What follows belongs to an exercise in optimizing a design on an open flow for small area, a short achievable clock period and few clock cycles per item; a production flow would make more cautious choices. At most, simulation tests tie the RTL to the original design; equivalence was not proved. Some runs may be left out. An edit can pass the tests and still lose a function that they never use. The RTL of runs 4 to 7 was laid out without a check of its function.

### design/flow/config.mk
export PLATFORM = sky130hd
export DESIGN_NAME = multiplier
export DESIGN_NICKNAME = multiplier
export VERILOG_FILES = /design/flow/design.v
export SDC_FILE = /design/flow/constraint.sdc
export NUM_CORES = 4
export LEC_CHECK = 0
export CAP_MARGIN = 20
export CORE_MARGIN = 2
export CORE_UTILIZATION = 40
export SLEW_MARGIN = 20
### design/flow/constraint.sdc
create_clock -name core_clock -period 8.0 [get_ports {clk}]
set_input_delay 1.6000 -clock core_clock [delete_from_list [all_inputs] [get_ports {clk}]]
set_output_delay 1.6000 -clock core_clock [all_outputs]
set_load 0.01 [all_outputs]
### design/flow/design.v
module multiplier #(MANT_BITS=23, EXP_BITS=8)(
	input wire clk,
	input wire reset_n,
	input wire input_valid,
	input logic [EXP_BITS+MANT_BITS:0] in_a,
	input logic [EXP_BITS+MANT_BITS:0] in_b,
	output logic [EXP_BITS+MANT_BITS:0] data_out,
	output logic output_valid
);
localparam [1:0] IDLE = 2'd0, SHIFT = 2'd1, MUL = 2'd2;
logic [1:0] st;
logic [7:0] ea, eb;
logic za, zb;
logic [9:0] esum;               
logic slow;
assign ea = in_a[30:23];
assign eb = in_b[30:23];
assign za = (ea == 8'd0);
assign zb = (eb == 8'd0);
assign esum = {2'b0, ea | {7'b0, za}} + {2'b0, eb | {7'b0, zb}};
assign slow = (za & ~zb & (|in_a[22:0])) | (zb & ~za & (|in_b[22:0]));
logic [23:0] sh;                
logic        sh_a;              
logic [8:0]  e;                 
logic        s126_r;
wire shifting = (st == SHIFT) && !sh[23] && !e[8] && !s126_r;
always_ff @(posedge clk) begin
	if (st == IDLE) begin
		sh <= {1'b0, za ? in_a[22:0] : in_b[22:0]};
		sh_a <= za;
	end else if (shifting)
		sh <= sh << 1;
end
wire use_sh = (st == MUL);
wire [23:0] x = (use_sh && sh_a) ? sh : {~za, in_a[22:0]};
wire [23:0] y = (use_sh && !sh_a) ? sh : {~zb, in_b[22:0]};
	wire pp1 = x[0] & y[0];
	wire pp2 = x[0] & y[1];
	wire pp3 = x[0] & y[2];
	wire pp4 = x[0] & y[3];
	wire pp5 = x[0] & y[4];
	wire pp6 = x[0] & y[5];
	wire pp7 = x[0] & y[6];
	wire pp8 = x[0] & y[7];
	wire pp9 = x[0] & y[8];
	wire pp10 = x[0] & y[9];
	wire pp11 = x[0] & y[10];
	wire pp12 = x[0] & y[11];
	wire pp13 = x[0] & y[12];
	wire pp14 = x[0] & y[13];
	wire pp15 = x[0] & y[14];
	wire pp16 = x[0] & y[15];
	wire pp17 = x[0] & y[16];
	wire pp18 = x[0] & y[17];
	wire pp19 = x[0] & y[18];
	wire pp20 = x[0] & y[19];
	wire pp21 = x[0] & y[20];
	wire pp22 = x[0] & y[21];
	wire pp23 = x[0] & y[22];
	wire pp24 = x[0] & y[23];
	wire pp25 = x[1] & y[0];
	wire pp26 = x[1] & y[1];
	wire pp27 = x[1] & y[2];
	wire pp28 = x[1] & y[3];
	wire pp29 = x[1] & y[4];
	wire pp30 = x[1] & y[5];
	wire pp31 = x[1] & y[6];
	wire pp32 = x[1] & y[7];
	wire pp33 = x[1] & y[8];
	wire pp34 = x[1] & y[9];
	wire pp35 = x[1] & y[10];
	wire pp36 = x[1] & y[11];
	wire pp37 = x[1] & y[12];
	wire pp38 = x[1] & y[13];
	wire pp39 = x[1] & y[14];
	wire pp40 = x[1] & y[15];
	wire pp41 = x[1] & y[16];
	wire pp42 = x[1] & y[17];
	wire pp43 = x[1] & y[18];
	wire pp44 = x[1] & y[19];
	wire pp45 = x[1] & y[20];
	wire pp46 = x[1] & y[21];
	wire pp47 = x[1] & y[22];
	wire pp48 = x[1] & y[23];
	wire pp49 = x[2] & y[0];
	wire pp50 = x[2] & y[1];
	wire pp51 = x[2] & y[2];
	wire pp52 = x[2] & y[3];
	wire pp53 = x[2] & y[4];
	wire pp54 = x[2] & y[5];
	wire pp55 = x[2] & y[6];
	wire pp56 = x[2] & y[7];
	wire pp57 = x[2] & y[8];
	wire pp58 = x[2] & y[9];
	wire pp59 = x[2] & y[10];
	wire pp60 = x[2] & y[11];
	wire pp61 = x[2] & y[12];
	wire pp62 = x[2] & y[13];
	wire pp63 = x[2] & y[14];
	wire pp64 = x[2] & y[15];
	wire pp65 = x[2] & y[16];
	wire pp66 = x[2] & y[17];
	wire pp67 = x[2] & y[18];
	wire pp68 = x[2] & y[19];
	wire pp69 = x[2] & y[20];
	wire pp70 = x[2] & y[21];
	wire pp71 = x[2] & y[22];
	wire pp72 = x[2] & y[23];
	wire pp73 = x[3] & y[0];
	wire pp74 = x[3] & y[1];
	wire pp75 = x[3] & y[2];
	wire pp76 = x[3] & y[3];
	wire pp77 = x[3] & y[4];
	wire pp78 = x[3] & y[5];
	wire pp79 = x[3] & y[6];
	wire pp80 = x[3] & y[7];
	wire pp81 = x[3] & y[8];
	wire pp82 = x[3] & y[9];
	wire pp83 = x[3] & y[10];
	wire pp84 = x[3] & y[11];
	wire pp85 = x[3] & y[12];
	wire pp86 = x[3] & y[13];
	wire pp87 = x[3] & y[14];
	wire pp88 = x[3] & y[15];
	wire pp89 = x[3] & y[16];
	wire pp90 = x[3] & y[17];
	wire pp91 = x[3] & y[18];
	wire pp92 = x[3] & y[19];
	wire pp93 = x[3] & y[20];
	wire pp94 = x[3] & y[21];
	wire pp95 = x[3] & y[22];
	wire pp96 = x[3] & y[23];
	wire pp97 = x[4] & y[0];
	wire pp98 = x[4] & y[1];
	wire pp99 = x[4] & y[2];
	wire pp100 = x[4] & y[3];
	wire pp101 = x[4] & y[4];
	wire pp102 = x[4] & y[5];
	wire pp103 = x[4] & y[6];
	wire pp104 = x[4] & y[7];
	wire pp105 = x[4] & y[8];
	wire pp106 = x[4] & y[9];
	wire pp107 = x[4] & y[10];
	wire pp108 = x[4] & y[11];
	wire pp109 = x[4] & y[12];
	wire pp110 = x[4] & y[13];
	wire pp111 = x[4] & y[14];
	wire pp112 = x[4] & y[15];
	wire pp113 = x[4] & y[16];
	wire pp114 = x[4] & y[17];
	wire pp115 = x[4] & y[18];
	wire pp116 = x[4] & y[19];
	wire pp117 = x[4] & y[20];
	wire pp118 = x[4] & y[21];
	wire pp119 = x[4] & y[22];
	wire pp120 = x[4] & y[23];
	wire pp121 = x[5] & y[0];
	wire pp122 = x[5] & y[1];
	wire pp123 = x[5] & y[2];
	wire pp124 = x[5] & y[3];
	wire pp125 = x[5] & y[4];
	wire pp126 = x[5] & y[5];
	wire pp127 = x[5] & y[6];
	wire pp128 = x[5] & y[7];
	wire pp129 = x[5] & y[8];
	wire pp130 = x[5] & y[9];
	wire pp131 = x[5] & y[10];
	wire pp132 = x[5] & y[11];
	wire pp133 = x[5] & y[12];
	wire pp134 = x[5] & y[13];
	wire pp135 = x[5] & y[14];
	wire pp136 = x[5] & y[15];
	wire pp137 = x[5] & y[16];
	wire pp138 = x[5] & y[17];
	wire pp139 = x[5] & y[18];
	wire pp140 = x[5] & y[19];
	wire pp141 = x[5] & y[20];
	wire pp142 = x[5] & y[21];
	wire pp143 = x[5] & y[22];
	wire pp144 = x[5] & y[23];
	wire pp145 = x[6] & y[0];
	wire pp146 = x[6] & y[1];
	wire pp147 = x[6] & y[2];
	wire pp148 = x[6] & y[3];
	wire pp149 = x[6] & y[4];
	wire pp150 = x[6] & y[5];
	wire pp151 = x[6] & y[6];
	wire pp152 = x[6] & y[7];
	wire pp153 = x[6] & y[8];
	wire pp154 = x[6] & y[9];
	wire pp155 = x[6] & y[10];
	wire pp156 = x[6] & y[11];
	wire pp157 = x[6] & y[12];
	wire pp158 = x[6] & y[13];
	wire pp159 = x[6] & y[14];
	wire pp160 = x[6] & y[15];
	wire pp161 = x[6] & y[16];
	wire pp162 = x[6] & y[17];
	wire pp163 = x[6] & y[18];
	wire pp164 = x[6] & y[19];
	wire pp165 = x[6] & y[20];
	wire pp166 = x[6] & y[21];
	wire pp167 = x[6] & y[22];
	wire pp168 = x[6] & y[23];
	wire pp169 = x[7] & y[0];
	wire pp170 = x[7] & y[1];
	wire pp171 = x[7] & y[2];
	wire pp172 = x[7] & y[3];
	wire pp173 = x[7] & y[4];
	wire pp174 = x[7] & y[5];
	wire pp175 = x[7] & y[6];
	wire pp176 = x[7] & y[7];
	wire pp177 = x[7] & y[8];
	wire pp178 = x[7] & y[9];
	wire pp179 = x[7] & y[10];
	wire pp180 = x[7] & y[11];
	wire pp181 = x[7] & y[12];
	wire pp182 = x[7] & y[13];
	wire pp183 = x[7] & y[14];
	wire pp184 = x[7] & y[15];
	wire pp185 = x[7] & y[16];
	wire pp186 = x[7] & y[17];
	wire pp187 = x[7] & y[18];
	wire pp188 = x[7] & y[19];
	wire pp189 = x[7] & y[20];
	wire pp190 = x[7] & y[21];
	wire pp191 = x[7] & y[22];
	wire pp192 = x[7] & y[23];
	wire pp193 = x[8] & y[0];
	wire pp194 = x[8] & y[1];
	wire pp195 = x[8] & y[2];
	wire pp196 = x[8] & y[3];
	wire pp197 = x[8] & y[4];
	wire pp198 = x[8] & y[5];
	wire pp199 = x[8] & y[6];
	wire pp200 = x[8] & y[7];
	wire pp201 = x[8] & y[8];
	wire pp202 = x[8] & y[9];
	wire pp203 = x[8] & y[10];
	wire pp204 = x[8] & y[11];
	wire pp205 = x[8] & y[12];
	wire pp206 = x[8] & y[13];
	wire pp207 = x[8] & y[14];
	wire pp208 = x[8] & y[15];
	wire pp209 = x[8] & y[16];
	wire pp210 = x[8] & y[17];
	wire pp211 = x[8] & y[18];
	wire pp212 = x[8] & y[19];
	wire pp213 = x[8] & y[20];
	wire pp214 = x[8] & y[21];
	wire pp215 = x[8] & y[22];
	wire pp216 = x[8] & y[23];
	wire pp217 = x[9] & y[0];
	wire pp218 = x[9] & y[1];
	wire pp219 = x[9] & y[2];
	wire pp220 = x[9] & y[3];
	wire pp221 = x[9] & y[4];
	wire pp222 = x[9] & y[5];
	wire pp223 = x[9] & y[6];
	wire pp224 = x[9] & y[7];
	wire pp225 = x[9] & y[8];
	wire pp226 = x[9] & y[9];
	wire pp227 = x[9] & y[10];
	wire pp228 = x[9] & y[11];
	wire pp229 = x[9] & y[12];
	wire pp230 = x[9] & y[13];
	wire pp231 = x[9] & y[14];
	wire pp232 = x[9] & y[15];
	wire pp233 = x[9] & y[16];
	wire pp234 = x[9] & y[17];
	wire pp235 = x[9] & y[18];
	wire pp236 = x[9] & y[19];
	wire pp237 = x[9] & y[20];
	wire pp238 = x[9] & y[21];
	wire pp239 = x[9] & y[22];
	wire pp240 = x[9] & y[23];
	wire pp241 = x[10] & y[0];
	wire pp242 = x[10] & y[1];
	wire pp243 = x[10] & y[2];
	wire pp244 = x[10] & y[3];
	wire pp245 = x[10] & y[4];
	wire pp246 = x[10] & y[5];
	wire pp247 = x[10] & y[6];
	wire pp248 = x[10] & y[7];
	wire pp249 = x[10] & y[8];
	wire pp250 = x[10] & y[9];
	wire pp251 = x[10] & y[10];
	wire pp252 = x[10] & y[11];
	wire pp253 = x[10] & y[12];
	wire pp254 = x[10] & y[13];
	wire pp255 = x[10] & y[14];
	wire pp256 = x[10] & y[15];
	wire pp257 = x[10] & y[16];
	wire pp258 = x[10] & y[17];
	wire pp259 = x[10] & y[18];
	wire pp260 = x[10] & y[19];
	wire pp261 = x[10] & y[20];
	wire pp262 = x[10] & y[21];
	wire pp263 = x[10] & y[22];
	wire pp264 = x[10] & y[23];
	wire pp265 = x[11] & y[0];
	wire pp266 = x[11] & y[1];
	wire pp267 = x[11] & y[2];
	wire pp268 = x[11] & y[3];
	wire pp269 = x[11] & y[4];
	wire pp270 = x[11] & y[5];
	wire pp271 = x[11] & y[6];
	wire pp272 = x[11] & y[7];
	wire pp273 = x[11] & y[8];
	wire pp274 = x[11] & y[9];
	wire pp275 = x[11] & y[10];
	wire pp276 = x[11] & y[11];
	wire pp277 = x[11] & y[12];
	wire pp278 = x[11] & y[13];
	wire pp279 = x[11] & y[14];
	wire pp280 = x[11] & y[15];
	wire pp281 = x[11] & y[16];
	wire pp282 = x[11] & y[17];
	wire pp283 = x[11] & y[18];
	wire pp284 = x[11] & y[19];
	wire pp285 = x[11] & y[20];
	wire pp286 = x[11] & y[21];
	wire pp287 = x[11] & y[22];
	wire pp288 = x[11] & y[23];
	wire pp289 = x[12] & y[0];
	wire pp290 = x[12] & y[1];
	wire pp291 = x[12] & y[2];
	wire pp292 = x[12] & y[3];
	wire pp293 = x[12] & y[4];
	wire pp294 = x[12] & y[5];
	wire pp295 = x[12] & y[6];
	wire pp296 = x[12] & y[7];
	wire pp297 = x[12] & y[8];
	wire pp298 = x[12] & y[9];
	wire pp299 = x[12] & y[10];
	wire pp300 = x[12] & y[11];
	wire pp301 = x[12] & y[12];
	wire pp302 = x[12] & y[13];
	wire pp303 = x[12] & y[14];
	wire pp304 = x[12] & y[15];
	wire pp305 = x[12] & y[16];
	wire pp306 = x[12] & y[17];
	wire pp307 = x[12] & y[18];
	wire pp308 = x[12] & y[19];
	wire pp309 = x[12] & y[20];
	wire pp310 = x[12] & y[21];
	wire pp311 = x[12] & y[22];
	wire pp312 = x[12] & y[23];
	wire pp313 = x[13] & y[0];
	wire pp314 = x[13] & y[1];
	wire pp315 = x[13] & y[2];
	wire pp316 = x[13] & y[3];
	wire pp317 = x[13] & y[4];
	wire pp318 = x[13] & y[5];
	wire pp319 = x[13] & y[6];
	wire pp320 = x[13] & y[7];
	wire pp321 = x[13] & y[8];
	wire pp322 = x[13] & y[9];
	wire pp323 = x[13] & y[10];
	wire pp324 = x[13] & y[11];
	wire pp325 = x[13] & y[12];
	wire pp326 = x[13] & y[13];
	wire pp327 = x[13] & y[14];
	wire pp328 = x[13] & y[15];
	wire pp329 = x[13] & y[16];
	wire pp330 = x[13] & y[17];
	wire pp331 = x[13] & y[18];
	wire pp332 = x[13] & y[19];
	wire pp333 = x[13] & y[20];
	wire pp334 = x[13] & y[21];
	wire pp335 = x[13] & y[22];
	wire pp336 = x[13] & y[23];
	wire pp337 = x[14] & y[0];
	wire pp338 = x[14] & y[1];
	wire pp339 = x[14] & y[2];
	wire pp340 = x[14] & y[3];
	wire pp341 = x[14] & y[4];
	wire pp342 = x[14] & y[5];
	wire pp343 = x[14] & y[6];
	wire pp344 = x[14] & y[7];
	wire pp345 = x[14] & y[8];
	wire pp346 = x[14] & y[9];
	wire pp347 = x[14] & y[10];
	wire pp348 = x[14] & y[11];
	wire pp349 = x[14] & y[12];
	wire pp350 = x[14] & y[13];
	wire pp351 = x[14] & y[14];
	wire pp352 = x[14] & y[15];
	wire pp353 = x[14] & y[16];
	wire pp354 = x[14] & y[17];
	wire pp355 = x[14] & y[18];
	wire pp356 = x[14] & y[19];
	wire pp357 = x[14] & y[20];
	wire pp358 = x[14] & y[21];
	wire pp359 = x[14] & y[22];
	wire pp360 = x[14] & y[23];
	wire pp361 = x[15] & y[0];
	wire pp362 = x[15] & y[1];
	wire pp363 = x[15] & y[2];
	wire pp364 = x[15] & y[3];
	wire pp365 = x[15] & y[4];
	wire pp366 = x[15] & y[5];
	wire pp367 = x[15] & y[6];
	wire pp368 = x[15] & y[7];
	wire pp369 = x[15] & y[8];
	wire pp370 = x[15] & y[9];
	wire pp371 = x[15] & y[10];
	wire pp372 = x[15] & y[11];
	wire pp373 = x[15] & y[12];
	wire pp374 = x[15] & y[13];
	wire pp375 = x[15] & y[14];
	wire pp376 = x[15] & y[15];
	wire pp377 = x[15] & y[16];
	wire pp378 = x[15] & y[17];
	wire pp379 = x[15] & y[18];
	wire pp380 = x[15] & y[19];
	wire pp381 = x[15] & y[20];
	wire pp382 = x[15] & y[21];
	wire pp383 = x[15] & y[22];
	wire pp384 = x[15] & y[23];
	wire pp385 = x[16] & y[0];
	wire pp386 = x[16] & y[1];
	wire pp387 = x[16] & y[2];
	wire pp388 = x[16] & y[3];
	wire pp389 = x[16] & y[4];
	wire pp390 = x[16] & y[5];
	wire pp391 = x[16] & y[6];
	wire pp392 = x[16] & y[7];
	wire pp393 = x[16] & y[8];
	wire pp394 = x[16] & y[9];
	wire pp395 = x[16] & y[10];
	wire pp396 = x[16] & y[11];
	wire pp397 = x[16] & y[12];
	wire pp398 = x[16] & y[13];
	wire pp399 = x[16] & y[14];
	wire pp400 = x[16] & y[15];
	wire pp401 = x[16] & y[16];
	wire pp402 = x[16] & y[17];
	wire pp403 = x[16] & y[18];
	wire pp404 = x[16] & y[19];
	wire pp405 = x[16] & y[20];
	wire pp406 = x[16] & y[21];
	wire pp407 = x[16] & y[22];
	wire pp408 = x[16] & y[23];
	wire pp409 = x[17] & y[0];
	wire pp410 = x[17] & y[1];
	wire pp411 = x[17] & y[2];
	wire pp412 = x[17] & y[3];
	wire pp413 = x[17] & y[4];
	wire pp414 = x[17] & y[5];
	wire pp415 = x[17] & y[6];
	wire pp416 = x[17] & y[7];
	wire pp417 = x[17] & y[8];
	wire pp418 = x[17] & y[9];
	wire pp419 = x[17] & y[10];
	wire pp420 = x[17] & y[11];
	wire pp421 = x[17] & y[12];
	wire pp422 = x[17] & y[13];
	wire pp423 = x[17] & y[14];
	wire pp424 = x[17] & y[15];
	wire pp425 = x[17] & y[16];
	wire pp426 = x[17] & y[17];
	wire pp427 = x[17] & y[18];
	wire pp428 = x[17] & y[19];
	wire pp429 = x[17] & y[20];
	wire pp430 = x[17] & y[21];
	wire pp431 = x[17] & y[22];
	wire pp432 = x[17] & y[23];
	wire pp433 = x[18] & y[0];
	wire pp434 = x[18] & y[1];
	wire pp435 = x[18] & y[2];
	wire pp436 = x[18] & y[3];
	wire pp437 = x[18] & y[4];
	wire pp438 = x[18] & y[5];
	wire pp439 = x[18] & y[6];
	wire pp440 = x[18] & y[7];
	wire pp441 = x[18] & y[8];
	wire pp442 = x[18] & y[9];
	wire pp443 = x[18] & y[10];
	wire pp444 = x[18] & y[11];
	wire pp445 = x[18] & y[12];
	wire pp446 = x[18] & y[13];
	wire pp447 = x[18] & y[14];
	wire pp448 = x[18] & y[15];
	wire pp449 = x[18] & y[16];
	wire pp450 = x[18] & y[17];
	wire pp451 = x[18] & y[18];
	wire pp452 = x[18] & y[19];
	wire pp453 = x[18] & y[20];
	wire pp454 = x[18] & y[21];
	wire pp455 = x[18] & y[22];
	wire pp456 = x[18] & y[23];
	wire pp457 = x[19] & y[0];
	wire pp458 = x[19] & y[1];
	wire pp459 = x[19] & y[2];
	wire pp460 = x[19] & y[3];
	wire pp461 = x[19] & y[4];
	wire pp462 = x[19] & y[5];
	wire pp463 = x[19] & y[6];
	wire pp464 = x[19] & y[7];
	wire pp465 = x[19] & y[8];
	wire pp466 = x[19] & y[9];
	wire pp467 = x[19] & y[10];
	wire pp468 = x[19] & y[11];
	wire pp469 = x[19] & y[12];
	wire pp470 = x[19] & y[13];
	wire pp471 = x[19] & y[14];
	wire pp472 = x[19] & y[15];
	wire pp473 = x[19] & y[16];
	wire pp474 = x[19] & y[17];
	wire pp475 = x[19] & y[18];
	wire pp476 = x[19] & y[19];
	wire pp477 = x[19] & y[20];
	wire pp478 = x[19] & y[21];
	wire pp479 = x[19] & y[22];
	wire pp480 = x[19] & y[23];
	wire pp481 = x[20] & y[0];
	wire pp482 = x[20] & y[1];
	wire pp483 = x[20] & y[2];
	wire pp484 = x[20] & y[3];
	wire pp485 = x[20] & y[4];
	wire pp486 = x[20] & y[5];
	wire pp487 = x[20] & y[6];
	wire pp488 = x[20] & y[7];
	wire pp489 = x[20] & y[8];
	wire pp490 = x[20] & y[9];
	wire pp491 = x[20] & y[10];
	wire pp492 = x[20] & y[11];
	wire pp493 = x[20] & y[12];
	wire pp494 = x[20] & y[13];
	wire pp495 = x[20] & y[14];
	wire pp496 = x[20] & y[15];
	wire pp497 = x[20] & y[16];
	wire pp498 = x[20] & y[17];
	wire pp499 = x[20] & y[18];
	wire pp500 = x[20] & y[19];
	wire pp501 = x[20] & y[20];
	wire pp502 = x[20] & y[21];
	wire pp503 = x[20] & y[22];
	wire pp504 = x[20] & y[23];
	wire pp505 = x[21] & y[0];
	wire pp506 = x[21] & y[1];
	wire pp507 = x[21] & y[2];
	wire pp508 = x[21] & y[3];
	wire pp509 = x[21] & y[4];
	wire pp510 = x[21] & y[5];
	wire pp511 = x[21] & y[6];
	wire pp512 = x[21] & y[7];
	wire pp513 = x[21] & y[8];
	wire pp514 = x[21] & y[9];
	wire pp515 = x[21] & y[10];
	wire pp516 = x[21] & y[11];
	wire pp517 = x[21] & y[12];
	wire pp518 = x[21] & y[13];
	wire pp519 = x[21] & y[14];
	wire pp520 = x[21] & y[15];
	wire pp521 = x[21] & y[16];
	wire pp522 = x[21] & y[17];
	wire pp523 = x[21] & y[18];
	wire pp524 = x[21] & y[19];
	wire pp525 = x[21] & y[20];
	wire pp526 = x[21] & y[21];
	wire pp527 = x[21] & y[22];
	wire pp528 = x[21] & y[23];
	wire pp529 = x[22] & y[0];
	wire pp530 = x[22] & y[1];
	wire pp531 = x[22] & y[2];
	wire pp532 = x[22] & y[3];
	wire pp533 = x[22] & y[4];
	wire pp534 = x[22] & y[5];
	wire pp535 = x[22] & y[6];
	wire pp536 = x[22] & y[7];
	wire pp537 = x[22] & y[8];
	wire pp538 = x[22] & y[9];
	wire pp539 = x[22] & y[10];
	wire pp540 = x[22] & y[11];
	wire pp541 = x[22] & y[12];
	wire pp542 = x[22] & y[13];
	wire pp543 = x[22] & y[14];
	wire pp544 = x[22] & y[15];
	wire pp545 = x[22] & y[16];
	wire pp546 = x[22] & y[17];
	wire pp547 = x[22] & y[18];
	wire pp548 = x[22] & y[19];
	wire pp549 = x[22] & y[20];
	wire pp550 = x[22] & y[21];
	wire pp551 = x[22] & y[22];
	wire pp552 = x[22] & y[23];
	wire pp553 = x[23] & y[0];
	wire pp554 = x[23] & y[1];
	wire pp555 = x[23] & y[2];
	wire pp556 = x[23] & y[3];
	wire pp557 = x[23] & y[4];
	wire pp558 = x[23] & y[5];
	wire pp559 = x[23] & y[6];
	wire pp560 = x[23] & y[7];
	wire pp561 = x[23] & y[8];
	wire pp562 = x[23] & y[9];
	wire pp563 = x[23] & y[10];
	wire pp564 = x[23] & y[11];
	wire pp565 = x[23] & y[12];
	wire pp566 = x[23] & y[13];
	wire pp567 = x[23] & y[14];
	wire pp568 = x[23] & y[15];
	wire pp569 = x[23] & y[16];
	wire pp570 = x[23] & y[17];
	wire pp571 = x[23] & y[18];
	wire pp572 = x[23] & y[19];
	wire pp573 = x[23] & y[20];
	wire pp574 = x[23] & y[21];
	wire pp575 = x[23] & y[22];
	wire pp576 = x[23] & y[23];
	wire s577 = pp26 ^ pp3;
	wire c578 = pp26 & pp3;
	wire s579 = pp27 ^ pp4 ^ pp50;
	wire c580 = (pp27 & pp4) | (pp27 & pp50) | (pp4 & pp50);
	wire s581 = pp73 ^ c578;
	wire c582 = pp73 & c578;
	wire s583 = pp28 ^ pp5 ^ pp51;
	wire c584 = (pp28 & pp5) | (pp28 & pp51) | (pp5 & pp51);
	wire s585 = pp74 ^ pp97 ^ c580;
	wire c586 = (pp74 & pp97) | (pp74 & c580) | (pp97 & c580);
	wire s587 = c582 ^ s583;
	wire c588 = c582 & s583;
	wire s589 = pp121 ^ pp29 ^ pp52;
	wire c590 = (pp121 & pp29) | (pp121 & pp52) | (pp29 & pp52);
	wire s591 = pp6 ^ pp75 ^ pp98;
	wire c592 = (pp6 & pp75) | (pp6 & pp98) | (pp75 & pp98);
	wire s593 = c584 ^ s589 ^ s591;
	wire c594 = (c584 & s589) | (c584 & s591) | (s589 & s591);
	wire s595 = c588 ^ c586;
	wire c596 = c588 & c586;
	wire s597 = pp122 ^ pp145 ^ pp30;
	wire c598 = (pp122 & pp145) | (pp122 & pp30) | (pp145 & pp30);
	wire s599 = pp53 ^ pp7 ^ pp76;
	wire c600 = (pp53 & pp7) | (pp53 & pp76) | (pp7 & pp76);
	wire s601 = pp99 ^ c590 ^ c592;
	wire c602 = (pp99 & c590) | (pp99 & c592) | (c590 & c592);
	wire s603 = s597 ^ s599 ^ c594;
	wire c604 = (s597 & s599) | (s597 & c594) | (s599 & c594);
	wire s605 = s601 ^ c596;
	wire c606 = s601 & c596;
	wire s607 = pp100 ^ pp123 ^ pp146;
	wire c608 = (pp100 & pp123) | (pp100 & pp146) | (pp123 & pp146);
	wire s609 = pp169 ^ pp31 ^ pp54;
	wire c610 = (pp169 & pp31) | (pp169 & pp54) | (pp31 & pp54);
	wire s611 = pp77 ^ pp8 ^ c598;
	wire c612 = (pp77 & pp8) | (pp77 & c598) | (pp8 & c598);
	wire s613 = c600 ^ s607 ^ s609;
	wire c614 = (c600 & s607) | (c600 & s609) | (s607 & s609);
	wire s615 = c602 ^ s611 ^ s613;
	wire c616 = (c602 & s611) | (c602 & s613) | (s611 & s613);
	wire s617 = c604 ^ c606;
	wire c618 = c604 & c606;
	wire s619 = pp101 ^ pp124 ^ pp147;
	wire c620 = (pp101 & pp124) | (pp101 & pp147) | (pp124 & pp147);
	wire s621 = pp170 ^ pp193 ^ pp32;
	wire c622 = (pp170 & pp193) | (pp170 & pp32) | (pp193 & pp32);
	wire s623 = pp55 ^ pp78 ^ pp9;
	wire c624 = (pp55 & pp78) | (pp55 & pp9) | (pp78 & pp9);
	wire s625 = c608 ^ c610 ^ s619;
	wire c626 = (c608 & c610) | (c608 & s619) | (c610 & s619);
	wire s627 = s621 ^ s623 ^ c612;
	wire c628 = (s621 & s623) | (s621 & c612) | (s623 & c612);
	wire s629 = c614 ^ s625 ^ s627;
	wire c630 = (c614 & s625) | (c614 & s627) | (s625 & s627);
	wire s631 = c616 ^ c618;
	wire c632 = c616 & c618;
	wire s633 = pp10 ^ pp102 ^ pp125;
	wire c634 = (pp10 & pp102) | (pp10 & pp125) | (pp102 & pp125);
	wire s635 = pp148 ^ pp171 ^ pp194;
	wire c636 = (pp148 & pp171) | (pp148 & pp194) | (pp171 & pp194);
	wire s637 = pp217 ^ pp33 ^ pp56;
	wire c638 = (pp217 & pp33) | (pp217 & pp56) | (pp33 & pp56);
	wire s639 = pp79 ^ c620 ^ c622;
	wire c640 = (pp79 & c620) | (pp79 & c622) | (c620 & c622);
	wire s641 = c624 ^ s633 ^ s635;
	wire c642 = (c624 & s633) | (c624 & s635) | (s633 & s635);
	wire s643 = s637 ^ c626 ^ s639;
	wire c644 = (s637 & c626) | (s637 & s639) | (c626 & s639);
	wire s645 = s641 ^ c628 ^ s643;
	wire c646 = (s641 & c628) | (s641 & s643) | (c628 & s643);
	wire s647 = c630 ^ c632;
	wire c648 = c630 & c632;
	wire s649 = pp103 ^ pp11 ^ pp126;
	wire c650 = (pp103 & pp11) | (pp103 & pp126) | (pp11 & pp126);
	wire s651 = pp149 ^ pp172 ^ pp195;
	wire c652 = (pp149 & pp172) | (pp149 & pp195) | (pp172 & pp195);
	wire s653 = pp218 ^ pp241 ^ pp34;
	wire c654 = (pp218 & pp241) | (pp218 & pp34) | (pp241 & pp34);
	wire s655 = pp57 ^ pp80 ^ c634;
	wire c656 = (pp57 & pp80) | (pp57 & c634) | (pp80 & c634);
	wire s657 = c636 ^ c638 ^ s649;
	wire c658 = (c636 & c638) | (c636 & s649) | (c638 & s649);
	wire s659 = s651 ^ s653 ^ c640;
	wire c660 = (s651 & s653) | (s651 & c640) | (s653 & c640);
	wire s661 = c642 ^ s655 ^ s657;
	wire c662 = (c642 & s655) | (c642 & s657) | (s655 & s657);
	wire s663 = c644 ^ s659 ^ s661;
	wire c664 = (c644 & s659) | (c644 & s661) | (s659 & s661);
	wire s665 = c646 ^ s663;
	wire c666 = c646 & s663;
	wire s667 = pp104 ^ pp12 ^ pp127;
	wire c668 = (pp104 & pp12) | (pp104 & pp127) | (pp12 & pp127);
	wire s669 = pp150 ^ pp173 ^ pp196;
	wire c670 = (pp150 & pp173) | (pp150 & pp196) | (pp173 & pp196);
	wire s671 = pp219 ^ pp242 ^ pp265;
	wire c672 = (pp219 & pp242) | (pp219 & pp265) | (pp242 & pp265);
	wire s673 = pp35 ^ pp58 ^ pp81;
	wire c674 = (pp35 & pp58) | (pp35 & pp81) | (pp58 & pp81);
	wire s675 = c650 ^ c652 ^ c654;
	wire c676 = (c650 & c652) | (c650 & c654) | (c652 & c654);
	wire s677 = s667 ^ s669 ^ s671;
	wire c678 = (s667 & s669) | (s667 & s671) | (s669 & s671);
	wire s679 = s673 ^ c656 ^ c658;
	wire c680 = (s673 & c656) | (s673 & c658) | (c656 & c658);
	wire s681 = s675 ^ s677 ^ c660;
	wire c682 = (s675 & s677) | (s675 & c660) | (s677 & c660);
	wire s683 = c662 ^ s679 ^ s681;
	wire c684 = (c662 & s679) | (c662 & s681) | (s679 & s681);
	wire s685 = c664 ^ s683;
	wire c686 = c664 & s683;
	wire s687 = pp105 ^ pp128 ^ pp13;
	wire c688 = (pp105 & pp128) | (pp105 & pp13) | (pp128 & pp13);
	wire s689 = pp151 ^ pp174 ^ pp197;
	wire c690 = (pp151 & pp174) | (pp151 & pp197) | (pp174 & pp197);
	wire s691 = pp220 ^ pp243 ^ pp266;
	wire c692 = (pp220 & pp243) | (pp220 & pp266) | (pp243 & pp266);
	wire s693 = pp289 ^ pp36 ^ pp59;
	wire c694 = (pp289 & pp36) | (pp289 & pp59) | (pp36 & pp59);
	wire s695 = pp82 ^ c668 ^ c670;
	wire c696 = (pp82 & c668) | (pp82 & c670) | (c668 & c670);
	wire s697 = c672 ^ c674 ^ s687;
	wire c698 = (c672 & c674) | (c672 & s687) | (c674 & s687);
	wire s699 = s689 ^ s691 ^ s693;
	wire c700 = (s689 & s691) | (s689 & s693) | (s691 & s693);
	wire s701 = c676 ^ c678 ^ s695;
	wire c702 = (c676 & c678) | (c676 & s695) | (c678 & s695);
	wire s703 = s697 ^ s699 ^ c680;
	wire c704 = (s697 & s699) | (s697 & c680) | (s699 & c680);
	wire s705 = s701 ^ c682 ^ s703;
	wire c706 = (s701 & c682) | (s701 & s703) | (c682 & s703);
	wire s707 = c684 ^ s705;
	wire c708 = c684 & s705;
	wire s709 = pp106 ^ pp129 ^ pp14;
	wire c710 = (pp106 & pp129) | (pp106 & pp14) | (pp129 & pp14);
	wire s711 = pp152 ^ pp175 ^ pp198;
	wire c712 = (pp152 & pp175) | (pp152 & pp198) | (pp175 & pp198);
	wire s713 = pp221 ^ pp244 ^ pp267;
	wire c714 = (pp221 & pp244) | (pp221 & pp267) | (pp244 & pp267);
	wire s715 = pp290 ^ pp313 ^ pp37;
	wire c716 = (pp290 & pp313) | (pp290 & pp37) | (pp313 & pp37);
	wire s717 = pp60 ^ pp83 ^ c688;
	wire c718 = (pp60 & pp83) | (pp60 & c688) | (pp83 & c688);
	wire s719 = c690 ^ c692 ^ c694;
	wire c720 = (c690 & c692) | (c690 & c694) | (c692 & c694);
	wire s721 = s709 ^ s711 ^ s713;
	wire c722 = (s709 & s711) | (s709 & s713) | (s711 & s713);
	wire s723 = s715 ^ c696 ^ c698;
	wire c724 = (s715 & c696) | (s715 & c698) | (c696 & c698);
	wire s725 = c700 ^ s717 ^ s719;
	wire c726 = (c700 & s717) | (c700 & s719) | (s717 & s719);
	wire s727 = s721 ^ c702 ^ s723;
	wire c728 = (s721 & c702) | (s721 & s723) | (c702 & s723);
	wire s729 = s725 ^ c704 ^ s727;
	wire c730 = (s725 & c704) | (s725 & s727) | (c704 & s727);
	wire s731 = c706 ^ s729;
	wire c732 = c706 & s729;
	wire s733 = pp107 ^ pp130 ^ pp15;
	wire c734 = (pp107 & pp130) | (pp107 & pp15) | (pp130 & pp15);
	wire s735 = pp153 ^ pp176 ^ pp199;
	wire c736 = (pp153 & pp176) | (pp153 & pp199) | (pp176 & pp199);
	wire s737 = pp222 ^ pp245 ^ pp268;
	wire c738 = (pp222 & pp245) | (pp222 & pp268) | (pp245 & pp268);
	wire s739 = pp291 ^ pp314 ^ pp337;
	wire c740 = (pp291 & pp314) | (pp291 & pp337) | (pp314 & pp337);
	wire s741 = pp38 ^ pp61 ^ pp84;
	wire c742 = (pp38 & pp61) | (pp38 & pp84) | (pp61 & pp84);
	wire s743 = c710 ^ c712 ^ c714;
	wire c744 = (c710 & c712) | (c710 & c714) | (c712 & c714);
	wire s745 = c716 ^ s733 ^ s735;
	wire c746 = (c716 & s733) | (c716 & s735) | (s733 & s735);
	wire s747 = s737 ^ s739 ^ s741;
	wire c748 = (s737 & s739) | (s737 & s741) | (s739 & s741);
	wire s749 = c718 ^ c720 ^ c722;
	wire c750 = (c718 & c720) | (c718 & c722) | (c720 & c722);
	wire s751 = s743 ^ s745 ^ s747;
	wire c752 = (s743 & s745) | (s743 & s747) | (s745 & s747);
	wire s753 = c724 ^ c726 ^ s749;
	wire c754 = (c724 & c726) | (c724 & s749) | (c726 & s749);
	wire s755 = s751 ^ c728 ^ s753;
	wire c756 = (s751 & c728) | (s751 & s753) | (c728 & s753);
	wire s757 = c730 ^ s755;
	wire c758 = c730 & s755;
	wire s759 = pp108 ^ pp131 ^ pp154;
	wire c760 = (pp108 & pp131) | (pp108 & pp154) | (pp131 & pp154);
	wire s761 = pp16 ^ pp177 ^ pp200;
	wire c762 = (pp16 & pp177) | (pp16 & pp200) | (pp177 & pp200);
	wire s763 = pp223 ^ pp246 ^ pp269;
	wire c764 = (pp223 & pp246) | (pp223 & pp269) | (pp246 & pp269);
	wire s765 = pp292 ^ pp315 ^ pp338;
	wire c766 = (pp292 & pp315) | (pp292 & pp338) | (pp315 & pp338);
	wire s767 = pp361 ^ pp39 ^ pp62;
	wire c768 = (pp361 & pp39) | (pp361 & pp62) | (pp39 & pp62);
	wire s769 = pp85 ^ c734 ^ c736;
	wire c770 = (pp85 & c734) | (pp85 & c736) | (c734 & c736);
	wire s771 = c738 ^ c740 ^ c742;
	wire c772 = (c738 & c740) | (c738 & c742) | (c740 & c742);
	wire s773 = s759 ^ s761 ^ s763;
	wire c774 = (s759 & s761) | (s759 & s763) | (s761 & s763);
	wire s775 = s765 ^ s767 ^ c744;
	wire c776 = (s765 & s767) | (s765 & c744) | (s767 & c744);
	wire s777 = c746 ^ c748 ^ s769;
	wire c778 = (c746 & c748) | (c746 & s769) | (c748 & s769);
	wire s779 = s771 ^ s773 ^ c750;
	wire c780 = (s771 & s773) | (s771 & c750) | (s773 & c750);
	wire s781 = s775 ^ c752 ^ s777;
	wire c782 = (s775 & c752) | (s775 & s777) | (c752 & s777);
	wire s783 = c754 ^ s779 ^ s781;
	wire c784 = (c754 & s779) | (c754 & s781) | (s779 & s781);
	wire s785 = c756 ^ s783;
	wire c786 = c756 & s783;
	wire s787 = pp109 ^ pp132 ^ pp155;
	wire c788 = (pp109 & pp132) | (pp109 & pp155) | (pp132 & pp155);
	wire s789 = pp17 ^ pp178 ^ pp201;
	wire c790 = (pp17 & pp178) | (pp17 & pp201) | (pp178 & pp201);
	wire s791 = pp224 ^ pp247 ^ pp270;
	wire c792 = (pp224 & pp247) | (pp224 & pp270) | (pp247 & pp270);
	wire s793 = pp293 ^ pp316 ^ pp339;
	wire c794 = (pp293 & pp316) | (pp293 & pp339) | (pp316 & pp339);
	wire s795 = pp362 ^ pp385 ^ pp40;
	wire c796 = (pp362 & pp385) | (pp362 & pp40) | (pp385 & pp40);
	wire s797 = pp63 ^ pp86 ^ c760;
	wire c798 = (pp63 & pp86) | (pp63 & c760) | (pp86 & c760);
	wire s799 = c762 ^ c764 ^ c766;
	wire c800 = (c762 & c764) | (c762 & c766) | (c764 & c766);
	wire s801 = c768 ^ s787 ^ s789;
	wire c802 = (c768 & s787) | (c768 & s789) | (s787 & s789);
	wire s803 = s791 ^ s793 ^ s795;
	wire c804 = (s791 & s793) | (s791 & s795) | (s793 & s795);
	wire s805 = c770 ^ c772 ^ c774;
	wire c806 = (c770 & c772) | (c770 & c774) | (c772 & c774);
	wire s807 = s797 ^ s799 ^ s801;
	wire c808 = (s797 & s799) | (s797 & s801) | (s799 & s801);
	wire s809 = s803 ^ c776 ^ c778;
	wire c810 = (s803 & c776) | (s803 & c778) | (c776 & c778);
	wire s811 = s805 ^ s807 ^ c780;
	wire c812 = (s805 & s807) | (s805 & c780) | (s807 & c780);
	wire s813 = c782 ^ s809 ^ s811;
	wire c814 = (c782 & s809) | (c782 & s811) | (s809 & s811);
	wire s815 = c784 ^ c786;
	wire c816 = c784 & c786;
	wire s817 = pp110 ^ pp133 ^ pp156;
	wire c818 = (pp110 & pp133) | (pp110 & pp156) | (pp133 & pp156);
	wire s819 = pp179 ^ pp18 ^ pp202;
	wire c820 = (pp179 & pp18) | (pp179 & pp202) | (pp18 & pp202);
	wire s821 = pp225 ^ pp248 ^ pp271;
	wire c822 = (pp225 & pp248) | (pp225 & pp271) | (pp248 & pp271);
	wire s823 = pp294 ^ pp317 ^ pp340;
	wire c824 = (pp294 & pp317) | (pp294 & pp340) | (pp317 & pp340);
	wire s825 = pp363 ^ pp386 ^ pp409;
	wire c826 = (pp363 & pp386) | (pp363 & pp409) | (pp386 & pp409);
	wire s827 = pp41 ^ pp64 ^ pp87;
	wire c828 = (pp41 & pp64) | (pp41 & pp87) | (pp64 & pp87);
	wire s829 = c788 ^ c790 ^ c792;
	wire c830 = (c788 & c790) | (c788 & c792) | (c790 & c792);
	wire s831 = c794 ^ c796 ^ s817;
	wire c832 = (c794 & c796) | (c794 & s817) | (c796 & s817);
	wire s833 = s819 ^ s821 ^ s823;
	wire c834 = (s819 & s821) | (s819 & s823) | (s821 & s823);
	wire s835 = s825 ^ s827 ^ c798;
	wire c836 = (s825 & s827) | (s825 & c798) | (s827 & c798);
	wire s837 = c800 ^ c802 ^ c804;
	wire c838 = (c800 & c802) | (c800 & c804) | (c802 & c804);
	wire s839 = s829 ^ s831 ^ s833;
	wire c840 = (s829 & s831) | (s829 & s833) | (s831 & s833);
	wire s841 = c806 ^ s835 ^ c808;
	wire c842 = (c806 & s835) | (c806 & c808) | (s835 & c808);
	wire s843 = s837 ^ s839 ^ c810;
	wire c844 = (s837 & s839) | (s837 & c810) | (s839 & c810);
	wire s845 = s841 ^ c812 ^ s843;
	wire c846 = (s841 & c812) | (s841 & s843) | (c812 & s843);
	wire s847 = c814 ^ s845;
	wire c848 = c814 & s845;
	wire s849 = pp111 ^ pp134 ^ pp157;
	wire c850 = (pp111 & pp134) | (pp111 & pp157) | (pp134 & pp157);
	wire s851 = pp180 ^ pp19 ^ pp203;
	wire c852 = (pp180 & pp19) | (pp180 & pp203) | (pp19 & pp203);
	wire s853 = pp226 ^ pp249 ^ pp272;
	wire c854 = (pp226 & pp249) | (pp226 & pp272) | (pp249 & pp272);
	wire s855 = pp295 ^ pp318 ^ pp341;
	wire c856 = (pp295 & pp318) | (pp295 & pp341) | (pp318 & pp341);
	wire s857 = pp364 ^ pp387 ^ pp410;
	wire c858 = (pp364 & pp387) | (pp364 & pp410) | (pp387 & pp410);
	wire s859 = pp42 ^ pp433 ^ pp65;
	wire c860 = (pp42 & pp433) | (pp42 & pp65) | (pp433 & pp65);
	wire s861 = pp88 ^ c818 ^ c820;
	wire c862 = (pp88 & c818) | (pp88 & c820) | (c818 & c820);
	wire s863 = c822 ^ c824 ^ c826;
	wire c864 = (c822 & c824) | (c822 & c826) | (c824 & c826);
	wire s865 = c828 ^ s849 ^ s851;
	wire c866 = (c828 & s849) | (c828 & s851) | (s849 & s851);
	wire s867 = s853 ^ s855 ^ s857;
	wire c868 = (s853 & s855) | (s853 & s857) | (s855 & s857);
	wire s869 = s859 ^ c830 ^ c832;
	wire c870 = (s859 & c830) | (s859 & c832) | (c830 & c832);
	wire s871 = c834 ^ s861 ^ s863;
	wire c872 = (c834 & s861) | (c834 & s863) | (s861 & s863);
	wire s873 = s865 ^ s867 ^ c836;
	wire c874 = (s865 & s867) | (s865 & c836) | (s867 & c836);
	wire s875 = c838 ^ c840 ^ s869;
	wire c876 = (c838 & c840) | (c838 & s869) | (c840 & s869);
	wire s877 = s871 ^ s873 ^ c842;
	wire c878 = (s871 & s873) | (s871 & c842) | (s873 & c842);
	wire s879 = s875 ^ c844 ^ s877;
	wire c880 = (s875 & c844) | (s875 & s877) | (c844 & s877);
	wire s881 = c846 ^ s879;
	wire c882 = c846 & s879;
	wire s883 = pp112 ^ pp135 ^ pp158;
	wire c884 = (pp112 & pp135) | (pp112 & pp158) | (pp135 & pp158);
	wire s885 = pp181 ^ pp20 ^ pp204;
	wire c886 = (pp181 & pp20) | (pp181 & pp204) | (pp20 & pp204);
	wire s887 = pp227 ^ pp250 ^ pp273;
	wire c888 = (pp227 & pp250) | (pp227 & pp273) | (pp250 & pp273);
	wire s889 = pp296 ^ pp319 ^ pp342;
	wire c890 = (pp296 & pp319) | (pp296 & pp342) | (pp319 & pp342);
	wire s891 = pp365 ^ pp388 ^ pp411;
	wire c892 = (pp365 & pp388) | (pp365 & pp411) | (pp388 & pp411);
	wire s893 = pp43 ^ pp434 ^ pp457;
	wire c894 = (pp43 & pp434) | (pp43 & pp457) | (pp434 & pp457);
	wire s895 = pp66 ^ pp89 ^ c850;
	wire c896 = (pp66 & pp89) | (pp66 & c850) | (pp89 & c850);
	wire s897 = c852 ^ c854 ^ c856;
	wire c898 = (c852 & c854) | (c852 & c856) | (c854 & c856);
	wire s899 = c858 ^ c860 ^ s883;
	wire c900 = (c858 & c860) | (c858 & s883) | (c860 & s883);
	wire s901 = s885 ^ s887 ^ s889;
	wire c902 = (s885 & s887) | (s885 & s889) | (s887 & s889);
	wire s903 = s891 ^ s893 ^ c862;
	wire c904 = (s891 & s893) | (s891 & c862) | (s893 & c862);
	wire s905 = c864 ^ c866 ^ c868;
	wire c906 = (c864 & c866) | (c864 & c868) | (c866 & c868);
	wire s907 = s895 ^ s897 ^ s899;
	wire c908 = (s895 & s897) | (s895 & s899) | (s897 & s899);
	wire s909 = s901 ^ c870 ^ c872;
	wire c910 = (s901 & c870) | (s901 & c872) | (c870 & c872);
	wire s911 = s903 ^ s905 ^ s907;
	wire c912 = (s903 & s905) | (s903 & s907) | (s905 & s907);
	wire s913 = c874 ^ c876 ^ s909;
	wire c914 = (c874 & c876) | (c874 & s909) | (c876 & s909);
	wire s915 = s911 ^ c878 ^ s913;
	wire c916 = (s911 & c878) | (s911 & s913) | (c878 & s913);
	wire s917 = c880 ^ s915;
	wire c918 = c880 & s915;
	wire s919 = pp113 ^ pp136 ^ pp159;
	wire c920 = (pp113 & pp136) | (pp113 & pp159) | (pp136 & pp159);
	wire s921 = pp182 ^ pp205 ^ pp21;
	wire c922 = (pp182 & pp205) | (pp182 & pp21) | (pp205 & pp21);
	wire s923 = pp228 ^ pp251 ^ pp274;
	wire c924 = (pp228 & pp251) | (pp228 & pp274) | (pp251 & pp274);
	wire s925 = pp297 ^ pp320 ^ pp343;
	wire c926 = (pp297 & pp320) | (pp297 & pp343) | (pp320 & pp343);
	wire s927 = pp366 ^ pp389 ^ pp412;
	wire c928 = (pp366 & pp389) | (pp366 & pp412) | (pp389 & pp412);
	wire s929 = pp435 ^ pp44 ^ pp458;
	wire c930 = (pp435 & pp44) | (pp435 & pp458) | (pp44 & pp458);
	wire s931 = pp481 ^ pp67 ^ pp90;
	wire c932 = (pp481 & pp67) | (pp481 & pp90) | (pp67 & pp90);
	wire s933 = c884 ^ c886 ^ c888;
	wire c934 = (c884 & c886) | (c884 & c888) | (c886 & c888);
	wire s935 = c890 ^ c892 ^ c894;
	wire c936 = (c890 & c892) | (c890 & c894) | (c892 & c894);
	wire s937 = s919 ^ s921 ^ s923;
	wire c938 = (s919 & s921) | (s919 & s923) | (s921 & s923);
	wire s939 = s925 ^ s927 ^ s929;
	wire c940 = (s925 & s927) | (s925 & s929) | (s927 & s929);
	wire s941 = s931 ^ c896 ^ c898;
	wire c942 = (s931 & c896) | (s931 & c898) | (c896 & c898);
	wire s943 = c900 ^ c902 ^ s933;
	wire c944 = (c900 & c902) | (c900 & s933) | (c902 & s933);
	wire s945 = s935 ^ s937 ^ s939;
	wire c946 = (s935 & s937) | (s935 & s939) | (s937 & s939);
	wire s947 = c904 ^ c906 ^ s941;
	wire c948 = (c904 & c906) | (c904 & s941) | (c906 & s941);
	wire s949 = c908 ^ s943 ^ s945;
	wire c950 = (c908 & s943) | (c908 & s945) | (s943 & s945);
	wire s951 = c910 ^ s947 ^ c912;
	wire c952 = (c910 & s947) | (c910 & c912) | (s947 & c912);
	wire s953 = s949 ^ c914 ^ s951;
	wire c954 = (s949 & c914) | (s949 & s951) | (c914 & s951);
	wire s955 = c916 ^ s953;
	wire c956 = c916 & s953;
	wire s957 = pp114 ^ pp137 ^ pp160;
	wire c958 = (pp114 & pp137) | (pp114 & pp160) | (pp137 & pp160);
	wire s959 = pp183 ^ pp206 ^ pp22;
	wire c960 = (pp183 & pp206) | (pp183 & pp22) | (pp206 & pp22);
	wire s961 = pp229 ^ pp252 ^ pp275;
	wire c962 = (pp229 & pp252) | (pp229 & pp275) | (pp252 & pp275);
	wire s963 = pp298 ^ pp321 ^ pp344;
	wire c964 = (pp298 & pp321) | (pp298 & pp344) | (pp321 & pp344);
	wire s965 = pp367 ^ pp390 ^ pp413;
	wire c966 = (pp367 & pp390) | (pp367 & pp413) | (pp390 & pp413);
	wire s967 = pp436 ^ pp45 ^ pp459;
	wire c968 = (pp436 & pp45) | (pp436 & pp459) | (pp45 & pp459);
	wire s969 = pp482 ^ pp505 ^ pp68;
	wire c970 = (pp482 & pp505) | (pp482 & pp68) | (pp505 & pp68);
	wire s971 = pp91 ^ c920 ^ c922;
	wire c972 = (pp91 & c920) | (pp91 & c922) | (c920 & c922);
	wire s973 = c924 ^ c926 ^ c928;
	wire c974 = (c924 & c926) | (c924 & c928) | (c926 & c928);
	wire s975 = c930 ^ c932 ^ s957;
	wire c976 = (c930 & c932) | (c930 & s957) | (c932 & s957);
	wire s977 = s959 ^ s961 ^ s963;
	wire c978 = (s959 & s961) | (s959 & s963) | (s961 & s963);
	wire s979 = s965 ^ s967 ^ s969;
	wire c980 = (s965 & s967) | (s965 & s969) | (s967 & s969);
	wire s981 = c934 ^ c936 ^ c938;
	wire c982 = (c934 & c936) | (c934 & c938) | (c936 & c938);
	wire s983 = c940 ^ s971 ^ s973;
	wire c984 = (c940 & s971) | (c940 & s973) | (s971 & s973);
	wire s985 = s975 ^ s977 ^ s979;
	wire c986 = (s975 & s977) | (s975 & s979) | (s977 & s979);
	wire s987 = c942 ^ c944 ^ c946;
	wire c988 = (c942 & c944) | (c942 & c946) | (c944 & c946);
	wire s989 = s981 ^ s983 ^ s985;
	wire c990 = (s981 & s983) | (s981 & s985) | (s983 & s985);
	wire s991 = c948 ^ c950 ^ s987;
	wire c992 = (c948 & c950) | (c948 & s987) | (c950 & s987);
	wire s993 = s989 ^ c952 ^ s991;
	wire c994 = (s989 & c952) | (s989 & s991) | (c952 & s991);
	wire s995 = c954 ^ s993;
	wire c996 = c954 & s993;
	wire s997 = pp115 ^ pp138 ^ pp161;
	wire c998 = (pp115 & pp138) | (pp115 & pp161) | (pp138 & pp161);
	wire s999 = pp184 ^ pp207 ^ pp23;
	wire c1000 = (pp184 & pp207) | (pp184 & pp23) | (pp207 & pp23);
	wire s1001 = pp230 ^ pp253 ^ pp276;
	wire c1002 = (pp230 & pp253) | (pp230 & pp276) | (pp253 & pp276);
	wire s1003 = pp299 ^ pp322 ^ pp345;
	wire c1004 = (pp299 & pp322) | (pp299 & pp345) | (pp322 & pp345);
	wire s1005 = pp368 ^ pp391 ^ pp414;
	wire c1006 = (pp368 & pp391) | (pp368 & pp414) | (pp391 & pp414);
	wire s1007 = pp437 ^ pp46 ^ pp460;
	wire c1008 = (pp437 & pp46) | (pp437 & pp460) | (pp46 & pp460);
	wire s1009 = pp483 ^ pp506 ^ pp529;
	wire c1010 = (pp483 & pp506) | (pp483 & pp529) | (pp506 & pp529);
	wire s1011 = pp69 ^ pp92 ^ c958;
	wire c1012 = (pp69 & pp92) | (pp69 & c958) | (pp92 & c958);
	wire s1013 = c960 ^ c962 ^ c964;
	wire c1014 = (c960 & c962) | (c960 & c964) | (c962 & c964);
	wire s1015 = c966 ^ c968 ^ c970;
	wire c1016 = (c966 & c968) | (c966 & c970) | (c968 & c970);
	wire s1017 = s1001 ^ s1003 ^ s1005;
	wire c1018 = (s1001 & s1003) | (s1001 & s1005) | (s1003 & s1005);
	wire s1019 = s1007 ^ s1009 ^ s997;
	wire c1020 = (s1007 & s1009) | (s1007 & s997) | (s1009 & s997);
	wire s1021 = s999 ^ c972 ^ c974;
	wire c1022 = (s999 & c972) | (s999 & c974) | (c972 & c974);
	wire s1023 = c976 ^ c978 ^ c980;
	wire c1024 = (c976 & c978) | (c976 & c980) | (c978 & c980);
	wire s1025 = s1011 ^ s1013 ^ s1015;
	wire c1026 = (s1011 & s1013) | (s1011 & s1015) | (s1013 & s1015);
	wire s1027 = s1017 ^ s1019 ^ c982;
	wire c1028 = (s1017 & s1019) | (s1017 & c982) | (s1019 & c982);
	wire s1029 = c984 ^ s1021 ^ c986;
	wire c1030 = (c984 & s1021) | (c984 & c986) | (s1021 & c986);
	wire s1031 = s1023 ^ s1025 ^ c988;
	wire c1032 = (s1023 & s1025) | (s1023 & c988) | (s1025 & c988);
	wire s1033 = s1027 ^ c990 ^ s1029;
	wire c1034 = (s1027 & c990) | (s1027 & s1029) | (c990 & s1029);
	wire s1035 = c992 ^ s1031 ^ s1033;
	wire c1036 = (c992 & s1031) | (c992 & s1033) | (s1031 & s1033);
	wire s1037 = c994 ^ s1035;
	wire c1038 = c994 & s1035;
	wire s1039 = pp116 ^ pp139 ^ pp162;
	wire c1040 = (pp116 & pp139) | (pp116 & pp162) | (pp139 & pp162);
	wire s1041 = pp185 ^ pp208 ^ pp231;
	wire c1042 = (pp185 & pp208) | (pp185 & pp231) | (pp208 & pp231);
	wire s1043 = pp24 ^ pp254 ^ pp277;
	wire c1044 = (pp24 & pp254) | (pp24 & pp277) | (pp254 & pp277);
	wire s1045 = pp300 ^ pp323 ^ pp346;
	wire c1046 = (pp300 & pp323) | (pp300 & pp346) | (pp323 & pp346);
	wire s1047 = pp369 ^ pp392 ^ pp415;
	wire c1048 = (pp369 & pp392) | (pp369 & pp415) | (pp392 & pp415);
	wire s1049 = pp438 ^ pp461 ^ pp47;
	wire c1050 = (pp438 & pp461) | (pp438 & pp47) | (pp461 & pp47);
	wire s1051 = pp484 ^ pp507 ^ pp530;
	wire c1052 = (pp484 & pp507) | (pp484 & pp530) | (pp507 & pp530);
	wire s1053 = pp553 ^ pp70 ^ pp93;
	wire c1054 = (pp553 & pp70) | (pp553 & pp93) | (pp70 & pp93);
	wire s1055 = c1000 ^ c1002 ^ c1004;
	wire c1056 = (c1000 & c1002) | (c1000 & c1004) | (c1002 & c1004);
	wire s1057 = c1006 ^ c1008 ^ c1010;
	wire c1058 = (c1006 & c1008) | (c1006 & c1010) | (c1008 & c1010);
	wire s1059 = c998 ^ s1039 ^ s1041;
	wire c1060 = (c998 & s1039) | (c998 & s1041) | (s1039 & s1041);
	wire s1061 = s1043 ^ s1045 ^ s1047;
	wire c1062 = (s1043 & s1045) | (s1043 & s1047) | (s1045 & s1047);
	wire s1063 = s1049 ^ s1051 ^ s1053;
	wire c1064 = (s1049 & s1051) | (s1049 & s1053) | (s1051 & s1053);
	wire s1065 = c1012 ^ c1014 ^ c1016;
	wire c1066 = (c1012 & c1014) | (c1012 & c1016) | (c1014 & c1016);
	wire s1067 = c1018 ^ c1020 ^ s1055;
	wire c1068 = (c1018 & c1020) | (c1018 & s1055) | (c1020 & s1055);
	wire s1069 = s1057 ^ s1059 ^ s1061;
	wire c1070 = (s1057 & s1059) | (s1057 & s1061) | (s1059 & s1061);
	wire s1071 = s1063 ^ c1022 ^ c1024;
	wire c1072 = (s1063 & c1022) | (s1063 & c1024) | (c1022 & c1024);
	wire s1073 = c1026 ^ s1065 ^ s1067;
	wire c1074 = (c1026 & s1065) | (c1026 & s1067) | (s1065 & s1067);
	wire s1075 = s1069 ^ c1028 ^ c1030;
	wire c1076 = (s1069 & c1028) | (s1069 & c1030) | (c1028 & c1030);
	wire s1077 = s1071 ^ s1073 ^ c1032;
	wire c1078 = (s1071 & s1073) | (s1071 & c1032) | (s1073 & c1032);
	wire s1079 = c1034 ^ s1075 ^ s1077;
	wire c1080 = (c1034 & s1075) | (c1034 & s1077) | (s1075 & s1077);
	wire s1081 = c1036 ^ c1038;
	wire c1082 = c1036 & c1038;
	wire s1083 = pp117 ^ pp140 ^ pp163;
	wire c1084 = (pp117 & pp140) | (pp117 & pp163) | (pp140 & pp163);
	wire s1085 = pp186 ^ pp209 ^ pp232;
	wire c1086 = (pp186 & pp209) | (pp186 & pp232) | (pp209 & pp232);
	wire s1087 = pp255 ^ pp278 ^ pp301;
	wire c1088 = (pp255 & pp278) | (pp255 & pp301) | (pp278 & pp301);
	wire s1089 = pp324 ^ pp347 ^ pp370;
	wire c1090 = (pp324 & pp347) | (pp324 & pp370) | (pp347 & pp370);
	wire s1091 = pp393 ^ pp416 ^ pp439;
	wire c1092 = (pp393 & pp416) | (pp393 & pp439) | (pp416 & pp439);
	wire s1093 = pp462 ^ pp48 ^ pp485;
	wire c1094 = (pp462 & pp48) | (pp462 & pp485) | (pp48 & pp485);
	wire s1095 = pp508 ^ pp531 ^ pp554;
	wire c1096 = (pp508 & pp531) | (pp508 & pp554) | (pp531 & pp554);
	wire s1097 = pp71 ^ pp94 ^ c1040;
	wire c1098 = (pp71 & pp94) | (pp71 & c1040) | (pp94 & c1040);
	wire s1099 = c1042 ^ c1044 ^ c1046;
	wire c1100 = (c1042 & c1044) | (c1042 & c1046) | (c1044 & c1046);
	wire s1101 = c1048 ^ c1050 ^ c1052;
	wire c1102 = (c1048 & c1050) | (c1048 & c1052) | (c1050 & c1052);
	wire s1103 = c1054 ^ s1083 ^ s1085;
	wire c1104 = (c1054 & s1083) | (c1054 & s1085) | (s1083 & s1085);
	wire s1105 = s1087 ^ s1089 ^ s1091;
	wire c1106 = (s1087 & s1089) | (s1087 & s1091) | (s1089 & s1091);
	wire s1107 = s1093 ^ s1095 ^ c1056;
	wire c1108 = (s1093 & s1095) | (s1093 & c1056) | (s1095 & c1056);
	wire s1109 = c1058 ^ c1060 ^ c1062;
	wire c1110 = (c1058 & c1060) | (c1058 & c1062) | (c1060 & c1062);
	wire s1111 = c1064 ^ s1097 ^ s1099;
	wire c1112 = (c1064 & s1097) | (c1064 & s1099) | (s1097 & s1099);
	wire s1113 = s1101 ^ s1103 ^ s1105;
	wire c1114 = (s1101 & s1103) | (s1101 & s1105) | (s1103 & s1105);
	wire s1115 = c1066 ^ c1068 ^ s1107;
	wire c1116 = (c1066 & c1068) | (c1066 & s1107) | (c1068 & s1107);
	wire s1117 = c1070 ^ s1109 ^ s1111;
	wire c1118 = (c1070 & s1109) | (c1070 & s1111) | (s1109 & s1111);
	wire s1119 = s1113 ^ c1072 ^ c1074;
	wire c1120 = (s1113 & c1072) | (s1113 & c1074) | (c1072 & c1074);
	wire s1121 = s1115 ^ s1117 ^ c1076;
	wire c1122 = (s1115 & s1117) | (s1115 & c1076) | (s1117 & c1076);
	wire s1123 = s1119 ^ c1078 ^ s1121;
	wire c1124 = (s1119 & c1078) | (s1119 & s1121) | (c1078 & s1121);
	wire s1125 = c1080 ^ s1123;
	wire c1126 = c1080 & s1123;
	wire s1127 = pp118 ^ pp141 ^ pp164;
	wire c1128 = (pp118 & pp141) | (pp118 & pp164) | (pp141 & pp164);
	wire s1129 = pp187 ^ pp210 ^ pp233;
	wire c1130 = (pp187 & pp210) | (pp187 & pp233) | (pp210 & pp233);
	wire s1131 = pp256 ^ pp279 ^ pp302;
	wire c1132 = (pp256 & pp279) | (pp256 & pp302) | (pp279 & pp302);
	wire s1133 = pp325 ^ pp348 ^ pp371;
	wire c1134 = (pp325 & pp348) | (pp325 & pp371) | (pp348 & pp371);
	wire s1135 = pp394 ^ pp417 ^ pp440;
	wire c1136 = (pp394 & pp417) | (pp394 & pp440) | (pp417 & pp440);
	wire s1137 = pp463 ^ pp486 ^ pp509;
	wire c1138 = (pp463 & pp486) | (pp463 & pp509) | (pp486 & pp509);
	wire s1139 = pp532 ^ pp555 ^ pp72;
	wire c1140 = (pp532 & pp555) | (pp532 & pp72) | (pp555 & pp72);
	wire s1141 = pp95 ^ c1084 ^ c1086;
	wire c1142 = (pp95 & c1084) | (pp95 & c1086) | (c1084 & c1086);
	wire s1143 = c1088 ^ c1090 ^ c1092;
	wire c1144 = (c1088 & c1090) | (c1088 & c1092) | (c1090 & c1092);
	wire s1145 = c1094 ^ c1096 ^ s1127;
	wire c1146 = (c1094 & c1096) | (c1094 & s1127) | (c1096 & s1127);
	wire s1147 = s1129 ^ s1131 ^ s1133;
	wire c1148 = (s1129 & s1131) | (s1129 & s1133) | (s1131 & s1133);
	wire s1149 = s1135 ^ s1137 ^ s1139;
	wire c1150 = (s1135 & s1137) | (s1135 & s1139) | (s1137 & s1139);
	wire s1151 = c1098 ^ c1100 ^ c1102;
	wire c1152 = (c1098 & c1100) | (c1098 & c1102) | (c1100 & c1102);
	wire s1153 = c1104 ^ c1106 ^ s1141;
	wire c1154 = (c1104 & c1106) | (c1104 & s1141) | (c1106 & s1141);
	wire s1155 = s1143 ^ s1145 ^ s1147;
	wire c1156 = (s1143 & s1145) | (s1143 & s1147) | (s1145 & s1147);
	wire s1157 = s1149 ^ c1108 ^ c1110;
	wire c1158 = (s1149 & c1108) | (s1149 & c1110) | (c1108 & c1110);
	wire s1159 = c1112 ^ s1151 ^ c1114;
	wire c1160 = (c1112 & s1151) | (c1112 & c1114) | (s1151 & c1114);
	wire s1161 = s1153 ^ s1155 ^ c1116;
	wire c1162 = (s1153 & s1155) | (s1153 & c1116) | (s1155 & c1116);
	wire s1163 = c1118 ^ s1157 ^ s1159;
	wire c1164 = (c1118 & s1157) | (c1118 & s1159) | (s1157 & s1159);
	wire s1165 = c1120 ^ s1161 ^ s1163;
	wire c1166 = (c1120 & s1161) | (c1120 & s1163) | (s1161 & s1163);
	wire s1167 = c1122 ^ s1165 ^ c1124;
	wire c1168 = (c1122 & s1165) | (c1122 & c1124) | (s1165 & c1124);
	wire s1169 = pp119 ^ pp142 ^ pp165;
	wire c1170 = (pp119 & pp142) | (pp119 & pp165) | (pp142 & pp165);
	wire s1171 = pp188 ^ pp211 ^ pp234;
	wire c1172 = (pp188 & pp211) | (pp188 & pp234) | (pp211 & pp234);
	wire s1173 = pp257 ^ pp280 ^ pp303;
	wire c1174 = (pp257 & pp280) | (pp257 & pp303) | (pp280 & pp303);
	wire s1175 = pp326 ^ pp349 ^ pp372;
	wire c1176 = (pp326 & pp349) | (pp326 & pp372) | (pp349 & pp372);
	wire s1177 = pp395 ^ pp418 ^ pp441;
	wire c1178 = (pp395 & pp418) | (pp395 & pp441) | (pp418 & pp441);
	wire s1179 = pp464 ^ pp487 ^ pp510;
	wire c1180 = (pp464 & pp487) | (pp464 & pp510) | (pp487 & pp510);
	wire s1181 = pp533 ^ pp556 ^ pp96;
	wire c1182 = (pp533 & pp556) | (pp533 & pp96) | (pp556 & pp96);
	wire s1183 = c1128 ^ c1130 ^ c1132;
	wire c1184 = (c1128 & c1130) | (c1128 & c1132) | (c1130 & c1132);
	wire s1185 = c1134 ^ c1136 ^ c1138;
	wire c1186 = (c1134 & c1136) | (c1134 & c1138) | (c1136 & c1138);
	wire s1187 = c1140 ^ s1169 ^ s1171;
	wire c1188 = (c1140 & s1169) | (c1140 & s1171) | (s1169 & s1171);
	wire s1189 = s1173 ^ s1175 ^ s1177;
	wire c1190 = (s1173 & s1175) | (s1173 & s1177) | (s1175 & s1177);
	wire s1191 = s1179 ^ s1181 ^ c1142;
	wire c1192 = (s1179 & s1181) | (s1179 & c1142) | (s1181 & c1142);
	wire s1193 = c1144 ^ c1146 ^ c1148;
	wire c1194 = (c1144 & c1146) | (c1144 & c1148) | (c1146 & c1148);
	wire s1195 = c1150 ^ s1183 ^ s1185;
	wire c1196 = (c1150 & s1183) | (c1150 & s1185) | (s1183 & s1185);
	wire s1197 = s1187 ^ s1189 ^ c1152;
	wire c1198 = (s1187 & s1189) | (s1187 & c1152) | (s1189 & c1152);
	wire s1199 = c1154 ^ s1191 ^ c1156;
	wire c1200 = (c1154 & s1191) | (c1154 & c1156) | (s1191 & c1156);
	wire s1201 = s1193 ^ s1195 ^ c1158;
	wire c1202 = (s1193 & s1195) | (s1193 & c1158) | (s1195 & c1158);
	wire s1203 = s1197 ^ c1160 ^ s1199;
	wire c1204 = (s1197 & c1160) | (s1197 & s1199) | (c1160 & s1199);
	wire s1205 = c1162 ^ s1201 ^ c1164;
	wire c1206 = (c1162 & s1201) | (c1162 & c1164) | (s1201 & c1164);
	wire s1207 = s1203 ^ c1166 ^ s1205;
	wire c1208 = (s1203 & c1166) | (s1203 & s1205) | (c1166 & s1205);
	wire s1209 = pp120 ^ pp143 ^ pp166;
	wire c1210 = (pp120 & pp143) | (pp120 & pp166) | (pp143 & pp166);
	wire s1211 = pp189 ^ pp212 ^ pp235;
	wire c1212 = (pp189 & pp212) | (pp189 & pp235) | (pp212 & pp235);
	wire s1213 = pp258 ^ pp281 ^ pp304;
	wire c1214 = (pp258 & pp281) | (pp258 & pp304) | (pp281 & pp304);
	wire s1215 = pp327 ^ pp350 ^ pp373;
	wire c1216 = (pp327 & pp350) | (pp327 & pp373) | (pp350 & pp373);
	wire s1217 = pp396 ^ pp419 ^ pp442;
	wire c1218 = (pp396 & pp419) | (pp396 & pp442) | (pp419 & pp442);
	wire s1219 = pp465 ^ pp488 ^ pp511;
	wire c1220 = (pp465 & pp488) | (pp465 & pp511) | (pp488 & pp511);
	wire s1221 = pp534 ^ pp557 ^ c1170;
	wire c1222 = (pp534 & pp557) | (pp534 & c1170) | (pp557 & c1170);
	wire s1223 = c1172 ^ c1174 ^ c1176;
	wire c1224 = (c1172 & c1174) | (c1172 & c1176) | (c1174 & c1176);
	wire s1225 = c1178 ^ c1180 ^ c1182;
	wire c1226 = (c1178 & c1180) | (c1178 & c1182) | (c1180 & c1182);
	wire s1227 = s1209 ^ s1211 ^ s1213;
	wire c1228 = (s1209 & s1211) | (s1209 & s1213) | (s1211 & s1213);
	wire s1229 = s1215 ^ s1217 ^ s1219;
	wire c1230 = (s1215 & s1217) | (s1215 & s1219) | (s1217 & s1219);
	wire s1231 = c1184 ^ c1186 ^ c1188;
	wire c1232 = (c1184 & c1186) | (c1184 & c1188) | (c1186 & c1188);
	wire s1233 = c1190 ^ s1221 ^ s1223;
	wire c1234 = (c1190 & s1221) | (c1190 & s1223) | (s1221 & s1223);
	wire s1235 = s1225 ^ s1227 ^ s1229;
	wire c1236 = (s1225 & s1227) | (s1225 & s1229) | (s1227 & s1229);
	wire s1237 = c1192 ^ c1194 ^ c1196;
	wire c1238 = (c1192 & c1194) | (c1192 & c1196) | (c1194 & c1196);
	wire s1239 = s1231 ^ s1233 ^ s1235;
	wire c1240 = (s1231 & s1233) | (s1231 & s1235) | (s1233 & s1235);
	wire s1241 = c1198 ^ c1200 ^ s1237;
	wire c1242 = (c1198 & c1200) | (c1198 & s1237) | (c1200 & s1237);
	wire s1243 = s1239 ^ c1202 ^ c1204;
	wire c1244 = (s1239 & c1202) | (s1239 & c1204) | (c1202 & c1204);
	wire s1245 = s1241 ^ c1206 ^ s1243;
	wire c1246 = (s1241 & c1206) | (s1241 & s1243) | (c1206 & s1243);
	wire s1247 = pp144 ^ pp167 ^ pp190;
	wire c1248 = (pp144 & pp167) | (pp144 & pp190) | (pp167 & pp190);
	wire s1249 = pp213 ^ pp236 ^ pp259;
	wire c1250 = (pp213 & pp236) | (pp213 & pp259) | (pp236 & pp259);
	wire s1251 = pp282 ^ pp305 ^ pp328;
	wire c1252 = (pp282 & pp305) | (pp282 & pp328) | (pp305 & pp328);
	wire s1253 = pp351 ^ pp374 ^ pp397;
	wire c1254 = (pp351 & pp374) | (pp351 & pp397) | (pp374 & pp397);
	wire s1255 = pp420 ^ pp443 ^ pp466;
	wire c1256 = (pp420 & pp443) | (pp420 & pp466) | (pp443 & pp466);
	wire s1257 = pp489 ^ pp512 ^ pp535;
	wire c1258 = (pp489 & pp512) | (pp489 & pp535) | (pp512 & pp535);
	wire s1259 = pp558 ^ c1210 ^ c1212;
	wire c1260 = (pp558 & c1210) | (pp558 & c1212) | (c1210 & c1212);
	wire s1261 = c1214 ^ c1216 ^ c1218;
	wire c1262 = (c1214 & c1216) | (c1214 & c1218) | (c1216 & c1218);
	wire s1263 = c1220 ^ s1247 ^ s1249;
	wire c1264 = (c1220 & s1247) | (c1220 & s1249) | (s1247 & s1249);
	wire s1265 = s1251 ^ s1253 ^ s1255;
	wire c1266 = (s1251 & s1253) | (s1251 & s1255) | (s1253 & s1255);
	wire s1267 = s1257 ^ c1222 ^ c1224;
	wire c1268 = (s1257 & c1222) | (s1257 & c1224) | (c1222 & c1224);
	wire s1269 = c1226 ^ c1228 ^ c1230;
	wire c1270 = (c1226 & c1228) | (c1226 & c1230) | (c1228 & c1230);
	wire s1271 = s1259 ^ s1261 ^ s1263;
	wire c1272 = (s1259 & s1261) | (s1259 & s1263) | (s1261 & s1263);
	wire s1273 = s1265 ^ c1232 ^ c1234;
	wire c1274 = (s1265 & c1232) | (s1265 & c1234) | (c1232 & c1234);
	wire s1275 = s1267 ^ c1236 ^ s1269;
	wire c1276 = (s1267 & c1236) | (s1267 & s1269) | (c1236 & s1269);
	wire s1277 = s1271 ^ c1238 ^ s1273;
	wire c1278 = (s1271 & c1238) | (s1271 & s1273) | (c1238 & s1273);
	wire s1279 = c1240 ^ s1275 ^ c1242;
	wire c1280 = (c1240 & s1275) | (c1240 & c1242) | (s1275 & c1242);
	wire s1281 = s1277 ^ c1244 ^ s1279;
	wire c1282 = (s1277 & c1244) | (s1277 & s1279) | (c1244 & s1279);
	wire s1283 = pp168 ^ pp191 ^ pp214;
	wire c1284 = (pp168 & pp191) | (pp168 & pp214) | (pp191 & pp214);
	wire s1285 = pp237 ^ pp260 ^ pp283;
	wire c1286 = (pp237 & pp260) | (pp237 & pp283) | (pp260 & pp283);
	wire s1287 = pp306 ^ pp329 ^ pp352;
	wire c1288 = (pp306 & pp329) | (pp306 & pp352) | (pp329 & pp352);
	wire s1289 = pp375 ^ pp398 ^ pp421;
	wire c1290 = (pp375 & pp398) | (pp375 & pp421) | (pp398 & pp421);
	wire s1291 = pp444 ^ pp467 ^ pp490;
	wire c1292 = (pp444 & pp467) | (pp444 & pp490) | (pp467 & pp490);
	wire s1293 = pp513 ^ pp536 ^ pp559;
	wire c1294 = (pp513 & pp536) | (pp513 & pp559) | (pp536 & pp559);
	wire s1295 = c1248 ^ c1250 ^ c1252;
	wire c1296 = (c1248 & c1250) | (c1248 & c1252) | (c1250 & c1252);
	wire s1297 = c1254 ^ c1256 ^ c1258;
	wire c1298 = (c1254 & c1256) | (c1254 & c1258) | (c1256 & c1258);
	wire s1299 = s1283 ^ s1285 ^ s1287;
	wire c1300 = (s1283 & s1285) | (s1283 & s1287) | (s1285 & s1287);
	wire s1301 = s1289 ^ s1291 ^ s1293;
	wire c1302 = (s1289 & s1291) | (s1289 & s1293) | (s1291 & s1293);
	wire s1303 = c1260 ^ c1262 ^ c1264;
	wire c1304 = (c1260 & c1262) | (c1260 & c1264) | (c1262 & c1264);
	wire s1305 = c1266 ^ s1295 ^ s1297;
	wire c1306 = (c1266 & s1295) | (c1266 & s1297) | (s1295 & s1297);
	wire s1307 = s1299 ^ s1301 ^ c1268;
	wire c1308 = (s1299 & s1301) | (s1299 & c1268) | (s1301 & c1268);
	wire s1309 = c1270 ^ c1272 ^ s1303;
	wire c1310 = (c1270 & c1272) | (c1270 & s1303) | (c1272 & s1303);
	wire s1311 = s1305 ^ c1274 ^ s1307;
	wire c1312 = (s1305 & c1274) | (s1305 & s1307) | (c1274 & s1307);
	wire s1313 = c1276 ^ s1309 ^ c1278;
	wire c1314 = (c1276 & s1309) | (c1276 & c1278) | (s1309 & c1278);
	wire s1315 = s1311 ^ c1280 ^ s1313;
	wire c1316 = (s1311 & c1280) | (s1311 & s1313) | (c1280 & s1313);
	wire s1317 = pp192 ^ pp215 ^ pp238;
	wire c1318 = (pp192 & pp215) | (pp192 & pp238) | (pp215 & pp238);
	wire s1319 = pp261 ^ pp284 ^ pp307;
	wire c1320 = (pp261 & pp284) | (pp261 & pp307) | (pp284 & pp307);
	wire s1321 = pp330 ^ pp353 ^ pp376;
	wire c1322 = (pp330 & pp353) | (pp330 & pp376) | (pp353 & pp376);
	wire s1323 = pp399 ^ pp422 ^ pp445;
	wire c1324 = (pp399 & pp422) | (pp399 & pp445) | (pp422 & pp445);
	wire s1325 = pp468 ^ pp491 ^ pp514;
	wire c1326 = (pp468 & pp491) | (pp468 & pp514) | (pp491 & pp514);
	wire s1327 = pp537 ^ pp560 ^ c1284;
	wire c1328 = (pp537 & pp560) | (pp537 & c1284) | (pp560 & c1284);
	wire s1329 = c1286 ^ c1288 ^ c1290;
	wire c1330 = (c1286 & c1288) | (c1286 & c1290) | (c1288 & c1290);
	wire s1331 = c1292 ^ c1294 ^ s1317;
	wire c1332 = (c1292 & c1294) | (c1292 & s1317) | (c1294 & s1317);
	wire s1333 = s1319 ^ s1321 ^ s1323;
	wire c1334 = (s1319 & s1321) | (s1319 & s1323) | (s1321 & s1323);
	wire s1335 = s1325 ^ c1296 ^ c1298;
	wire c1336 = (s1325 & c1296) | (s1325 & c1298) | (c1296 & c1298);
	wire s1337 = c1300 ^ c1302 ^ s1327;
	wire c1338 = (c1300 & c1302) | (c1300 & s1327) | (c1302 & s1327);
	wire s1339 = s1329 ^ s1331 ^ s1333;
	wire c1340 = (s1329 & s1331) | (s1329 & s1333) | (s1331 & s1333);
	wire s1341 = c1304 ^ c1306 ^ s1335;
	wire c1342 = (c1304 & c1306) | (c1304 & s1335) | (c1306 & s1335);
	wire s1343 = s1337 ^ s1339 ^ c1308;
	wire c1344 = (s1337 & s1339) | (s1337 & c1308) | (s1339 & c1308);
	wire s1345 = c1310 ^ s1341 ^ c1312;
	wire c1346 = (c1310 & s1341) | (c1310 & c1312) | (s1341 & c1312);
	wire s1347 = s1343 ^ c1314 ^ s1345;
	wire c1348 = (s1343 & c1314) | (s1343 & s1345) | (c1314 & s1345);
	wire s1349 = pp216 ^ pp239 ^ pp262;
	wire c1350 = (pp216 & pp239) | (pp216 & pp262) | (pp239 & pp262);
	wire s1351 = pp285 ^ pp308 ^ pp331;
	wire c1352 = (pp285 & pp308) | (pp285 & pp331) | (pp308 & pp331);
	wire s1353 = pp354 ^ pp377 ^ pp400;
	wire c1354 = (pp354 & pp377) | (pp354 & pp400) | (pp377 & pp400);
	wire s1355 = pp423 ^ pp446 ^ pp469;
	wire c1356 = (pp423 & pp446) | (pp423 & pp469) | (pp446 & pp469);
	wire s1357 = pp492 ^ pp515 ^ pp538;
	wire c1358 = (pp492 & pp515) | (pp492 & pp538) | (pp515 & pp538);
	wire s1359 = pp561 ^ c1318 ^ c1320;
	wire c1360 = (pp561 & c1318) | (pp561 & c1320) | (c1318 & c1320);
	wire s1361 = c1322 ^ c1324 ^ c1326;
	wire c1362 = (c1322 & c1324) | (c1322 & c1326) | (c1324 & c1326);
	wire s1363 = s1349 ^ s1351 ^ s1353;
	wire c1364 = (s1349 & s1351) | (s1349 & s1353) | (s1351 & s1353);
	wire s1365 = s1355 ^ s1357 ^ c1328;
	wire c1366 = (s1355 & s1357) | (s1355 & c1328) | (s1357 & c1328);
	wire s1367 = c1330 ^ c1332 ^ c1334;
	wire c1368 = (c1330 & c1332) | (c1330 & c1334) | (c1332 & c1334);
	wire s1369 = s1359 ^ s1361 ^ s1363;
	wire c1370 = (s1359 & s1361) | (s1359 & s1363) | (s1361 & s1363);
	wire s1371 = c1336 ^ c1338 ^ s1365;
	wire c1372 = (c1336 & c1338) | (c1336 & s1365) | (c1338 & s1365);
	wire s1373 = c1340 ^ s1367 ^ s1369;
	wire c1374 = (c1340 & s1367) | (c1340 & s1369) | (s1367 & s1369);
	wire s1375 = c1342 ^ s1371 ^ c1344;
	wire c1376 = (c1342 & s1371) | (c1342 & c1344) | (s1371 & c1344);
	wire s1377 = s1373 ^ c1346 ^ s1375;
	wire c1378 = (s1373 & c1346) | (s1373 & s1375) | (c1346 & s1375);
	wire s1379 = pp240 ^ pp263 ^ pp286;
	wire c1380 = (pp240 & pp263) | (pp240 & pp286) | (pp263 & pp286);
	wire s1381 = pp309 ^ pp332 ^ pp355;
	wire c1382 = (pp309 & pp332) | (pp309 & pp355) | (pp332 & pp355);
	wire s1383 = pp378 ^ pp401 ^ pp424;
	wire c1384 = (pp378 & pp401) | (pp378 & pp424) | (pp401 & pp424);
	wire s1385 = pp447 ^ pp470 ^ pp493;
	wire c1386 = (pp447 & pp470) | (pp447 & pp493) | (pp470 & pp493);
	wire s1387 = pp516 ^ pp539 ^ pp562;
	wire c1388 = (pp516 & pp539) | (pp516 & pp562) | (pp539 & pp562);
	wire s1389 = c1350 ^ c1352 ^ c1354;
	wire c1390 = (c1350 & c1352) | (c1350 & c1354) | (c1352 & c1354);
	wire s1391 = c1356 ^ c1358 ^ s1379;
	wire c1392 = (c1356 & c1358) | (c1356 & s1379) | (c1358 & s1379);
	wire s1393 = s1381 ^ s1383 ^ s1385;
	wire c1394 = (s1381 & s1383) | (s1381 & s1385) | (s1383 & s1385);
	wire s1395 = s1387 ^ c1360 ^ c1362;
	wire c1396 = (s1387 & c1360) | (s1387 & c1362) | (c1360 & c1362);
	wire s1397 = c1364 ^ s1389 ^ s1391;
	wire c1398 = (c1364 & s1389) | (c1364 & s1391) | (s1389 & s1391);
	wire s1399 = s1393 ^ c1366 ^ c1368;
	wire c1400 = (s1393 & c1366) | (s1393 & c1368) | (c1366 & c1368);
	wire s1401 = s1395 ^ c1370 ^ s1397;
	wire c1402 = (s1395 & c1370) | (s1395 & s1397) | (c1370 & s1397);
	wire s1403 = c1372 ^ s1399 ^ c1374;
	wire c1404 = (c1372 & s1399) | (c1372 & c1374) | (s1399 & c1374);
	wire s1405 = s1401 ^ c1376 ^ s1403;
	wire c1406 = (s1401 & c1376) | (s1401 & s1403) | (c1376 & s1403);
	wire s1407 = pp264 ^ pp287 ^ pp310;
	wire c1408 = (pp264 & pp287) | (pp264 & pp310) | (pp287 & pp310);
	wire s1409 = pp333 ^ pp356 ^ pp379;
	wire c1410 = (pp333 & pp356) | (pp333 & pp379) | (pp356 & pp379);
	wire s1411 = pp402 ^ pp425 ^ pp448;
	wire c1412 = (pp402 & pp425) | (pp402 & pp448) | (pp425 & pp448);
	wire s1413 = pp471 ^ pp494 ^ pp517;
	wire c1414 = (pp471 & pp494) | (pp471 & pp517) | (pp494 & pp517);
	wire s1415 = pp540 ^ pp563 ^ c1380;
	wire c1416 = (pp540 & pp563) | (pp540 & c1380) | (pp563 & c1380);
	wire s1417 = c1382 ^ c1384 ^ c1386;
	wire c1418 = (c1382 & c1384) | (c1382 & c1386) | (c1384 & c1386);
	wire s1419 = c1388 ^ s1407 ^ s1409;
	wire c1420 = (c1388 & s1407) | (c1388 & s1409) | (s1407 & s1409);
	wire s1421 = s1411 ^ s1413 ^ c1390;
	wire c1422 = (s1411 & s1413) | (s1411 & c1390) | (s1413 & c1390);
	wire s1423 = c1392 ^ c1394 ^ s1415;
	wire c1424 = (c1392 & c1394) | (c1392 & s1415) | (c1394 & s1415);
	wire s1425 = s1417 ^ s1419 ^ c1396;
	wire c1426 = (s1417 & s1419) | (s1417 & c1396) | (s1419 & c1396);
	wire s1427 = s1421 ^ c1398 ^ s1423;
	wire c1428 = (s1421 & c1398) | (s1421 & s1423) | (c1398 & s1423);
	wire s1429 = c1400 ^ s1425 ^ c1402;
	wire c1430 = (c1400 & s1425) | (c1400 & c1402) | (s1425 & c1402);
	wire s1431 = s1427 ^ c1404 ^ s1429;
	wire c1432 = (s1427 & c1404) | (s1427 & s1429) | (c1404 & s1429);
	wire s1433 = pp288 ^ pp311 ^ pp334;
	wire c1434 = (pp288 & pp311) | (pp288 & pp334) | (pp311 & pp334);
	wire s1435 = pp357 ^ pp380 ^ pp403;
	wire c1436 = (pp357 & pp380) | (pp357 & pp403) | (pp380 & pp403);
	wire s1437 = pp426 ^ pp449 ^ pp472;
	wire c1438 = (pp426 & pp449) | (pp426 & pp472) | (pp449 & pp472);
	wire s1439 = pp495 ^ pp518 ^ pp541;
	wire c1440 = (pp495 & pp518) | (pp495 & pp541) | (pp518 & pp541);
	wire s1441 = pp564 ^ c1408 ^ c1410;
	wire c1442 = (pp564 & c1408) | (pp564 & c1410) | (c1408 & c1410);
	wire s1443 = c1412 ^ c1414 ^ s1433;
	wire c1444 = (c1412 & c1414) | (c1412 & s1433) | (c1414 & s1433);
	wire s1445 = s1435 ^ s1437 ^ s1439;
	wire c1446 = (s1435 & s1437) | (s1435 & s1439) | (s1437 & s1439);
	wire s1447 = c1416 ^ c1418 ^ c1420;
	wire c1448 = (c1416 & c1418) | (c1416 & c1420) | (c1418 & c1420);
	wire s1449 = s1441 ^ s1443 ^ s1445;
	wire c1450 = (s1441 & s1443) | (s1441 & s1445) | (s1443 & s1445);
	wire s1451 = c1422 ^ c1424 ^ s1447;
	wire c1452 = (c1422 & c1424) | (c1422 & s1447) | (c1424 & s1447);
	wire s1453 = s1449 ^ c1426 ^ c1428;
	wire c1454 = (s1449 & c1426) | (s1449 & c1428) | (c1426 & c1428);
	wire s1455 = s1451 ^ c1430 ^ s1453;
	wire c1456 = (s1451 & c1430) | (s1451 & s1453) | (c1430 & s1453);
	wire s1457 = pp312 ^ pp335 ^ pp358;
	wire c1458 = (pp312 & pp335) | (pp312 & pp358) | (pp335 & pp358);
	wire s1459 = pp381 ^ pp404 ^ pp427;
	wire c1460 = (pp381 & pp404) | (pp381 & pp427) | (pp404 & pp427);
	wire s1461 = pp450 ^ pp473 ^ pp496;
	wire c1462 = (pp450 & pp473) | (pp450 & pp496) | (pp473 & pp496);
	wire s1463 = pp519 ^ pp542 ^ pp565;
	wire c1464 = (pp519 & pp542) | (pp519 & pp565) | (pp542 & pp565);
	wire s1465 = c1434 ^ c1436 ^ c1438;
	wire c1466 = (c1434 & c1436) | (c1434 & c1438) | (c1436 & c1438);
	wire s1467 = c1440 ^ s1457 ^ s1459;
	wire c1468 = (c1440 & s1457) | (c1440 & s1459) | (s1457 & s1459);
	wire s1469 = s1461 ^ s1463 ^ c1442;
	wire c1470 = (s1461 & s1463) | (s1461 & c1442) | (s1463 & c1442);
	wire s1471 = c1444 ^ c1446 ^ s1465;
	wire c1472 = (c1444 & c1446) | (c1444 & s1465) | (c1446 & s1465);
	wire s1473 = s1467 ^ c1448 ^ s1469;
	wire c1474 = (s1467 & c1448) | (s1467 & s1469) | (c1448 & s1469);
	wire s1475 = c1450 ^ s1471 ^ c1452;
	wire c1476 = (c1450 & s1471) | (c1450 & c1452) | (s1471 & c1452);
	wire s1477 = s1473 ^ c1454 ^ s1475;
	wire c1478 = (s1473 & c1454) | (s1473 & s1475) | (c1454 & s1475);
	wire s1479 = pp336 ^ pp359 ^ pp382;
	wire c1480 = (pp336 & pp359) | (pp336 & pp382) | (pp359 & pp382);
	wire s1481 = pp405 ^ pp428 ^ pp451;
	wire c1482 = (pp405 & pp428) | (pp405 & pp451) | (pp428 & pp451);
	wire s1483 = pp474 ^ pp497 ^ pp520;
	wire c1484 = (pp474 & pp497) | (pp474 & pp520) | (pp497 & pp520);
	wire s1485 = pp543 ^ pp566 ^ c1458;
	wire c1486 = (pp543 & pp566) | (pp543 & c1458) | (pp566 & c1458);
	wire s1487 = c1460 ^ c1462 ^ c1464;
	wire c1488 = (c1460 & c1462) | (c1460 & c1464) | (c1462 & c1464);
	wire s1489 = s1479 ^ s1481 ^ s1483;
	wire c1490 = (s1479 & s1481) | (s1479 & s1483) | (s1481 & s1483);
	wire s1491 = c1466 ^ c1468 ^ s1485;
	wire c1492 = (c1466 & c1468) | (c1466 & s1485) | (c1468 & s1485);
	wire s1493 = s1487 ^ s1489 ^ c1470;
	wire c1494 = (s1487 & s1489) | (s1487 & c1470) | (s1489 & c1470);
	wire s1495 = c1472 ^ s1491 ^ c1474;
	wire c1496 = (c1472 & s1491) | (c1472 & c1474) | (s1491 & c1474);
	wire s1497 = s1493 ^ c1476 ^ s1495;
	wire c1498 = (s1493 & c1476) | (s1493 & s1495) | (c1476 & s1495);
	wire s1499 = pp360 ^ pp383 ^ pp406;
	wire c1500 = (pp360 & pp383) | (pp360 & pp406) | (pp383 & pp406);
	wire s1501 = pp429 ^ pp452 ^ pp475;
	wire c1502 = (pp429 & pp452) | (pp429 & pp475) | (pp452 & pp475);
	wire s1503 = pp498 ^ pp521 ^ pp544;
	wire c1504 = (pp498 & pp521) | (pp498 & pp544) | (pp521 & pp544);
	wire s1505 = pp567 ^ c1480 ^ c1482;
	wire c1506 = (pp567 & c1480) | (pp567 & c1482) | (c1480 & c1482);
	wire s1507 = c1484 ^ s1499 ^ s1501;
	wire c1508 = (c1484 & s1499) | (c1484 & s1501) | (s1499 & s1501);
	wire s1509 = s1503 ^ c1486 ^ c1488;
	wire c1510 = (s1503 & c1486) | (s1503 & c1488) | (c1486 & c1488);
	wire s1511 = c1490 ^ s1505 ^ s1507;
	wire c1512 = (c1490 & s1505) | (c1490 & s1507) | (s1505 & s1507);
	wire s1513 = c1492 ^ s1509 ^ s1511;
	wire c1514 = (c1492 & s1509) | (c1492 & s1511) | (s1509 & s1511);
	wire s1515 = c1494 ^ s1513 ^ c1496;
	wire c1516 = (c1494 & s1513) | (c1494 & c1496) | (s1513 & c1496);
	wire s1517 = pp384 ^ pp407 ^ pp430;
	wire c1518 = (pp384 & pp407) | (pp384 & pp430) | (pp407 & pp430);
	wire s1519 = pp453 ^ pp476 ^ pp499;
	wire c1520 = (pp453 & pp476) | (pp453 & pp499) | (pp476 & pp499);
	wire s1521 = pp522 ^ pp545 ^ pp568;
	wire c1522 = (pp522 & pp545) | (pp522 & pp568) | (pp545 & pp568);
	wire s1523 = c1500 ^ c1502 ^ c1504;
	wire c1524 = (c1500 & c1502) | (c1500 & c1504) | (c1502 & c1504);
	wire s1525 = s1517 ^ s1519 ^ s1521;
	wire c1526 = (s1517 & s1519) | (s1517 & s1521) | (s1519 & s1521);
	wire s1527 = c1506 ^ c1508 ^ s1523;
	wire c1528 = (c1506 & c1508) | (c1506 & s1523) | (c1508 & s1523);
	wire s1529 = s1525 ^ c1510 ^ c1512;
	wire c1530 = (s1525 & c1510) | (s1525 & c1512) | (c1510 & c1512);
	wire s1531 = s1527 ^ c1514 ^ s1529;
	wire c1532 = (s1527 & c1514) | (s1527 & s1529) | (c1514 & s1529);
	wire s1533 = pp408 ^ pp431 ^ pp454;
	wire c1534 = (pp408 & pp431) | (pp408 & pp454) | (pp431 & pp454);
	wire s1535 = pp477 ^ pp500 ^ pp523;
	wire c1536 = (pp477 & pp500) | (pp477 & pp523) | (pp500 & pp523);
	wire s1537 = pp546 ^ pp569 ^ c1518;
	wire c1538 = (pp546 & pp569) | (pp546 & c1518) | (pp569 & c1518);
	wire s1539 = c1520 ^ c1522 ^ s1533;
	wire c1540 = (c1520 & c1522) | (c1520 & s1533) | (c1522 & s1533);
	wire s1541 = s1535 ^ c1524 ^ c1526;
	wire c1542 = (s1535 & c1524) | (s1535 & c1526) | (c1524 & c1526);
	wire s1543 = s1537 ^ s1539 ^ c1528;
	wire c1544 = (s1537 & s1539) | (s1537 & c1528) | (s1539 & c1528);
	wire s1545 = s1541 ^ c1530 ^ s1543;
	wire c1546 = (s1541 & c1530) | (s1541 & s1543) | (c1530 & s1543);
	wire s1547 = pp432 ^ pp455 ^ pp478;
	wire c1548 = (pp432 & pp455) | (pp432 & pp478) | (pp455 & pp478);
	wire s1549 = pp501 ^ pp524 ^ pp547;
	wire c1550 = (pp501 & pp524) | (pp501 & pp547) | (pp524 & pp547);
	wire s1551 = pp570 ^ c1534 ^ c1536;
	wire c1552 = (pp570 & c1534) | (pp570 & c1536) | (c1534 & c1536);
	wire s1553 = s1547 ^ s1549 ^ c1538;
	wire c1554 = (s1547 & s1549) | (s1547 & c1538) | (s1549 & c1538);
	wire s1555 = c1540 ^ s1551 ^ c1542;
	wire c1556 = (c1540 & s1551) | (c1540 & c1542) | (s1551 & c1542);
	wire s1557 = s1553 ^ c1544 ^ s1555;
	wire c1558 = (s1553 & c1544) | (s1553 & s1555) | (c1544 & s1555);
	wire s1559 = pp456 ^ pp479 ^ pp502;
	wire c1560 = (pp456 & pp479) | (pp456 & pp502) | (pp479 & pp502);
	wire s1561 = pp525 ^ pp548 ^ pp571;
	wire c1562 = (pp525 & pp548) | (pp525 & pp571) | (pp548 & pp571);
	wire s1563 = c1548 ^ c1550 ^ s1559;
	wire c1564 = (c1548 & c1550) | (c1548 & s1559) | (c1550 & s1559);
	wire s1565 = s1561 ^ c1552 ^ s1563;
	wire c1566 = (s1561 & c1552) | (s1561 & s1563) | (c1552 & s1563);
	wire s1567 = c1554 ^ s1565 ^ c1556;
	wire c1568 = (c1554 & s1565) | (c1554 & c1556) | (s1565 & c1556);
	wire s1569 = pp480 ^ pp503 ^ pp526;
	wire c1570 = (pp480 & pp503) | (pp480 & pp526) | (pp503 & pp526);
	wire s1571 = pp549 ^ pp572 ^ c1560;
	wire c1572 = (pp549 & pp572) | (pp549 & c1560) | (pp572 & c1560);
	wire s1573 = c1562 ^ s1569 ^ c1564;
	wire c1574 = (c1562 & s1569) | (c1562 & c1564) | (s1569 & c1564);
	wire s1575 = s1571 ^ c1566 ^ s1573;
	wire c1576 = (s1571 & c1566) | (s1571 & s1573) | (c1566 & s1573);
	wire s1577 = pp504 ^ pp527 ^ pp550;
	wire c1578 = (pp504 & pp527) | (pp504 & pp550) | (pp527 & pp550);
	wire s1579 = pp573 ^ c1570 ^ s1577;
	wire c1580 = (pp573 & c1570) | (pp573 & s1577) | (c1570 & s1577);
	wire s1581 = c1572 ^ s1579 ^ c1574;
	wire c1582 = (c1572 & s1579) | (c1572 & c1574) | (s1579 & c1574);
	wire s1583 = pp528 ^ pp551 ^ pp574;
	wire c1584 = (pp528 & pp551) | (pp528 & pp574) | (pp551 & pp574);
	wire s1585 = c1578 ^ s1583 ^ c1580;
	wire c1586 = (c1578 & s1583) | (c1578 & c1580) | (s1583 & c1580);
	wire s1587 = pp552 ^ pp575 ^ c1584;
	wire c1588 = (pp552 & pp575) | (pp552 & c1584) | (pp575 & c1584);
wire [23:0] lo_sum = {1'b0, {c996, c956, c918, c882, c848, c816, s813, c758, c732, c708, c686, c666, c648, s645, s629, s615, s605, s593, s587, s579, pp49, pp2, pp1}} + {1'b0, {s1037, s995, s955, s917, s881, s847, s815, s785, s757, s731, s707, s685, s665, s647, s631, s617, s603, s595, s585, s581, s577, pp25, 1'b0}};
logic [24:0] ra, rb;
logic rc;
logic sgn, inf_r, zero_r;
always_ff @(posedge clk) begin
	ra <= {1'b0, pp576, s1587, s1585, c1576, s1575, c1558, c1546, c1532, s1531, c1498, c1478, c1456, c1432, c1406, c1378, c1348, c1316, c1282, c1246, c1208, s1207, c1126, c1082, s1079};
	rb <= {1'b0, c1588, c1586, c1582, s1581, c1568, s1567, s1557, s1545, c1516, s1515, s1497, s1477, s1455, s1431, s1405, s1377, s1347, s1315, s1281, s1245, c1168, s1167, s1125, s1081};
	rc <= lo_sum[23];
	sgn <= in_a[31] ^ in_b[31];
	inf_r <= (ea == 8'hff) || (eb == 8'hff) || (esum >= 10'd382);
	zero_r <= (za && in_a[22:0] == 0) || (zb && in_b[22:0] == 0) || (esum < 10'd128);
	if (st == IDLE) begin
		e <= 9'(esum - 10'd127);
		s126_r <= (esum == 10'd128);
	end else if (shifting)
		e <= e - 9'd1;
end
always_ff @(posedge clk, negedge reset_n) begin
	if (!reset_n) begin
		st <= IDLE;
		output_valid <= 1'b0;
	end else begin
		output_valid <= (st == MUL) || (st == IDLE && input_valid && !slow);
		case (st)
			IDLE: if (input_valid && slow) st <= SHIFT;
			SHIFT: if (!shifting) st <= MUL;
			default: st <= IDLE;
		endcase
	end
end
wire [24:0] p = ra + rb + {24'b0, rc};    
wire p47 = p[24];
wire p46 = p[23];
wire [22:0] mo = p47 ? p[23:1] : p[22:0];
wire [7:0] eo = (s126_r && !p47 && !p46) ? 8'd0 : e[7:0] + {7'd0, p47};
assign data_out = {sgn, inf_r ? {8'hff, 23'd0} : zero_r ? 31'd0 : {eo, mo}};
endmodule
### design/flow/run.sh
#!/bin/bash
# synth_recipe.tcl (not shown) runs the flow's synth.tcl, then flattens the netlist and writes it again
# the make line also repeats each setting of config.mk as NAME=value (left out here)
make -C /OpenROAD-flow-scripts/flow DESIGN_CONFIG=/design/flow/config.mk WORK_HOME=/design/flow/orfs CLKGATE_MAP_FILE= SYNTH_SCRIPT=/design/flow/synth_recipe.tcl finish
==> results.py, run 1 <==
metrics = {
    "worst_setup_path": {
        "cpPeakStageDelay_ps": 570,
        "crit_path_cell_trace": "clkdlybuf4s50_1 > mux2i_2 > buf_4 > nor2_1 > fa_1 > inv_1 > fa_1 > fa_1 > fa_1 > inv_1 > fa_1 > inv_1 > fa_1 > inv_1 > ha_1 > ha_1 > a2111oi_0 > a21oi_1",
        "r2r_cells": 19,
        "path_max_fanout": 14,
        "cp_slowest_cell": "mux2i_2",
        "crit_top_cell": "fa_1",
        "arrival_ps": 7450,
        "end_kind": "flop",
    },
    "floorplanning": {
        "core-area_sq_um": 52600,
        "die_width_microns": 235,
        "die-area_sq_um": 55000,
        "rows": 84,
    },
    "detailed_routing": {
        "postRouteAntennaNets": 0,
        "drtIter0Drc": 1715,
        "wl_per_cell_microns": 23.5,
        "vias_per_cell": 5.49,
        "num_vias": 17600,
    },
    "synthesis": {
        "synth_area_leaders": "fa_1 46%, inv_1 9.0%, nor2_1 8.3%",
        "yosys_warnings": 1,
        "synth-edff-count": 34,
        "synthDistinctLibCells": 72,
        "ys.flop_type": "dfxtp_1",
        "seq_area_frac_synth_pct": 10.1,
        "synth_cells": 2437,
    },
    "sta": {
        "slew_violations": 0,
        "tightest_slew_ps": 971,
        "fmax_mhz": 139,
        "skew_ps": 23.7,
    },
    "outcome": {
        "outcome": "complete, no violations",
    },
    "global_route": {
        "grt_max_degree": 56,
        "grt-busiest-layer": "met2",
        "antenna_found_initial": 0,
        "first_global_vias": 19100,
        "grt_use_met3_pct": 6.61,
        "overflow": 0,
        "track_usage_pct": 28.8,
        "use_met1_pct": 37.0,
    },
    "placed_design": {
        "portBuffers": 99,
    },
    "clock_tree": {
        "cts_setup_buffers": 0,
        "cts_sinks": 90,
        "clockBufferDepth": 2,
    },
    "job": {
        "drv_cap": 0,
    },
    "cells_and_area": {
        "syn2layout_area_growth_pct": 10.9,
        "final_cell_mix": "512 x inv_1, 486 x fa_1, 470 x nor2_1",
    },
    "worst_hold_path": {
        "hold_class": "flop to flop",
    },
}
Testbench counts for the RTL of run 1, summed over its fixed seeds: cycles 3,200, items 3,200.
run 1: cell families after synthesis:
family	share of synthesized area, %
AOI/OAI and AO/OA	5.57
xor gates and xnor gates	1.61
adders and majority gates	50.5
buffers and inverters	11.0
DFF	10.1
muxes	4.65
and+or+nand+nor	16.6
run 1: worst paths after layout:
check	slack (ps)	start	endpoint
setup / recovery	810	in_b[12]	rc
hold / removal	590	sh[23]	sh[23]
setup reg to reg	1320	st[1]	rc
hold reg to reg	590	sh[23]	sh[23]
max in group asynchronous	6440	reset_n	st[1]
min in group asynchronous	1400	reset_n	output_valid
run 1: cell type report:
cell class                 instances  area [sq um]
inverter                         515          1930
timing repair buffer             165          1500
clock inverter                     6          66.3
fill                            5124         29000
clock buffer                      10           230
tap                              688           861
multi-input combinational       1734         16800
antenna                            1          2.50
sequential                        90          2160
run 1: cells in the mapped netlist, types with 3 or more instances:
cell and number:
inv_2 3, o21a_1 12, buf_1 4, xor2_1 21, fa_1 486, a21oi_1 56
nand3_1 16, o211ai_1 5, o22ai_1 3, mux2_2 42, o21ai_0 16, clkbuf_1 74
or4_1 4, edfxtp_1 34, a21oi_2 3, xnor2_1 18, and3_1 10, dfxtp_1 53
nand2b_1 23, o31ai_1 4, inv_1 512, nor4_1 17, nor3b_1 3, a21o_1 14
dfrtp_1 3, nand2_1 264, nor3_1 14, nor2b_1 4, nand4_1 13, nor2_1 470
buf_2 19, mux2i_1 49, a211oi_1 9, or2_2 7, o21ai_1 3, ha_1 80
a31oi_1 24
run 1: flip-flops by register name (all words and copies together), names as in the netlist, 2 cells and up:
name  flops
e         9
ra       24
sh       24
st        2
rb       24
run 1: critical path: cells and delay by family:
kind                       cells  cell delay [ps]
AOI/OAI and AO/OA              2              490
muxes                          1              570
and+or+nand+nor                1              110
buffers and inverters          6             1100
adders and majority gates      8             3550
run 1: through the flow:
step	setup WS [ps]	cell area [sq um]	instances	utilization, %	hold WS [ps]
2_1_floorplan	1300	21300	2437	-	485
3_3_place_gp	442	23300	3192	44.3	552
3_5_place_dp	434	23300	3192	44.3	566
4_1_cts	818	23600	3208	44.8	578
5_1_grt	559	23600	3208	44.9	637
6_report	807	23600	3209	44.9	588
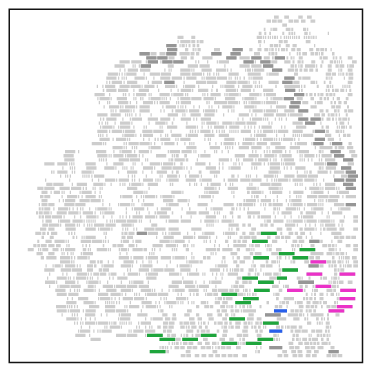
run_1/ff_map.png
Drawn at 1.5 px/micron. Other sequential cells in the stronger gray, the rest of the logic in the fainter gray.
Key: magenta = e [flops 9, where lower right]; blue = st [flops 2]; green = sh [flops 24]
Another 55 sequential cells are not colored.
sequential cell area share: 9.15%
fin util: 44.9%
Reg area: 2160 sq um

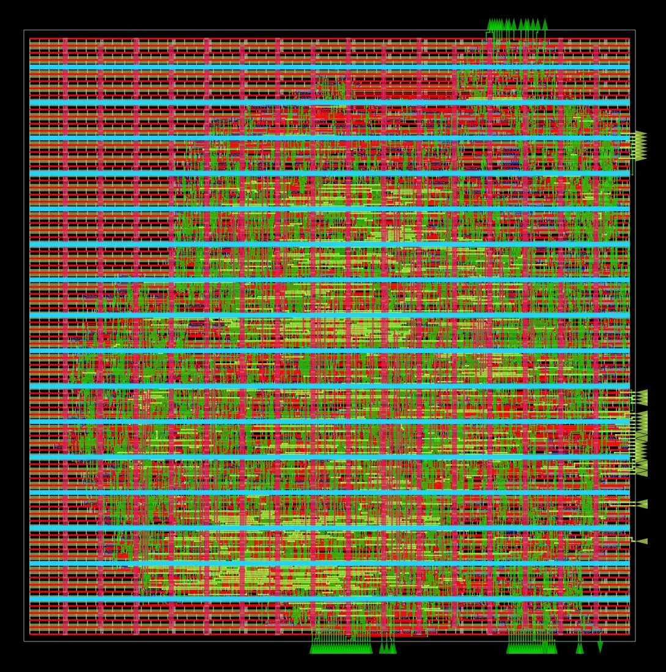
run_1/top_view.png
Design Area, Final: 23600 sq um
I/O pin count: 100
Die Height: 235 microns
routed wire length: 75.3 mm

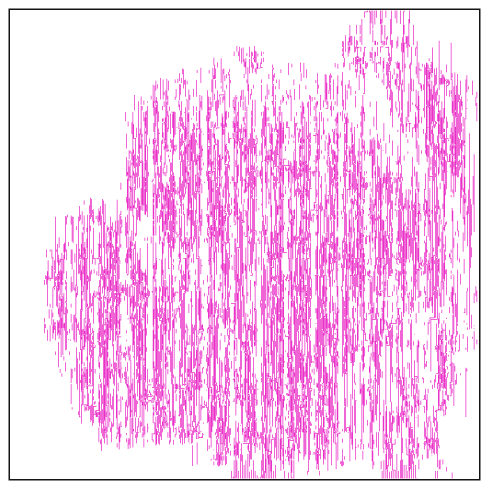
run_1/m2.png
Drawn at 2 px/micron.
The wires run mostly vertical. The layer carries 34.8 mm of wire. The longest straight run is 97.9 microns.

run_1/pinout.png
Drawn at 2 px/micron. Pins as bars across the die edge, other pins in gray.
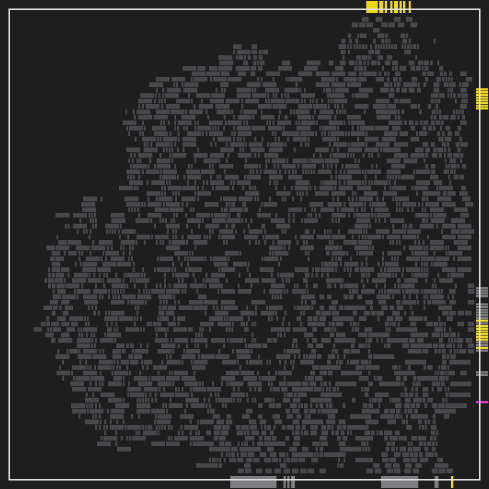

==> run 2: changes to the inputs <==
--- a/design/flow/config.mk
+++ b/design/flow/config.mk
@@ -8,4 +8,5 @@
 export CAP_MARGIN = 20
 export CORE_MARGIN = 2
 export CORE_UTILIZATION = 40
+export SETUP_SLACK_MARGIN = 1.0
 export SLEW_MARGIN = 20
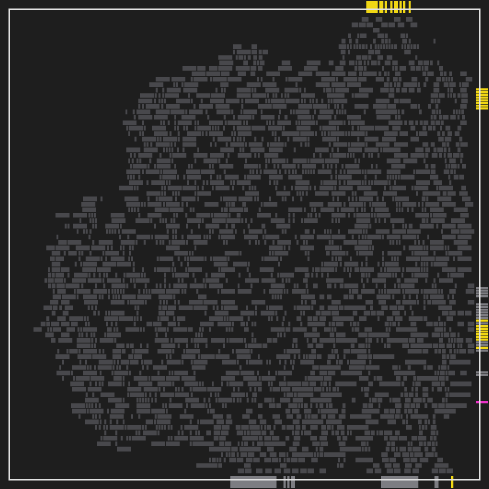
run_2/pinout.png
Drawn at 2 px/micron. Pins as bars across the die edge, other pins in gray.
Key: magenta = clk [pins 1, direction input, edge right]; yellow = data_out [pins 32, direction output, edge 16 right, 15 top, 1 bottom]
All pins by edge: 52 bottom, 33 right, 15 top.
Horiz. Die Dim: 235 microns
Port Buffers: 99

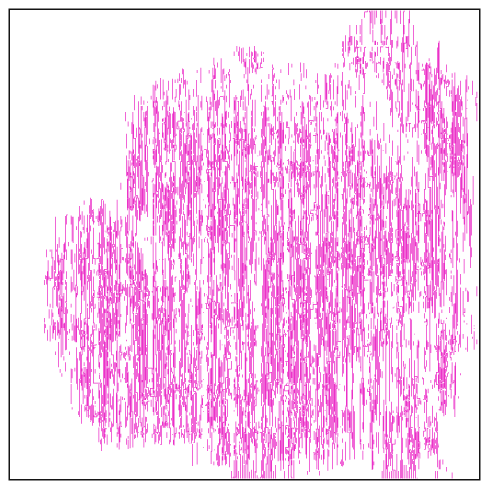
run_2/m2.png
Drawn at 2 px/micron.
The wires run mostly vertical. The layer carries 34.8 mm of wire.
routed vias: 17700
routed wire length: 75.3 mm

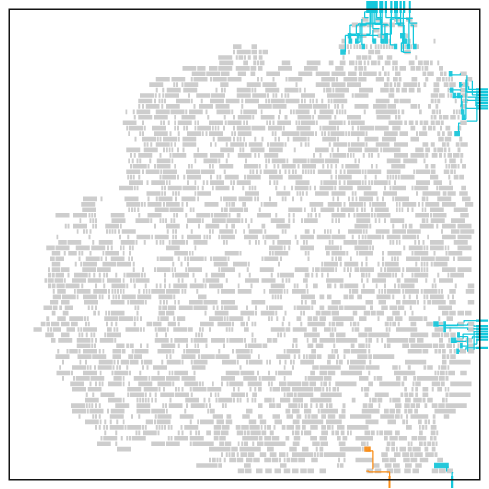
run_2/port_trees.png
Drawn at 2 px/micron.
Key: cyan = data_out [direction output, end cells 32, buffers 32, wire 603 microns]; orange = input_valid [direction input, end cells 2, buffers 1, wire 28.3 microns]

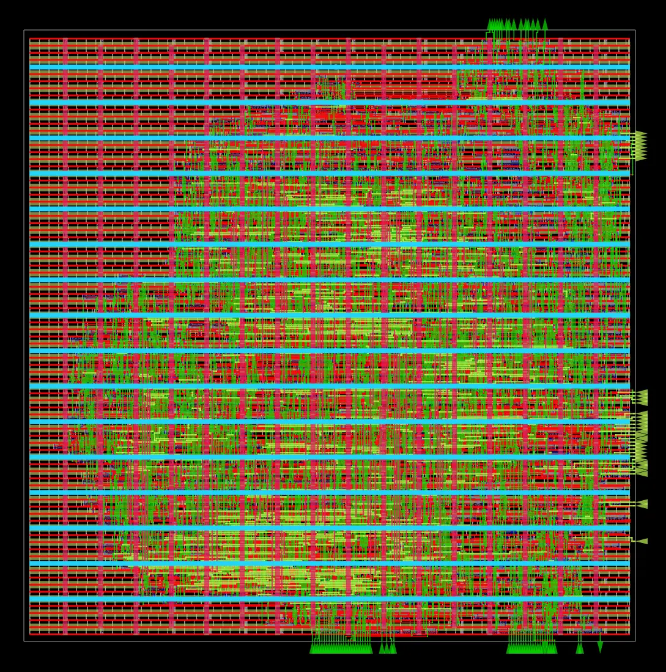
run_2/top_view.png
non-filler instance count after layout: 3211
DIE AREA: 55000 sq um
fin util: 45.2%
Design Area, Final: 23700 sq um
row count: 84

==> results.py, run 2 <==
metrics = {
    "sta": {
        "slew_violations": 0,
        "rsz0062_at_grt": "true",
        "skew_ps": 24.7,
        "tightest_slew_ps": 956,
    },
    "synthesis": {
        "seq_area_frac_synth_pct": 10.1,
        "synthDistinctLibCells": 72,
        "yosys_warnings": 1,
        "synth.area.mux_share_pct": 4.65,
        "synth-compound-area-share_pct": 5.57,
        "synth_xor_area_share_pct": 1.61,
        "synthTopCellsByCount": "512 x inv_1, 486 x fa_1, 470 x nor2_1, 264 x nand2_1, 80 x ha_1",
        "synth_area_leaders": "fa_1 46%, inv_1 9.0%, nor2_1 8.3%",
        "synthAdderAreaFrac_pct": 50.5,
        "synth_top_family_by_area": "adder cells",
        "synth-edff-count": 34,
        "synth_cells": 2437,
        "ys.flop_type": "dfxtp_1",
    },
    "worst_setup_path": {
        "r2r_end": "rc",
        "arrival_ps": 7170,
        "reg2reg_setup_slack_ps": 1530,
        "cpPeakStageDelay_ps": 580,
        "end_kind": "flop",
        "crit_path_cell_trace": "clkdlybuf4s50_1 > mux2i_1 > nor2_1 > fa_1 > inv_1 > fa_1 > fa_1 > fa_1 > fa_1 > inv_1 > ha_1 > ha_1 > ha_1 > a21o_1 > a21oi_1 > nor2b_1 > o311ai_1 > a21oi_1",
        "cp_slowest_cell": "fa_1",
        "rr_startpoint": "st[0]",
        "crit_top_cell": "fa_1",
        "path_max_fanout": 4,
        "r2r_cells": 19,
    },
    "clock_tree": {
        "clockBufferDepth": 2,
        "cts_sinks": 90,
    },
    "global_route": {
        "track_usage_pct": 28.8,
        "overflow": 0,
        "grt_max_degree": 56,
        "first_global_vias": 19200,
    },
    "job": {
        "drv_cap": 0,
    },
    "outcome": {
        "outcome": "complete, no violations",
    },
    "cells_and_area": {
        "fillerInstances": 5110,
        "final_cell_mix": "512 x inv_1, 486 x fa_1, 470 x nor2_1",
        "top_regs": "ra (24), rb (24), sh (24)",
    },
    "worst_hold_path": {
        "hold_class": "flop to flop",
        "hold_path_end": "sh[23]",
    },
    "detailed_routing": {
        "vias_per_cell": 5.50,
        "drtIter0Drc": 1671,
        "postRouteAntennaNets": 0,
        "wl_per_cell_microns": 23.5,
    },
    "placed_design": {
        "post_dp_cell_area_sq_um": 23300,
    },
    "floorplanning": {
        "core-area_sq_um": 52600,
        "io_pins": 100,
    },
}
==> run 2: cell counts after synthesis <==
No cell type changed its count.
==> run 2: metrics by stage <==
| step | cells | utilization [%] | setup slack [ps] |
|---|---|---|---|
| floorplan | 2437 | - | 1300 |
| global placement | 3192 | 44.3 | 442 |
| detailed placement | 3192 | 44.3 | 434 |
| CTS | 3208 | 44.9 | 1040 |
| global route | 3210 | 45.2 | 936 |
| finish | 3211 | 45.2 | 1090 |
==> run 2: layout make-up <==
class,count,area [sq um],area share [%]
sequential,90,2160,9.09
timing repair buffer,167,1540,6.50
tap,688,861,3.63
antenna,1,2.50,0.0105
clock inverter,6,66.3,0.279
clock buffer,10,230,0.970
inverter,515,1930,8.14
multi-input combinational,1734,17000,71.4
==> run 2: worst max-delay path: cells and delay by family <==
family	cells	cell delay (ps)
adders and majority gates	8	3370
AOI/OAI and AO/OA	4	730
buffers and inverters	3	630
muxes	1	540
and+or+nand+nor	2	300
==> run 2: layer usage <==
metal	wire (microns)	part of all wire, %	vias up	global-route usage, %
li1	-	-	7487	-
met1	29400	39	8977	37.0
met2	34800	46	957	46.4
met3	7290	9.7	229	6.61
met4	3810	5.1	0	12.8
met5	0	0	-	0
==> run 2: logic make-up (layout without fill, tap and decap cells) <==
family,after synthesis,after routing
simple gates,858,858
flops,90,90
buf+inv,613,698
mux,93,93
compound gates,178,178
xor+xnor,39,39
fa+ha+maj,566,566
other cells,0,1
==> run 2: worst max-delay path by stage <==
stage / from / to / cells past startpoint
after floorplan: in_a[19] / rc / 17
after global placement: in_b[12] / rc / 18
after detailed placement: in_b[5] / rc / 16
after CTS: in_a[17] / rc / 17
after global routing: in_b[10] / rc / 18
final: in_b[14] / rc / 18
==> run 2: repair_timing <==
action                     CTS  global route
buffers inserted             0             2
resized for setup            2            29
setup endpoints to repair    1             4
run_2/ff_map.png
Drawn at 1.5 px/micron. Other sequential cells in the stronger gray, the rest of the logic in the fainter gray.
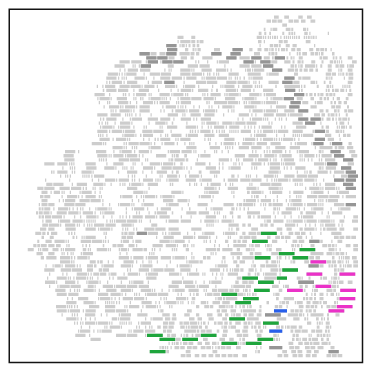

==> run 3: changes to the inputs <==
--- a/design/flow/config.mk
+++ b/design/flow/config.mk
@@ -8,5 +8,5 @@
 export CAP_MARGIN = 20
 export CORE_MARGIN = 2
 export CORE_UTILIZATION = 40
-export SETUP_SLACK_MARGIN = 1.0
+export SETUP_SLACK_MARGIN = 2.0
 export SLEW_MARGIN = 20
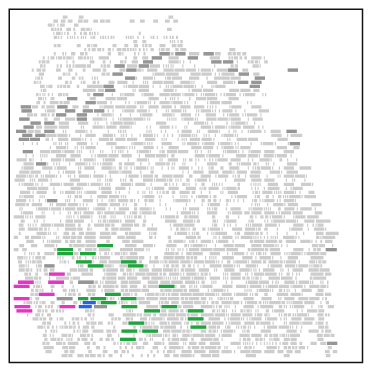
run_3/ff_map.png
Drawn at 1.5 px/micron. Other sequential cells in the stronger gray, the rest of the logic in the fainter gray.
Key: green = sh [flops 24]; blue = st [flops 2]; magenta = e [flops 9, where lower left]
Another 55 sequential cells are not colored.

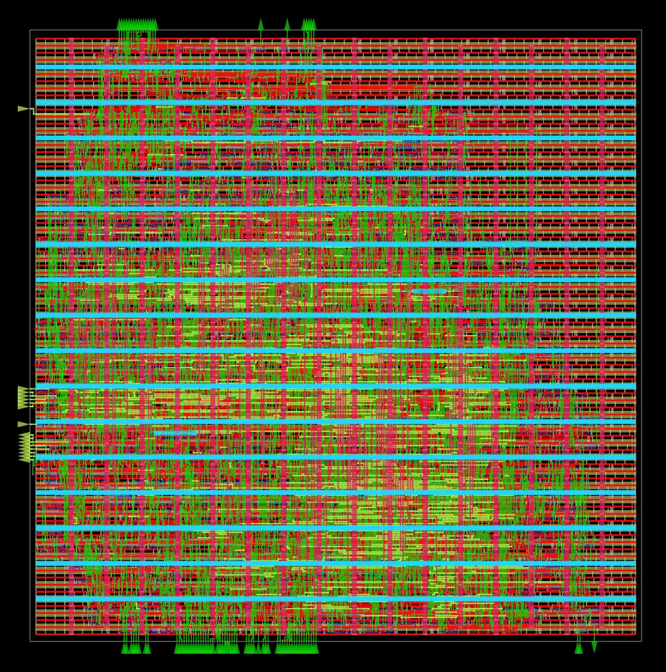
run_3/top_view.png
fin util: 50.2%
non-filler instance count after layout: 3389

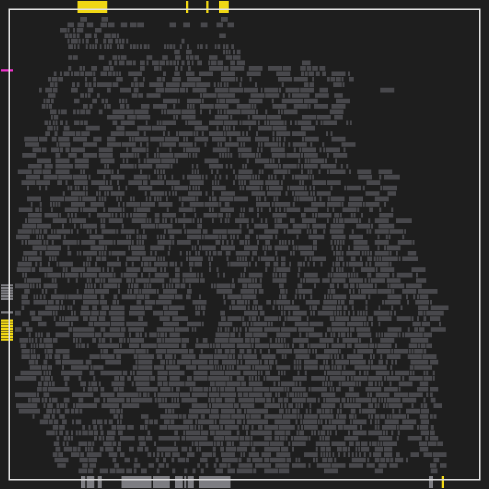
run_3/pinout.png
Drawn at 2 px/micron. Pins as bars across the die edge, other pins in gray.
Key: magenta = clk [pins 1, direction input, edge left]; yellow = data_out [pins 32, direction output, edge 23 top, 8 left, 1 bottom]
All pins by edge: 61 bottom, 23 top, 16 left.

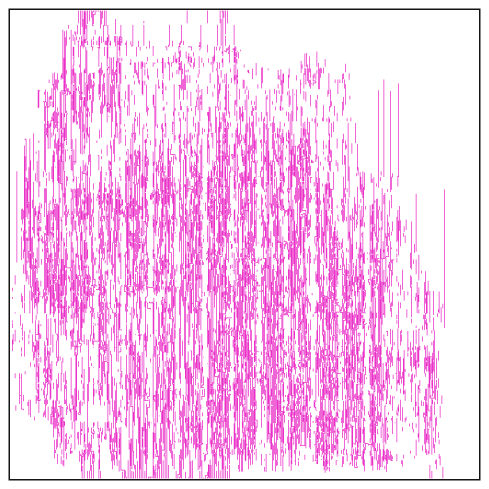
run_3/m2.png
Drawn at 2 px/micron.
The layer carries 35.4 mm of wire. The layer holds 46% of the routed length. 2949 nets have wire on it.
GRT met2 Usage: 47.3%
routed vias: 18600
routed wire length: 76.2 mm

==> results.py, run 3 <==
metrics = {
    "synthesis": {
        "synth-edff-count": 34,
        "avgSynthCellArea_sq_um": 8.72,
        "synth_top_area_share_pct": 45.8,
        "synth_cells": 2437,
        "synthTopCellsByCount": "512 x inv_1, 486 x fa_1, 470 x nor2_1, 264 x nand2_1, 80 x ha_1",
        "synth_area_leaders": "fa_1 46%, inv_1 9.0%, nor2_1 8.3%",
        "postSynth.asyncResetShare_pct": 3.33,
        "ys.flop_type": "dfxtp_1",
        "seq_area_frac_synth_pct": 10.1,
        "syn_area_sq_um": 21300,
        "synthDistinctLibCells": 72,
        "yosys_warnings": 1,
    },
    "detailed_routing": {
        "postRouteAntennaNets": 0,
        "dr.pass1.iters": 6,
        "drtIter0Drc": 1701,
        "met2_length_mm": 35.4,
        "top_layer_used": "met5",
        "vias_per_cell": 5.48,
        "drc": 0,
        "wl_met3_mm": 7.43,
        "wl_met1_mm": 28.5,
        "wl_per_cell_microns": 22.5,
    },
    "worst_setup_path": {
        "cp.buffers_inverters": 4,
        "rr_startpoint": "st[1]",
        "crit_path_cell_trace": "clkdlybuf4s15_2 > mux2_4 > nand2_1 > fa_1 > fa_1 > fa_1 > inv_1 > fa_2 > fa_1 > inv_1 > fa_1 > inv_2 > ha_4 > ha_4 > a2111oi_4 > a21oi_1",
        "arrival_ps": 6360,
        "end_kind": "flop",
        "r2r_cells": 20,
        "critical_path_class": "input pin to flop",
        "path_max_fanout": 8,
        "r2r_end": "rc",
        "cpPeakStageDelay_ps": 550,
        "critPathTopFamily": "adder cells",
        "reg2reg_setup_slack_ps": 2020,
        "cp_slowest_cell": "fa_1",
        "crit_top_cell": "fa_1",
    },
    "placed_design": {
        "portBuffers": 99,
        "place_hpwl_mm": 56.4,
        "dp_slack_ps": 764,
    },
    "clock_tree": {
        "hold_buffers": 0,
        "clockBufferDepth": 2,
        "cts_sinks": 90,
        "cts-buffers-inserted": 9,
        "root_buffer": "clkbuf_16",
        "path_clk_slew_ps": 90,
        "cts_max_level": 3,
    },
    "floorplanning": {
        "die_width_microns": 235,
        "die-area_sq_um": 55000,
        "io_pins": 100,
        "rows": 84,
        "start_util_pct": 40.5,
        "core-area_sq_um": 52600,
    },
    "job": {
        "drv_cap": 0,
    },
    "global_route": {
        "grt_max_degree": 56,
        "first_global_vias": 20200,
        "overflow": 0,
        "track_usage_pct": 29.0,
    },
    "sta": {
        "rsz0062_at_grt": "true",
        "tightest_slew_ps": 939,
        "hold_viol_final": 0,
        "skew_ps": 21.1,
        "finalWorstSetupSlack_ps": 1930,
        "setup_violations": 0,
        "slew_violations": 0,
    },
    "cells_and_area": {
        "top_regs": "ra (24), rb (24), sh (24)",
        "final_nets": 3328,
        "final_cell_mix": "507 x inv_1, 459 x nor2_1, 450 x fa_1",
    },
    "outcome": {
        "outcome": "complete, no violations",
    },
    "worst_hold_path": {
        "worstHoldStart": "st[1]",
        "hold_path_end": "st[1]",
        "hold_class": "flop to flop",
        "hold_path_depth": 1,
    },
}
## run 3: logic make-up (layout without fill, tap and decap cells)
group	after synthesis	in the layout	synth area share, %
and+or+nand+nor	858	858	16.6
buffers and inverters	613	874	11.0
adders and majority gates	566	566	50.5
AOI/OAI and AO/OA	178	178	5.57
muxes	93	95	4.65
DFF	90	90	10.1
xor gates and xnor gates	39	39	1.61
other	0	1	0
## run 3: cell type report
cell class                 count  area, sq um
fill                        4845        26200
inverter                     515         1950
tap                          688          861
timing repair buffer         342         3270
sequential                    90         2160
antenna                        1         2.50
timing repair inverter         1         6.26
multi-input combinational   1736        17800
clock inverter                 6         97.6
clock buffer                  10          229
## run 3: how the worst max path moves through the flow
stage / start / endpoint / slack, ps / depth (start not counted)
6_report: in_a[1] / rc / 1930 / 16
5_1_grt: st[1] / rc / 1790 / 20
4_1_cts: in_a[18] / rc / 1910 / 16
3_5_place_dp: in_b[5] / rc / 760 / 19
3_3_place_gp: in_b[5] / rc / 790 / 19
2_1_floorplan: in_b[20] / rc / 1940 / 18
## run 3: repair_timing
action,in CTS,in global routing
endpoints found under the setup margin,33,17
endpoints found under the hold margin,0,0
setup buffers,162,25
pin swaps,17,29
gates cloned,3,2
gates resized for setup,169,104
## run 3: per-stage QoR
stage	std cells	hold slack [ps]	cell area, sq um
finish	3389	577	26400
global route	3388	597	26400
CTS	3361	578	26000
detailed placement	3180	564	23800
global placement	3180	553	23800
floorplan	2437	485	22300
## run 3: routing by layer
layer	global-route usage [%]	vias to the layer above
li1	-	7874
met1	35.9	9407
met2	47.3	1022
met3	6.98	265
met4	15.2	4
met5	0	-
run_3/port_trees.png
Drawn at 2 px/micron.
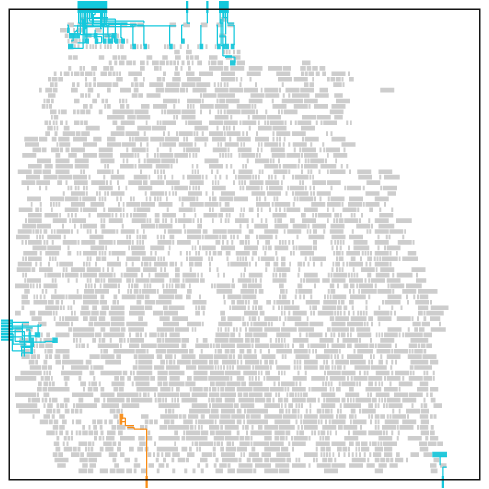

## Run 4: files that changed since run 3, shown whole
==> design/flow/design.v <==
module multiplier #(MANT_BITS=23, EXP_BITS=8)(
	input wire clk,
	input wire reset_n,
	input wire input_valid,
	input logic [EXP_BITS+MANT_BITS:0] in_a,
	input logic [EXP_BITS+MANT_BITS:0] in_b,
	output logic [EXP_BITS+MANT_BITS:0] data_out,
	output logic output_valid
);
localparam [1:0] IDLE = 2'd0, SHIFT = 2'd1, MUL = 2'd2;
logic [1:0] st;
logic [7:0] ea, eb;
logic za, zb;
logic [9:0] esum;               
logic slow;
assign ea = in_a[30:23];
assign eb = in_b[30:23];
assign za = (ea == 8'd0);
assign zb = (eb == 8'd0);
assign esum = {2'b0, ea | {7'b0, za}} + {2'b0, eb | {7'b0, zb}};
assign slow = (za & ~zb & (|in_a[22:0])) | (zb & ~za & (|in_b[22:0]));
logic [23:0] sh;                
logic        sh_a;              
logic [8:0]  e;                 
logic        s126_r;
wire shifting = (st == SHIFT) && !sh[23] && !e[8] && !s126_r;
always_ff @(posedge clk) begin
	if (st == IDLE) begin
		sh <= {1'b0, za ? in_a[22:0] : in_b[22:0]};
		sh_a <= za;
	end else if (shifting)
		sh <= sh << 1;
end
wire use_sh = (st == MUL);
wire [23:0] x = (use_sh && sh_a) ? sh : {~za, in_a[22:0]};
wire [23:0] y = (use_sh && !sh_a) ? sh : {~zb, in_b[22:0]};
	wire pp1 = x[0] & y[0];
	wire pp2 = x[0] & y[1];
	wire pp3 = x[0] & y[2];
	wire pp4 = x[0] & y[3];
	wire pp5 = x[0] & y[4];
	wire pp6 = x[0] & y[5];
	wire pp7 = x[0] & y[6];
	wire pp8 = x[0] & y[7];
	wire pp9 = x[0] & y[8];
	wire pp10 = x[0] & y[9];
	wire pp11 = x[0] & y[10];
	wire pp12 = x[0] & y[11];
	wire pp13 = x[0] & y[12];
	wire pp14 = x[0] & y[13];
	wire pp15 = x[0] & y[14];
	wire pp16 = x[0] & y[15];
	wire pp17 = x[0] & y[16];
	wire pp18 = x[0] & y[17];
	wire pp19 = x[0] & y[18];
	wire pp20 = x[0] & y[19];
	wire pp21 = x[0] & y[20];
	wire pp22 = x[0] & y[21];
	wire pp23 = x[0] & y[22];
	wire pp24 = x[0] & y[23];
	wire pp25 = x[1] & y[0];
	wire pp26 = x[1] & y[1];
	wire pp27 = x[1] & y[2];
	wire pp28 = x[1] & y[3];
	wire pp29 = x[1] & y[4];
	wire pp30 = x[1] & y[5];
	wire pp31 = x[1] & y[6];
	wire pp32 = x[1] & y[7];
	wire pp33 = x[1] & y[8];
	wire pp34 = x[1] & y[9];
	wire pp35 = x[1] & y[10];
	wire pp36 = x[1] & y[11];
	wire pp37 = x[1] & y[12];
	wire pp38 = x[1] & y[13];
	wire pp39 = x[1] & y[14];
	wire pp40 = x[1] & y[15];
	wire pp41 = x[1] & y[16];
	wire pp42 = x[1] & y[17];
	wire pp43 = x[1] & y[18];
	wire pp44 = x[1] & y[19];
	wire pp45 = x[1] & y[20];
	wire pp46 = x[1] & y[21];
	wire pp47 = x[1] & y[22];
	wire pp48 = x[1] & y[23];
	wire pp49 = x[2] & y[0];
	wire pp50 = x[2] & y[1];
	wire pp51 = x[2] & y[2];
	wire pp52 = x[2] & y[3];
	wire pp53 = x[2] & y[4];
	wire pp54 = x[2] & y[5];
	wire pp55 = x[2] & y[6];
	wire pp56 = x[2] & y[7];
	wire pp57 = x[2] & y[8];
	wire pp58 = x[2] & y[9];
	wire pp59 = x[2] & y[10];
	wire pp60 = x[2] & y[11];
	wire pp61 = x[2] & y[12];
	wire pp62 = x[2] & y[13];
	wire pp63 = x[2] & y[14];
	wire pp64 = x[2] & y[15];
	wire pp65 = x[2] & y[16];
	wire pp66 = x[2] & y[17];
	wire pp67 = x[2] & y[18];
	wire pp68 = x[2] & y[19];
	wire pp69 = x[2] & y[20];
	wire pp70 = x[2] & y[21];
	wire pp71 = x[2] & y[22];
	wire pp72 = x[2] & y[23];
	wire pp73 = x[3] & y[0];
	wire pp74 = x[3] & y[1];
	wire pp75 = x[3] & y[2];
	wire pp76 = x[3] & y[3];
	wire pp77 = x[3] & y[4];
	wire pp78 = x[3] & y[5];
	wire pp79 = x[3] & y[6];
	wire pp80 = x[3] & y[7];
	wire pp81 = x[3] & y[8];
	wire pp82 = x[3] & y[9];
	wire pp83 = x[3] & y[10];
	wire pp84 = x[3] & y[11];
	wire pp85 = x[3] & y[12];
	wire pp86 = x[3] & y[13];
	wire pp87 = x[3] & y[14];
	wire pp88 = x[3] & y[15];
	wire pp89 = x[3] & y[16];
	wire pp90 = x[3] & y[17];
	wire pp91 = x[3] & y[18];
	wire pp92 = x[3] & y[19];
	wire pp93 = x[3] & y[20];
	wire pp94 = x[3] & y[21];
	wire pp95 = x[3] & y[22];
	wire pp96 = x[3] & y[23];
	wire pp97 = x[4] & y[0];
	wire pp98 = x[4] & y[1];
	wire pp99 = x[4] & y[2];
	wire pp100 = x[4] & y[3];
	wire pp101 = x[4] & y[4];
	wire pp102 = x[4] & y[5];
	wire pp103 = x[4] & y[6];
	wire pp104 = x[4] & y[7];
	wire pp105 = x[4] & y[8];
	wire pp106 = x[4] & y[9];
	wire pp107 = x[4] & y[10];
	wire pp108 = x[4] & y[11];
	wire pp109 = x[4] & y[12];
	wire pp110 = x[4] & y[13];
	wire pp111 = x[4] & y[14];
	wire pp112 = x[4] & y[15];
	wire pp113 = x[4] & y[16];
	wire pp114 = x[4] & y[17];
	wire pp115 = x[4] & y[18];
	wire pp116 = x[4] & y[19];
	wire pp117 = x[4] & y[20];
	wire pp118 = x[4] & y[21];
	wire pp119 = x[4] & y[22];
	wire pp120 = x[4] & y[23];
	wire pp121 = x[5] & y[0];
	wire pp122 = x[5] & y[1];
	wire pp123 = x[5] & y[2];
	wire pp124 = x[5] & y[3];
	wire pp125 = x[5] & y[4];
	wire pp126 = x[5] & y[5];
	wire pp127 = x[5] & y[6];
	wire pp128 = x[5] & y[7];
	wire pp129 = x[5] & y[8];
	wire pp130 = x[5] & y[9];
	wire pp131 = x[5] & y[10];
	wire pp132 = x[5] & y[11];
	wire pp133 = x[5] & y[12];
	wire pp134 = x[5] & y[13];
	wire pp135 = x[5] & y[14];
	wire pp136 = x[5] & y[15];
	wire pp137 = x[5] & y[16];
	wire pp138 = x[5] & y[17];
	wire pp139 = x[5] & y[18];
	wire pp140 = x[5] & y[19];
	wire pp141 = x[5] & y[20];
	wire pp142 = x[5] & y[21];
	wire pp143 = x[5] & y[22];
	wire pp144 = x[5] & y[23];
	wire pp145 = x[6] & y[0];
	wire pp146 = x[6] & y[1];
	wire pp147 = x[6] & y[2];
	wire pp148 = x[6] & y[3];
	wire pp149 = x[6] & y[4];
	wire pp150 = x[6] & y[5];
	wire pp151 = x[6] & y[6];
	wire pp152 = x[6] & y[7];
	wire pp153 = x[6] & y[8];
	wire pp154 = x[6] & y[9];
	wire pp155 = x[6] & y[10];
	wire pp156 = x[6] & y[11];
	wire pp157 = x[6] & y[12];
	wire pp158 = x[6] & y[13];
	wire pp159 = x[6] & y[14];
	wire pp160 = x[6] & y[15];
	wire pp161 = x[6] & y[16];
	wire pp162 = x[6] & y[17];
	wire pp163 = x[6] & y[18];
	wire pp164 = x[6] & y[19];
	wire pp165 = x[6] & y[20];
	wire pp166 = x[6] & y[21];
	wire pp167 = x[6] & y[22];
	wire pp168 = x[6] & y[23];
	wire pp169 = x[7] & y[0];
	wire pp170 = x[7] & y[1];
	wire pp171 = x[7] & y[2];
	wire pp172 = x[7] & y[3];
	wire pp173 = x[7] & y[4];
	wire pp174 = x[7] & y[5];
	wire pp175 = x[7] & y[6];
	wire pp176 = x[7] & y[7];
	wire pp177 = x[7] & y[8];
	wire pp178 = x[7] & y[9];
	wire pp179 = x[7] & y[10];
	wire pp180 = x[7] & y[11];
	wire pp181 = x[7] & y[12];
	wire pp182 = x[7] & y[13];
	wire pp183 = x[7] & y[14];
	wire pp184 = x[7] & y[15];
	wire pp185 = x[7] & y[16];
	wire pp186 = x[7] & y[17];
	wire pp187 = x[7] & y[18];
	wire pp188 = x[7] & y[19];
	wire pp189 = x[7] & y[20];
	wire pp190 = x[7] & y[21];
	wire pp191 = x[7] & y[22];
	wire pp192 = x[7] & y[23];
	wire pp193 = x[8] & y[0];
	wire pp194 = x[8] & y[1];
	wire pp195 = x[8] & y[2];
	wire pp196 = x[8] & y[3];
	wire pp197 = x[8] & y[4];
	wire pp198 = x[8] & y[5];
	wire pp199 = x[8] & y[6];
	wire pp200 = x[8] & y[7];
	wire pp201 = x[8] & y[8];
	wire pp202 = x[8] & y[9];
	wire pp203 = x[8] & y[10];
	wire pp204 = x[8] & y[11];
	wire pp205 = x[8] & y[12];
	wire pp206 = x[8] & y[13];
	wire pp207 = x[8] & y[14];
	wire pp208 = x[8] & y[15];
	wire pp209 = x[8] & y[16];
	wire pp210 = x[8] & y[17];
	wire pp211 = x[8] & y[18];
	wire pp212 = x[8] & y[19];
	wire pp213 = x[8] & y[20];
	wire pp214 = x[8] & y[21];
	wire pp215 = x[8] & y[22];
	wire pp216 = x[8] & y[23];
	wire pp217 = x[9] & y[0];
	wire pp218 = x[9] & y[1];
	wire pp219 = x[9] & y[2];
	wire pp220 = x[9] & y[3];
	wire pp221 = x[9] & y[4];
	wire pp222 = x[9] & y[5];
	wire pp223 = x[9] & y[6];
	wire pp224 = x[9] & y[7];
	wire pp225 = x[9] & y[8];
	wire pp226 = x[9] & y[9];
	wire pp227 = x[9] & y[10];
	wire pp228 = x[9] & y[11];
	wire pp229 = x[9] & y[12];
	wire pp230 = x[9] & y[13];
	wire pp231 = x[9] & y[14];
	wire pp232 = x[9] & y[15];
	wire pp233 = x[9] & y[16];
	wire pp234 = x[9] & y[17];
	wire pp235 = x[9] & y[18];
	wire pp236 = x[9] & y[19];
	wire pp237 = x[9] & y[20];
	wire pp238 = x[9] & y[21];
	wire pp239 = x[9] & y[22];
	wire pp240 = x[9] & y[23];
	wire pp241 = x[10] & y[0];
	wire pp242 = x[10] & y[1];
	wire pp243 = x[10] & y[2];
	wire pp244 = x[10] & y[3];
	wire pp245 = x[10] & y[4];
	wire pp246 = x[10] & y[5];
	wire pp247 = x[10] & y[6];
	wire pp248 = x[10] & y[7];
	wire pp249 = x[10] & y[8];
	wire pp250 = x[10] & y[9];
	wire pp251 = x[10] & y[10];
	wire pp252 = x[10] & y[11];
	wire pp253 = x[10] & y[12];
	wire pp254 = x[10] & y[13];
	wire pp255 = x[10] & y[14];
	wire pp256 = x[10] & y[15];
	wire pp257 = x[10] & y[16];
	wire pp258 = x[10] & y[17];
	wire pp259 = x[10] & y[18];
	wire pp260 = x[10] & y[19];
	wire pp261 = x[10] & y[20];
	wire pp262 = x[10] & y[21];
	wire pp263 = x[10] & y[22];
	wire pp264 = x[10] & y[23];
	wire pp265 = x[11] & y[0];
	wire pp266 = x[11] & y[1];
	wire pp267 = x[11] & y[2];
	wire pp268 = x[11] & y[3];
	wire pp269 = x[11] & y[4];
	wire pp270 = x[11] & y[5];
	wire pp271 = x[11] & y[6];
	wire pp272 = x[11] & y[7];
	wire pp273 = x[11] & y[8];
	wire pp274 = x[11] & y[9];
	wire pp275 = x[11] & y[10];
	wire pp276 = x[11] & y[11];
	wire pp277 = x[11] & y[12];
	wire pp278 = x[11] & y[13];
	wire pp279 = x[11] & y[14];
	wire pp280 = x[11] & y[15];
	wire pp281 = x[11] & y[16];
	wire pp282 = x[11] & y[17];
	wire pp283 = x[11] & y[18];
	wire pp284 = x[11] & y[19];
	wire pp285 = x[11] & y[20];
	wire pp286 = x[11] & y[21];
	wire pp287 = x[11] & y[22];
	wire pp288 = x[11] & y[23];
	wire pp289 = x[12] & y[0];
	wire pp290 = x[12] & y[1];
	wire pp291 = x[12] & y[2];
	wire pp292 = x[12] & y[3];
	wire pp293 = x[12] & y[4];
	wire pp294 = x[12] & y[5];
	wire pp295 = x[12] & y[6];
	wire pp296 = x[12] & y[7];
	wire pp297 = x[12] & y[8];
	wire pp298 = x[12] & y[9];
	wire pp299 = x[12] & y[10];
	wire pp300 = x[12] & y[11];
	wire pp301 = x[12] & y[12];
	wire pp302 = x[12] & y[13];
	wire pp303 = x[12] & y[14];
	wire pp304 = x[12] & y[15];
	wire pp305 = x[12] & y[16];
	wire pp306 = x[12] & y[17];
	wire pp307 = x[12] & y[18];
	wire pp308 = x[12] & y[19];
	wire pp309 = x[12] & y[20];
	wire pp310 = x[12] & y[21];
	wire pp311 = x[12] & y[22];
	wire pp312 = x[12] & y[23];
	wire pp313 = x[13] & y[0];
	wire pp314 = x[13] & y[1];
	wire pp315 = x[13] & y[2];
	wire pp316 = x[13] & y[3];
	wire pp317 = x[13] & y[4];
	wire pp318 = x[13] & y[5];
	wire pp319 = x[13] & y[6];
	wire pp320 = x[13] & y[7];
	wire pp321 = x[13] & y[8];
	wire pp322 = x[13] & y[9];
	wire pp323 = x[13] & y[10];
	wire pp324 = x[13] & y[11];
	wire pp325 = x[13] & y[12];
	wire pp326 = x[13] & y[13];
	wire pp327 = x[13] & y[14];
	wire pp328 = x[13] & y[15];
	wire pp329 = x[13] & y[16];
	wire pp330 = x[13] & y[17];
	wire pp331 = x[13] & y[18];
	wire pp332 = x[13] & y[19];
	wire pp333 = x[13] & y[20];
	wire pp334 = x[13] & y[21];
	wire pp335 = x[13] & y[22];
	wire pp336 = x[13] & y[23];
	wire pp337 = x[14] & y[0];
	wire pp338 = x[14] & y[1];
	wire pp339 = x[14] & y[2];
	wire pp340 = x[14] & y[3];
	wire pp341 = x[14] & y[4];
	wire pp342 = x[14] & y[5];
	wire pp343 = x[14] & y[6];
	wire pp344 = x[14] & y[7];
	wire pp345 = x[14] & y[8];
	wire pp346 = x[14] & y[9];
	wire pp347 = x[14] & y[10];
	wire pp348 = x[14] & y[11];
	wire pp349 = x[14] & y[12];
	wire pp350 = x[14] & y[13];
	wire pp351 = x[14] & y[14];
	wire pp352 = x[14] & y[15];
	wire pp353 = x[14] & y[16];
	wire pp354 = x[14] & y[17];
	wire pp355 = x[14] & y[18];
	wire pp356 = x[14] & y[19];
	wire pp357 = x[14] & y[20];
	wire pp358 = x[14] & y[21];
	wire pp359 = x[14] & y[22];
	wire pp360 = x[14] & y[23];
	wire pp361 = x[15] & y[0];
	wire pp362 = x[15] & y[1];
	wire pp363 = x[15] & y[2];
	wire pp364 = x[15] & y[3];
	wire pp365 = x[15] & y[4];
	wire pp366 = x[15] & y[5];
	wire pp367 = x[15] & y[6];
	wire pp368 = x[15] & y[7];
	wire pp369 = x[15] & y[8];
	wire pp370 = x[15] & y[9];
	wire pp371 = x[15] & y[10];
	wire pp372 = x[15] & y[11];
	wire pp373 = x[15] & y[12];
	wire pp374 = x[15] & y[13];
	wire pp375 = x[15] & y[14];
	wire pp376 = x[15] & y[15];
	wire pp377 = x[15] & y[16];
	wire pp378 = x[15] & y[17];
	wire pp379 = x[15] & y[18];
	wire pp380 = x[15] & y[19];
	wire pp381 = x[15] & y[20];
	wire pp382 = x[15] & y[21];
	wire pp383 = x[15] & y[22];
	wire pp384 = x[15] & y[23];
	wire pp385 = x[16] & y[0];
	wire pp386 = x[16] & y[1];
	wire pp387 = x[16] & y[2];
	wire pp388 = x[16] & y[3];
	wire pp389 = x[16] & y[4];
	wire pp390 = x[16] & y[5];
	wire pp391 = x[16] & y[6];
	wire pp392 = x[16] & y[7];
	wire pp393 = x[16] & y[8];
	wire pp394 = x[16] & y[9];
	wire pp395 = x[16] & y[10];
	wire pp396 = x[16] & y[11];
	wire pp397 = x[16] & y[12];
	wire pp398 = x[16] & y[13];
	wire pp399 = x[16] & y[14];
	wire pp400 = x[16] & y[15];
	wire pp401 = x[16] & y[16];
	wire pp402 = x[16] & y[17];
	wire pp403 = x[16] & y[18];
	wire pp404 = x[16] & y[19];
	wire pp405 = x[16] & y[20];
	wire pp406 = x[16] & y[21];
	wire pp407 = x[16] & y[22];
	wire pp408 = x[16] & y[23];
	wire pp409 = x[17] & y[0];
	wire pp410 = x[17] & y[1];
	wire pp411 = x[17] & y[2];
	wire pp412 = x[17] & y[3];
	wire pp413 = x[17] & y[4];
	wire pp414 = x[17] & y[5];
	wire pp415 = x[17] & y[6];
	wire pp416 = x[17] & y[7];
	wire pp417 = x[17] & y[8];
	wire pp418 = x[17] & y[9];
	wire pp419 = x[17] & y[10];
	wire pp420 = x[17] & y[11];
	wire pp421 = x[17] & y[12];
	wire pp422 = x[17] & y[13];
	wire pp423 = x[17] & y[14];
	wire pp424 = x[17] & y[15];
	wire pp425 = x[17] & y[16];
	wire pp426 = x[17] & y[17];
	wire pp427 = x[17] & y[18];
	wire pp428 = x[17] & y[19];
	wire pp429 = x[17] & y[20];
	wire pp430 = x[17] & y[21];
	wire pp431 = x[17] & y[22];
	wire pp432 = x[17] & y[23];
	wire pp433 = x[18] & y[0];
	wire pp434 = x[18] & y[1];
	wire pp435 = x[18] & y[2];
	wire pp436 = x[18] & y[3];
	wire pp437 = x[18] & y[4];
	wire pp438 = x[18] & y[5];
	wire pp439 = x[18] & y[6];
	wire pp440 = x[18] & y[7];
	wire pp441 = x[18] & y[8];
	wire pp442 = x[18] & y[9];
	wire pp443 = x[18] & y[10];
	wire pp444 = x[18] & y[11];
	wire pp445 = x[18] & y[12];
	wire pp446 = x[18] & y[13];
	wire pp447 = x[18] & y[14];
	wire pp448 = x[18] & y[15];
	wire pp449 = x[18] & y[16];
	wire pp450 = x[18] & y[17];
	wire pp451 = x[18] & y[18];
	wire pp452 = x[18] & y[19];
	wire pp453 = x[18] & y[20];
	wire pp454 = x[18] & y[21];
	wire pp455 = x[18] & y[22];
	wire pp456 = x[18] & y[23];
	wire pp457 = x[19] & y[0];
	wire pp458 = x[19] & y[1];
	wire pp459 = x[19] & y[2];
	wire pp460 = x[19] & y[3];
	wire pp461 = x[19] & y[4];
	wire pp462 = x[19] & y[5];
	wire pp463 = x[19] & y[6];
	wire pp464 = x[19] & y[7];
	wire pp465 = x[19] & y[8];
	wire pp466 = x[19] & y[9];
	wire pp467 = x[19] & y[10];
	wire pp468 = x[19] & y[11];
	wire pp469 = x[19] & y[12];
	wire pp470 = x[19] & y[13];
	wire pp471 = x[19] & y[14];
	wire pp472 = x[19] & y[15];
	wire pp473 = x[19] & y[16];
	wire pp474 = x[19] & y[17];
	wire pp475 = x[19] & y[18];
	wire pp476 = x[19] & y[19];
	wire pp477 = x[19] & y[20];
	wire pp478 = x[19] & y[21];
	wire pp479 = x[19] & y[22];
	wire pp480 = x[19] & y[23];
	wire pp481 = x[20] & y[0];
	wire pp482 = x[20] & y[1];
	wire pp483 = x[20] & y[2];
	wire pp484 = x[20] & y[3];
	wire pp485 = x[20] & y[4];
	wire pp486 = x[20] & y[5];
	wire pp487 = x[20] & y[6];
	wire pp488 = x[20] & y[7];
	wire pp489 = x[20] & y[8];
	wire pp490 = x[20] & y[9];
	wire pp491 = x[20] & y[10];
	wire pp492 = x[20] & y[11];
	wire pp493 = x[20] & y[12];
	wire pp494 = x[20] & y[13];
	wire pp495 = x[20] & y[14];
	wire pp496 = x[20] & y[15];
	wire pp497 = x[20] & y[16];
	wire pp498 = x[20] & y[17];
	wire pp499 = x[20] & y[18];
	wire pp500 = x[20] & y[19];
	wire pp501 = x[20] & y[20];
	wire pp502 = x[20] & y[21];
	wire pp503 = x[20] & y[22];
	wire pp504 = x[20] & y[23];
	wire pp505 = x[21] & y[0];
	wire pp506 = x[21] & y[1];
	wire pp507 = x[21] & y[2];
	wire pp508 = x[21] & y[3];
	wire pp509 = x[21] & y[4];
	wire pp510 = x[21] & y[5];
	wire pp511 = x[21] & y[6];
	wire pp512 = x[21] & y[7];
	wire pp513 = x[21] & y[8];
	wire pp514 = x[21] & y[9];
	wire pp515 = x[21] & y[10];
	wire pp516 = x[21] & y[11];
	wire pp517 = x[21] & y[12];
	wire pp518 = x[21] & y[13];
	wire pp519 = x[21] & y[14];
	wire pp520 = x[21] & y[15];
	wire pp521 = x[21] & y[16];
	wire pp522 = x[21] & y[17];
	wire pp523 = x[21] & y[18];
	wire pp524 = x[21] & y[19];
	wire pp525 = x[21] & y[20];
	wire pp526 = x[21] & y[21];
	wire pp527 = x[21] & y[22];
	wire pp528 = x[21] & y[23];
	wire pp529 = x[22] & y[0];
	wire pp530 = x[22] & y[1];
	wire pp531 = x[22] & y[2];
	wire pp532 = x[22] & y[3];
	wire pp533 = x[22] & y[4];
	wire pp534 = x[22] & y[5];
	wire pp535 = x[22] & y[6];
	wire pp536 = x[22] & y[7];
	wire pp537 = x[22] & y[8];
	wire pp538 = x[22] & y[9];
	wire pp539 = x[22] & y[10];
	wire pp540 = x[22] & y[11];
	wire pp541 = x[22] & y[12];
	wire pp542 = x[22] & y[13];
	wire pp543 = x[22] & y[14];
	wire pp544 = x[22] & y[15];
	wire pp545 = x[22] & y[16];
	wire pp546 = x[22] & y[17];
	wire pp547 = x[22] & y[18];
	wire pp548 = x[22] & y[19];
	wire pp549 = x[22] & y[20];
	wire pp550 = x[22] & y[21];
	wire pp551 = x[22] & y[22];
	wire pp552 = x[22] & y[23];
	wire pp553 = x[23] & y[0];
	wire pp554 = x[23] & y[1];
	wire pp555 = x[23] & y[2];
	wire pp556 = x[23] & y[3];
	wire pp557 = x[23] & y[4];
	wire pp558 = x[23] & y[5];
	wire pp559 = x[23] & y[6];
	wire pp560 = x[23] & y[7];
	wire pp561 = x[23] & y[8];
	wire pp562 = x[23] & y[9];
	wire pp563 = x[23] & y[10];
	wire pp564 = x[23] & y[11];
	wire pp565 = x[23] & y[12];
	wire pp566 = x[23] & y[13];
	wire pp567 = x[23] & y[14];
	wire pp568 = x[23] & y[15];
	wire pp569 = x[23] & y[16];
	wire pp570 = x[23] & y[17];
	wire pp571 = x[23] & y[18];
	wire pp572 = x[23] & y[19];
	wire pp573 = x[23] & y[20];
	wire pp574 = x[23] & y[21];
	wire pp575 = x[23] & y[22];
	wire pp576 = x[23] & y[23];
	wire s577, c578;
	mul_ha us577 (pp26, pp3, s577, c578);
	wire s579, c580;
	mul_fa us579 (pp27, pp4, pp50, s579, c580);
	wire s581, c582;
	mul_ha us581 (pp73, c578, s581, c582);
	wire s583, c584;
	mul_fa us583 (pp28, pp5, pp51, s583, c584);
	wire s585, c586;
	mul_fa us585 (pp74, pp97, c580, s585, c586);
	wire s587, c588;
	mul_ha us587 (c582, s583, s587, c588);
	wire s589, c590;
	mul_fa us589 (pp121, pp29, pp52, s589, c590);
	wire s591, c592;
	mul_fa us591 (pp6, pp75, pp98, s591, c592);
	wire s593, c594;
	mul_fa us593 (c584, s589, s591, s593, c594);
	wire s595, c596;
	mul_ha us595 (c588, c586, s595, c596);
	wire s597, c598;
	mul_fa us597 (pp122, pp145, pp30, s597, c598);
	wire s599, c600;
	mul_fa us599 (pp53, pp7, pp76, s599, c600);
	wire s601, c602;
	mul_fa us601 (pp99, c590, c592, s601, c602);
	wire s603, c604;
	mul_fa us603 (s597, s599, c594, s603, c604);
	wire s605, c606;
	mul_ha us605 (s601, c596, s605, c606);
	wire s607, c608;
	mul_fa us607 (pp100, pp123, pp146, s607, c608);
	wire s609, c610;
	mul_fa us609 (pp169, pp31, pp54, s609, c610);
	wire s611, c612;
	mul_fa us611 (pp77, pp8, c598, s611, c612);
	wire s613, c614;
	mul_fa us613 (c600, s607, s609, s613, c614);
	wire s615, c616;
	mul_fa us615 (c602, s611, s613, s615, c616);
	wire s617, c618;
	mul_ha us617 (c604, c606, s617, c618);
	wire s619, c620;
	mul_fa us619 (pp101, pp124, pp147, s619, c620);
	wire s621, c622;
	mul_fa us621 (pp170, pp193, pp32, s621, c622);
	wire s623, c624;
	mul_fa us623 (pp55, pp78, pp9, s623, c624);
	wire s625, c626;
	mul_fa us625 (c608, c610, s619, s625, c626);
	wire s627, c628;
	mul_fa us627 (s621, s623, c612, s627, c628);
	wire s629, c630;
	mul_fa us629 (c614, s625, s627, s629, c630);
	wire s631, c632;
	mul_ha us631 (c616, c618, s631, c632);
	wire s633, c634;
	mul_fa us633 (pp10, pp102, pp125, s633, c634);
	wire s635, c636;
	mul_fa us635 (pp148, pp171, pp194, s635, c636);
	wire s637, c638;
	mul_fa us637 (pp217, pp33, pp56, s637, c638);
	wire s639, c640;
	mul_fa us639 (pp79, c620, c622, s639, c640);
	wire s641, c642;
	mul_fa us641 (c624, s633, s635, s641, c642);
	wire s643, c644;
	mul_fa us643 (s637, c626, s639, s643, c644);
	wire s645, c646;
	mul_fa us645 (s641, c628, s643, s645, c646);
	wire s647, c648;
	mul_ha us647 (c630, c632, s647, c648);
	wire s649, c650;
	mul_fa us649 (pp103, pp11, pp126, s649, c650);
	wire s651, c652;
	mul_fa us651 (pp149, pp172, pp195, s651, c652);
	wire s653, c654;
	mul_fa us653 (pp218, pp241, pp34, s653, c654);
	wire s655, c656;
	mul_fa us655 (pp57, pp80, c634, s655, c656);
	wire s657, c658;
	mul_fa us657 (c636, c638, s649, s657, c658);
	wire s659, c660;
	mul_fa us659 (s651, s653, c640, s659, c660);
	wire s661, c662;
	mul_fa us661 (c642, s655, s657, s661, c662);
	wire s663, c664;
	mul_fa us663 (c644, s659, s661, s663, c664);
	wire s665, c666;
	mul_ha us665 (c646, s663, s665, c666);
	wire s667, c668;
	mul_fa us667 (pp104, pp12, pp127, s667, c668);
	wire s669, c670;
	mul_fa us669 (pp150, pp173, pp196, s669, c670);
	wire s671, c672;
	mul_fa us671 (pp219, pp242, pp265, s671, c672);
	wire s673, c674;
	mul_fa us673 (pp35, pp58, pp81, s673, c674);
	wire s675, c676;
	mul_fa us675 (c650, c652, c654, s675, c676);
	wire s677, c678;
	mul_fa us677 (s667, s669, s671, s677, c678);
	wire s679, c680;
	mul_fa us679 (s673, c656, c658, s679, c680);
	wire s681, c682;
	mul_fa us681 (s675, s677, c660, s681, c682);
	wire s683, c684;
	mul_fa us683 (c662, s679, s681, s683, c684);
	wire s685, c686;
	mul_ha us685 (c664, s683, s685, c686);
	wire s687, c688;
	mul_fa us687 (pp105, pp128, pp13, s687, c688);
	wire s689, c690;
	mul_fa us689 (pp151, pp174, pp197, s689, c690);
	wire s691, c692;
	mul_fa us691 (pp220, pp243, pp266, s691, c692);
	wire s693, c694;
	mul_fa us693 (pp289, pp36, pp59, s693, c694);
	wire s695, c696;
	mul_fa us695 (pp82, c668, c670, s695, c696);
	wire s697, c698;
	mul_fa us697 (c672, c674, s687, s697, c698);
	wire s699, c700;
	mul_fa us699 (s689, s691, s693, s699, c700);
	wire s701, c702;
	mul_fa us701 (c676, c678, s695, s701, c702);
	wire s703, c704;
	mul_fa us703 (s697, s699, c680, s703, c704);
	wire s705, c706;
	mul_fa us705 (s701, c682, s703, s705, c706);
	wire s707, c708;
	mul_ha us707 (c684, s705, s707, c708);
	wire s709, c710;
	mul_fa us709 (pp106, pp129, pp14, s709, c710);
	wire s711, c712;
	mul_fa us711 (pp152, pp175, pp198, s711, c712);
	wire s713, c714;
	mul_fa us713 (pp221, pp244, pp267, s713, c714);
	wire s715, c716;
	mul_fa us715 (pp290, pp313, pp37, s715, c716);
	wire s717, c718;
	mul_fa us717 (pp60, pp83, c688, s717, c718);
	wire s719, c720;
	mul_fa us719 (c690, c692, c694, s719, c720);
	wire s721, c722;
	mul_fa us721 (s709, s711, s713, s721, c722);
	wire s723, c724;
	mul_fa us723 (s715, c696, c698, s723, c724);
	wire s725, c726;
	mul_fa us725 (c700, s717, s719, s725, c726);
	wire s727, c728;
	mul_fa us727 (s721, c702, s723, s727, c728);
	wire s729, c730;
	mul_fa us729 (s725, c704, s727, s729, c730);
	wire s731, c732;
	mul_ha us731 (c706, s729, s731, c732);
	wire s733, c734;
	mul_fa us733 (pp107, pp130, pp15, s733, c734);
	wire s735, c736;
	mul_fa us735 (pp153, pp176, pp199, s735, c736);
	wire s737, c738;
	mul_fa us737 (pp222, pp245, pp268, s737, c738);
	wire s739, c740;
	mul_fa us739 (pp291, pp314, pp337, s739, c740);
	wire s741, c742;
	mul_fa us741 (pp38, pp61, pp84, s741, c742);
	wire s743, c744;
	mul_fa us743 (c710, c712, c714, s743, c744);
	wire s745, c746;
	mul_fa us745 (c716, s733, s735, s745, c746);
	wire s747, c748;
	mul_fa us747 (s737, s739, s741, s747, c748);
	wire s749, c750;
	mul_fa us749 (c718, c720, c722, s749, c750);
	wire s751, c752;
	mul_fa us751 (s743, s745, s747, s751, c752);
	wire s753, c754;
	mul_fa us753 (c724, c726, s749, s753, c754);
	wire s755, c756;
	mul_fa us755 (s751, c728, s753, s755, c756);
	wire s757, c758;
	mul_ha us757 (c730, s755, s757, c758);
	wire s759, c760;
	mul_fa us759 (pp108, pp131, pp154, s759, c760);
	wire s761, c762;
	mul_fa us761 (pp16, pp177, pp200, s761, c762);
	wire s763, c764;
	mul_fa us763 (pp223, pp246, pp269, s763, c764);
	wire s765, c766;
	mul_fa us765 (pp292, pp315, pp338, s765, c766);
	wire s767, c768;
	mul_fa us767 (pp361, pp39, pp62, s767, c768);
	wire s769, c770;
	mul_fa us769 (pp85, c734, c736, s769, c770);
	wire s771, c772;
	mul_fa us771 (c738, c740, c742, s771, c772);
	wire s773, c774;
	mul_fa us773 (s759, s761, s763, s773, c774);
	wire s775, c776;
	mul_fa us775 (s765, s767, c744, s775, c776);
	wire s777, c778;
	mul_fa us777 (c746, c748, s769, s777, c778);
	wire s779, c780;
	mul_fa us779 (s771, s773, c750, s779, c780);
	wire s781, c782;
	mul_fa us781 (s775, c752, s777, s781, c782);
	wire s783, c784;
	mul_fa us783 (c754, s779, s781, s783, c784);
	wire s785, c786;
	mul_ha us785 (c756, s783, s785, c786);
	wire s787, c788;
	mul_fa us787 (pp109, pp132, pp155, s787, c788);
	wire s789, c790;
	mul_fa us789 (pp17, pp178, pp201, s789, c790);
	wire s791, c792;
	mul_fa us791 (pp224, pp247, pp270, s791, c792);
	wire s793, c794;
	mul_fa us793 (pp293, pp316, pp339, s793, c794);
	wire s795, c796;
	mul_fa us795 (pp362, pp385, pp40, s795, c796);
	wire s797, c798;
	mul_fa us797 (pp63, pp86, c760, s797, c798);
	wire s799, c800;
	mul_fa us799 (c762, c764, c766, s799, c800);
	wire s801, c802;
	mul_fa us801 (c768, s787, s789, s801, c802);
	wire s803, c804;
	mul_fa us803 (s791, s793, s795, s803, c804);
	wire s805, c806;
	mul_fa us805 (c770, c772, c774, s805, c806);
	wire s807, c808;
	mul_fa us807 (s797, s799, s801, s807, c808);
	wire s809, c810;
	mul_fa us809 (s803, c776, c778, s809, c810);
	wire s811, c812;
	mul_fa us811 (s805, s807, c780, s811, c812);
	wire s813, c814;
	mul_fa us813 (c782, s809, s811, s813, c814);
	wire s815, c816;
	mul_ha us815 (c784, c786, s815, c816);
	wire s817, c818;
	mul_fa us817 (pp110, pp133, pp156, s817, c818);
	wire s819, c820;
	mul_fa us819 (pp179, pp18, pp202, s819, c820);
	wire s821, c822;
	mul_fa us821 (pp225, pp248, pp271, s821, c822);
	wire s823, c824;
	mul_fa us823 (pp294, pp317, pp340, s823, c824);
	wire s825, c826;
	mul_fa us825 (pp363, pp386, pp409, s825, c826);
	wire s827, c828;
	mul_fa us827 (pp41, pp64, pp87, s827, c828);
	wire s829, c830;
	mul_fa us829 (c788, c790, c792, s829, c830);
	wire s831, c832;
	mul_fa us831 (c794, c796, s817, s831, c832);
	wire s833, c834;
	mul_fa us833 (s819, s821, s823, s833, c834);
	wire s835, c836;
	mul_fa us835 (s825, s827, c798, s835, c836);
	wire s837, c838;
	mul_fa us837 (c800, c802, c804, s837, c838);
	wire s839, c840;
	mul_fa us839 (s829, s831, s833, s839, c840);
	wire s841, c842;
	mul_fa us841 (c806, s835, c808, s841, c842);
	wire s843, c844;
	mul_fa us843 (s837, s839, c810, s843, c844);
	wire s845, c846;
	mul_fa us845 (s841, c812, s843, s845, c846);
	wire s847, c848;
	mul_ha us847 (c814, s845, s847, c848);
	wire s849, c850;
	mul_fa us849 (pp111, pp134, pp157, s849, c850);
	wire s851, c852;
	mul_fa us851 (pp180, pp19, pp203, s851, c852);
	wire s853, c854;
	mul_fa us853 (pp226, pp249, pp272, s853, c854);
	wire s855, c856;
	mul_fa us855 (pp295, pp318, pp341, s855, c856);
	wire s857, c858;
	mul_fa us857 (pp364, pp387, pp410, s857, c858);
	wire s859, c860;
	mul_fa us859 (pp42, pp433, pp65, s859, c860);
	wire s861, c862;
	mul_fa us861 (pp88, c818, c820, s861, c862);
	wire s863, c864;
	mul_fa us863 (c822, c824, c826, s863, c864);
	wire s865, c866;
	mul_fa us865 (c828, s849, s851, s865, c866);
	wire s867, c868;
	mul_fa us867 (s853, s855, s857, s867, c868);
	wire s869, c870;
	mul_fa us869 (s859, c830, c832, s869, c870);
	wire s871, c872;
	mul_fa us871 (c834, s861, s863, s871, c872);
	wire s873, c874;
	mul_fa us873 (s865, s867, c836, s873, c874);
	wire s875, c876;
	mul_fa us875 (c838, c840, s869, s875, c876);
	wire s877, c878;
	mul_fa us877 (s871, s873, c842, s877, c878);
	wire s879, c880;
	mul_fa us879 (s875, c844, s877, s879, c880);
	wire s881, c882;
	mul_ha us881 (c846, s879, s881, c882);
	wire s883, c884;
	mul_fa us883 (pp112, pp135, pp158, s883, c884);
	wire s885, c886;
	mul_fa us885 (pp181, pp20, pp204, s885, c886);
	wire s887, c888;
	mul_fa us887 (pp227, pp250, pp273, s887, c888);
	wire s889, c890;
	mul_fa us889 (pp296, pp319, pp342, s889, c890);
	wire s891, c892;
	mul_fa us891 (pp365, pp388, pp411, s891, c892);
	wire s893, c894;
	mul_fa us893 (pp43, pp434, pp457, s893, c894);
	wire s895, c896;
	mul_fa us895 (pp66, pp89, c850, s895, c896);
	wire s897, c898;
	mul_fa us897 (c852, c854, c856, s897, c898);
	wire s899, c900;
	mul_fa us899 (c858, c860, s883, s899, c900);
	wire s901, c902;
	mul_fa us901 (s885, s887, s889, s901, c902);
	wire s903, c904;
	mul_fa us903 (s891, s893, c862, s903, c904);
	wire s905, c906;
	mul_fa us905 (c864, c866, c868, s905, c906);
	wire s907, c908;
	mul_fa us907 (s895, s897, s899, s907, c908);
	wire s909, c910;
	mul_fa us909 (s901, c870, c872, s909, c910);
	wire s911, c912;
	mul_fa us911 (s903, s905, s907, s911, c912);
	wire s913, c914;
	mul_fa us913 (c874, c876, s909, s913, c914);
	wire s915, c916;
	mul_fa us915 (s911, c878, s913, s915, c916);
	wire s917, c918;
	mul_ha us917 (c880, s915, s917, c918);
	wire s919, c920;
	mul_fa us919 (pp113, pp136, pp159, s919, c920);
	wire s921, c922;
	mul_fa us921 (pp182, pp205, pp21, s921, c922);
	wire s923, c924;
	mul_fa us923 (pp228, pp251, pp274, s923, c924);
	wire s925, c926;
	mul_fa us925 (pp297, pp320, pp343, s925, c926);
	wire s927, c928;
	mul_fa us927 (pp366, pp389, pp412, s927, c928);
	wire s929, c930;
	mul_fa us929 (pp435, pp44, pp458, s929, c930);
	wire s931, c932;
	mul_fa us931 (pp481, pp67, pp90, s931, c932);
	wire s933, c934;
	mul_fa us933 (c884, c886, c888, s933, c934);
	wire s935, c936;
	mul_fa us935 (c890, c892, c894, s935, c936);
	wire s937, c938;
	mul_fa us937 (s919, s921, s923, s937, c938);
	wire s939, c940;
	mul_fa us939 (s925, s927, s929, s939, c940);
	wire s941, c942;
	mul_fa us941 (s931, c896, c898, s941, c942);
	wire s943, c944;
	mul_fa us943 (c900, c902, s933, s943, c944);
	wire s945, c946;
	mul_fa us945 (s935, s937, s939, s945, c946);
	wire s947, c948;
	mul_fa us947 (c904, c906, s941, s947, c948);
	wire s949, c950;
	mul_fa us949 (c908, s943, s945, s949, c950);
	wire s951, c952;
	mul_fa us951 (c910, s947, c912, s951, c952);
	wire s953, c954;
	mul_fa us953 (s949, c914, s951, s953, c954);
	wire s955, c956;
	mul_ha us955 (c916, s953, s955, c956);
	wire s957, c958;
	mul_fa us957 (pp114, pp137, pp160, s957, c958);
	wire s959, c960;
	mul_fa us959 (pp183, pp206, pp22, s959, c960);
	wire s961, c962;
	mul_fa us961 (pp229, pp252, pp275, s961, c962);
	wire s963, c964;
	mul_fa us963 (pp298, pp321, pp344, s963, c964);
	wire s965, c966;
	mul_fa us965 (pp367, pp390, pp413, s965, c966);
	wire s967, c968;
	mul_fa us967 (pp436, pp45, pp459, s967, c968);
	wire s969, c970;
	mul_fa us969 (pp482, pp505, pp68, s969, c970);
	wire s971, c972;
	mul_fa us971 (pp91, c920, c922, s971, c972);
	wire s973, c974;
	mul_fa us973 (c924, c926, c928, s973, c974);
	wire s975, c976;
	mul_fa us975 (c930, c932, s957, s975, c976);
	wire s977, c978;
	mul_fa us977 (s959, s961, s963, s977, c978);
	wire s979, c980;
	mul_fa us979 (s965, s967, s969, s979, c980);
	wire s981, c982;
	mul_fa us981 (c934, c936, c938, s981, c982);
	wire s983, c984;
	mul_fa us983 (c940, s971, s973, s983, c984);
	wire s985, c986;
	mul_fa us985 (s975, s977, s979, s985, c986);
	wire s987, c988;
	mul_fa us987 (c942, c944, c946, s987, c988);
	wire s989, c990;
	mul_fa us989 (s981, s983, s985, s989, c990);
	wire s991, c992;
	mul_fa us991 (c948, c950, s987, s991, c992);
	wire s993, c994;
	mul_fa us993 (s989, c952, s991, s993, c994);
	wire s995, c996;
	mul_ha us995 (c954, s993, s995, c996);
	wire s997, c998;
	mul_fa us997 (pp115, pp138, pp161, s997, c998);
	wire s999, c1000;
	mul_fa us999 (pp184, pp207, pp23, s999, c1000);
	wire s1001, c1002;
	mul_fa us1001 (pp230, pp253, pp276, s1001, c1002);
	wire s1003, c1004;
	mul_fa us1003 (pp299, pp322, pp345, s1003, c1004);
	wire s1005, c1006;
	mul_fa us1005 (pp368, pp391, pp414, s1005, c1006);
	wire s1007, c1008;
	mul_fa us1007 (pp437, pp46, pp460, s1007, c1008);
	wire s1009, c1010;
	mul_fa us1009 (pp483, pp506, pp529, s1009, c1010);
	wire s1011, c1012;
	mul_fa us1011 (pp69, pp92, c958, s1011, c1012);
	wire s1013, c1014;
	mul_fa us1013 (c960, c962, c964, s1013, c1014);
	wire s1015, c1016;
	mul_fa us1015 (c966, c968, c970, s1015, c1016);
	wire s1017, c1018;
	mul_fa us1017 (s1001, s1003, s1005, s1017, c1018);
	wire s1019, c1020;
	mul_fa us1019 (s1007, s1009, s997, s1019, c1020);
	wire s1021, c1022;
	mul_fa us1021 (s999, c972, c974, s1021, c1022);
	wire s1023, c1024;
	mul_fa us1023 (c976, c978, c980, s1023, c1024);
	wire s1025, c1026;
	mul_fa us1025 (s1011, s1013, s1015, s1025, c1026);
	wire s1027, c1028;
	mul_fa us1027 (s1017, s1019, c982, s1027, c1028);
	wire s1029, c1030;
	mul_fa us1029 (c984, s1021, c986, s1029, c1030);
	wire s1031, c1032;
	mul_fa us1031 (s1023, s1025, c988, s1031, c1032);
	wire s1033, c1034;
	mul_fa us1033 (s1027, c990, s1029, s1033, c1034);
	wire s1035, c1036;
	mul_fa us1035 (c992, s1031, s1033, s1035, c1036);
	wire s1037, c1038;
	mul_ha us1037 (c994, s1035, s1037, c1038);
	wire s1039, c1040;
	mul_fa us1039 (pp116, pp139, pp162, s1039, c1040);
	wire s1041, c1042;
	mul_fa us1041 (pp185, pp208, pp231, s1041, c1042);
	wire s1043, c1044;
	mul_fa us1043 (pp24, pp254, pp277, s1043, c1044);
	wire s1045, c1046;
	mul_fa us1045 (pp300, pp323, pp346, s1045, c1046);
	wire s1047, c1048;
	mul_fa us1047 (pp369, pp392, pp415, s1047, c1048);
	wire s1049, c1050;
	mul_fa us1049 (pp438, pp461, pp47, s1049, c1050);
	wire s1051, c1052;
	mul_fa us1051 (pp484, pp507, pp530, s1051, c1052);
	wire s1053, c1054;
	mul_fa us1053 (pp553, pp70, pp93, s1053, c1054);
	wire s1055, c1056;
	mul_fa us1055 (c1000, c1002, c1004, s1055, c1056);
	wire s1057, c1058;
	mul_fa us1057 (c1006, c1008, c1010, s1057, c1058);
	wire s1059, c1060;
	mul_fa us1059 (c998, s1039, s1041, s1059, c1060);
	wire s1061, c1062;
	mul_fa us1061 (s1043, s1045, s1047, s1061, c1062);
	wire s1063, c1064;
	mul_fa us1063 (s1049, s1051, s1053, s1063, c1064);
	wire s1065, c1066;
	mul_fa us1065 (c1012, c1014, c1016, s1065, c1066);
	wire s1067, c1068;
	mul_fa us1067 (c1018, c1020, s1055, s1067, c1068);
	wire s1069, c1070;
	mul_fa us1069 (s1057, s1059, s1061, s1069, c1070);
	wire s1071, c1072;
	mul_fa us1071 (s1063, c1022, c1024, s1071, c1072);
	wire s1073, c1074;
	mul_fa us1073 (c1026, s1065, s1067, s1073, c1074);
	wire s1075, c1076;
	mul_fa us1075 (s1069, c1028, c1030, s1075, c1076);
	wire s1077, c1078;
	mul_fa us1077 (s1071, s1073, c1032, s1077, c1078);
	wire s1079, c1080;
	mul_fa us1079 (c1034, s1075, s1077, s1079, c1080);
	wire s1081, c1082;
	mul_ha us1081 (c1036, c1038, s1081, c1082);
	wire s1083, c1084;
	mul_fa us1083 (pp117, pp140, pp163, s1083, c1084);
	wire s1085, c1086;
	mul_fa us1085 (pp186, pp209, pp232, s1085, c1086);
	wire s1087, c1088;
	mul_fa us1087 (pp255, pp278, pp301, s1087, c1088);
	wire s1089, c1090;
	mul_fa us1089 (pp324, pp347, pp370, s1089, c1090);
	wire s1091, c1092;
	mul_fa us1091 (pp393, pp416, pp439, s1091, c1092);
	wire s1093, c1094;
	mul_fa us1093 (pp462, pp48, pp485, s1093, c1094);
	wire s1095, c1096;
	mul_fa us1095 (pp508, pp531, pp554, s1095, c1096);
	wire s1097, c1098;
	mul_fa us1097 (pp71, pp94, c1040, s1097, c1098);
	wire s1099, c1100;
	mul_fa us1099 (c1042, c1044, c1046, s1099, c1100);
	wire s1101, c1102;
	mul_fa us1101 (c1048, c1050, c1052, s1101, c1102);
	wire s1103, c1104;
	mul_fa us1103 (c1054, s1083, s1085, s1103, c1104);
	wire s1105, c1106;
	mul_fa us1105 (s1087, s1089, s1091, s1105, c1106);
	wire s1107, c1108;
	mul_fa us1107 (s1093, s1095, c1056, s1107, c1108);
	wire s1109, c1110;
	mul_fa us1109 (c1058, c1060, c1062, s1109, c1110);
	wire s1111, c1112;
	mul_fa us1111 (c1064, s1097, s1099, s1111, c1112);
	wire s1113, c1114;
	mul_fa us1113 (s1101, s1103, s1105, s1113, c1114);
	wire s1115, c1116;
	mul_fa us1115 (c1066, c1068, s1107, s1115, c1116);
	wire s1117, c1118;
	mul_fa us1117 (c1070, s1109, s1111, s1117, c1118);
	wire s1119, c1120;
	mul_fa us1119 (s1113, c1072, c1074, s1119, c1120);
	wire s1121, c1122;
	mul_fa us1121 (s1115, s1117, c1076, s1121, c1122);
	wire s1123, c1124;
	mul_fa us1123 (s1119, c1078, s1121, s1123, c1124);
	wire s1125, c1126;
	mul_ha us1125 (c1080, s1123, s1125, c1126);
	wire s1127, c1128;
	mul_fa us1127 (pp118, pp141, pp164, s1127, c1128);
	wire s1129, c1130;
	mul_fa us1129 (pp187, pp210, pp233, s1129, c1130);
	wire s1131, c1132;
	mul_fa us1131 (pp256, pp279, pp302, s1131, c1132);
	wire s1133, c1134;
	mul_fa us1133 (pp325, pp348, pp371, s1133, c1134);
	wire s1135, c1136;
	mul_fa us1135 (pp394, pp417, pp440, s1135, c1136);
	wire s1137, c1138;
	mul_fa us1137 (pp463, pp486, pp509, s1137, c1138);
	wire s1139, c1140;
	mul_fa us1139 (pp532, pp555, pp72, s1139, c1140);
	wire s1141, c1142;
	mul_fa us1141 (pp95, c1084, c1086, s1141, c1142);
	wire s1143, c1144;
	mul_fa us1143 (c1088, c1090, c1092, s1143, c1144);
	wire s1145, c1146;
	mul_fa us1145 (c1094, c1096, s1127, s1145, c1146);
	wire s1147, c1148;
	mul_fa us1147 (s1129, s1131, s1133, s1147, c1148);
	wire s1149, c1150;
	mul_fa us1149 (s1135, s1137, s1139, s1149, c1150);
	wire s1151, c1152;
	mul_fa us1151 (c1098, c1100, c1102, s1151, c1152);
	wire s1153, c1154;
	mul_fa us1153 (c1104, c1106, s1141, s1153, c1154);
	wire s1155, c1156;
	mul_fa us1155 (s1143, s1145, s1147, s1155, c1156);
	wire s1157, c1158;
	mul_fa us1157 (s1149, c1108, c1110, s1157, c1158);
	wire s1159, c1160;
	mul_fa us1159 (c1112, s1151, c1114, s1159, c1160);
	wire s1161, c1162;
	mul_fa us1161 (s1153, s1155, c1116, s1161, c1162);
	wire s1163, c1164;
	mul_fa us1163 (c1118, s1157, s1159, s1163, c1164);
	wire s1165, c1166;
	mul_fa us1165 (c1120, s1161, s1163, s1165, c1166);
	wire s1167, c1168;
	mul_fa us1167 (c1122, s1165, c1124, s1167, c1168);
	wire s1169, c1170;
	mul_fa us1169 (pp119, pp142, pp165, s1169, c1170);
	wire s1171, c1172;
	mul_fa us1171 (pp188, pp211, pp234, s1171, c1172);
	wire s1173, c1174;
	mul_fa us1173 (pp257, pp280, pp303, s1173, c1174);
	wire s1175, c1176;
	mul_fa us1175 (pp326, pp349, pp372, s1175, c1176);
	wire s1177, c1178;
	mul_fa us1177 (pp395, pp418, pp441, s1177, c1178);
	wire s1179, c1180;
	mul_fa us1179 (pp464, pp487, pp510, s1179, c1180);
	wire s1181, c1182;
	mul_fa us1181 (pp533, pp556, pp96, s1181, c1182);
	wire s1183, c1184;
	mul_fa us1183 (c1128, c1130, c1132, s1183, c1184);
	wire s1185, c1186;
	mul_fa us1185 (c1134, c1136, c1138, s1185, c1186);
	wire s1187, c1188;
	mul_fa us1187 (c1140, s1169, s1171, s1187, c1188);
	wire s1189, c1190;
	mul_fa us1189 (s1173, s1175, s1177, s1189, c1190);
	wire s1191, c1192;
	mul_fa us1191 (s1179, s1181, c1142, s1191, c1192);
	wire s1193, c1194;
	mul_fa us1193 (c1144, c1146, c1148, s1193, c1194);
	wire s1195, c1196;
	mul_fa us1195 (c1150, s1183, s1185, s1195, c1196);
	wire s1197, c1198;
	mul_fa us1197 (s1187, s1189, c1152, s1197, c1198);
	wire s1199, c1200;
	mul_fa us1199 (c1154, s1191, c1156, s1199, c1200);
	wire s1201, c1202;
	mul_fa us1201 (s1193, s1195, c1158, s1201, c1202);
	wire s1203, c1204;
	mul_fa us1203 (s1197, c1160, s1199, s1203, c1204);
	wire s1205, c1206;
	mul_fa us1205 (c1162, s1201, c1164, s1205, c1206);
	wire s1207, c1208;
	mul_fa us1207 (s1203, c1166, s1205, s1207, c1208);
	wire s1209, c1210;
	mul_fa us1209 (pp120, pp143, pp166, s1209, c1210);
	wire s1211, c1212;
	mul_fa us1211 (pp189, pp212, pp235, s1211, c1212);
	wire s1213, c1214;
	mul_fa us1213 (pp258, pp281, pp304, s1213, c1214);
	wire s1215, c1216;
	mul_fa us1215 (pp327, pp350, pp373, s1215, c1216);
	wire s1217, c1218;
	mul_fa us1217 (pp396, pp419, pp442, s1217, c1218);
	wire s1219, c1220;
	mul_fa us1219 (pp465, pp488, pp511, s1219, c1220);
	wire s1221, c1222;
	mul_fa us1221 (pp534, pp557, c1170, s1221, c1222);
	wire s1223, c1224;
	mul_fa us1223 (c1172, c1174, c1176, s1223, c1224);
	wire s1225, c1226;
	mul_fa us1225 (c1178, c1180, c1182, s1225, c1226);
	wire s1227, c1228;
	mul_fa us1227 (s1209, s1211, s1213, s1227, c1228);
	wire s1229, c1230;
	mul_fa us1229 (s1215, s1217, s1219, s1229, c1230);
	wire s1231, c1232;
	mul_fa us1231 (c1184, c1186, c1188, s1231, c1232);
	wire s1233, c1234;
	mul_fa us1233 (c1190, s1221, s1223, s1233, c1234);
	wire s1235, c1236;
	mul_fa us1235 (s1225, s1227, s1229, s1235, c1236);
	wire s1237, c1238;
	mul_fa us1237 (c1192, c1194, c1196, s1237, c1238);
	wire s1239, c1240;
	mul_fa us1239 (s1231, s1233, s1235, s1239, c1240);
	wire s1241, c1242;
	mul_fa us1241 (c1198, c1200, s1237, s1241, c1242);
	wire s1243, c1244;
	mul_fa us1243 (s1239, c1202, c1204, s1243, c1244);
	wire s1245, c1246;
	mul_fa us1245 (s1241, c1206, s1243, s1245, c1246);
	wire s1247, c1248;
	mul_fa us1247 (pp144, pp167, pp190, s1247, c1248);
	wire s1249, c1250;
	mul_fa us1249 (pp213, pp236, pp259, s1249, c1250);
	wire s1251, c1252;
	mul_fa us1251 (pp282, pp305, pp328, s1251, c1252);
	wire s1253, c1254;
	mul_fa us1253 (pp351, pp374, pp397, s1253, c1254);
	wire s1255, c1256;
	mul_fa us1255 (pp420, pp443, pp466, s1255, c1256);
	wire s1257, c1258;
	mul_fa us1257 (pp489, pp512, pp535, s1257, c1258);
	wire s1259, c1260;
	mul_fa us1259 (pp558, c1210, c1212, s1259, c1260);
	wire s1261, c1262;
	mul_fa us1261 (c1214, c1216, c1218, s1261, c1262);
	wire s1263, c1264;
	mul_fa us1263 (c1220, s1247, s1249, s1263, c1264);
	wire s1265, c1266;
	mul_fa us1265 (s1251, s1253, s1255, s1265, c1266);
	wire s1267, c1268;
	mul_fa us1267 (s1257, c1222, c1224, s1267, c1268);
	wire s1269, c1270;
	mul_fa us1269 (c1226, c1228, c1230, s1269, c1270);
	wire s1271, c1272;
	mul_fa us1271 (s1259, s1261, s1263, s1271, c1272);
	wire s1273, c1274;
	mul_fa us1273 (s1265, c1232, c1234, s1273, c1274);
	wire s1275, c1276;
	mul_fa us1275 (s1267, c1236, s1269, s1275, c1276);
	wire s1277, c1278;
	mul_fa us1277 (s1271, c1238, s1273, s1277, c1278);
	wire s1279, c1280;
	mul_fa us1279 (c1240, s1275, c1242, s1279, c1280);
	wire s1281, c1282;
	mul_fa us1281 (s1277, c1244, s1279, s1281, c1282);
	wire s1283, c1284;
	mul_fa us1283 (pp168, pp191, pp214, s1283, c1284);
	wire s1285, c1286;
	mul_fa us1285 (pp237, pp260, pp283, s1285, c1286);
	wire s1287, c1288;
	mul_fa us1287 (pp306, pp329, pp352, s1287, c1288);
	wire s1289, c1290;
	mul_fa us1289 (pp375, pp398, pp421, s1289, c1290);
	wire s1291, c1292;
	mul_fa us1291 (pp444, pp467, pp490, s1291, c1292);
	wire s1293, c1294;
	mul_fa us1293 (pp513, pp536, pp559, s1293, c1294);
	wire s1295, c1296;
	mul_fa us1295 (c1248, c1250, c1252, s1295, c1296);
	wire s1297, c1298;
	mul_fa us1297 (c1254, c1256, c1258, s1297, c1298);
	wire s1299, c1300;
	mul_fa us1299 (s1283, s1285, s1287, s1299, c1300);
	wire s1301, c1302;
	mul_fa us1301 (s1289, s1291, s1293, s1301, c1302);
	wire s1303, c1304;
	mul_fa us1303 (c1260, c1262, c1264, s1303, c1304);
	wire s1305, c1306;
	mul_fa us1305 (c1266, s1295, s1297, s1305, c1306);
	wire s1307, c1308;
	mul_fa us1307 (s1299, s1301, c1268, s1307, c1308);
	wire s1309, c1310;
	mul_fa us1309 (c1270, c1272, s1303, s1309, c1310);
	wire s1311, c1312;
	mul_fa us1311 (s1305, c1274, s1307, s1311, c1312);
	wire s1313, c1314;
	mul_fa us1313 (c1276, s1309, c1278, s1313, c1314);
	wire s1315, c1316;
	mul_fa us1315 (s1311, c1280, s1313, s1315, c1316);
	wire s1317, c1318;
	mul_fa us1317 (pp192, pp215, pp238, s1317, c1318);
	wire s1319, c1320;
	mul_fa us1319 (pp261, pp284, pp307, s1319, c1320);
	wire s1321, c1322;
	mul_fa us1321 (pp330, pp353, pp376, s1321, c1322);
	wire s1323, c1324;
	mul_fa us1323 (pp399, pp422, pp445, s1323, c1324);
	wire s1325, c1326;
	mul_fa us1325 (pp468, pp491, pp514, s1325, c1326);
	wire s1327, c1328;
	mul_fa us1327 (pp537, pp560, c1284, s1327, c1328);
	wire s1329, c1330;
	mul_fa us1329 (c1286, c1288, c1290, s1329, c1330);
	wire s1331, c1332;
	mul_fa us1331 (c1292, c1294, s1317, s1331, c1332);
	wire s1333, c1334;
	mul_fa us1333 (s1319, s1321, s1323, s1333, c1334);
	wire s1335, c1336;
	mul_fa us1335 (s1325, c1296, c1298, s1335, c1336);
	wire s1337, c1338;
	mul_fa us1337 (c1300, c1302, s1327, s1337, c1338);
	wire s1339, c1340;
	mul_fa us1339 (s1329, s1331, s1333, s1339, c1340);
	wire s1341, c1342;
	mul_fa us1341 (c1304, c1306, s1335, s1341, c1342);
	wire s1343, c1344;
	mul_fa us1343 (s1337, s1339, c1308, s1343, c1344);
	wire s1345, c1346;
	mul_fa us1345 (c1310, s1341, c1312, s1345, c1346);
	wire s1347, c1348;
	mul_fa us1347 (s1343, c1314, s1345, s1347, c1348);
	wire s1349, c1350;
	mul_fa us1349 (pp216, pp239, pp262, s1349, c1350);
	wire s1351, c1352;
	mul_fa us1351 (pp285, pp308, pp331, s1351, c1352);
	wire s1353, c1354;
	mul_fa us1353 (pp354, pp377, pp400, s1353, c1354);
	wire s1355, c1356;
	mul_fa us1355 (pp423, pp446, pp469, s1355, c1356);
	wire s1357, c1358;
	mul_fa us1357 (pp492, pp515, pp538, s1357, c1358);
	wire s1359, c1360;
	mul_fa us1359 (pp561, c1318, c1320, s1359, c1360);
	wire s1361, c1362;
	mul_fa us1361 (c1322, c1324, c1326, s1361, c1362);
	wire s1363, c1364;
	mul_fa us1363 (s1349, s1351, s1353, s1363, c1364);
	wire s1365, c1366;
	mul_fa us1365 (s1355, s1357, c1328, s1365, c1366);
	wire s1367, c1368;
	mul_fa us1367 (c1330, c1332, c1334, s1367, c1368);
	wire s1369, c1370;
	mul_fa us1369 (s1359, s1361, s1363, s1369, c1370);
	wire s1371, c1372;
	mul_fa us1371 (c1336, c1338, s1365, s1371, c1372);
	wire s1373, c1374;
	mul_fa us1373 (c1340, s1367, s1369, s1373, c1374);
	wire s1375, c1376;
	mul_fa us1375 (c1342, s1371, c1344, s1375, c1376);
	wire s1377, c1378;
	mul_fa us1377 (s1373, c1346, s1375, s1377, c1378);
	wire s1379, c1380;
	mul_fa us1379 (pp240, pp263, pp286, s1379, c1380);
	wire s1381, c1382;
	mul_fa us1381 (pp309, pp332, pp355, s1381, c1382);
	wire s1383, c1384;
	mul_fa us1383 (pp378, pp401, pp424, s1383, c1384);
	wire s1385, c1386;
	mul_fa us1385 (pp447, pp470, pp493, s1385, c1386);
	wire s1387, c1388;
	mul_fa us1387 (pp516, pp539, pp562, s1387, c1388);
	wire s1389, c1390;
	mul_fa us1389 (c1350, c1352, c1354, s1389, c1390);
	wire s1391, c1392;
	mul_fa us1391 (c1356, c1358, s1379, s1391, c1392);
	wire s1393, c1394;
	mul_fa us1393 (s1381, s1383, s1385, s1393, c1394);
	wire s1395, c1396;
	mul_fa us1395 (s1387, c1360, c1362, s1395, c1396);
	wire s1397, c1398;
	mul_fa us1397 (c1364, s1389, s1391, s1397, c1398);
	wire s1399, c1400;
	mul_fa us1399 (s1393, c1366, c1368, s1399, c1400);
	wire s1401, c1402;
	mul_fa us1401 (s1395, c1370, s1397, s1401, c1402);
	wire s1403, c1404;
	mul_fa us1403 (c1372, s1399, c1374, s1403, c1404);
	wire s1405, c1406;
	mul_fa us1405 (s1401, c1376, s1403, s1405, c1406);
	wire s1407, c1408;
	mul_fa us1407 (pp264, pp287, pp310, s1407, c1408);
	wire s1409, c1410;
	mul_fa us1409 (pp333, pp356, pp379, s1409, c1410);
	wire s1411, c1412;
	mul_fa us1411 (pp402, pp425, pp448, s1411, c1412);
	wire s1413, c1414;
	mul_fa us1413 (pp471, pp494, pp517, s1413, c1414);
	wire s1415, c1416;
	mul_fa us1415 (pp540, pp563, c1380, s1415, c1416);
	wire s1417, c1418;
	mul_fa us1417 (c1382, c1384, c1386, s1417, c1418);
	wire s1419, c1420;
	mul_fa us1419 (c1388, s1407, s1409, s1419, c1420);
	wire s1421, c1422;
	mul_fa us1421 (s1411, s1413, c1390, s1421, c1422);
	wire s1423, c1424;
	mul_fa us1423 (c1392, c1394, s1415, s1423, c1424);
	wire s1425, c1426;
	mul_fa us1425 (s1417, s1419, c1396, s1425, c1426);
	wire s1427, c1428;
	mul_fa us1427 (s1421, c1398, s1423, s1427, c1428);
	wire s1429, c1430;
	mul_fa us1429 (c1400, s1425, c1402, s1429, c1430);
	wire s1431, c1432;
	mul_fa us1431 (s1427, c1404, s1429, s1431, c1432);
	wire s1433, c1434;
	mul_fa us1433 (pp288, pp311, pp334, s1433, c1434);
	wire s1435, c1436;
	mul_fa us1435 (pp357, pp380, pp403, s1435, c1436);
	wire s1437, c1438;
	mul_fa us1437 (pp426, pp449, pp472, s1437, c1438);
	wire s1439, c1440;
	mul_fa us1439 (pp495, pp518, pp541, s1439, c1440);
	wire s1441, c1442;
	mul_fa us1441 (pp564, c1408, c1410, s1441, c1442);
	wire s1443, c1444;
	mul_fa us1443 (c1412, c1414, s1433, s1443, c1444);
	wire s1445, c1446;
	mul_fa us1445 (s1435, s1437, s1439, s1445, c1446);
	wire s1447, c1448;
	mul_fa us1447 (c1416, c1418, c1420, s1447, c1448);
	wire s1449, c1450;
	mul_fa us1449 (s1441, s1443, s1445, s1449, c1450);
	wire s1451, c1452;
	mul_fa us1451 (c1422, c1424, s1447, s1451, c1452);
	wire s1453, c1454;
	mul_fa us1453 (s1449, c1426, c1428, s1453, c1454);
	wire s1455, c1456;
	mul_fa us1455 (s1451, c1430, s1453, s1455, c1456);
	wire s1457, c1458;
	mul_fa us1457 (pp312, pp335, pp358, s1457, c1458);
	wire s1459, c1460;
	mul_fa us1459 (pp381, pp404, pp427, s1459, c1460);
	wire s1461, c1462;
	mul_fa us1461 (pp450, pp473, pp496, s1461, c1462);
	wire s1463, c1464;
	mul_fa us1463 (pp519, pp542, pp565, s1463, c1464);
	wire s1465, c1466;
	mul_fa us1465 (c1434, c1436, c1438, s1465, c1466);
	wire s1467, c1468;
	mul_fa us1467 (c1440, s1457, s1459, s1467, c1468);
	wire s1469, c1470;
	mul_fa us1469 (s1461, s1463, c1442, s1469, c1470);
	wire s1471, c1472;
	mul_fa us1471 (c1444, c1446, s1465, s1471, c1472);
	wire s1473, c1474;
	mul_fa us1473 (s1467, c1448, s1469, s1473, c1474);
	wire s1475, c1476;
	mul_fa us1475 (c1450, s1471, c1452, s1475, c1476);
	wire s1477, c1478;
	mul_fa us1477 (s1473, c1454, s1475, s1477, c1478);
	wire s1479, c1480;
	mul_fa us1479 (pp336, pp359, pp382, s1479, c1480);
	wire s1481, c1482;
	mul_fa us1481 (pp405, pp428, pp451, s1481, c1482);
	wire s1483, c1484;
	mul_fa us1483 (pp474, pp497, pp520, s1483, c1484);
	wire s1485, c1486;
	mul_fa us1485 (pp543, pp566, c1458, s1485, c1486);
	wire s1487, c1488;
	mul_fa us1487 (c1460, c1462, c1464, s1487, c1488);
	wire s1489, c1490;
	mul_fa us1489 (s1479, s1481, s1483, s1489, c1490);
	wire s1491, c1492;
	mul_fa us1491 (c1466, c1468, s1485, s1491, c1492);
	wire s1493, c1494;
	mul_fa us1493 (s1487, s1489, c1470, s1493, c1494);
	wire s1495, c1496;
	mul_fa us1495 (c1472, s1491, c1474, s1495, c1496);
	wire s1497, c1498;
	mul_fa us1497 (s1493, c1476, s1495, s1497, c1498);
	wire s1499, c1500;
	mul_fa us1499 (pp360, pp383, pp406, s1499, c1500);
	wire s1501, c1502;
	mul_fa us1501 (pp429, pp452, pp475, s1501, c1502);
	wire s1503, c1504;
	mul_fa us1503 (pp498, pp521, pp544, s1503, c1504);
	wire s1505, c1506;
	mul_fa us1505 (pp567, c1480, c1482, s1505, c1506);
	wire s1507, c1508;
	mul_fa us1507 (c1484, s1499, s1501, s1507, c1508);
	wire s1509, c1510;
	mul_fa us1509 (s1503, c1486, c1488, s1509, c1510);
	wire s1511, c1512;
	mul_fa us1511 (c1490, s1505, s1507, s1511, c1512);
	wire s1513, c1514;
	mul_fa us1513 (c1492, s1509, s1511, s1513, c1514);
	wire s1515, c1516;
	mul_fa us1515 (c1494, s1513, c1496, s1515, c1516);
	wire s1517, c1518;
	mul_fa us1517 (pp384, pp407, pp430, s1517, c1518);
	wire s1519, c1520;
	mul_fa us1519 (pp453, pp476, pp499, s1519, c1520);
	wire s1521, c1522;
	mul_fa us1521 (pp522, pp545, pp568, s1521, c1522);
	wire s1523, c1524;
	mul_fa us1523 (c1500, c1502, c1504, s1523, c1524);
	wire s1525, c1526;
	mul_fa us1525 (s1517, s1519, s1521, s1525, c1526);
	wire s1527, c1528;
	mul_fa us1527 (c1506, c1508, s1523, s1527, c1528);
	wire s1529, c1530;
	mul_fa us1529 (s1525, c1510, c1512, s1529, c1530);
	wire s1531, c1532;
	mul_fa us1531 (s1527, c1514, s1529, s1531, c1532);
	wire s1533, c1534;
	mul_fa us1533 (pp408, pp431, pp454, s1533, c1534);
	wire s1535, c1536;
	mul_fa us1535 (pp477, pp500, pp523, s1535, c1536);
	wire s1537, c1538;
	mul_fa us1537 (pp546, pp569, c1518, s1537, c1538);
	wire s1539, c1540;
	mul_fa us1539 (c1520, c1522, s1533, s1539, c1540);
	wire s1541, c1542;
	mul_fa us1541 (s1535, c1524, c1526, s1541, c1542);
	wire s1543, c1544;
	mul_fa us1543 (s1537, s1539, c1528, s1543, c1544);
	wire s1545, c1546;
	mul_fa us1545 (s1541, c1530, s1543, s1545, c1546);
	wire s1547, c1548;
	mul_fa us1547 (pp432, pp455, pp478, s1547, c1548);
	wire s1549, c1550;
	mul_fa us1549 (pp501, pp524, pp547, s1549, c1550);
	wire s1551, c1552;
	mul_fa us1551 (pp570, c1534, c1536, s1551, c1552);
	wire s1553, c1554;
	mul_fa us1553 (s1547, s1549, c1538, s1553, c1554);
	wire s1555, c1556;
	mul_fa us1555 (c1540, s1551, c1542, s1555, c1556);
	wire s1557, c1558;
	mul_fa us1557 (s1553, c1544, s1555, s1557, c1558);
	wire s1559, c1560;
	mul_fa us1559 (pp456, pp479, pp502, s1559, c1560);
	wire s1561, c1562;
	mul_fa us1561 (pp525, pp548, pp571, s1561, c1562);
	wire s1563, c1564;
	mul_fa us1563 (c1548, c1550, s1559, s1563, c1564);
	wire s1565, c1566;
	mul_fa us1565 (s1561, c1552, s1563, s1565, c1566);
	wire s1567, c1568;
	mul_fa us1567 (c1554, s1565, c1556, s1567, c1568);
	wire s1569, c1570;
	mul_fa us1569 (pp480, pp503, pp526, s1569, c1570);
	wire s1571, c1572;
	mul_fa us1571 (pp549, pp572, c1560, s1571, c1572);
	wire s1573, c1574;
	mul_fa us1573 (c1562, s1569, c1564, s1573, c1574);
	wire s1575, c1576;
	mul_fa us1575 (s1571, c1566, s1573, s1575, c1576);
	wire s1577, c1578;
	mul_fa us1577 (pp504, pp527, pp550, s1577, c1578);
	wire s1579, c1580;
	mul_fa us1579 (pp573, c1570, s1577, s1579, c1580);
	wire s1581, c1582;
	mul_fa us1581 (c1572, s1579, c1574, s1581, c1582);
	wire s1583, c1584;
	mul_fa us1583 (pp528, pp551, pp574, s1583, c1584);
	wire s1585, c1586;
	mul_fa us1585 (c1578, s1583, c1580, s1585, c1586);
	wire s1587, c1588;
	mul_fa us1587 (pp552, pp575, c1584, s1587, c1588);
wire [16:0] lo_sum = {1'b0, {c758, c732, c708, c686, c666, c648, s645, s629, s615, s605, s593, s587, s579, pp49, pp2, pp1}} + {1'b0, {s785, s757, s731, s707, s685, s665, s647, s631, s617, s603, s595, s585, s581, s577, pp25, 1'b0}};
logic [31:0] ra, rb;
logic rc;
logic sgn, inf_r, zero_r;
always_ff @(posedge clk) begin
	ra <= {1'b0, pp576, s1587, s1585, c1576, s1575, c1558, c1546, c1532, s1531, c1498, c1478, c1456, c1432, c1406, c1378, c1348, c1316, c1282, c1246, c1208, s1207, c1126, c1082, s1079, c996, c956, c918, c882, c848, c816, s813};
	rb <= {1'b0, c1588, c1586, c1582, s1581, c1568, s1567, s1557, s1545, c1516, s1515, s1497, s1477, s1455, s1431, s1405, s1377, s1347, s1315, s1281, s1245, c1168, s1167, s1125, s1081, s1037, s995, s955, s917, s881, s847, s815};
	rc <= lo_sum[16];
	sgn <= in_a[31] ^ in_b[31];
	inf_r <= (ea == 8'hff) || (eb == 8'hff) || (esum >= 10'd382);
	zero_r <= (za && in_a[22:0] == 0) || (zb && in_b[22:0] == 0) || (esum < 10'd128);
	if (st == IDLE) begin
		e <= 9'(esum - 10'd127);
		s126_r <= (esum == 10'd128);
	end else if (shifting)
		e <= e - 9'd1;
end
always_ff @(posedge clk, negedge reset_n) begin
	if (!reset_n) begin
		st <= IDLE;
		output_valid <= 1'b0;
	end else begin
		output_valid <= (st == MUL) || (st == IDLE && input_valid && !slow);
		case (st)
			IDLE: if (input_valid && slow) st <= SHIFT;
			SHIFT: if (!shifting) st <= MUL;
			default: st <= IDLE;
		endcase
	end
end
wire [32:0] ps = {ra, 1'b1} + {rb, rc};    
wire [31:0] p = ps[32:1];                     
wire p47 = p[31];
wire p46 = p[30];
wire [22:0] mo = p47 ? p[30:8] : p[29:7];
wire [7:0] e1 = e[7:0] + 8'd1;
wire [7:0] eo = p47 ? e1 : (s126_r && !p46) ? 8'd0 : e[7:0];
assign data_out = {sgn, inf_r ? {8'hff, 23'd0} : zero_r ? 31'd0 : {eo, mo}};
endmodule
module mul_fa(input a, input b, input c, output s, output co);
	assign s = a ^ b ^ c;
	assign co = (a & b) | (a & c) | (b & c);
endmodule
module mul_ha(input a, input b, output s, output co);
	assign s = a ^ b;
	assign co = a & b;
endmodule
==> design/flow/config.mk <==
export PLATFORM = sky130hd
export DESIGN_NAME = multiplier
export DESIGN_NICKNAME = multiplier
export VERILOG_FILES = /design/flow/design.v
export SDC_FILE = /design/flow/constraint.sdc
export NUM_CORES = 4
export LEC_CHECK = 0
export CAP_MARGIN = 20
export CORE_MARGIN = 2
export CORE_UTILIZATION = 40
export SLEW_MARGIN = 20
export SYNTH_HIERARCHICAL = 1
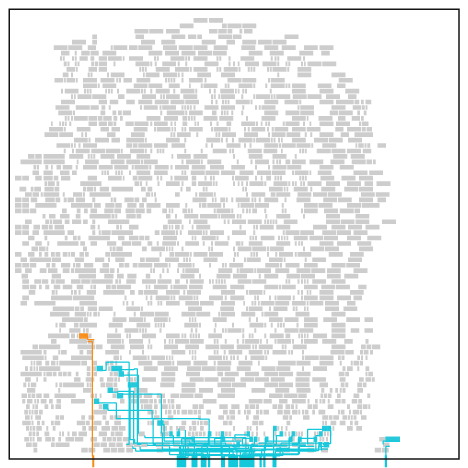
run_4/port_trees.png
Drawn at 2 px/micron.

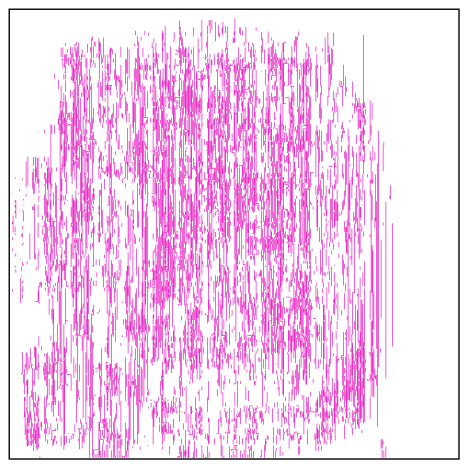
run_4/m2.png
Drawn at 2 px/micron.
routed vias: 15400
GRT met2 Usage: 38.8%
routed wire length: 62.6 mm

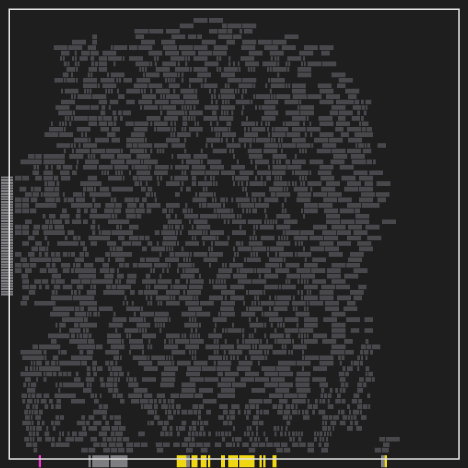
run_4/pinout.png
Drawn at 2 px/micron. Pins as bars across the die edge, other pins in gray.
Key: yellow = data_out [pins 32, direction output, edge bottom]; magenta = clk [pins 1, direction input, edge bottom]
Die Height: 224 microns
Horiz. Die Dim: 224 microns

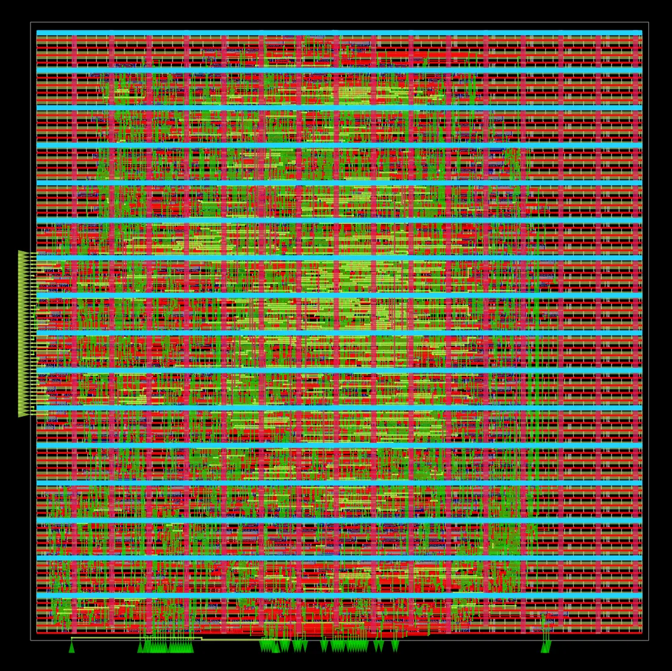
run_4/top_view.png
DIE AREA: 50300 sq um
fin util: 45.4%

==> results.py, run 4 <==
metrics = {
    "outcome": {
        "outcome": "complete, no violations",
    },
    "synthesis": {
        "yosys.area_share.simple_pct": 17.2,
        "ys.flop_type": "dfxtp_1",
        "yosys.cell_count.top_type": "nor2_1",
        "avgSynthCellArea_sq_um": 10.0,
        "synthAdderAreaFrac_pct": 55.1,
        "yosys_warnings": 7,
        "synth_area_leaders": "fa_1 50%, nor2_1 12%, dfxtp_1 6.9%",
        "synthDistinctLibCells": 70,
        "synth_top_family_by_area": "adder cells",
        "seq_area_frac_synth_pct": 12.6,
        "syn_area_sq_um": 19400,
        "synth-edff-count": 34,
        "synth-compound-area-share_pct": 6.76,
        "synth_cells": 1937,
        "synthTopCellsByCount": "634 x nor2_1, 484 x fa_1, 122 x clkbuf_1, 84 x a21oi_1, 80 x ha_1",
        "synth_xor_area_share_pct": 1.63,
        "synth.area.mux_share_pct": 3.67,
        "synth_top_area_share_pct": 50.0,
    },
    "detailed_routing": {
        "met2_length_mm": 28.4,
        "wl_met1_mm": 26.6,
        "drtIter0Drc": 1509,
        "wl_per_cell_microns": 24.1,
        "top_layer_used": "met4",
        "dr.pass1.iters": 7,
        "drc": 0,
        "postRouteAntennaNets": 0,
        "vias_per_cell": 5.91,
        "wl_met3_mm": 6.34,
    },
    "placed_design": {
        "portBuffers": 99,
        "place_hpwl_mm": 46.9,
        "dp_slack_ps": 675,
        "post_dp_cell_area_sq_um": 21300,
    },
    "sta": {
        "hold_viol_final": 0,
        "rsz0062_at_grt": "false",
        "skew_ps": 19.4,
        "slew_violations": 0,
        "tightest_slew_ps": 961,
        "finalWorstSetupSlack_ps": 1200,
        "setup_violations": 0,
    },
    "cells_and_area": {
        "layout_commonest_cell": "nor2_1",
        "final_cell_mix": "633 x nor2_1, 484 x fa_1, 99 x clkdlybuf4s50_1",
        "final_nets": 2612,
        "top_regs": "ra (31), rb (31), sh (24)",
        "fin_area_sq_um": 21700,
        "antenna_cells": 0,
    },
    "clock_tree": {
        "clockBufferDepth": 2,
        "hold_buffers": 0,
        "path_clk_slew_ps": 90,
        "cts-buffers-inserted": 9,
        "cts_sinks": 104,
        "root_buffer": "clkbuf_16",
        "cts_max_level": 3,
        "ctsResizeCount": 0,
    },
    "global_route": {
        "first_global_vias": 16600,
        "track_usage_pct": 25.6,
        "grt_max_degree": 61,
        "grt_use_met3_pct": 6.96,
        "overflow": 0,
        "use_met1_pct": 36.2,
        "grt-busiest-layer": "met2",
    },
    "worst_setup_path": {
        "critical_path_class": "input pin to flop",
        "arrival_ps": 7080,
        "path_max_fanout": 23,
        "r2r_cells": 12,
        "end_kind": "flop",
    },
    "floorplanning": {
        "core-area_sq_um": 47700,
        "rows": 80,
        "start_util_pct": 40.6,
    },
    "job": {
        "drv_cap": 0,
    },
    "worst_hold_path": {
        "hold_class": "flop to flop",
        "hold_path_depth": 1,
    },
}
## run 4: cell count changes in the layout (fill, tap and decap cells not counted), sizes merged, moves of 11 or more
| cell | before | now |
|---|---|---|
| a21oi | 59 | 85 |
| nand2b | 23 | 12 |
| clkdlybuf4s15 | 12 | 0 |
| mux2 | 43 | 0 |
| dlygate4sd2 | 16 | 0 |
| dfxtp | 53 | 67 |
| mux2i | 52 | 71 |
| a31oi | 24 | 10 |
| clkbuf | 32 | 10 |
| buf | 249 | 68 |
| inv | 518 | 22 |
| nand2 | 264 | 53 |
| clkdlybuf4s50 | 33 | 99 |
| nor2 | 470 | 634 |
## run 4: through the flow
stage	hold WS [ps]	instances	util [%]
4_1_cts	591	2600	45.3
3_3_place_gp	568	2584	44.7
6_report	589	2601	45.4
5_1_grt	631	2601	45.4
2_1_floorplan	478	1937	-
3_5_place_dp	574	2584	44.7
## run 4: worst max-delay path, stage by stage
cell and delay [ps]:
clkdlybuf4s50_1 470, nor4_1 720, nand2_1 300, mux2i_2 280
buf_4 350, nor2_1 130, fa_1 470, fa_1 540
fa_1 440, fa_1 470, fa_1 400, fa_1 510
fa_1 400
## run 4: logic make-up after synthesis
| group | Yosys count |
|---|---|
| buffers and inverters | 153 |
| xor gates and xnor gates | 36 |
| muxes | 71 |
| adders and majority gates | 564 |
| and+or+nand+nor | 807 |
| AOI/OAI and AO/OA | 202 |
| DFF | 104 |
## run 4: final timing paths
kind | from | endpoint | slack, ps
min | st[1] | st[0] | 590
min in group asynchronous | reset_n | st[0] | 1370
max reg2reg | st[0] | rb[9] | 1620
min reg2reg | st[1] | st[0] | 590
max in group asynchronous | reset_n | output_valid | 6470
max | in_b[28] | rb[11] | 1200
## run 4: modules after synthesis (local to each module, per instance)
| module | cells inside | flops+latches | area [sq um] |
|---|---|---|---|
| multiplier | 1431 | 104 | 9430 |
| mul_fa | 1 | 0 | 20.0 |
| mul_ha | 1 | 0 | 12.5 |
## run 4: cell type report
cell class | count | area, sq um
Clock buffer | 10 | 229
Clock inverter | 6 | 61.3
Fill cell | 4406 | 26100
Inverter | 19 | 71.3
Multi-Input combinational cell | 1680 | 16600
Sequential cell | 104 | 2440
Tap cell | 615 | 769
Timing Repair Buffer | 167 | 1520
run_4/ff_map.png
Drawn at 1.5 px/micron. Other sequential cells in the stronger gray, the rest of the logic in the fainter gray.
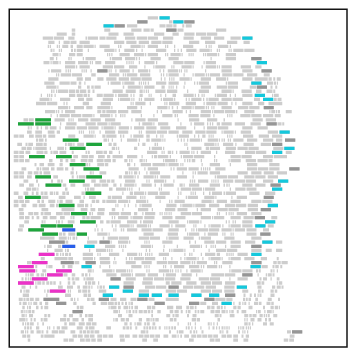

==> run 5: changes to the inputs <==
--- a/design/flow/config.mk
+++ b/design/flow/config.mk
@@ -8,5 +8,6 @@
 export CAP_MARGIN = 20
 export CORE_MARGIN = 2
 export CORE_UTILIZATION = 40
+export SETUP_SLACK_MARGIN = 1.5
 export SLEW_MARGIN = 20
 export SYNTH_HIERARCHICAL = 1
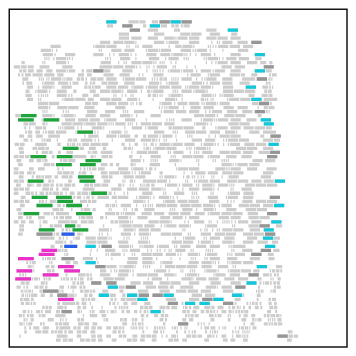
run_5/ff_map.png
Drawn at 1.5 px/micron. Other sequential cells in the stronger gray, the rest of the logic in the fainter gray.
fin util: 45.7%
Reg area: 2440 sq um

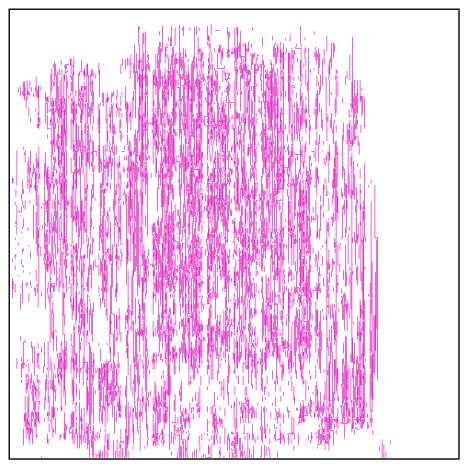
run_5/m2.png
Drawn at 2 px/micron.
GRT met2 Usage: 39.6%
routed vias: 15500
routed wire length: 63.3 mm

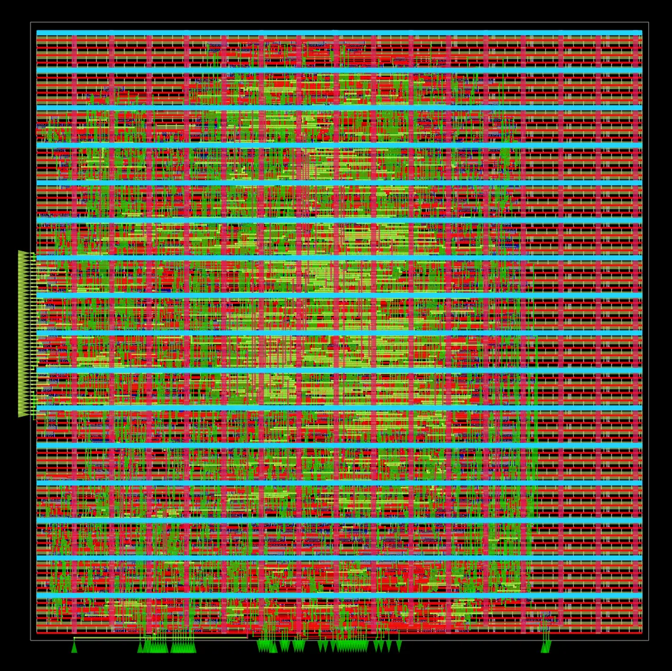
run_5/top_view.png
row count: 80
non-filler instance count after layout: 2607

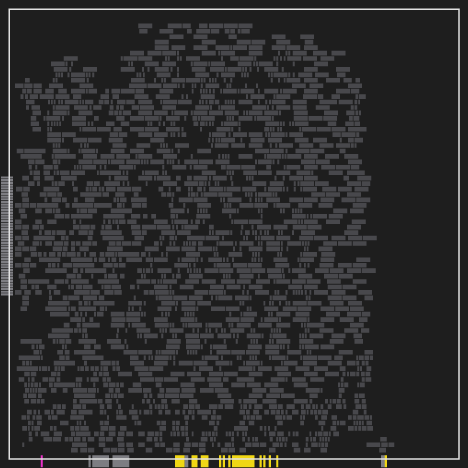
run_5/pinout.png
Drawn at 2 px/micron. Pins as bars across the die edge, other pins in gray.
Key: magenta = clk [pins 1, direction input, edge bottom]; yellow = data_out [pins 32, direction output, edge bottom]
All pins by edge: 56 bottom, 44 left.

==> results.py, run 5 <==
metrics = {
    "outcome": {
        "outcome": "complete, no violations",
    },
    "worst_setup_path": {
        "cp_slowest_cell": "clkdlybuf4s50_1",
        "rr_startpoint": "st[1]",
        "critical_path_class": "input pin to flop",
        "path_max_fanout": 23,
        "crit_top_cell": "fa_1",
        "arrival_ps": 6680,
        "crit_path_start_kind": "input pin",
        "cp-startpoint": "in_b[24]",
        "crit_path_cell_trace": "clkdlybuf4s50_1 > nor4_4 > nand2_2 > mux2i_4 > buf_6 > nor2_1 > fa_1 > fa_1 > fa_1 > fa_1 > fa_1 > fa_1 > fa_1",
        "end_kind": "flop",
        "cpPeakStageDelay_ps": 510,
    },
    "synthesis": {
        "synth_xor_area_share_pct": 1.63,
        "synthDistinctLibCells": 70,
        "postSynth.asyncResetShare_pct": 2.88,
        "syn_area_sq_um": 19400,
        "synthAdderAreaFrac_pct": 55.1,
        "synth.area.mux_share_pct": 3.67,
        "avgSynthCellArea_sq_um": 10.0,
        "synth-edff-count": 34,
        "seq_area_frac_synth_pct": 12.6,
        "synthTopCellsByCount": "634 x nor2_1, 484 x fa_1, 122 x clkbuf_1, 84 x a21oi_1, 80 x ha_1",
        "synth_fp_nets": 2568,
        "yosys.area_share.simple_pct": 17.2,
        "ys.flop_type": "dfxtp_1",
        "yosys.cell_count.top_type": "nor2_1",
        "synth-compound-area-share_pct": 6.76,
        "ys_ff_latch": 104,
        "synth_area_leaders": "fa_1 50%, nor2_1 12%, dfxtp_1 6.9%",
        "synth_top_area_share_pct": 50.0,
        "synth_cells": 1937,
        "yosys_warnings": 7,
        "synth_top_family_by_area": "adder cells",
    },
    "floorplanning": {
        "die-area_sq_um": 50300,
        "io_pins": 100,
        "die_y_microns": 224,
        "core-area_sq_um": 47700,
        "start_util_pct": 40.6,
        "die_width_microns": 224,
    },
    "cells_and_area": {
        "top_regs": "ra (31), rb (31), sh (24)",
        "fillerInstances": 4354,
        "antenna_cells": 0,
        "drive_above_1_share_pct": 8.08,
        "fin_area_sq_um": 21800,
        "multi_input_area_sq_um": 16700,
        "final_cell_mix": "633 x nor2_1, 484 x fa_1, 99 x clkdlybuf4s50_1",
        "layout_commonest_cell": "nor2_1",
        "syn2layout_area_growth_pct": 12.5,
        "final_nets": 2618,
    },
    "placed_design": {
        "place_hpwl_mm": 47.1,
        "post-place-cells": 2583,
        "post_dp_cell_area_sq_um": 21300,
        "dp_slack_ps": 538,
        "portBuffers": 99,
        "gp_congestion": 0.934,
    },
    "sta": {
        "tightest_slew_ps": 1020,
        "slew_violations": 0,
        "skew_ps": 11.1,
        "slew_headroom_pct": 32.2,
        "setup_violations": 0,
        "hold_viol_final": 0,
        "finalWorstSetupSlack_ps": 1600,
        "fin_crit_ps": 6400,
        "rsz0062_at_grt": "false",
        "fmax_mhz": 156,
    },
    "clock_tree": {
        "path_clk_slew_ps": 80,
        "cts-buffers-inserted": 9,
        "cts_sinks": 104,
        "clockBufferDepth": 2,
        "cts_max_level": 3,
        "root_buffer": "clkbuf_16",
        "cts_tree": "done",
    },
    "detailed_routing": {
        "postRouteAntennaNets": 0,
        "drtIter0Drc": 1526,
        "drc": 0,
        "wl_per_cell_microns": 24.3,
        "dr.pass1.iters": 5,
        "vias_per_cell": 5.95,
    },
    "worst_hold_path": {
        "worstHoldStart": "st[1]",
        "hold_class": "flop to flop",
    },
    "global_route": {
        "first_global_vias": 16700,
        "overflow": 0,
        "grt_max_degree": 61,
        "track_usage_pct": 25.8,
    },
    "job": {
        "drv_cap": 0,
    },
}
-- run 5: area by class of cell --
type | instances | area share (%)
inverters | 19 | 0.327
multi-input cells | 1680 | 76.4
clock buffers | 9 | 1.03
flip-flops and latches | 104 | 11.2
repair buffers | 173 | 7.33
clock inverters | 7 | 0.247
well taps | 615 | 3.53
-- run 5: per-stage QoR --
| step | hold WS, ps |
|---|---|
| after floorplan | 478 |
| after global placement | 569 |
| after detailed placement | 574 |
| after CTS | 587 |
| after global routing | 610 |
| final | 588 |
-- run 5: worst paths after layout --
check	end	slack (ps)	cells past startpoint
max	rb[12]	1600	13
min in group asynchronous	output_valid	1390	1
max in group asynchronous	st[1]	6420	1
min reg2reg	st[0]	590	1
max reg2reg	rb[13]	1900	13
min	st[0]	590	1
-- run 5: critical path, delay by kind of cell --
| kind | cells | cell delay, ps |
|---|---|---|
| buf+inv | 2 | 790 |
| fa+ha+maj | 7 | 3210 |
| mux | 1 | 290 |
| simple gates | 3 | 790 |
-- run 5: routing by layer --
layer	wire (microns)	vias up	global-route usage (%)	share of wire, %
met4	1780	0	8.74	2.8
met2	28600	928	39.6	45
met5	0	-	0	0
met3	6880	134	6.89	11
li1	-	6376	-	-
met1	26000	8084	35.6	41
-- run 5: logic make-up (layout without fill, tap and decap cells) --
kind of cell,count (synthesis),count (layout)
muxes,71,71
AOI/OAI and AO/OA,202,202
buffers and inverters,153,208
DFF,104,104
xor gates and xnor gates,36,36
and+or+nand+nor,807,807
adders and majority gates,564,564
-- run 5: what timing repair did --
item,CTS,global route
endpoints found under the setup margin,27,11
hold buffers,0,0
buffers inserted,0,7
gates resized for setup,7,8
-- run 5: modules after synthesis, one instance, submodules excluded --
module      flip-flops and latches  cell area [sq um]
mul_ha                           0               12.5
multiplier                     104               9430
mul_fa                           0               20.0
run_5/port_trees.png
Drawn at 2 px/micron.
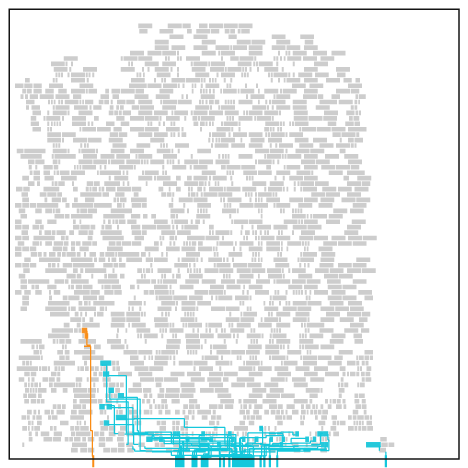

==> run 6: changes to the inputs <==
--- a/design/flow/config.mk
+++ b/design/flow/config.mk
@@ -8,6 +8,6 @@
 export CAP_MARGIN = 20
 export CORE_MARGIN = 2
 export CORE_UTILIZATION = 40
-export SETUP_SLACK_MARGIN = 1.5
+export SETUP_SLACK_MARGIN = 2.5
 export SLEW_MARGIN = 20
 export SYNTH_HIERARCHICAL = 1
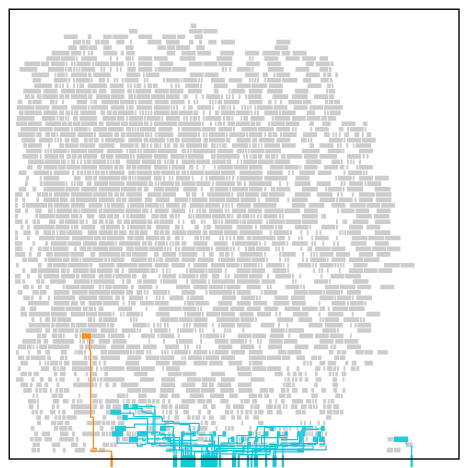
run_6/port_trees.png
Drawn at 2 px/micron.
Key: orange = input_valid [direction input, end cells 2, buffers 1, wire 76.5 microns]; cyan = data_out [direction output, end cells 32, buffers 32, wire 1150 microns]

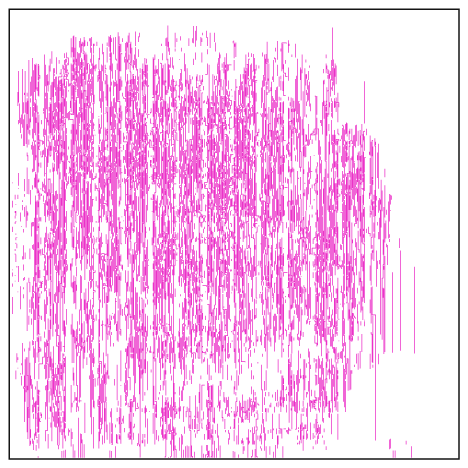
run_6/m2.png
Drawn at 2 px/micron.
routed wire length: 74.2 mm
GRT met2 Usage: 45.2%
routed vias: 17300

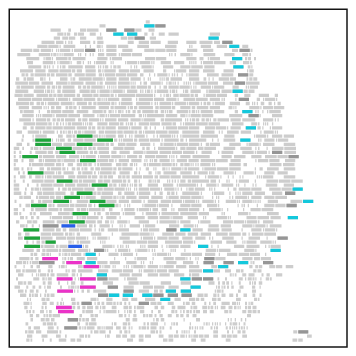
run_6/ff_map.png
Drawn at 1.5 px/micron. Other sequential cells in the stronger gray, the rest of the logic in the fainter gray.
Key: blue = st [flops 2]; cyan = rb [flops 31]; green = sh [flops 24, where middle left]; magenta = e [flops 9, where lower left]
Another 38 sequential cells are not colored.

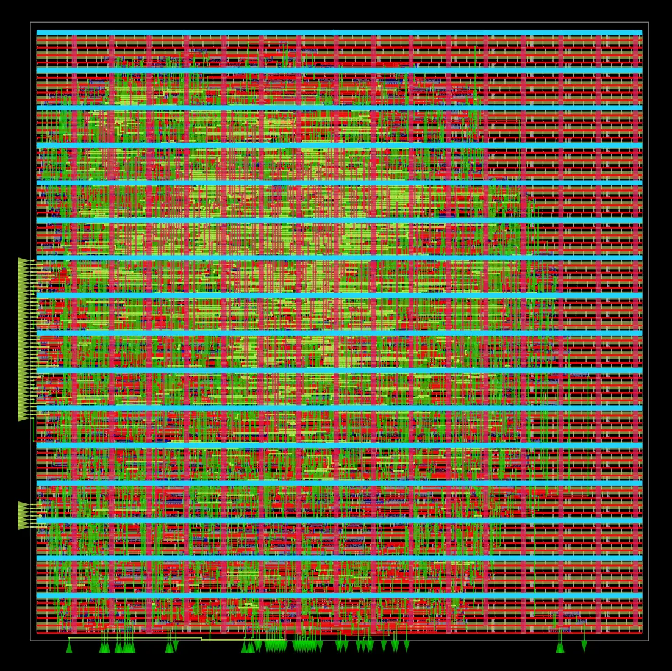
run_6/top_view.png
Design Area, Final: 26100 sq um
fin util: 54.7%

==> results.py, run 6 <==
metrics = {
    "detailed_routing": {
        "wl_per_cell_microns": 26.0,
        "wl_met3_mm": 8.99,
        "top_layer_used": "met4",
        "drtIter0Drc": 2003,
        "dr.pass1.iters": 6,
        "postRouteAntennaNets": 0,
    },
    "worst_setup_path": {
        "r2r_cells": 17,
        "critical_path_class": "input pin to flop",
        "cp_slowest_cell": "fa_2",
        "crit_path_cell_trace": "buf_2 > mux2i_4 > buf_12 > buf_12 > buf_4 > nor2_1 > fa_1 > fa_2 > fa_2 > fa_1 > ha_4 > ha_4 > a21o_1 > a21oi_4 > nor2b_4 > o21ai_2 > nand2b_1 > a221o_1",
        "rr_startpoint": "st[0]",
        "path_max_fanout": 5,
        "endpoint": "rc",
        "cp-startpoint": "in_b[3]",
        "r2r_end": "rb[9]",
        "arrival_ps": 5980,
        "reg2reg_setup_slack_ps": 2470,
    },
    "placed_design": {
        "dp_slack_ps": 812,
        "post-place-cells": 2591,
        "place_hpwl_mm": 46.2,
        "gp_congestion": 0.926,
    },
    "floorplanning": {
        "die_width_microns": 224,
        "core-area_sq_um": 47700,
        "io_pins": 100,
        "start_util_pct": 40.6,
        "rows": 80,
        "die_y_microns": 224,
    },
    "global_route": {
        "grt-busiest-layer": "met2",
        "first_global_vias": 18300,
        "overflow": 0,
    },
    "synthesis": {
        "synth_top_area_share_pct": 50.0,
        "seq_area_frac_synth_pct": 12.6,
        "syn_area_sq_um": 19400,
        "ys_ff_latch": 104,
        "synth-edff-count": 34,
        "postSynth.asyncResetShare_pct": 2.88,
        "synth_fp_nets": 2568,
    },
    "cells_and_area": {
        "top_regs": "ra (31), rb (31), sh (24)",
        "drive_above_1_share_pct": 29.2,
        "stdcell_count": 2858,
        "final_cell_mix": "611 x nor2_1, 349 x fa_1, 201 x buf_4",
        "multi_input_area_sq_um": 17700,
    },
    "outcome": {
        "outcome": "complete, no violations",
    },
    "sta": {
        "hold_ws_ps": 551,
        "skew_ps": 20.3,
        "hold_viol_final": 0,
    },
    "clock_tree": {
        "path_clk_slew_ps": 90,
        "cts-buffers-inserted": 9,
        "root_buffer": "clkbuf_16",
        "cts_tree": "done",
        "cts_sinks": 104,
    },
    "worst_hold_path": {
        "hold_class": "flop to flop",
        "worstHoldStart": "st[1]",
    },
}
run 6: cell count changes in the layout (fill, tap and decap cells not counted), sizes merged, moves of 4 or more:
cell,delta
buf,+257
clkdlybuf4s50,-63
bufbuf,+19
clkbuf,+17
clkdlybuf4s15,+11
dlygate4sd2,+6
clkinv,-4
run 6: timing repair:
| action | in CTS | in global routing |
|---|---|---|
| pin swaps | 82 | 79 |
| gates resized for setup | 416 | 140 |
| buffers inserted | 173 | 47 |
| setup endpoints to repair | 78 | 38 |
| cloned | 28 | 1 |
run 6: cells by family after synthesis:
| family | after synthesis | synth area share [%] |
|---|---|---|
| buffers and inverters | 153 | 3.09 |
| AOI/OAI and AO/OA | 202 | 6.76 |
| adders and majority gates | 564 | 55.1 |
| DFF | 104 | 12.6 |
| and+or+nand+nor | 807 | 17.2 |
| xor gates and xnor gates | 36 | 1.63 |
| muxes | 71 | 3.67 |
run 6: stage by stage:
step | utilization (%) | cell area, sq um
after floorplan | - | 19700
after global placement | 45.1 | 21500
after detailed placement | 45.1 | 21500
after CTS | 53.1 | 25300
after global routing | 54.7 | 26100
final | 54.7 | 26100
run 6: worst max-delay path: cells and delay by family:
| kind | cells | cell delay, ps |
|---|---|---|
| adder cells (fa/ha/maj) | 6 | 2490 |
| AO/OA/AOI/OAI | 4 | 830 |
| buffers and inverters | 4 | 570 |
| AND/OR/NAND/NOR | 3 | 380 |
| multiplexers | 1 | 90 |
run 6: worst min path at each step:
stage	to	slack [ps]	cells after the start
floorplan	st[0]	480	1
global placement	st[0]	570	1
global route	st[0]	560	1
finish	st[0]	550	1
CTS	st[0]	620	1
detailed placement	st[0]	580	1
run 6: modules after synthesis (local to each module, per instance):
module / times used / area [sq um] / cells / flip-flops and latches
multiplier: 1 / 9430 / 1431 / 104
mul_ha: 23 / 12.5 / 1 / 0
mul_fa: 483 / 20.0 / 1 / 0
run 6: area by class of cell:
class	instances	area share (%)
flip-flops and latches	104	9.34
clock inverters	6	0.187
repair buffers	422	18.5
diodes	1	0.00958
multi-input cells	1681	67.8
clock buffers	10	0.876
well taps	615	2.94
inverters	19	0.273
run_6/pinout.png
Drawn at 2 px/micron. Pins as bars across the die edge, other pins in gray.
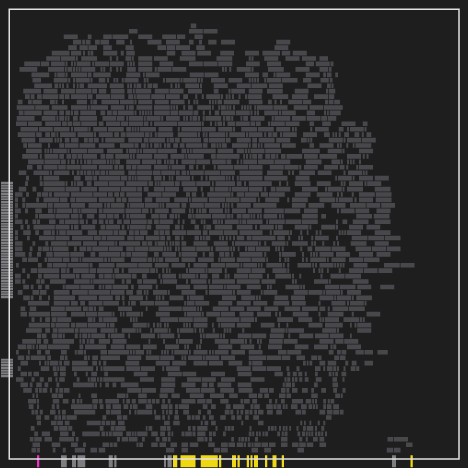

==> run 7: changes to the inputs <==
--- a/design/flow/config.mk
+++ b/design/flow/config.mk
@@ -8,6 +8,6 @@
 export CAP_MARGIN = 20
 export CORE_MARGIN = 2
 export CORE_UTILIZATION = 40
-export SETUP_SLACK_MARGIN = 2.5
+export SETUP_SLACK_MARGIN = 3.5
 export SLEW_MARGIN = 20
 export SYNTH_HIERARCHICAL = 1
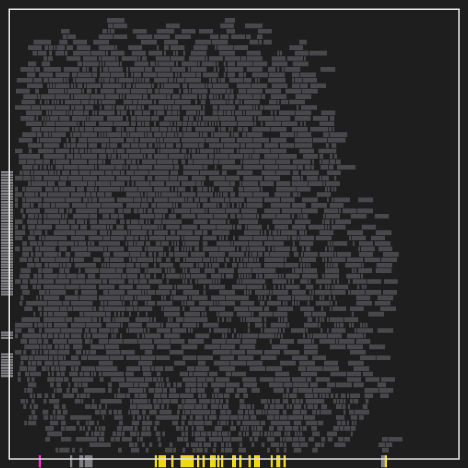
run_7/pinout.png
Drawn at 2 px/micron. Pins as bars across the die edge, other pins in gray.

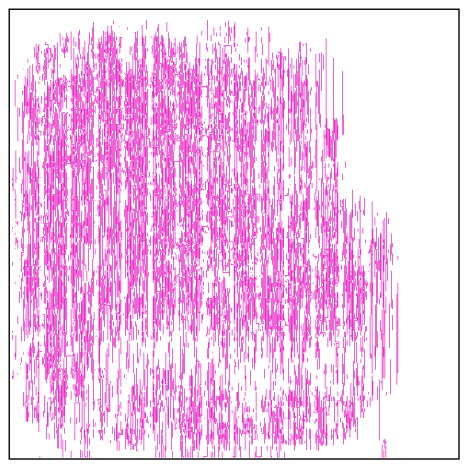
run_7/m2.png
Drawn at 2 px/micron.
routed vias: 18300
routed wire length: 81.0 mm
GRT met2 Usage: 48.3%

==> results.py, run 7 <==
metrics = {
    "detailed_routing": {
        "postRouteAntennaNets": 0,
        "dr.pass1.iters": 6,
        "wl_per_cell_microns": 27.3,
    },
    "placed_design": {
        "gp_congestion": 0.934,
        "dp_slack_ps": 1010,
        "place_hpwl_mm": 45.5,
        "post-place-cells": 2585,
    },
    "cells_and_area": {
        "drive_above_1_share_pct": 44.0,
        "final_cell_mix": "558 x nor2_1, 247 x fa_2, 237 x fa_1",
        "top_regs": "ra (31), rb (31), sh (24)",
        "multi_input_area_sq_um": 18700,
    },
    "global_route": {
        "overflow": 0,
        "track_usage_pct": 31.8,
        "first_global_vias": 19300,
        "grt-busiest-layer": "met2",
    },
    "outcome": {
        "outcome": "complete, no violations",
    },
    "worst_setup_path": {
        "endpoint": "rb[12]",
        "crit_path_cell_trace": "clkdlybuf4s15_1 > or4_4 > nor2_4 > nand2_2 > o21ai_4 > buf_6 > nor2_4 > fa_2 > fa_2 > fa_2 > fa_2 > fa_2 > fa_2 > fa_2",
        "cp.buffers_inverters": 2,
        "r2r_end": "rb[9]",
        "path_max_fanout": 4,
        "rr_startpoint": "sh_a",
        "worst-path-stages": 14,
        "arrival_ps": 5900,
        "cp-startpoint": "in_a[23]",
        "critPathTopFamily": "adder cells",
        "critical_path_class": "input pin to flop",
        "reg2reg_setup_slack_ps": 2480,
        "r2r_cells": 15,
    },
    "clock_tree": {
        "cts_sinks": 104,
        "root_buffer": "clkbuf_16",
        "cts_tree": "done",
        "cts-buffers-inserted": 9,
        "path_clk_slew_ps": 90,
    },
    "synthesis": {
        "avgSynthCellArea_sq_um": 10.0,
        "ys_ff_latch": 104,
        "seq_area_frac_synth_pct": 12.6,
        "syn_area_sq_um": 19400,
        "synth-edff-count": 34,
        "postSynth.asyncResetShare_pct": 2.88,
    },
    "floorplanning": {
        "die_y_microns": 224,
        "core-area_sq_um": 47700,
        "die_width_microns": 224,
        "rows": 80,
        "io_pins": 100,
    },
    "sta": {
        "hold_ws_ps": 587,
        "skew_ps": 13.9,
        "hold_viol_final": 0,
    },
    "worst_hold_path": {
        "hold_class": "flop to flop",
    },
}
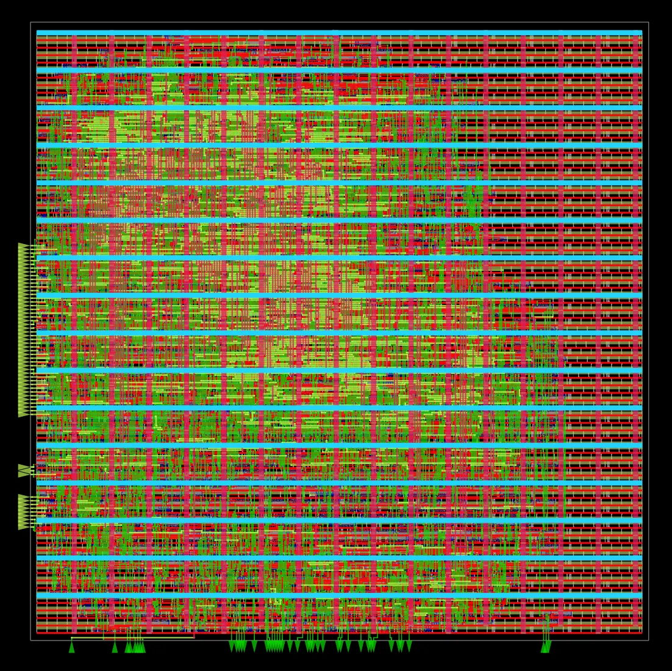
run_7/top_view.png
non-filler instance count after layout: 2967
Design Area, Final: 28400 sq um
fin util: 59.4%

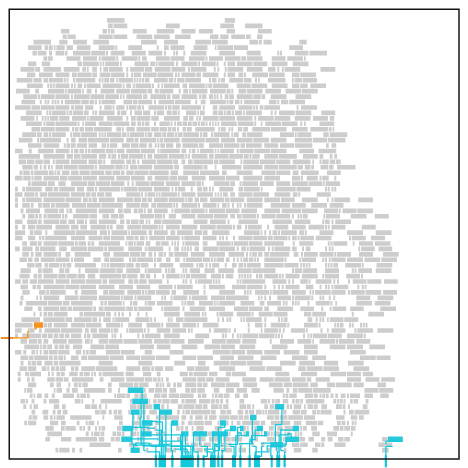
run_7/port_trees.png
Drawn at 2 px/micron.

[run 7: cell counts after synthesis]
Identical to the previous run, type by type.
[run 7: cells by family after synthesis]
kind of cell | Yosys count | share of synthesized area [%]
muxes | 71 | 3.67
DFF | 104 | 12.6
adders and majority gates | 564 | 55.1
AOI/OAI and AO/OA | 202 | 6.76
buffers and inverters | 153 | 3.09
and+or+nand+nor | 807 | 17.2
xor gates and xnor gates | 36 | 1.63
[run 7: layer usage]
metal / part of all wire [%] / up-vias
li1: - / 7147
met5: 0 / -
met4: 7.3 / 0
met2: 45 / 1517
met1: 35 / 9186
met3: 13 / 432
[run 7: repair_timing]
action / in CTS / in global routing
pin swaps: 188 / 152
buffers inserted: 287 / 43
gates resized for setup: 982 / 165
endpoints found under the hold margin: 0 / 0
setup endpoints to repair: 100 / 94
gates cloned: 33 / 1
[run 7: how the worst min path moves through the flow]
stage / from / end / cells past startpoint
2_1_floorplan: st[1] / st[0] / 1
3_3_place_gp: st[1] / st[0] / 1
3_5_place_dp: sh[23] / sh[23] / 2
4_1_cts: st[1] / st[0] / 1
5_1_grt: st[1] / output_valid / 2
6_report: st[1] / output_valid / 2
[run 7: per-module statistics from Yosys (local to each module, per instance)]
| module | flip-flops and latches | cells | times used |
|---|---|---|---|
| multiplier | 104 | 1431 | 1 |
| mul_fa | 0 | 1 | 483 |
| mul_ha | 0 | 1 | 23 |
[run 7: area by class of cell]
type,count,share of cell area (%)
tap,615,2.71
sequential,104,8.63
antenna,1,0.00882
multi-input combinational,1682,65.9
clock buffer,10,0.882
inverter,19,0.251
timing repair buffer,530,21.4
clock inverter,6,0.229
[run 7: metrics by stage]
| step | area, sq um | utilization (%) |
|---|---|---|
| 3_3_place_gp | 21600 | 45.1 |
| 6_report | 28400 | 59.4 |
| 5_1_grt | 28400 | 59.4 |
| 4_1_cts | 27300 | 57.2 |
| 2_1_floorplan | 19800 | - |
| 3_5_place_dp | 21600 | 45.1 |
run_7/ff_map.png
Drawn at 1.5 px/micron. Other sequential cells in the stronger gray, the rest of the logic in the fainter gray.
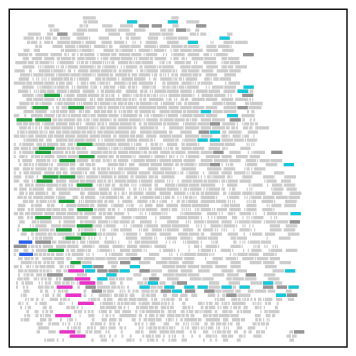

==> run 8: too many edits to list; what changed since run 7 <==
design/flow/design.v: 1671 -> 1677 lines; modules unchanged: 2
  multiplier: edited, 1663 -> 1663 lines
  mul_bsel: new, 3 lines
  mul_bpp: new, 3 lines
==> module mul_bsel as of run 8 <==
module mul_bsel(input one, input two, input xi, input xim, output tn);
	assign tn = ~((one & xi) | (two & xim));
endmodule
==> module mul_bpp as of run 8 <==
module mul_bpp(input one, input two, input neg, input xi, input xim, output pp);
	assign pp = ((one & xi) | (two & xim)) ^ neg;
endmodule
--- a/design/flow/config.mk
+++ b/design/flow/config.mk
@@ -9,5 +9,5 @@
 export CORE_MARGIN = 2
 export CORE_UTILIZATION = 40
-export SETUP_SLACK_MARGIN = 3.5
+export SETUP_SLACK_MARGIN = 1.5
 export SLEW_MARGIN = 20
 export SYNTH_HIERARCHICAL = 1
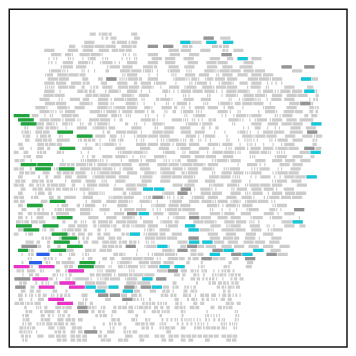
run_8/ff_map.png
Drawn at 1.5 px/micron. Other sequential cells in the stronger gray, the rest of the logic in the fainter gray.
Key: blue = st [flops 2]; cyan = rb [flops 31]; magenta = e [flops 9, where lower left]; green = sh [flops 24]
Another 38 sequential cells are not colored.

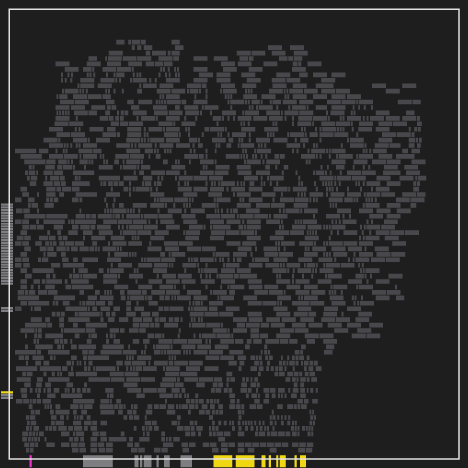
run_8/pinout.png
Drawn at 2 px/micron. Pins as bars across the die edge, other pins in gray.
Key: yellow = data_out [pins 32, direction output, edge 31 bottom, 1 left]; magenta = clk [pins 1, direction input, edge bottom]

==> results.py, run 8 <==
metrics = {
    "worst_setup_path": {
        "rr_startpoint": "st[1]",
        "r2r_cells": 17,
        "cp-startpoint": "in_a[4]",
        "arrival_ps": 6570,
        "critical_path_class": "input pin to flop",
        "path_max_fanout": 17,
        "end_kind": "flop",
    },
    "sta": {
        "setup_violations": 0,
        "period_share_pct": 78.6,
        "hold_ws_ps": 591,
        "hold_viol_final": 0,
        "tns_ps": 0,
        "slew_headroom_pct": 27.8,
        "skew_ps": 18.8,
    },
    "synthesis": {
        "postSynth.asyncResetShare_pct": 2.88,
        "synth-edff-count": 34,
        "ys_ff_latch": 104,
        "seq_area_frac_synth_pct": 12.6,
        "syn_area_sq_um": 19400,
    },
    "cells_and_area": {
        "fin_util_pct": 45.5,
        "top_regs": "ra (31), rb (31), sh (24)",
        "stdcell_count": 2607,
        "antenna_cells": 0,
        "final_cell_mix": "633 x nor2_1, 484 x fa_1, 99 x clkdlybuf4s50_1",
        "drive_above_1_share_pct": 8.13,
        "fin_area_sq_um": 21700,
        "fillerInstances": 4449,
        "layout_commonest_cell": "nor2_1",
    },
    "clock_tree": {
        "root_buffer": "clkbuf_16",
        "path_clk_slew_ps": 90,
        "cts_sinks": 104,
        "cts-buffers-inserted": 9,
        "cts_tree": "done",
    },
    "floorplanning": {
        "die_y_microns": 224,
        "core-area_sq_um": 47700,
        "io_pins": 100,
        "rows": 80,
        "die_width_microns": 224,
    },
    "placed_design": {
        "place_hpwl_mm": 47.1,
        "gp_congestion": 0.919,
        "post_dp_cell_area_sq_um": 21400,
        "dp_slack_ps": 1260,
        "post-place-cells": 2585,
    },
    "global_route": {
        "track_usage_pct": 25.8,
        "overflow": 0,
        "first_global_vias": 16800,
    },
    "detailed_routing": {
        "wl_per_cell_microns": 23.9,
        "dr.pass1.iters": 5,
    },
    "worst_hold_path": {
        "worstHoldStart": "st[1]",
        "hold_path_depth": 1,
        "hold_class": "flop to flop",
    },
    "outcome": {
        "outcome": "complete, no violations",
    },
}
Testbench counts for the RTL of run 8, summed over its fixed seeds: cycles 3,200, items 3,200.
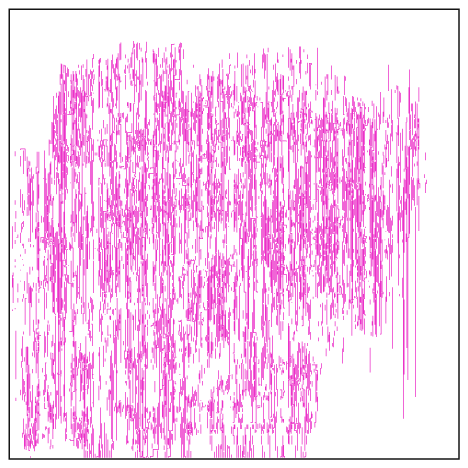
run_8/m2.png
Drawn at 2 px/micron.
GRT met2 Usage: 42.2%
routed vias: 15200
routed wire length: 62.4 mm

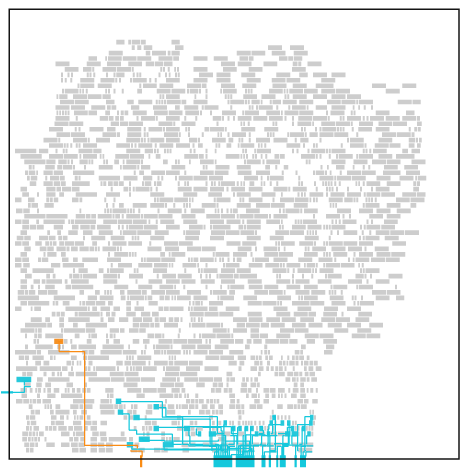
run_8/port_trees.png
Drawn at 2 px/micron.
Key: cyan = data_out [direction output, end cells 32, buffers 32, wire 1010 microns]; orange = input_valid [direction input, end cells 2, buffers 1, wire 104 microns]

-- run 8: cell types whose count changed in the layout (fill, tap and decap cells not counted), sizes merged, moves of 6 or more --
| cell | delta |
|---|---|
| buf | -428 |
| bufbuf | -6 |
| clkbuf | -6 |
| clkdlybuf4s15 | -8 |
| clkdlybuf4s50 | +93 |
-- run 8: layer usage --
layer	part of all wire (%)	global-route usage, %	vias up
met4	3.0	8.74	0
met3	8.2	5.01	136
met2	48	42.2	767
li1	-	-	6367
met1	41	34.4	7972
met5	0	0	-
-- run 8: worst max-delay path: stages --
cell and delay [ps]:
clkdlybuf4s50_1 490, mux2i_2 570, buf_4 400, nor2_1 130
fa_1 530, fa_1 460, fa_1 580, fa_1 450
fa_1 410, fa_1 530, fa_1 400
-- run 8: final timing paths --
kind / end / slack, ps
min in group asynchronous: output_valid / 1420
worst max-delay path: rb[10] / 1710
worst max register to register: rc / 2020
max in group asynchronous: st[0] / 6370
worst min register to register: st[0] / 590
worst min-delay path: st[0] / 590
-- run 8: per-module statistics from Yosys (local to each module, per instance) --
module	times used	area, sq um
mul_ha	23	12.5
multiplier	1	9430
mul_fa	483	20.0
-- run 8: repair_timing --
item,CTS,global route
resized for setup,0,3
buffers inserted,0,5
endpoints found under the setup margin,0,7
hold buffers,0,0
-- run 8: cell families after synthesis --
kind of cell	Yosys count	synth area share, %
xor+xnor	36	1.63
buf+inv	153	3.09
mux	71	3.67
simple gates	807	17.2
flops	104	12.6
fa+ha+maj	564	55.1
compound gates	202	6.76
-- run 8: layout make-up --
type | count | area, sq um | share of cell area (%)
clock buffer | 9 | 225 | 1.04
clock inverter | 7 | 80.1 | 0.368
inverter | 19 | 71.3 | 0.328
multi-input combinational | 1680 | 16600 | 76.3
sequential | 104 | 2440 | 11.2
tap | 615 | 769 | 3.54
timing repair buffer | 173 | 1570 | 7.21
run_8/top_view.png
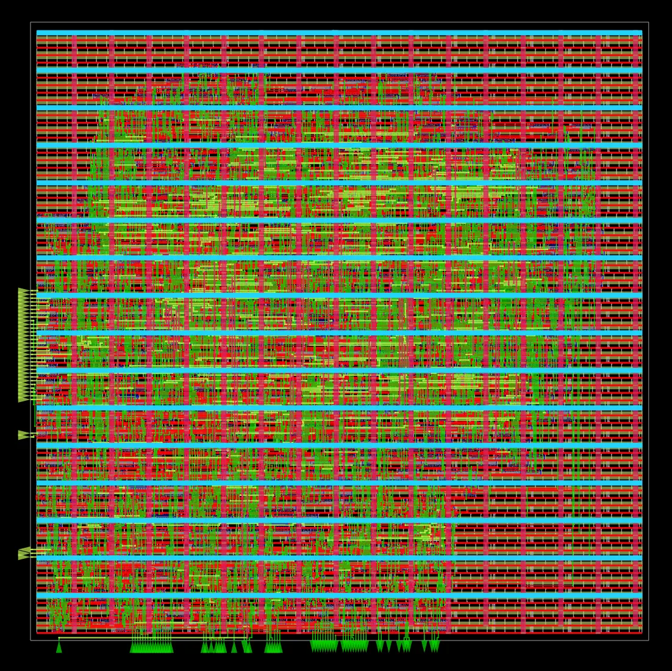

==> run 9: changes to the inputs <==
--- a/design/flow/config.mk
+++ b/design/flow/config.mk
@@ -8,6 +8,6 @@
 export CAP_MARGIN = 20
 export CORE_MARGIN = 2
 export CORE_UTILIZATION = 40
-export SETUP_SLACK_MARGIN = 1.5
+export SETUP_SLACK_MARGIN = 2.0
 export SLEW_MARGIN = 20
 export SYNTH_HIERARCHICAL = 1
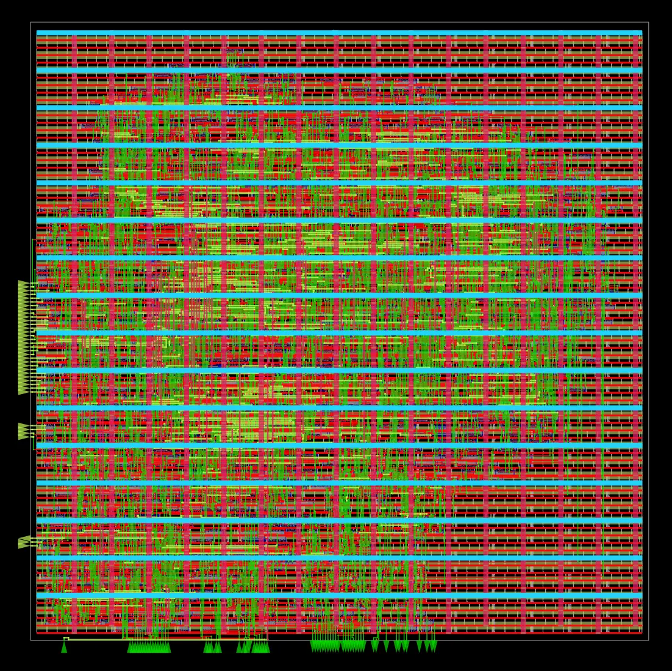
run_9/top_view.png
non-filler instance count after layout: 2624
Design Area, Final: 22200 sq um

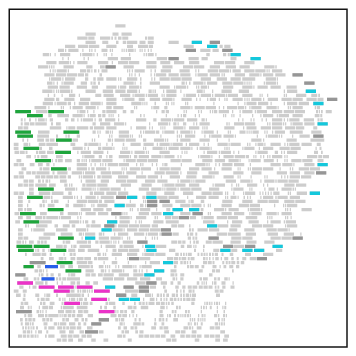
run_9/ff_map.png
Drawn at 1.5 px/micron. Other sequential cells in the stronger gray, the rest of the logic in the fainter gray.
Key: green = sh [flops 24]; magenta = e [flops 9, where lower left]; cyan = rb [flops 31, where all over the die]; blue = st [flops 2]
Another 38 sequential cells are not colored.
fin util: 46.4%
sequential cell area share: 11.0%

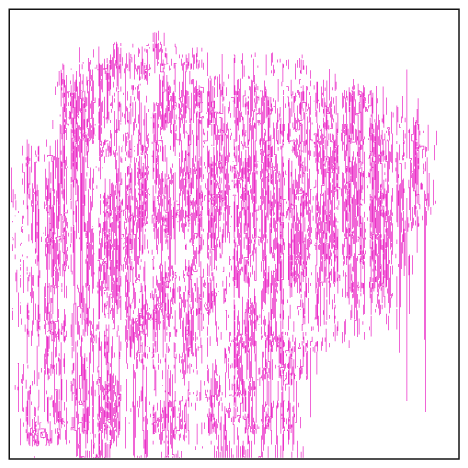
run_9/m2.png
Drawn at 2 px/micron.
2354 nets have wire on it. The layer carries 30.0 mm of wire. The wires run mostly vertical. The longest straight run is 102 microns. The layer holds 48% of the routed length.

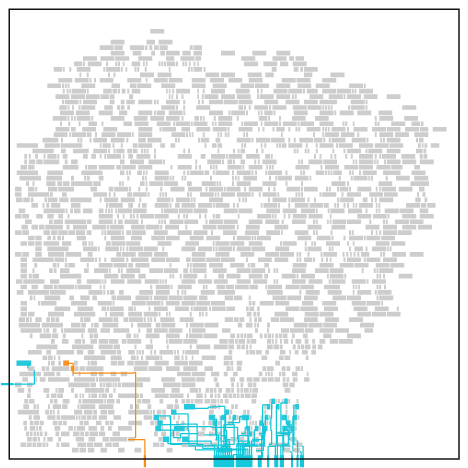
run_9/port_trees.png
Drawn at 2 px/micron.
Key: cyan = data_out [direction output, end cells 32, buffers 32, wire 984 microns]; orange = input_valid [direction input, end cells 2, buffers 1, wire 89.5 microns]

==> results.py, run 9 <==
metrics = {
    "outcome": {
        "outcome": "complete, no violations",
    },
    "cells_and_area": {
        "top_regs": "ra (31), rb (31), sh (24)",
        "drive_above_1_share_pct": 9.21,
        "layout_commonest_cell": "nor2_1",
        "final_cell_mix": "632 x nor2_1, 482 x fa_1, 95 x clkdlybuf4s50_1",
    },
    "sta": {
        "setup_violations": 0,
        "tns_ps": 0,
        "hold_viol_final": 0,
    },
    "placed_design": {
        "dp_slack_ps": 1140,
        "place_hpwl_mm": 47.1,
    },
    "worst_hold_path": {
        "hold_class": "flop to flop",
    },
    "synthesis": {
        "postSynth.asyncResetShare_pct": 2.88,
        "syn_area_sq_um": 19400,
        "synth-edff-count": 34,
        "synth.area.mux_share_pct": 3.67,
        "seq_area_frac_synth_pct": 12.6,
        "synth_xor_area_share_pct": 1.63,
        "synth_top_family_by_area": "adder cells",
    },
    "clock_tree": {
        "hold_buffers": 0,
        "root_buffer": "clkbuf_16",
        "path_clk_slew_ps": 100,
        "cts_sinks": 104,
        "cts-buffers-inserted": 9,
    },
    "detailed_routing": {
        "num_vias": 15400,
        "dr.pass1.iters": 5,
        "wl_per_cell_microns": 24.0,
    },
    "worst_setup_path": {
        "crit_path_cell_trace": "clkdlybuf4s50_1 > mux2i_4 > buf_4 > nor2_1 > fa_1 > fa_1 > fa_1 > fa_1 > fa_1 > ha_1 > nor2b_1 > o21ai_0 > nand2b_1 > a221o_1",
        "cpPeakStageDelay_ps": 530,
        "cp_slowest_cell": "clkdlybuf4s50_1",
        "crit_top_cell": "fa_1",
        "critical_path_class": "input pin to flop",
        "arrival_ps": 6350,
        "rr_startpoint": "st[1]",
        "path_max_fanout": 16,
    },
    "global_route": {
        "overflow": 0,
        "first_global_vias": 16900,
        "track_usage_pct": 25.8,
    },
    "floorplanning": {
        "core-area_sq_um": 47700,
        "die_y_microns": 224,
        "rows": 80,
        "io_pins": 100,
        "die_width_microns": 224,
    },
}
-- run 9: worst paths after layout --
path	cells after the start	slack [ps]	endpoint
max in group asynchronous	1	6400	st[0]
min	1	580	st[0]
min reg2reg	1	580	st[0]
max reg2reg	16	2100	rc
min in group asynchronous	1	1410	st[1]
max	14	1960	rc
-- run 9: per-module statistics from Yosys (local to each module, per instance) --
module | cells | times used | cell area [sq um]
mul_fa | 1 | 483 | 20.0
mul_ha | 1 | 23 | 12.5
multiplier | 1431 | 1 | 9430
-- run 9: worst max-delay path, delay by kind of cell --
family | cells | cell delay [ps]
simple gates | 3 | 310
buf+inv | 2 | 920
mux | 1 | 420
compound gates | 2 | 420
fa+ha+maj | 6 | 2650
-- run 9: area by class of cell --
cell class | count | area (sq um)
well taps | 615 | 769
flip-flops and latches | 104 | 2440
clock inverters | 7 | 91.3
clock buffers | 9 | 225
diodes | 1 | 2.50
fillers | 4379 | 25600
repair buffers | 188 | 1740
multi-input cells | 1681 | 16800
inverters | 19 | 71.3
-- run 9: timing repair --
| item | 4_1_cts | 5_1_grt |
|---|---|---|
| gates cloned | 0 | 1 |
| setup buffers | 7 | 13 |
| pin swaps | 2 | 2 |
| endpoints found under the hold margin | 0 | 0 |
| gates resized for setup | 28 | 13 |
| endpoints found under the setup margin | 32 | 29 |
-- run 9: per-layer routing --
metal	vias to the layer above	share of wire (%)	GRT usage [%]	routed length, microns
met5	-	0	0	0
met4	0	3.2	9.31	2030
met2	805	48	41.7	30000
met3	151	9.1	6.49	5740
li1	6422	-	-	-
met1	8002	40	33.7	25100
-- run 9: logic make-up (layout without fill, tap and decap cells) --
logic type,count (synthesis),count (layout)
buffers and inverters,153,223
other,0,1
xor gates and xnor gates,36,36
and+or+nand+nor,807,807
muxes,71,71
AOI/OAI and AO/OA,202,203
DFF,104,104
adders and majority gates,564,564
-- run 9: per-stage QoR --
stage	hold WS [ps]	utilization, %	cell area [sq um]	std cells
floorplan	478	-	19400	1937
global placement	556	44.7	21400	2584
detailed placement	570	44.7	21400	2584
CTS	587	46.0	21900	2607
global route	601	46.4	22200	2624
finish	582	46.4	22200	2624
run_9/pinout.png
Drawn at 2 px/micron. Pins as bars across the die edge, other pins in gray.
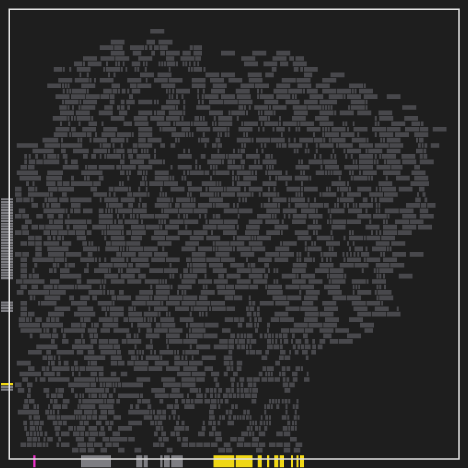

==> run 10: changes to the inputs <==
==> design/flow/flow/run.sh (new file) <==
#!/bin/bash
set -euo pipefail
export BUFFER_PORTS_ARGS="-buffer_cell sky130_fd_sc_hd__buf_4"
bash standard.sh > standard.log 2>&1
==> design/flow/standard.sh (new file) <==
#!/bin/bash
# synth_recipe.tcl (not shown) runs the flow's synth.tcl, then flattens the netlist and writes it again
# the make line also repeats each setting of config.mk as NAME=value (left out here)
make -C /OpenROAD-flow-scripts/flow DESIGN_CONFIG=/design/flow/config.mk WORK_HOME=/design/flow/orfs CLKGATE_MAP_FILE= SYNTH_SCRIPT=/design/flow/synth_recipe.tcl "${@:-finish}"
removed: design/flow/run.sh
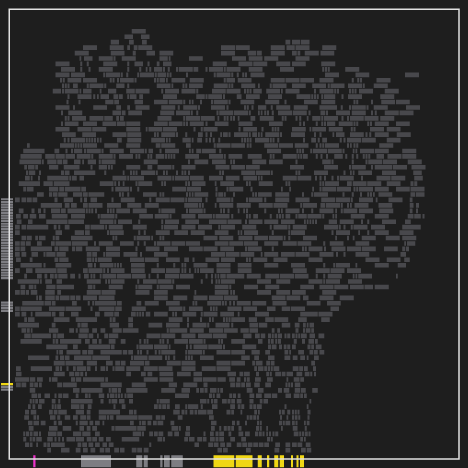
run_10/pinout.png
Drawn at 2 px/micron. Pins as bars across the die edge, other pins in gray.
Key: magenta = clk [pins 1, direction input, edge bottom]; yellow = data_out [pins 32, direction output, edge 31 bottom, 1 left]

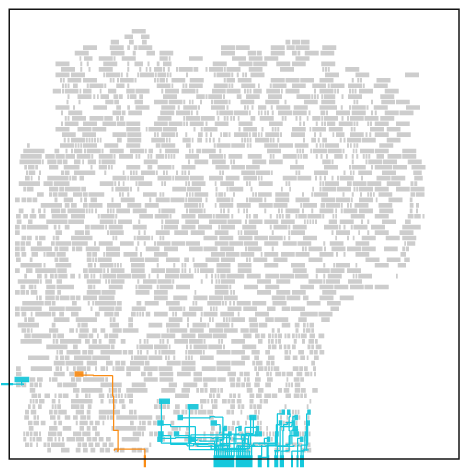
run_10/port_trees.png
Drawn at 2 px/micron.
Key: orange = input_valid [direction input, end cells 2, buffers 1, wire 79.1 microns]; cyan = data_out [direction output, end cells 32, buffers 32, wire 937 microns]

==> results.py, run 10 <==
metrics = {
    "outcome": {
        "outcome": "complete, no violations",
    },
    "detailed_routing": {
        "wl_met3_mm": 6.06,
        "met2_length_mm": 29.3,
        "wl_per_cell_microns": 23.8,
        "dr.pass1.iters": 6,
        "top_layer_used": "met4",
    },
    "cells_and_area": {
        "final_cell_mix": "633 x nor2_1, 484 x fa_1, 170 x buf_4",
        "drive_above_1_share_pct": 13.2,
        "syn2layout_area_growth_pct": 11.9,
        "layout_commonest_cell": "nor2_1",
        "fillerInstances": 4452,
        "multi_input_area_sq_um": 16700,
        "top_regs": "ra (31), rb (31), sh (24)",
    },
    "synthesis": {
        "postSynth.asyncResetShare_pct": 2.88,
        "seq_area_frac_synth_pct": 12.6,
        "synth_fp_nets": 2568,
        "synth-edff-count": 34,
        "syn_area_sq_um": 19400,
        "yosys_warnings": 7,
    },
    "worst_hold_path": {
        "hold_class": "flop to flop",
    },
    "global_route": {
        "overflow": 0,
        "track_usage_pct": 25.7,
        "use_met1_pct": 33.1,
        "grt-busiest-layer": "met2",
        "grt_use_met3_pct": 7.75,
        "first_global_vias": 17000,
    },
    "floorplanning": {
        "die_width_microns": 224,
        "die_y_microns": 224,
        "core-area_sq_um": 47700,
    },
    "clock_tree": {
        "path_clk_slew_ps": 80,
        "root_buffer": "clkbuf_16",
        "hold_buffers": 0,
        "clockBufferDepth": 2,
        "cts-buffers-inserted": 9,
        "cts_sinks": 104,
    },
    "sta": {
        "setup_violations": 0,
        "hold_viol_final": 0,
        "tns_ps": 0,
    },
    "placed_design": {
        "place_hpwl_mm": 46.2,
        "dp_slack_ps": 1540,
    },
    "worst_setup_path": {
        "arrival_ps": 6150,
        "critical_path_class": "input pin to flop",
    },
}
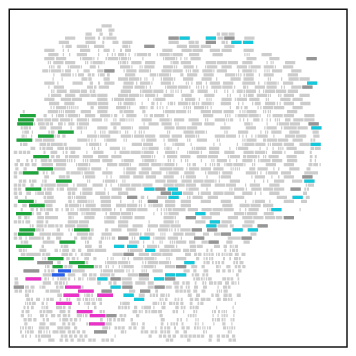
run_10/ff_map.png
Drawn at 1.5 px/micron. Other sequential cells in the stronger gray, the rest of the logic in the fainter gray.
Key: green = sh [flops 24]; cyan = rb [flops 31]; magenta = e [flops 9, where lower left]; blue = st [flops 2]
Another 38 sequential cells are not colored.

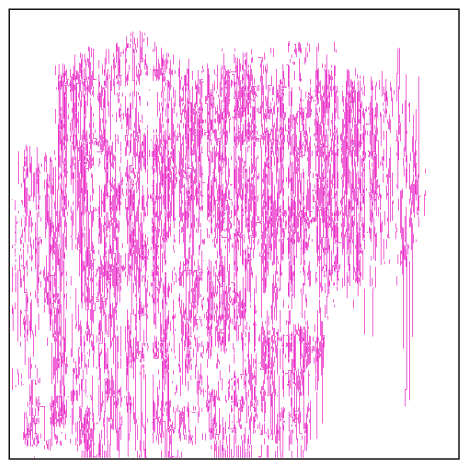
run_10/m2.png
Drawn at 2 px/micron.
The layer carries 29.3 mm of wire. The wires run mostly vertical. 2343 nets have wire on it. The layer holds 47% of the routed length. The longest straight run is 70.7 microns.
routed vias: 15300
GRT met2 Usage: 40.6%
routed wire length: 62.1 mm

[run 10: changes by cell type in the layout (fill, tap and decap cells not counted), sizes merged]
cell | previous run | this run
buf | 89 | 177
dlygate4sd2 | 1 | 0
dlymetal6s2s | 3 | 0
clkdlybuf4s50 | 95 | 0
o21ai | 29 | 28
clkbuf | 9 | 10
clkinv | 4 | 3
[run 10: path summary, 6_finish.rpt]
path / start / end / slack, ps / cells past startpoint
max: in_b[24] / rb[9] / 2120 / 13
min: st[1] / st[0] / 590 / 1
max reg2reg: st[1] / rc / 2420 / 17
min reg2reg: st[1] / st[0] / 590 / 1
max in group asynchronous: reset_n / st[1] / 6900 / 1
min in group asynchronous: reset_n / output_valid / 990 / 1
[run 10: area by class of cell]
cell class / instances / area share [%]
Tap cell: 615 / 3.55
Antenna cell: 1 / 0.0115
Clock inverter: 6 / 0.288
Multi-Input combinational cell: 1680 / 77.0
Clock buffer: 10 / 1.06
Sequential cell: 104 / 11.2
Timing Repair Buffer: 177 / 6.50
Inverter: 19 / 0.329
[run 10: per-stage QoR]
| stage | utilization, % | cell area, sq um | hold slack [ps] | instances |
|---|---|---|---|---|
| 6_report | 45.4 | 21700 | 591 | 2612 |
| 5_1_grt | 45.4 | 21700 | 611 | 2611 |
| 4_1_cts | 45.0 | 21500 | 587 | 2603 |
| 3_5_place_dp | 44.2 | 21100 | 572 | 2581 |
| 3_3_place_gp | 44.1 | 21100 | 568 | 2581 |
| 2_1_floorplan | - | 19400 | 478 | 1937 |
[run 10: cells by family (layout without fill, tap and decap cells)]
family	Yosys count	in the layout	share of synthesized area, %
compound gates	202	202	6.76
xor+xnor	36	36	1.63
fa+ha+maj	564	564	55.1
buf+inv	153	212	3.09
flops	104	104	12.6
mux	71	71	3.67
other cells	0	1	0
simple gates	807	807	17.2
[run 10: repair_timing]
action                                  4_1_cts  5_1_grt
endpoints found under the setup margin       24       32
resized for setup                             3       13
pin swaps                                     1        1
setup buffers                                 6        7
[run 10: worst max-delay path: stages]
cell and delay (ps):
buf_4 130, nor4_2 340, nand2_1 180, mux2i_2 210, buf_8 220, nor2_1 150, fa_1 540, fa_1 410
fa_1 580, fa_1 450, fa_1 400, fa_1 510, fa_1 400

==> separate check: timing with driven ports <==
The results above use ideal ports. As a check the final layouts listed here were re-extracted and re-timed, cells and wires unchanged.
Step 1, drivers: a clkbuf_16 drives clk and a buf_2 each remaining input, both assumed.
Step 2 moves the port delays by t, midway between the first and last clock arrival at a register: inputs arrive t later, outputs are due t later. That takes back most of the time a late clock gives input paths.
Three values: no drivers, after step 1, after step 2; two values: the first two.
run | t, ns | setup slack, ns | worst setup path at the end | worst data-port slew with drivers (ns)
run 1 | 0.422 | 0.807 / 0.815 / 0.393 | input to register | 0.07
run 2 | 0.421 | 1.094 / 1.117 / 0.696 | input to register | 0.07
run 3 | 0.459 | 1.933 / 1.966 / 1.507 | input to register | 0.05
run 4 | 0.450 | 1.198 / 1.227 / 0.777 | input to register | 0.06
run 5 | 0.456 | 1.597 / 1.624 / 1.168 | input to register | 0.07
run 6 | 0.453 | 2.307 / 2.253 / 1.800 | input to register | 0.10
run 7 | 0.462 | 2.393 / 2.409 / 1.947 | input to register | 0.06
run 8 | 0.455 | 1.714 / 1.743 / 1.288 | input to register | 0.08
run 9 | 0.458 | 1.962 / 1.992 / 1.534 | input to register | 0.09
run 10 | 0.445 | 2.120 / 2.150 / 1.706 | input to register | 0.08
After both steps every run listed still meets setup and hold. For run 6, which loses most, drivers alone change the setup slack by -0.054 ns; drivers and shift together by -0.507 ns.
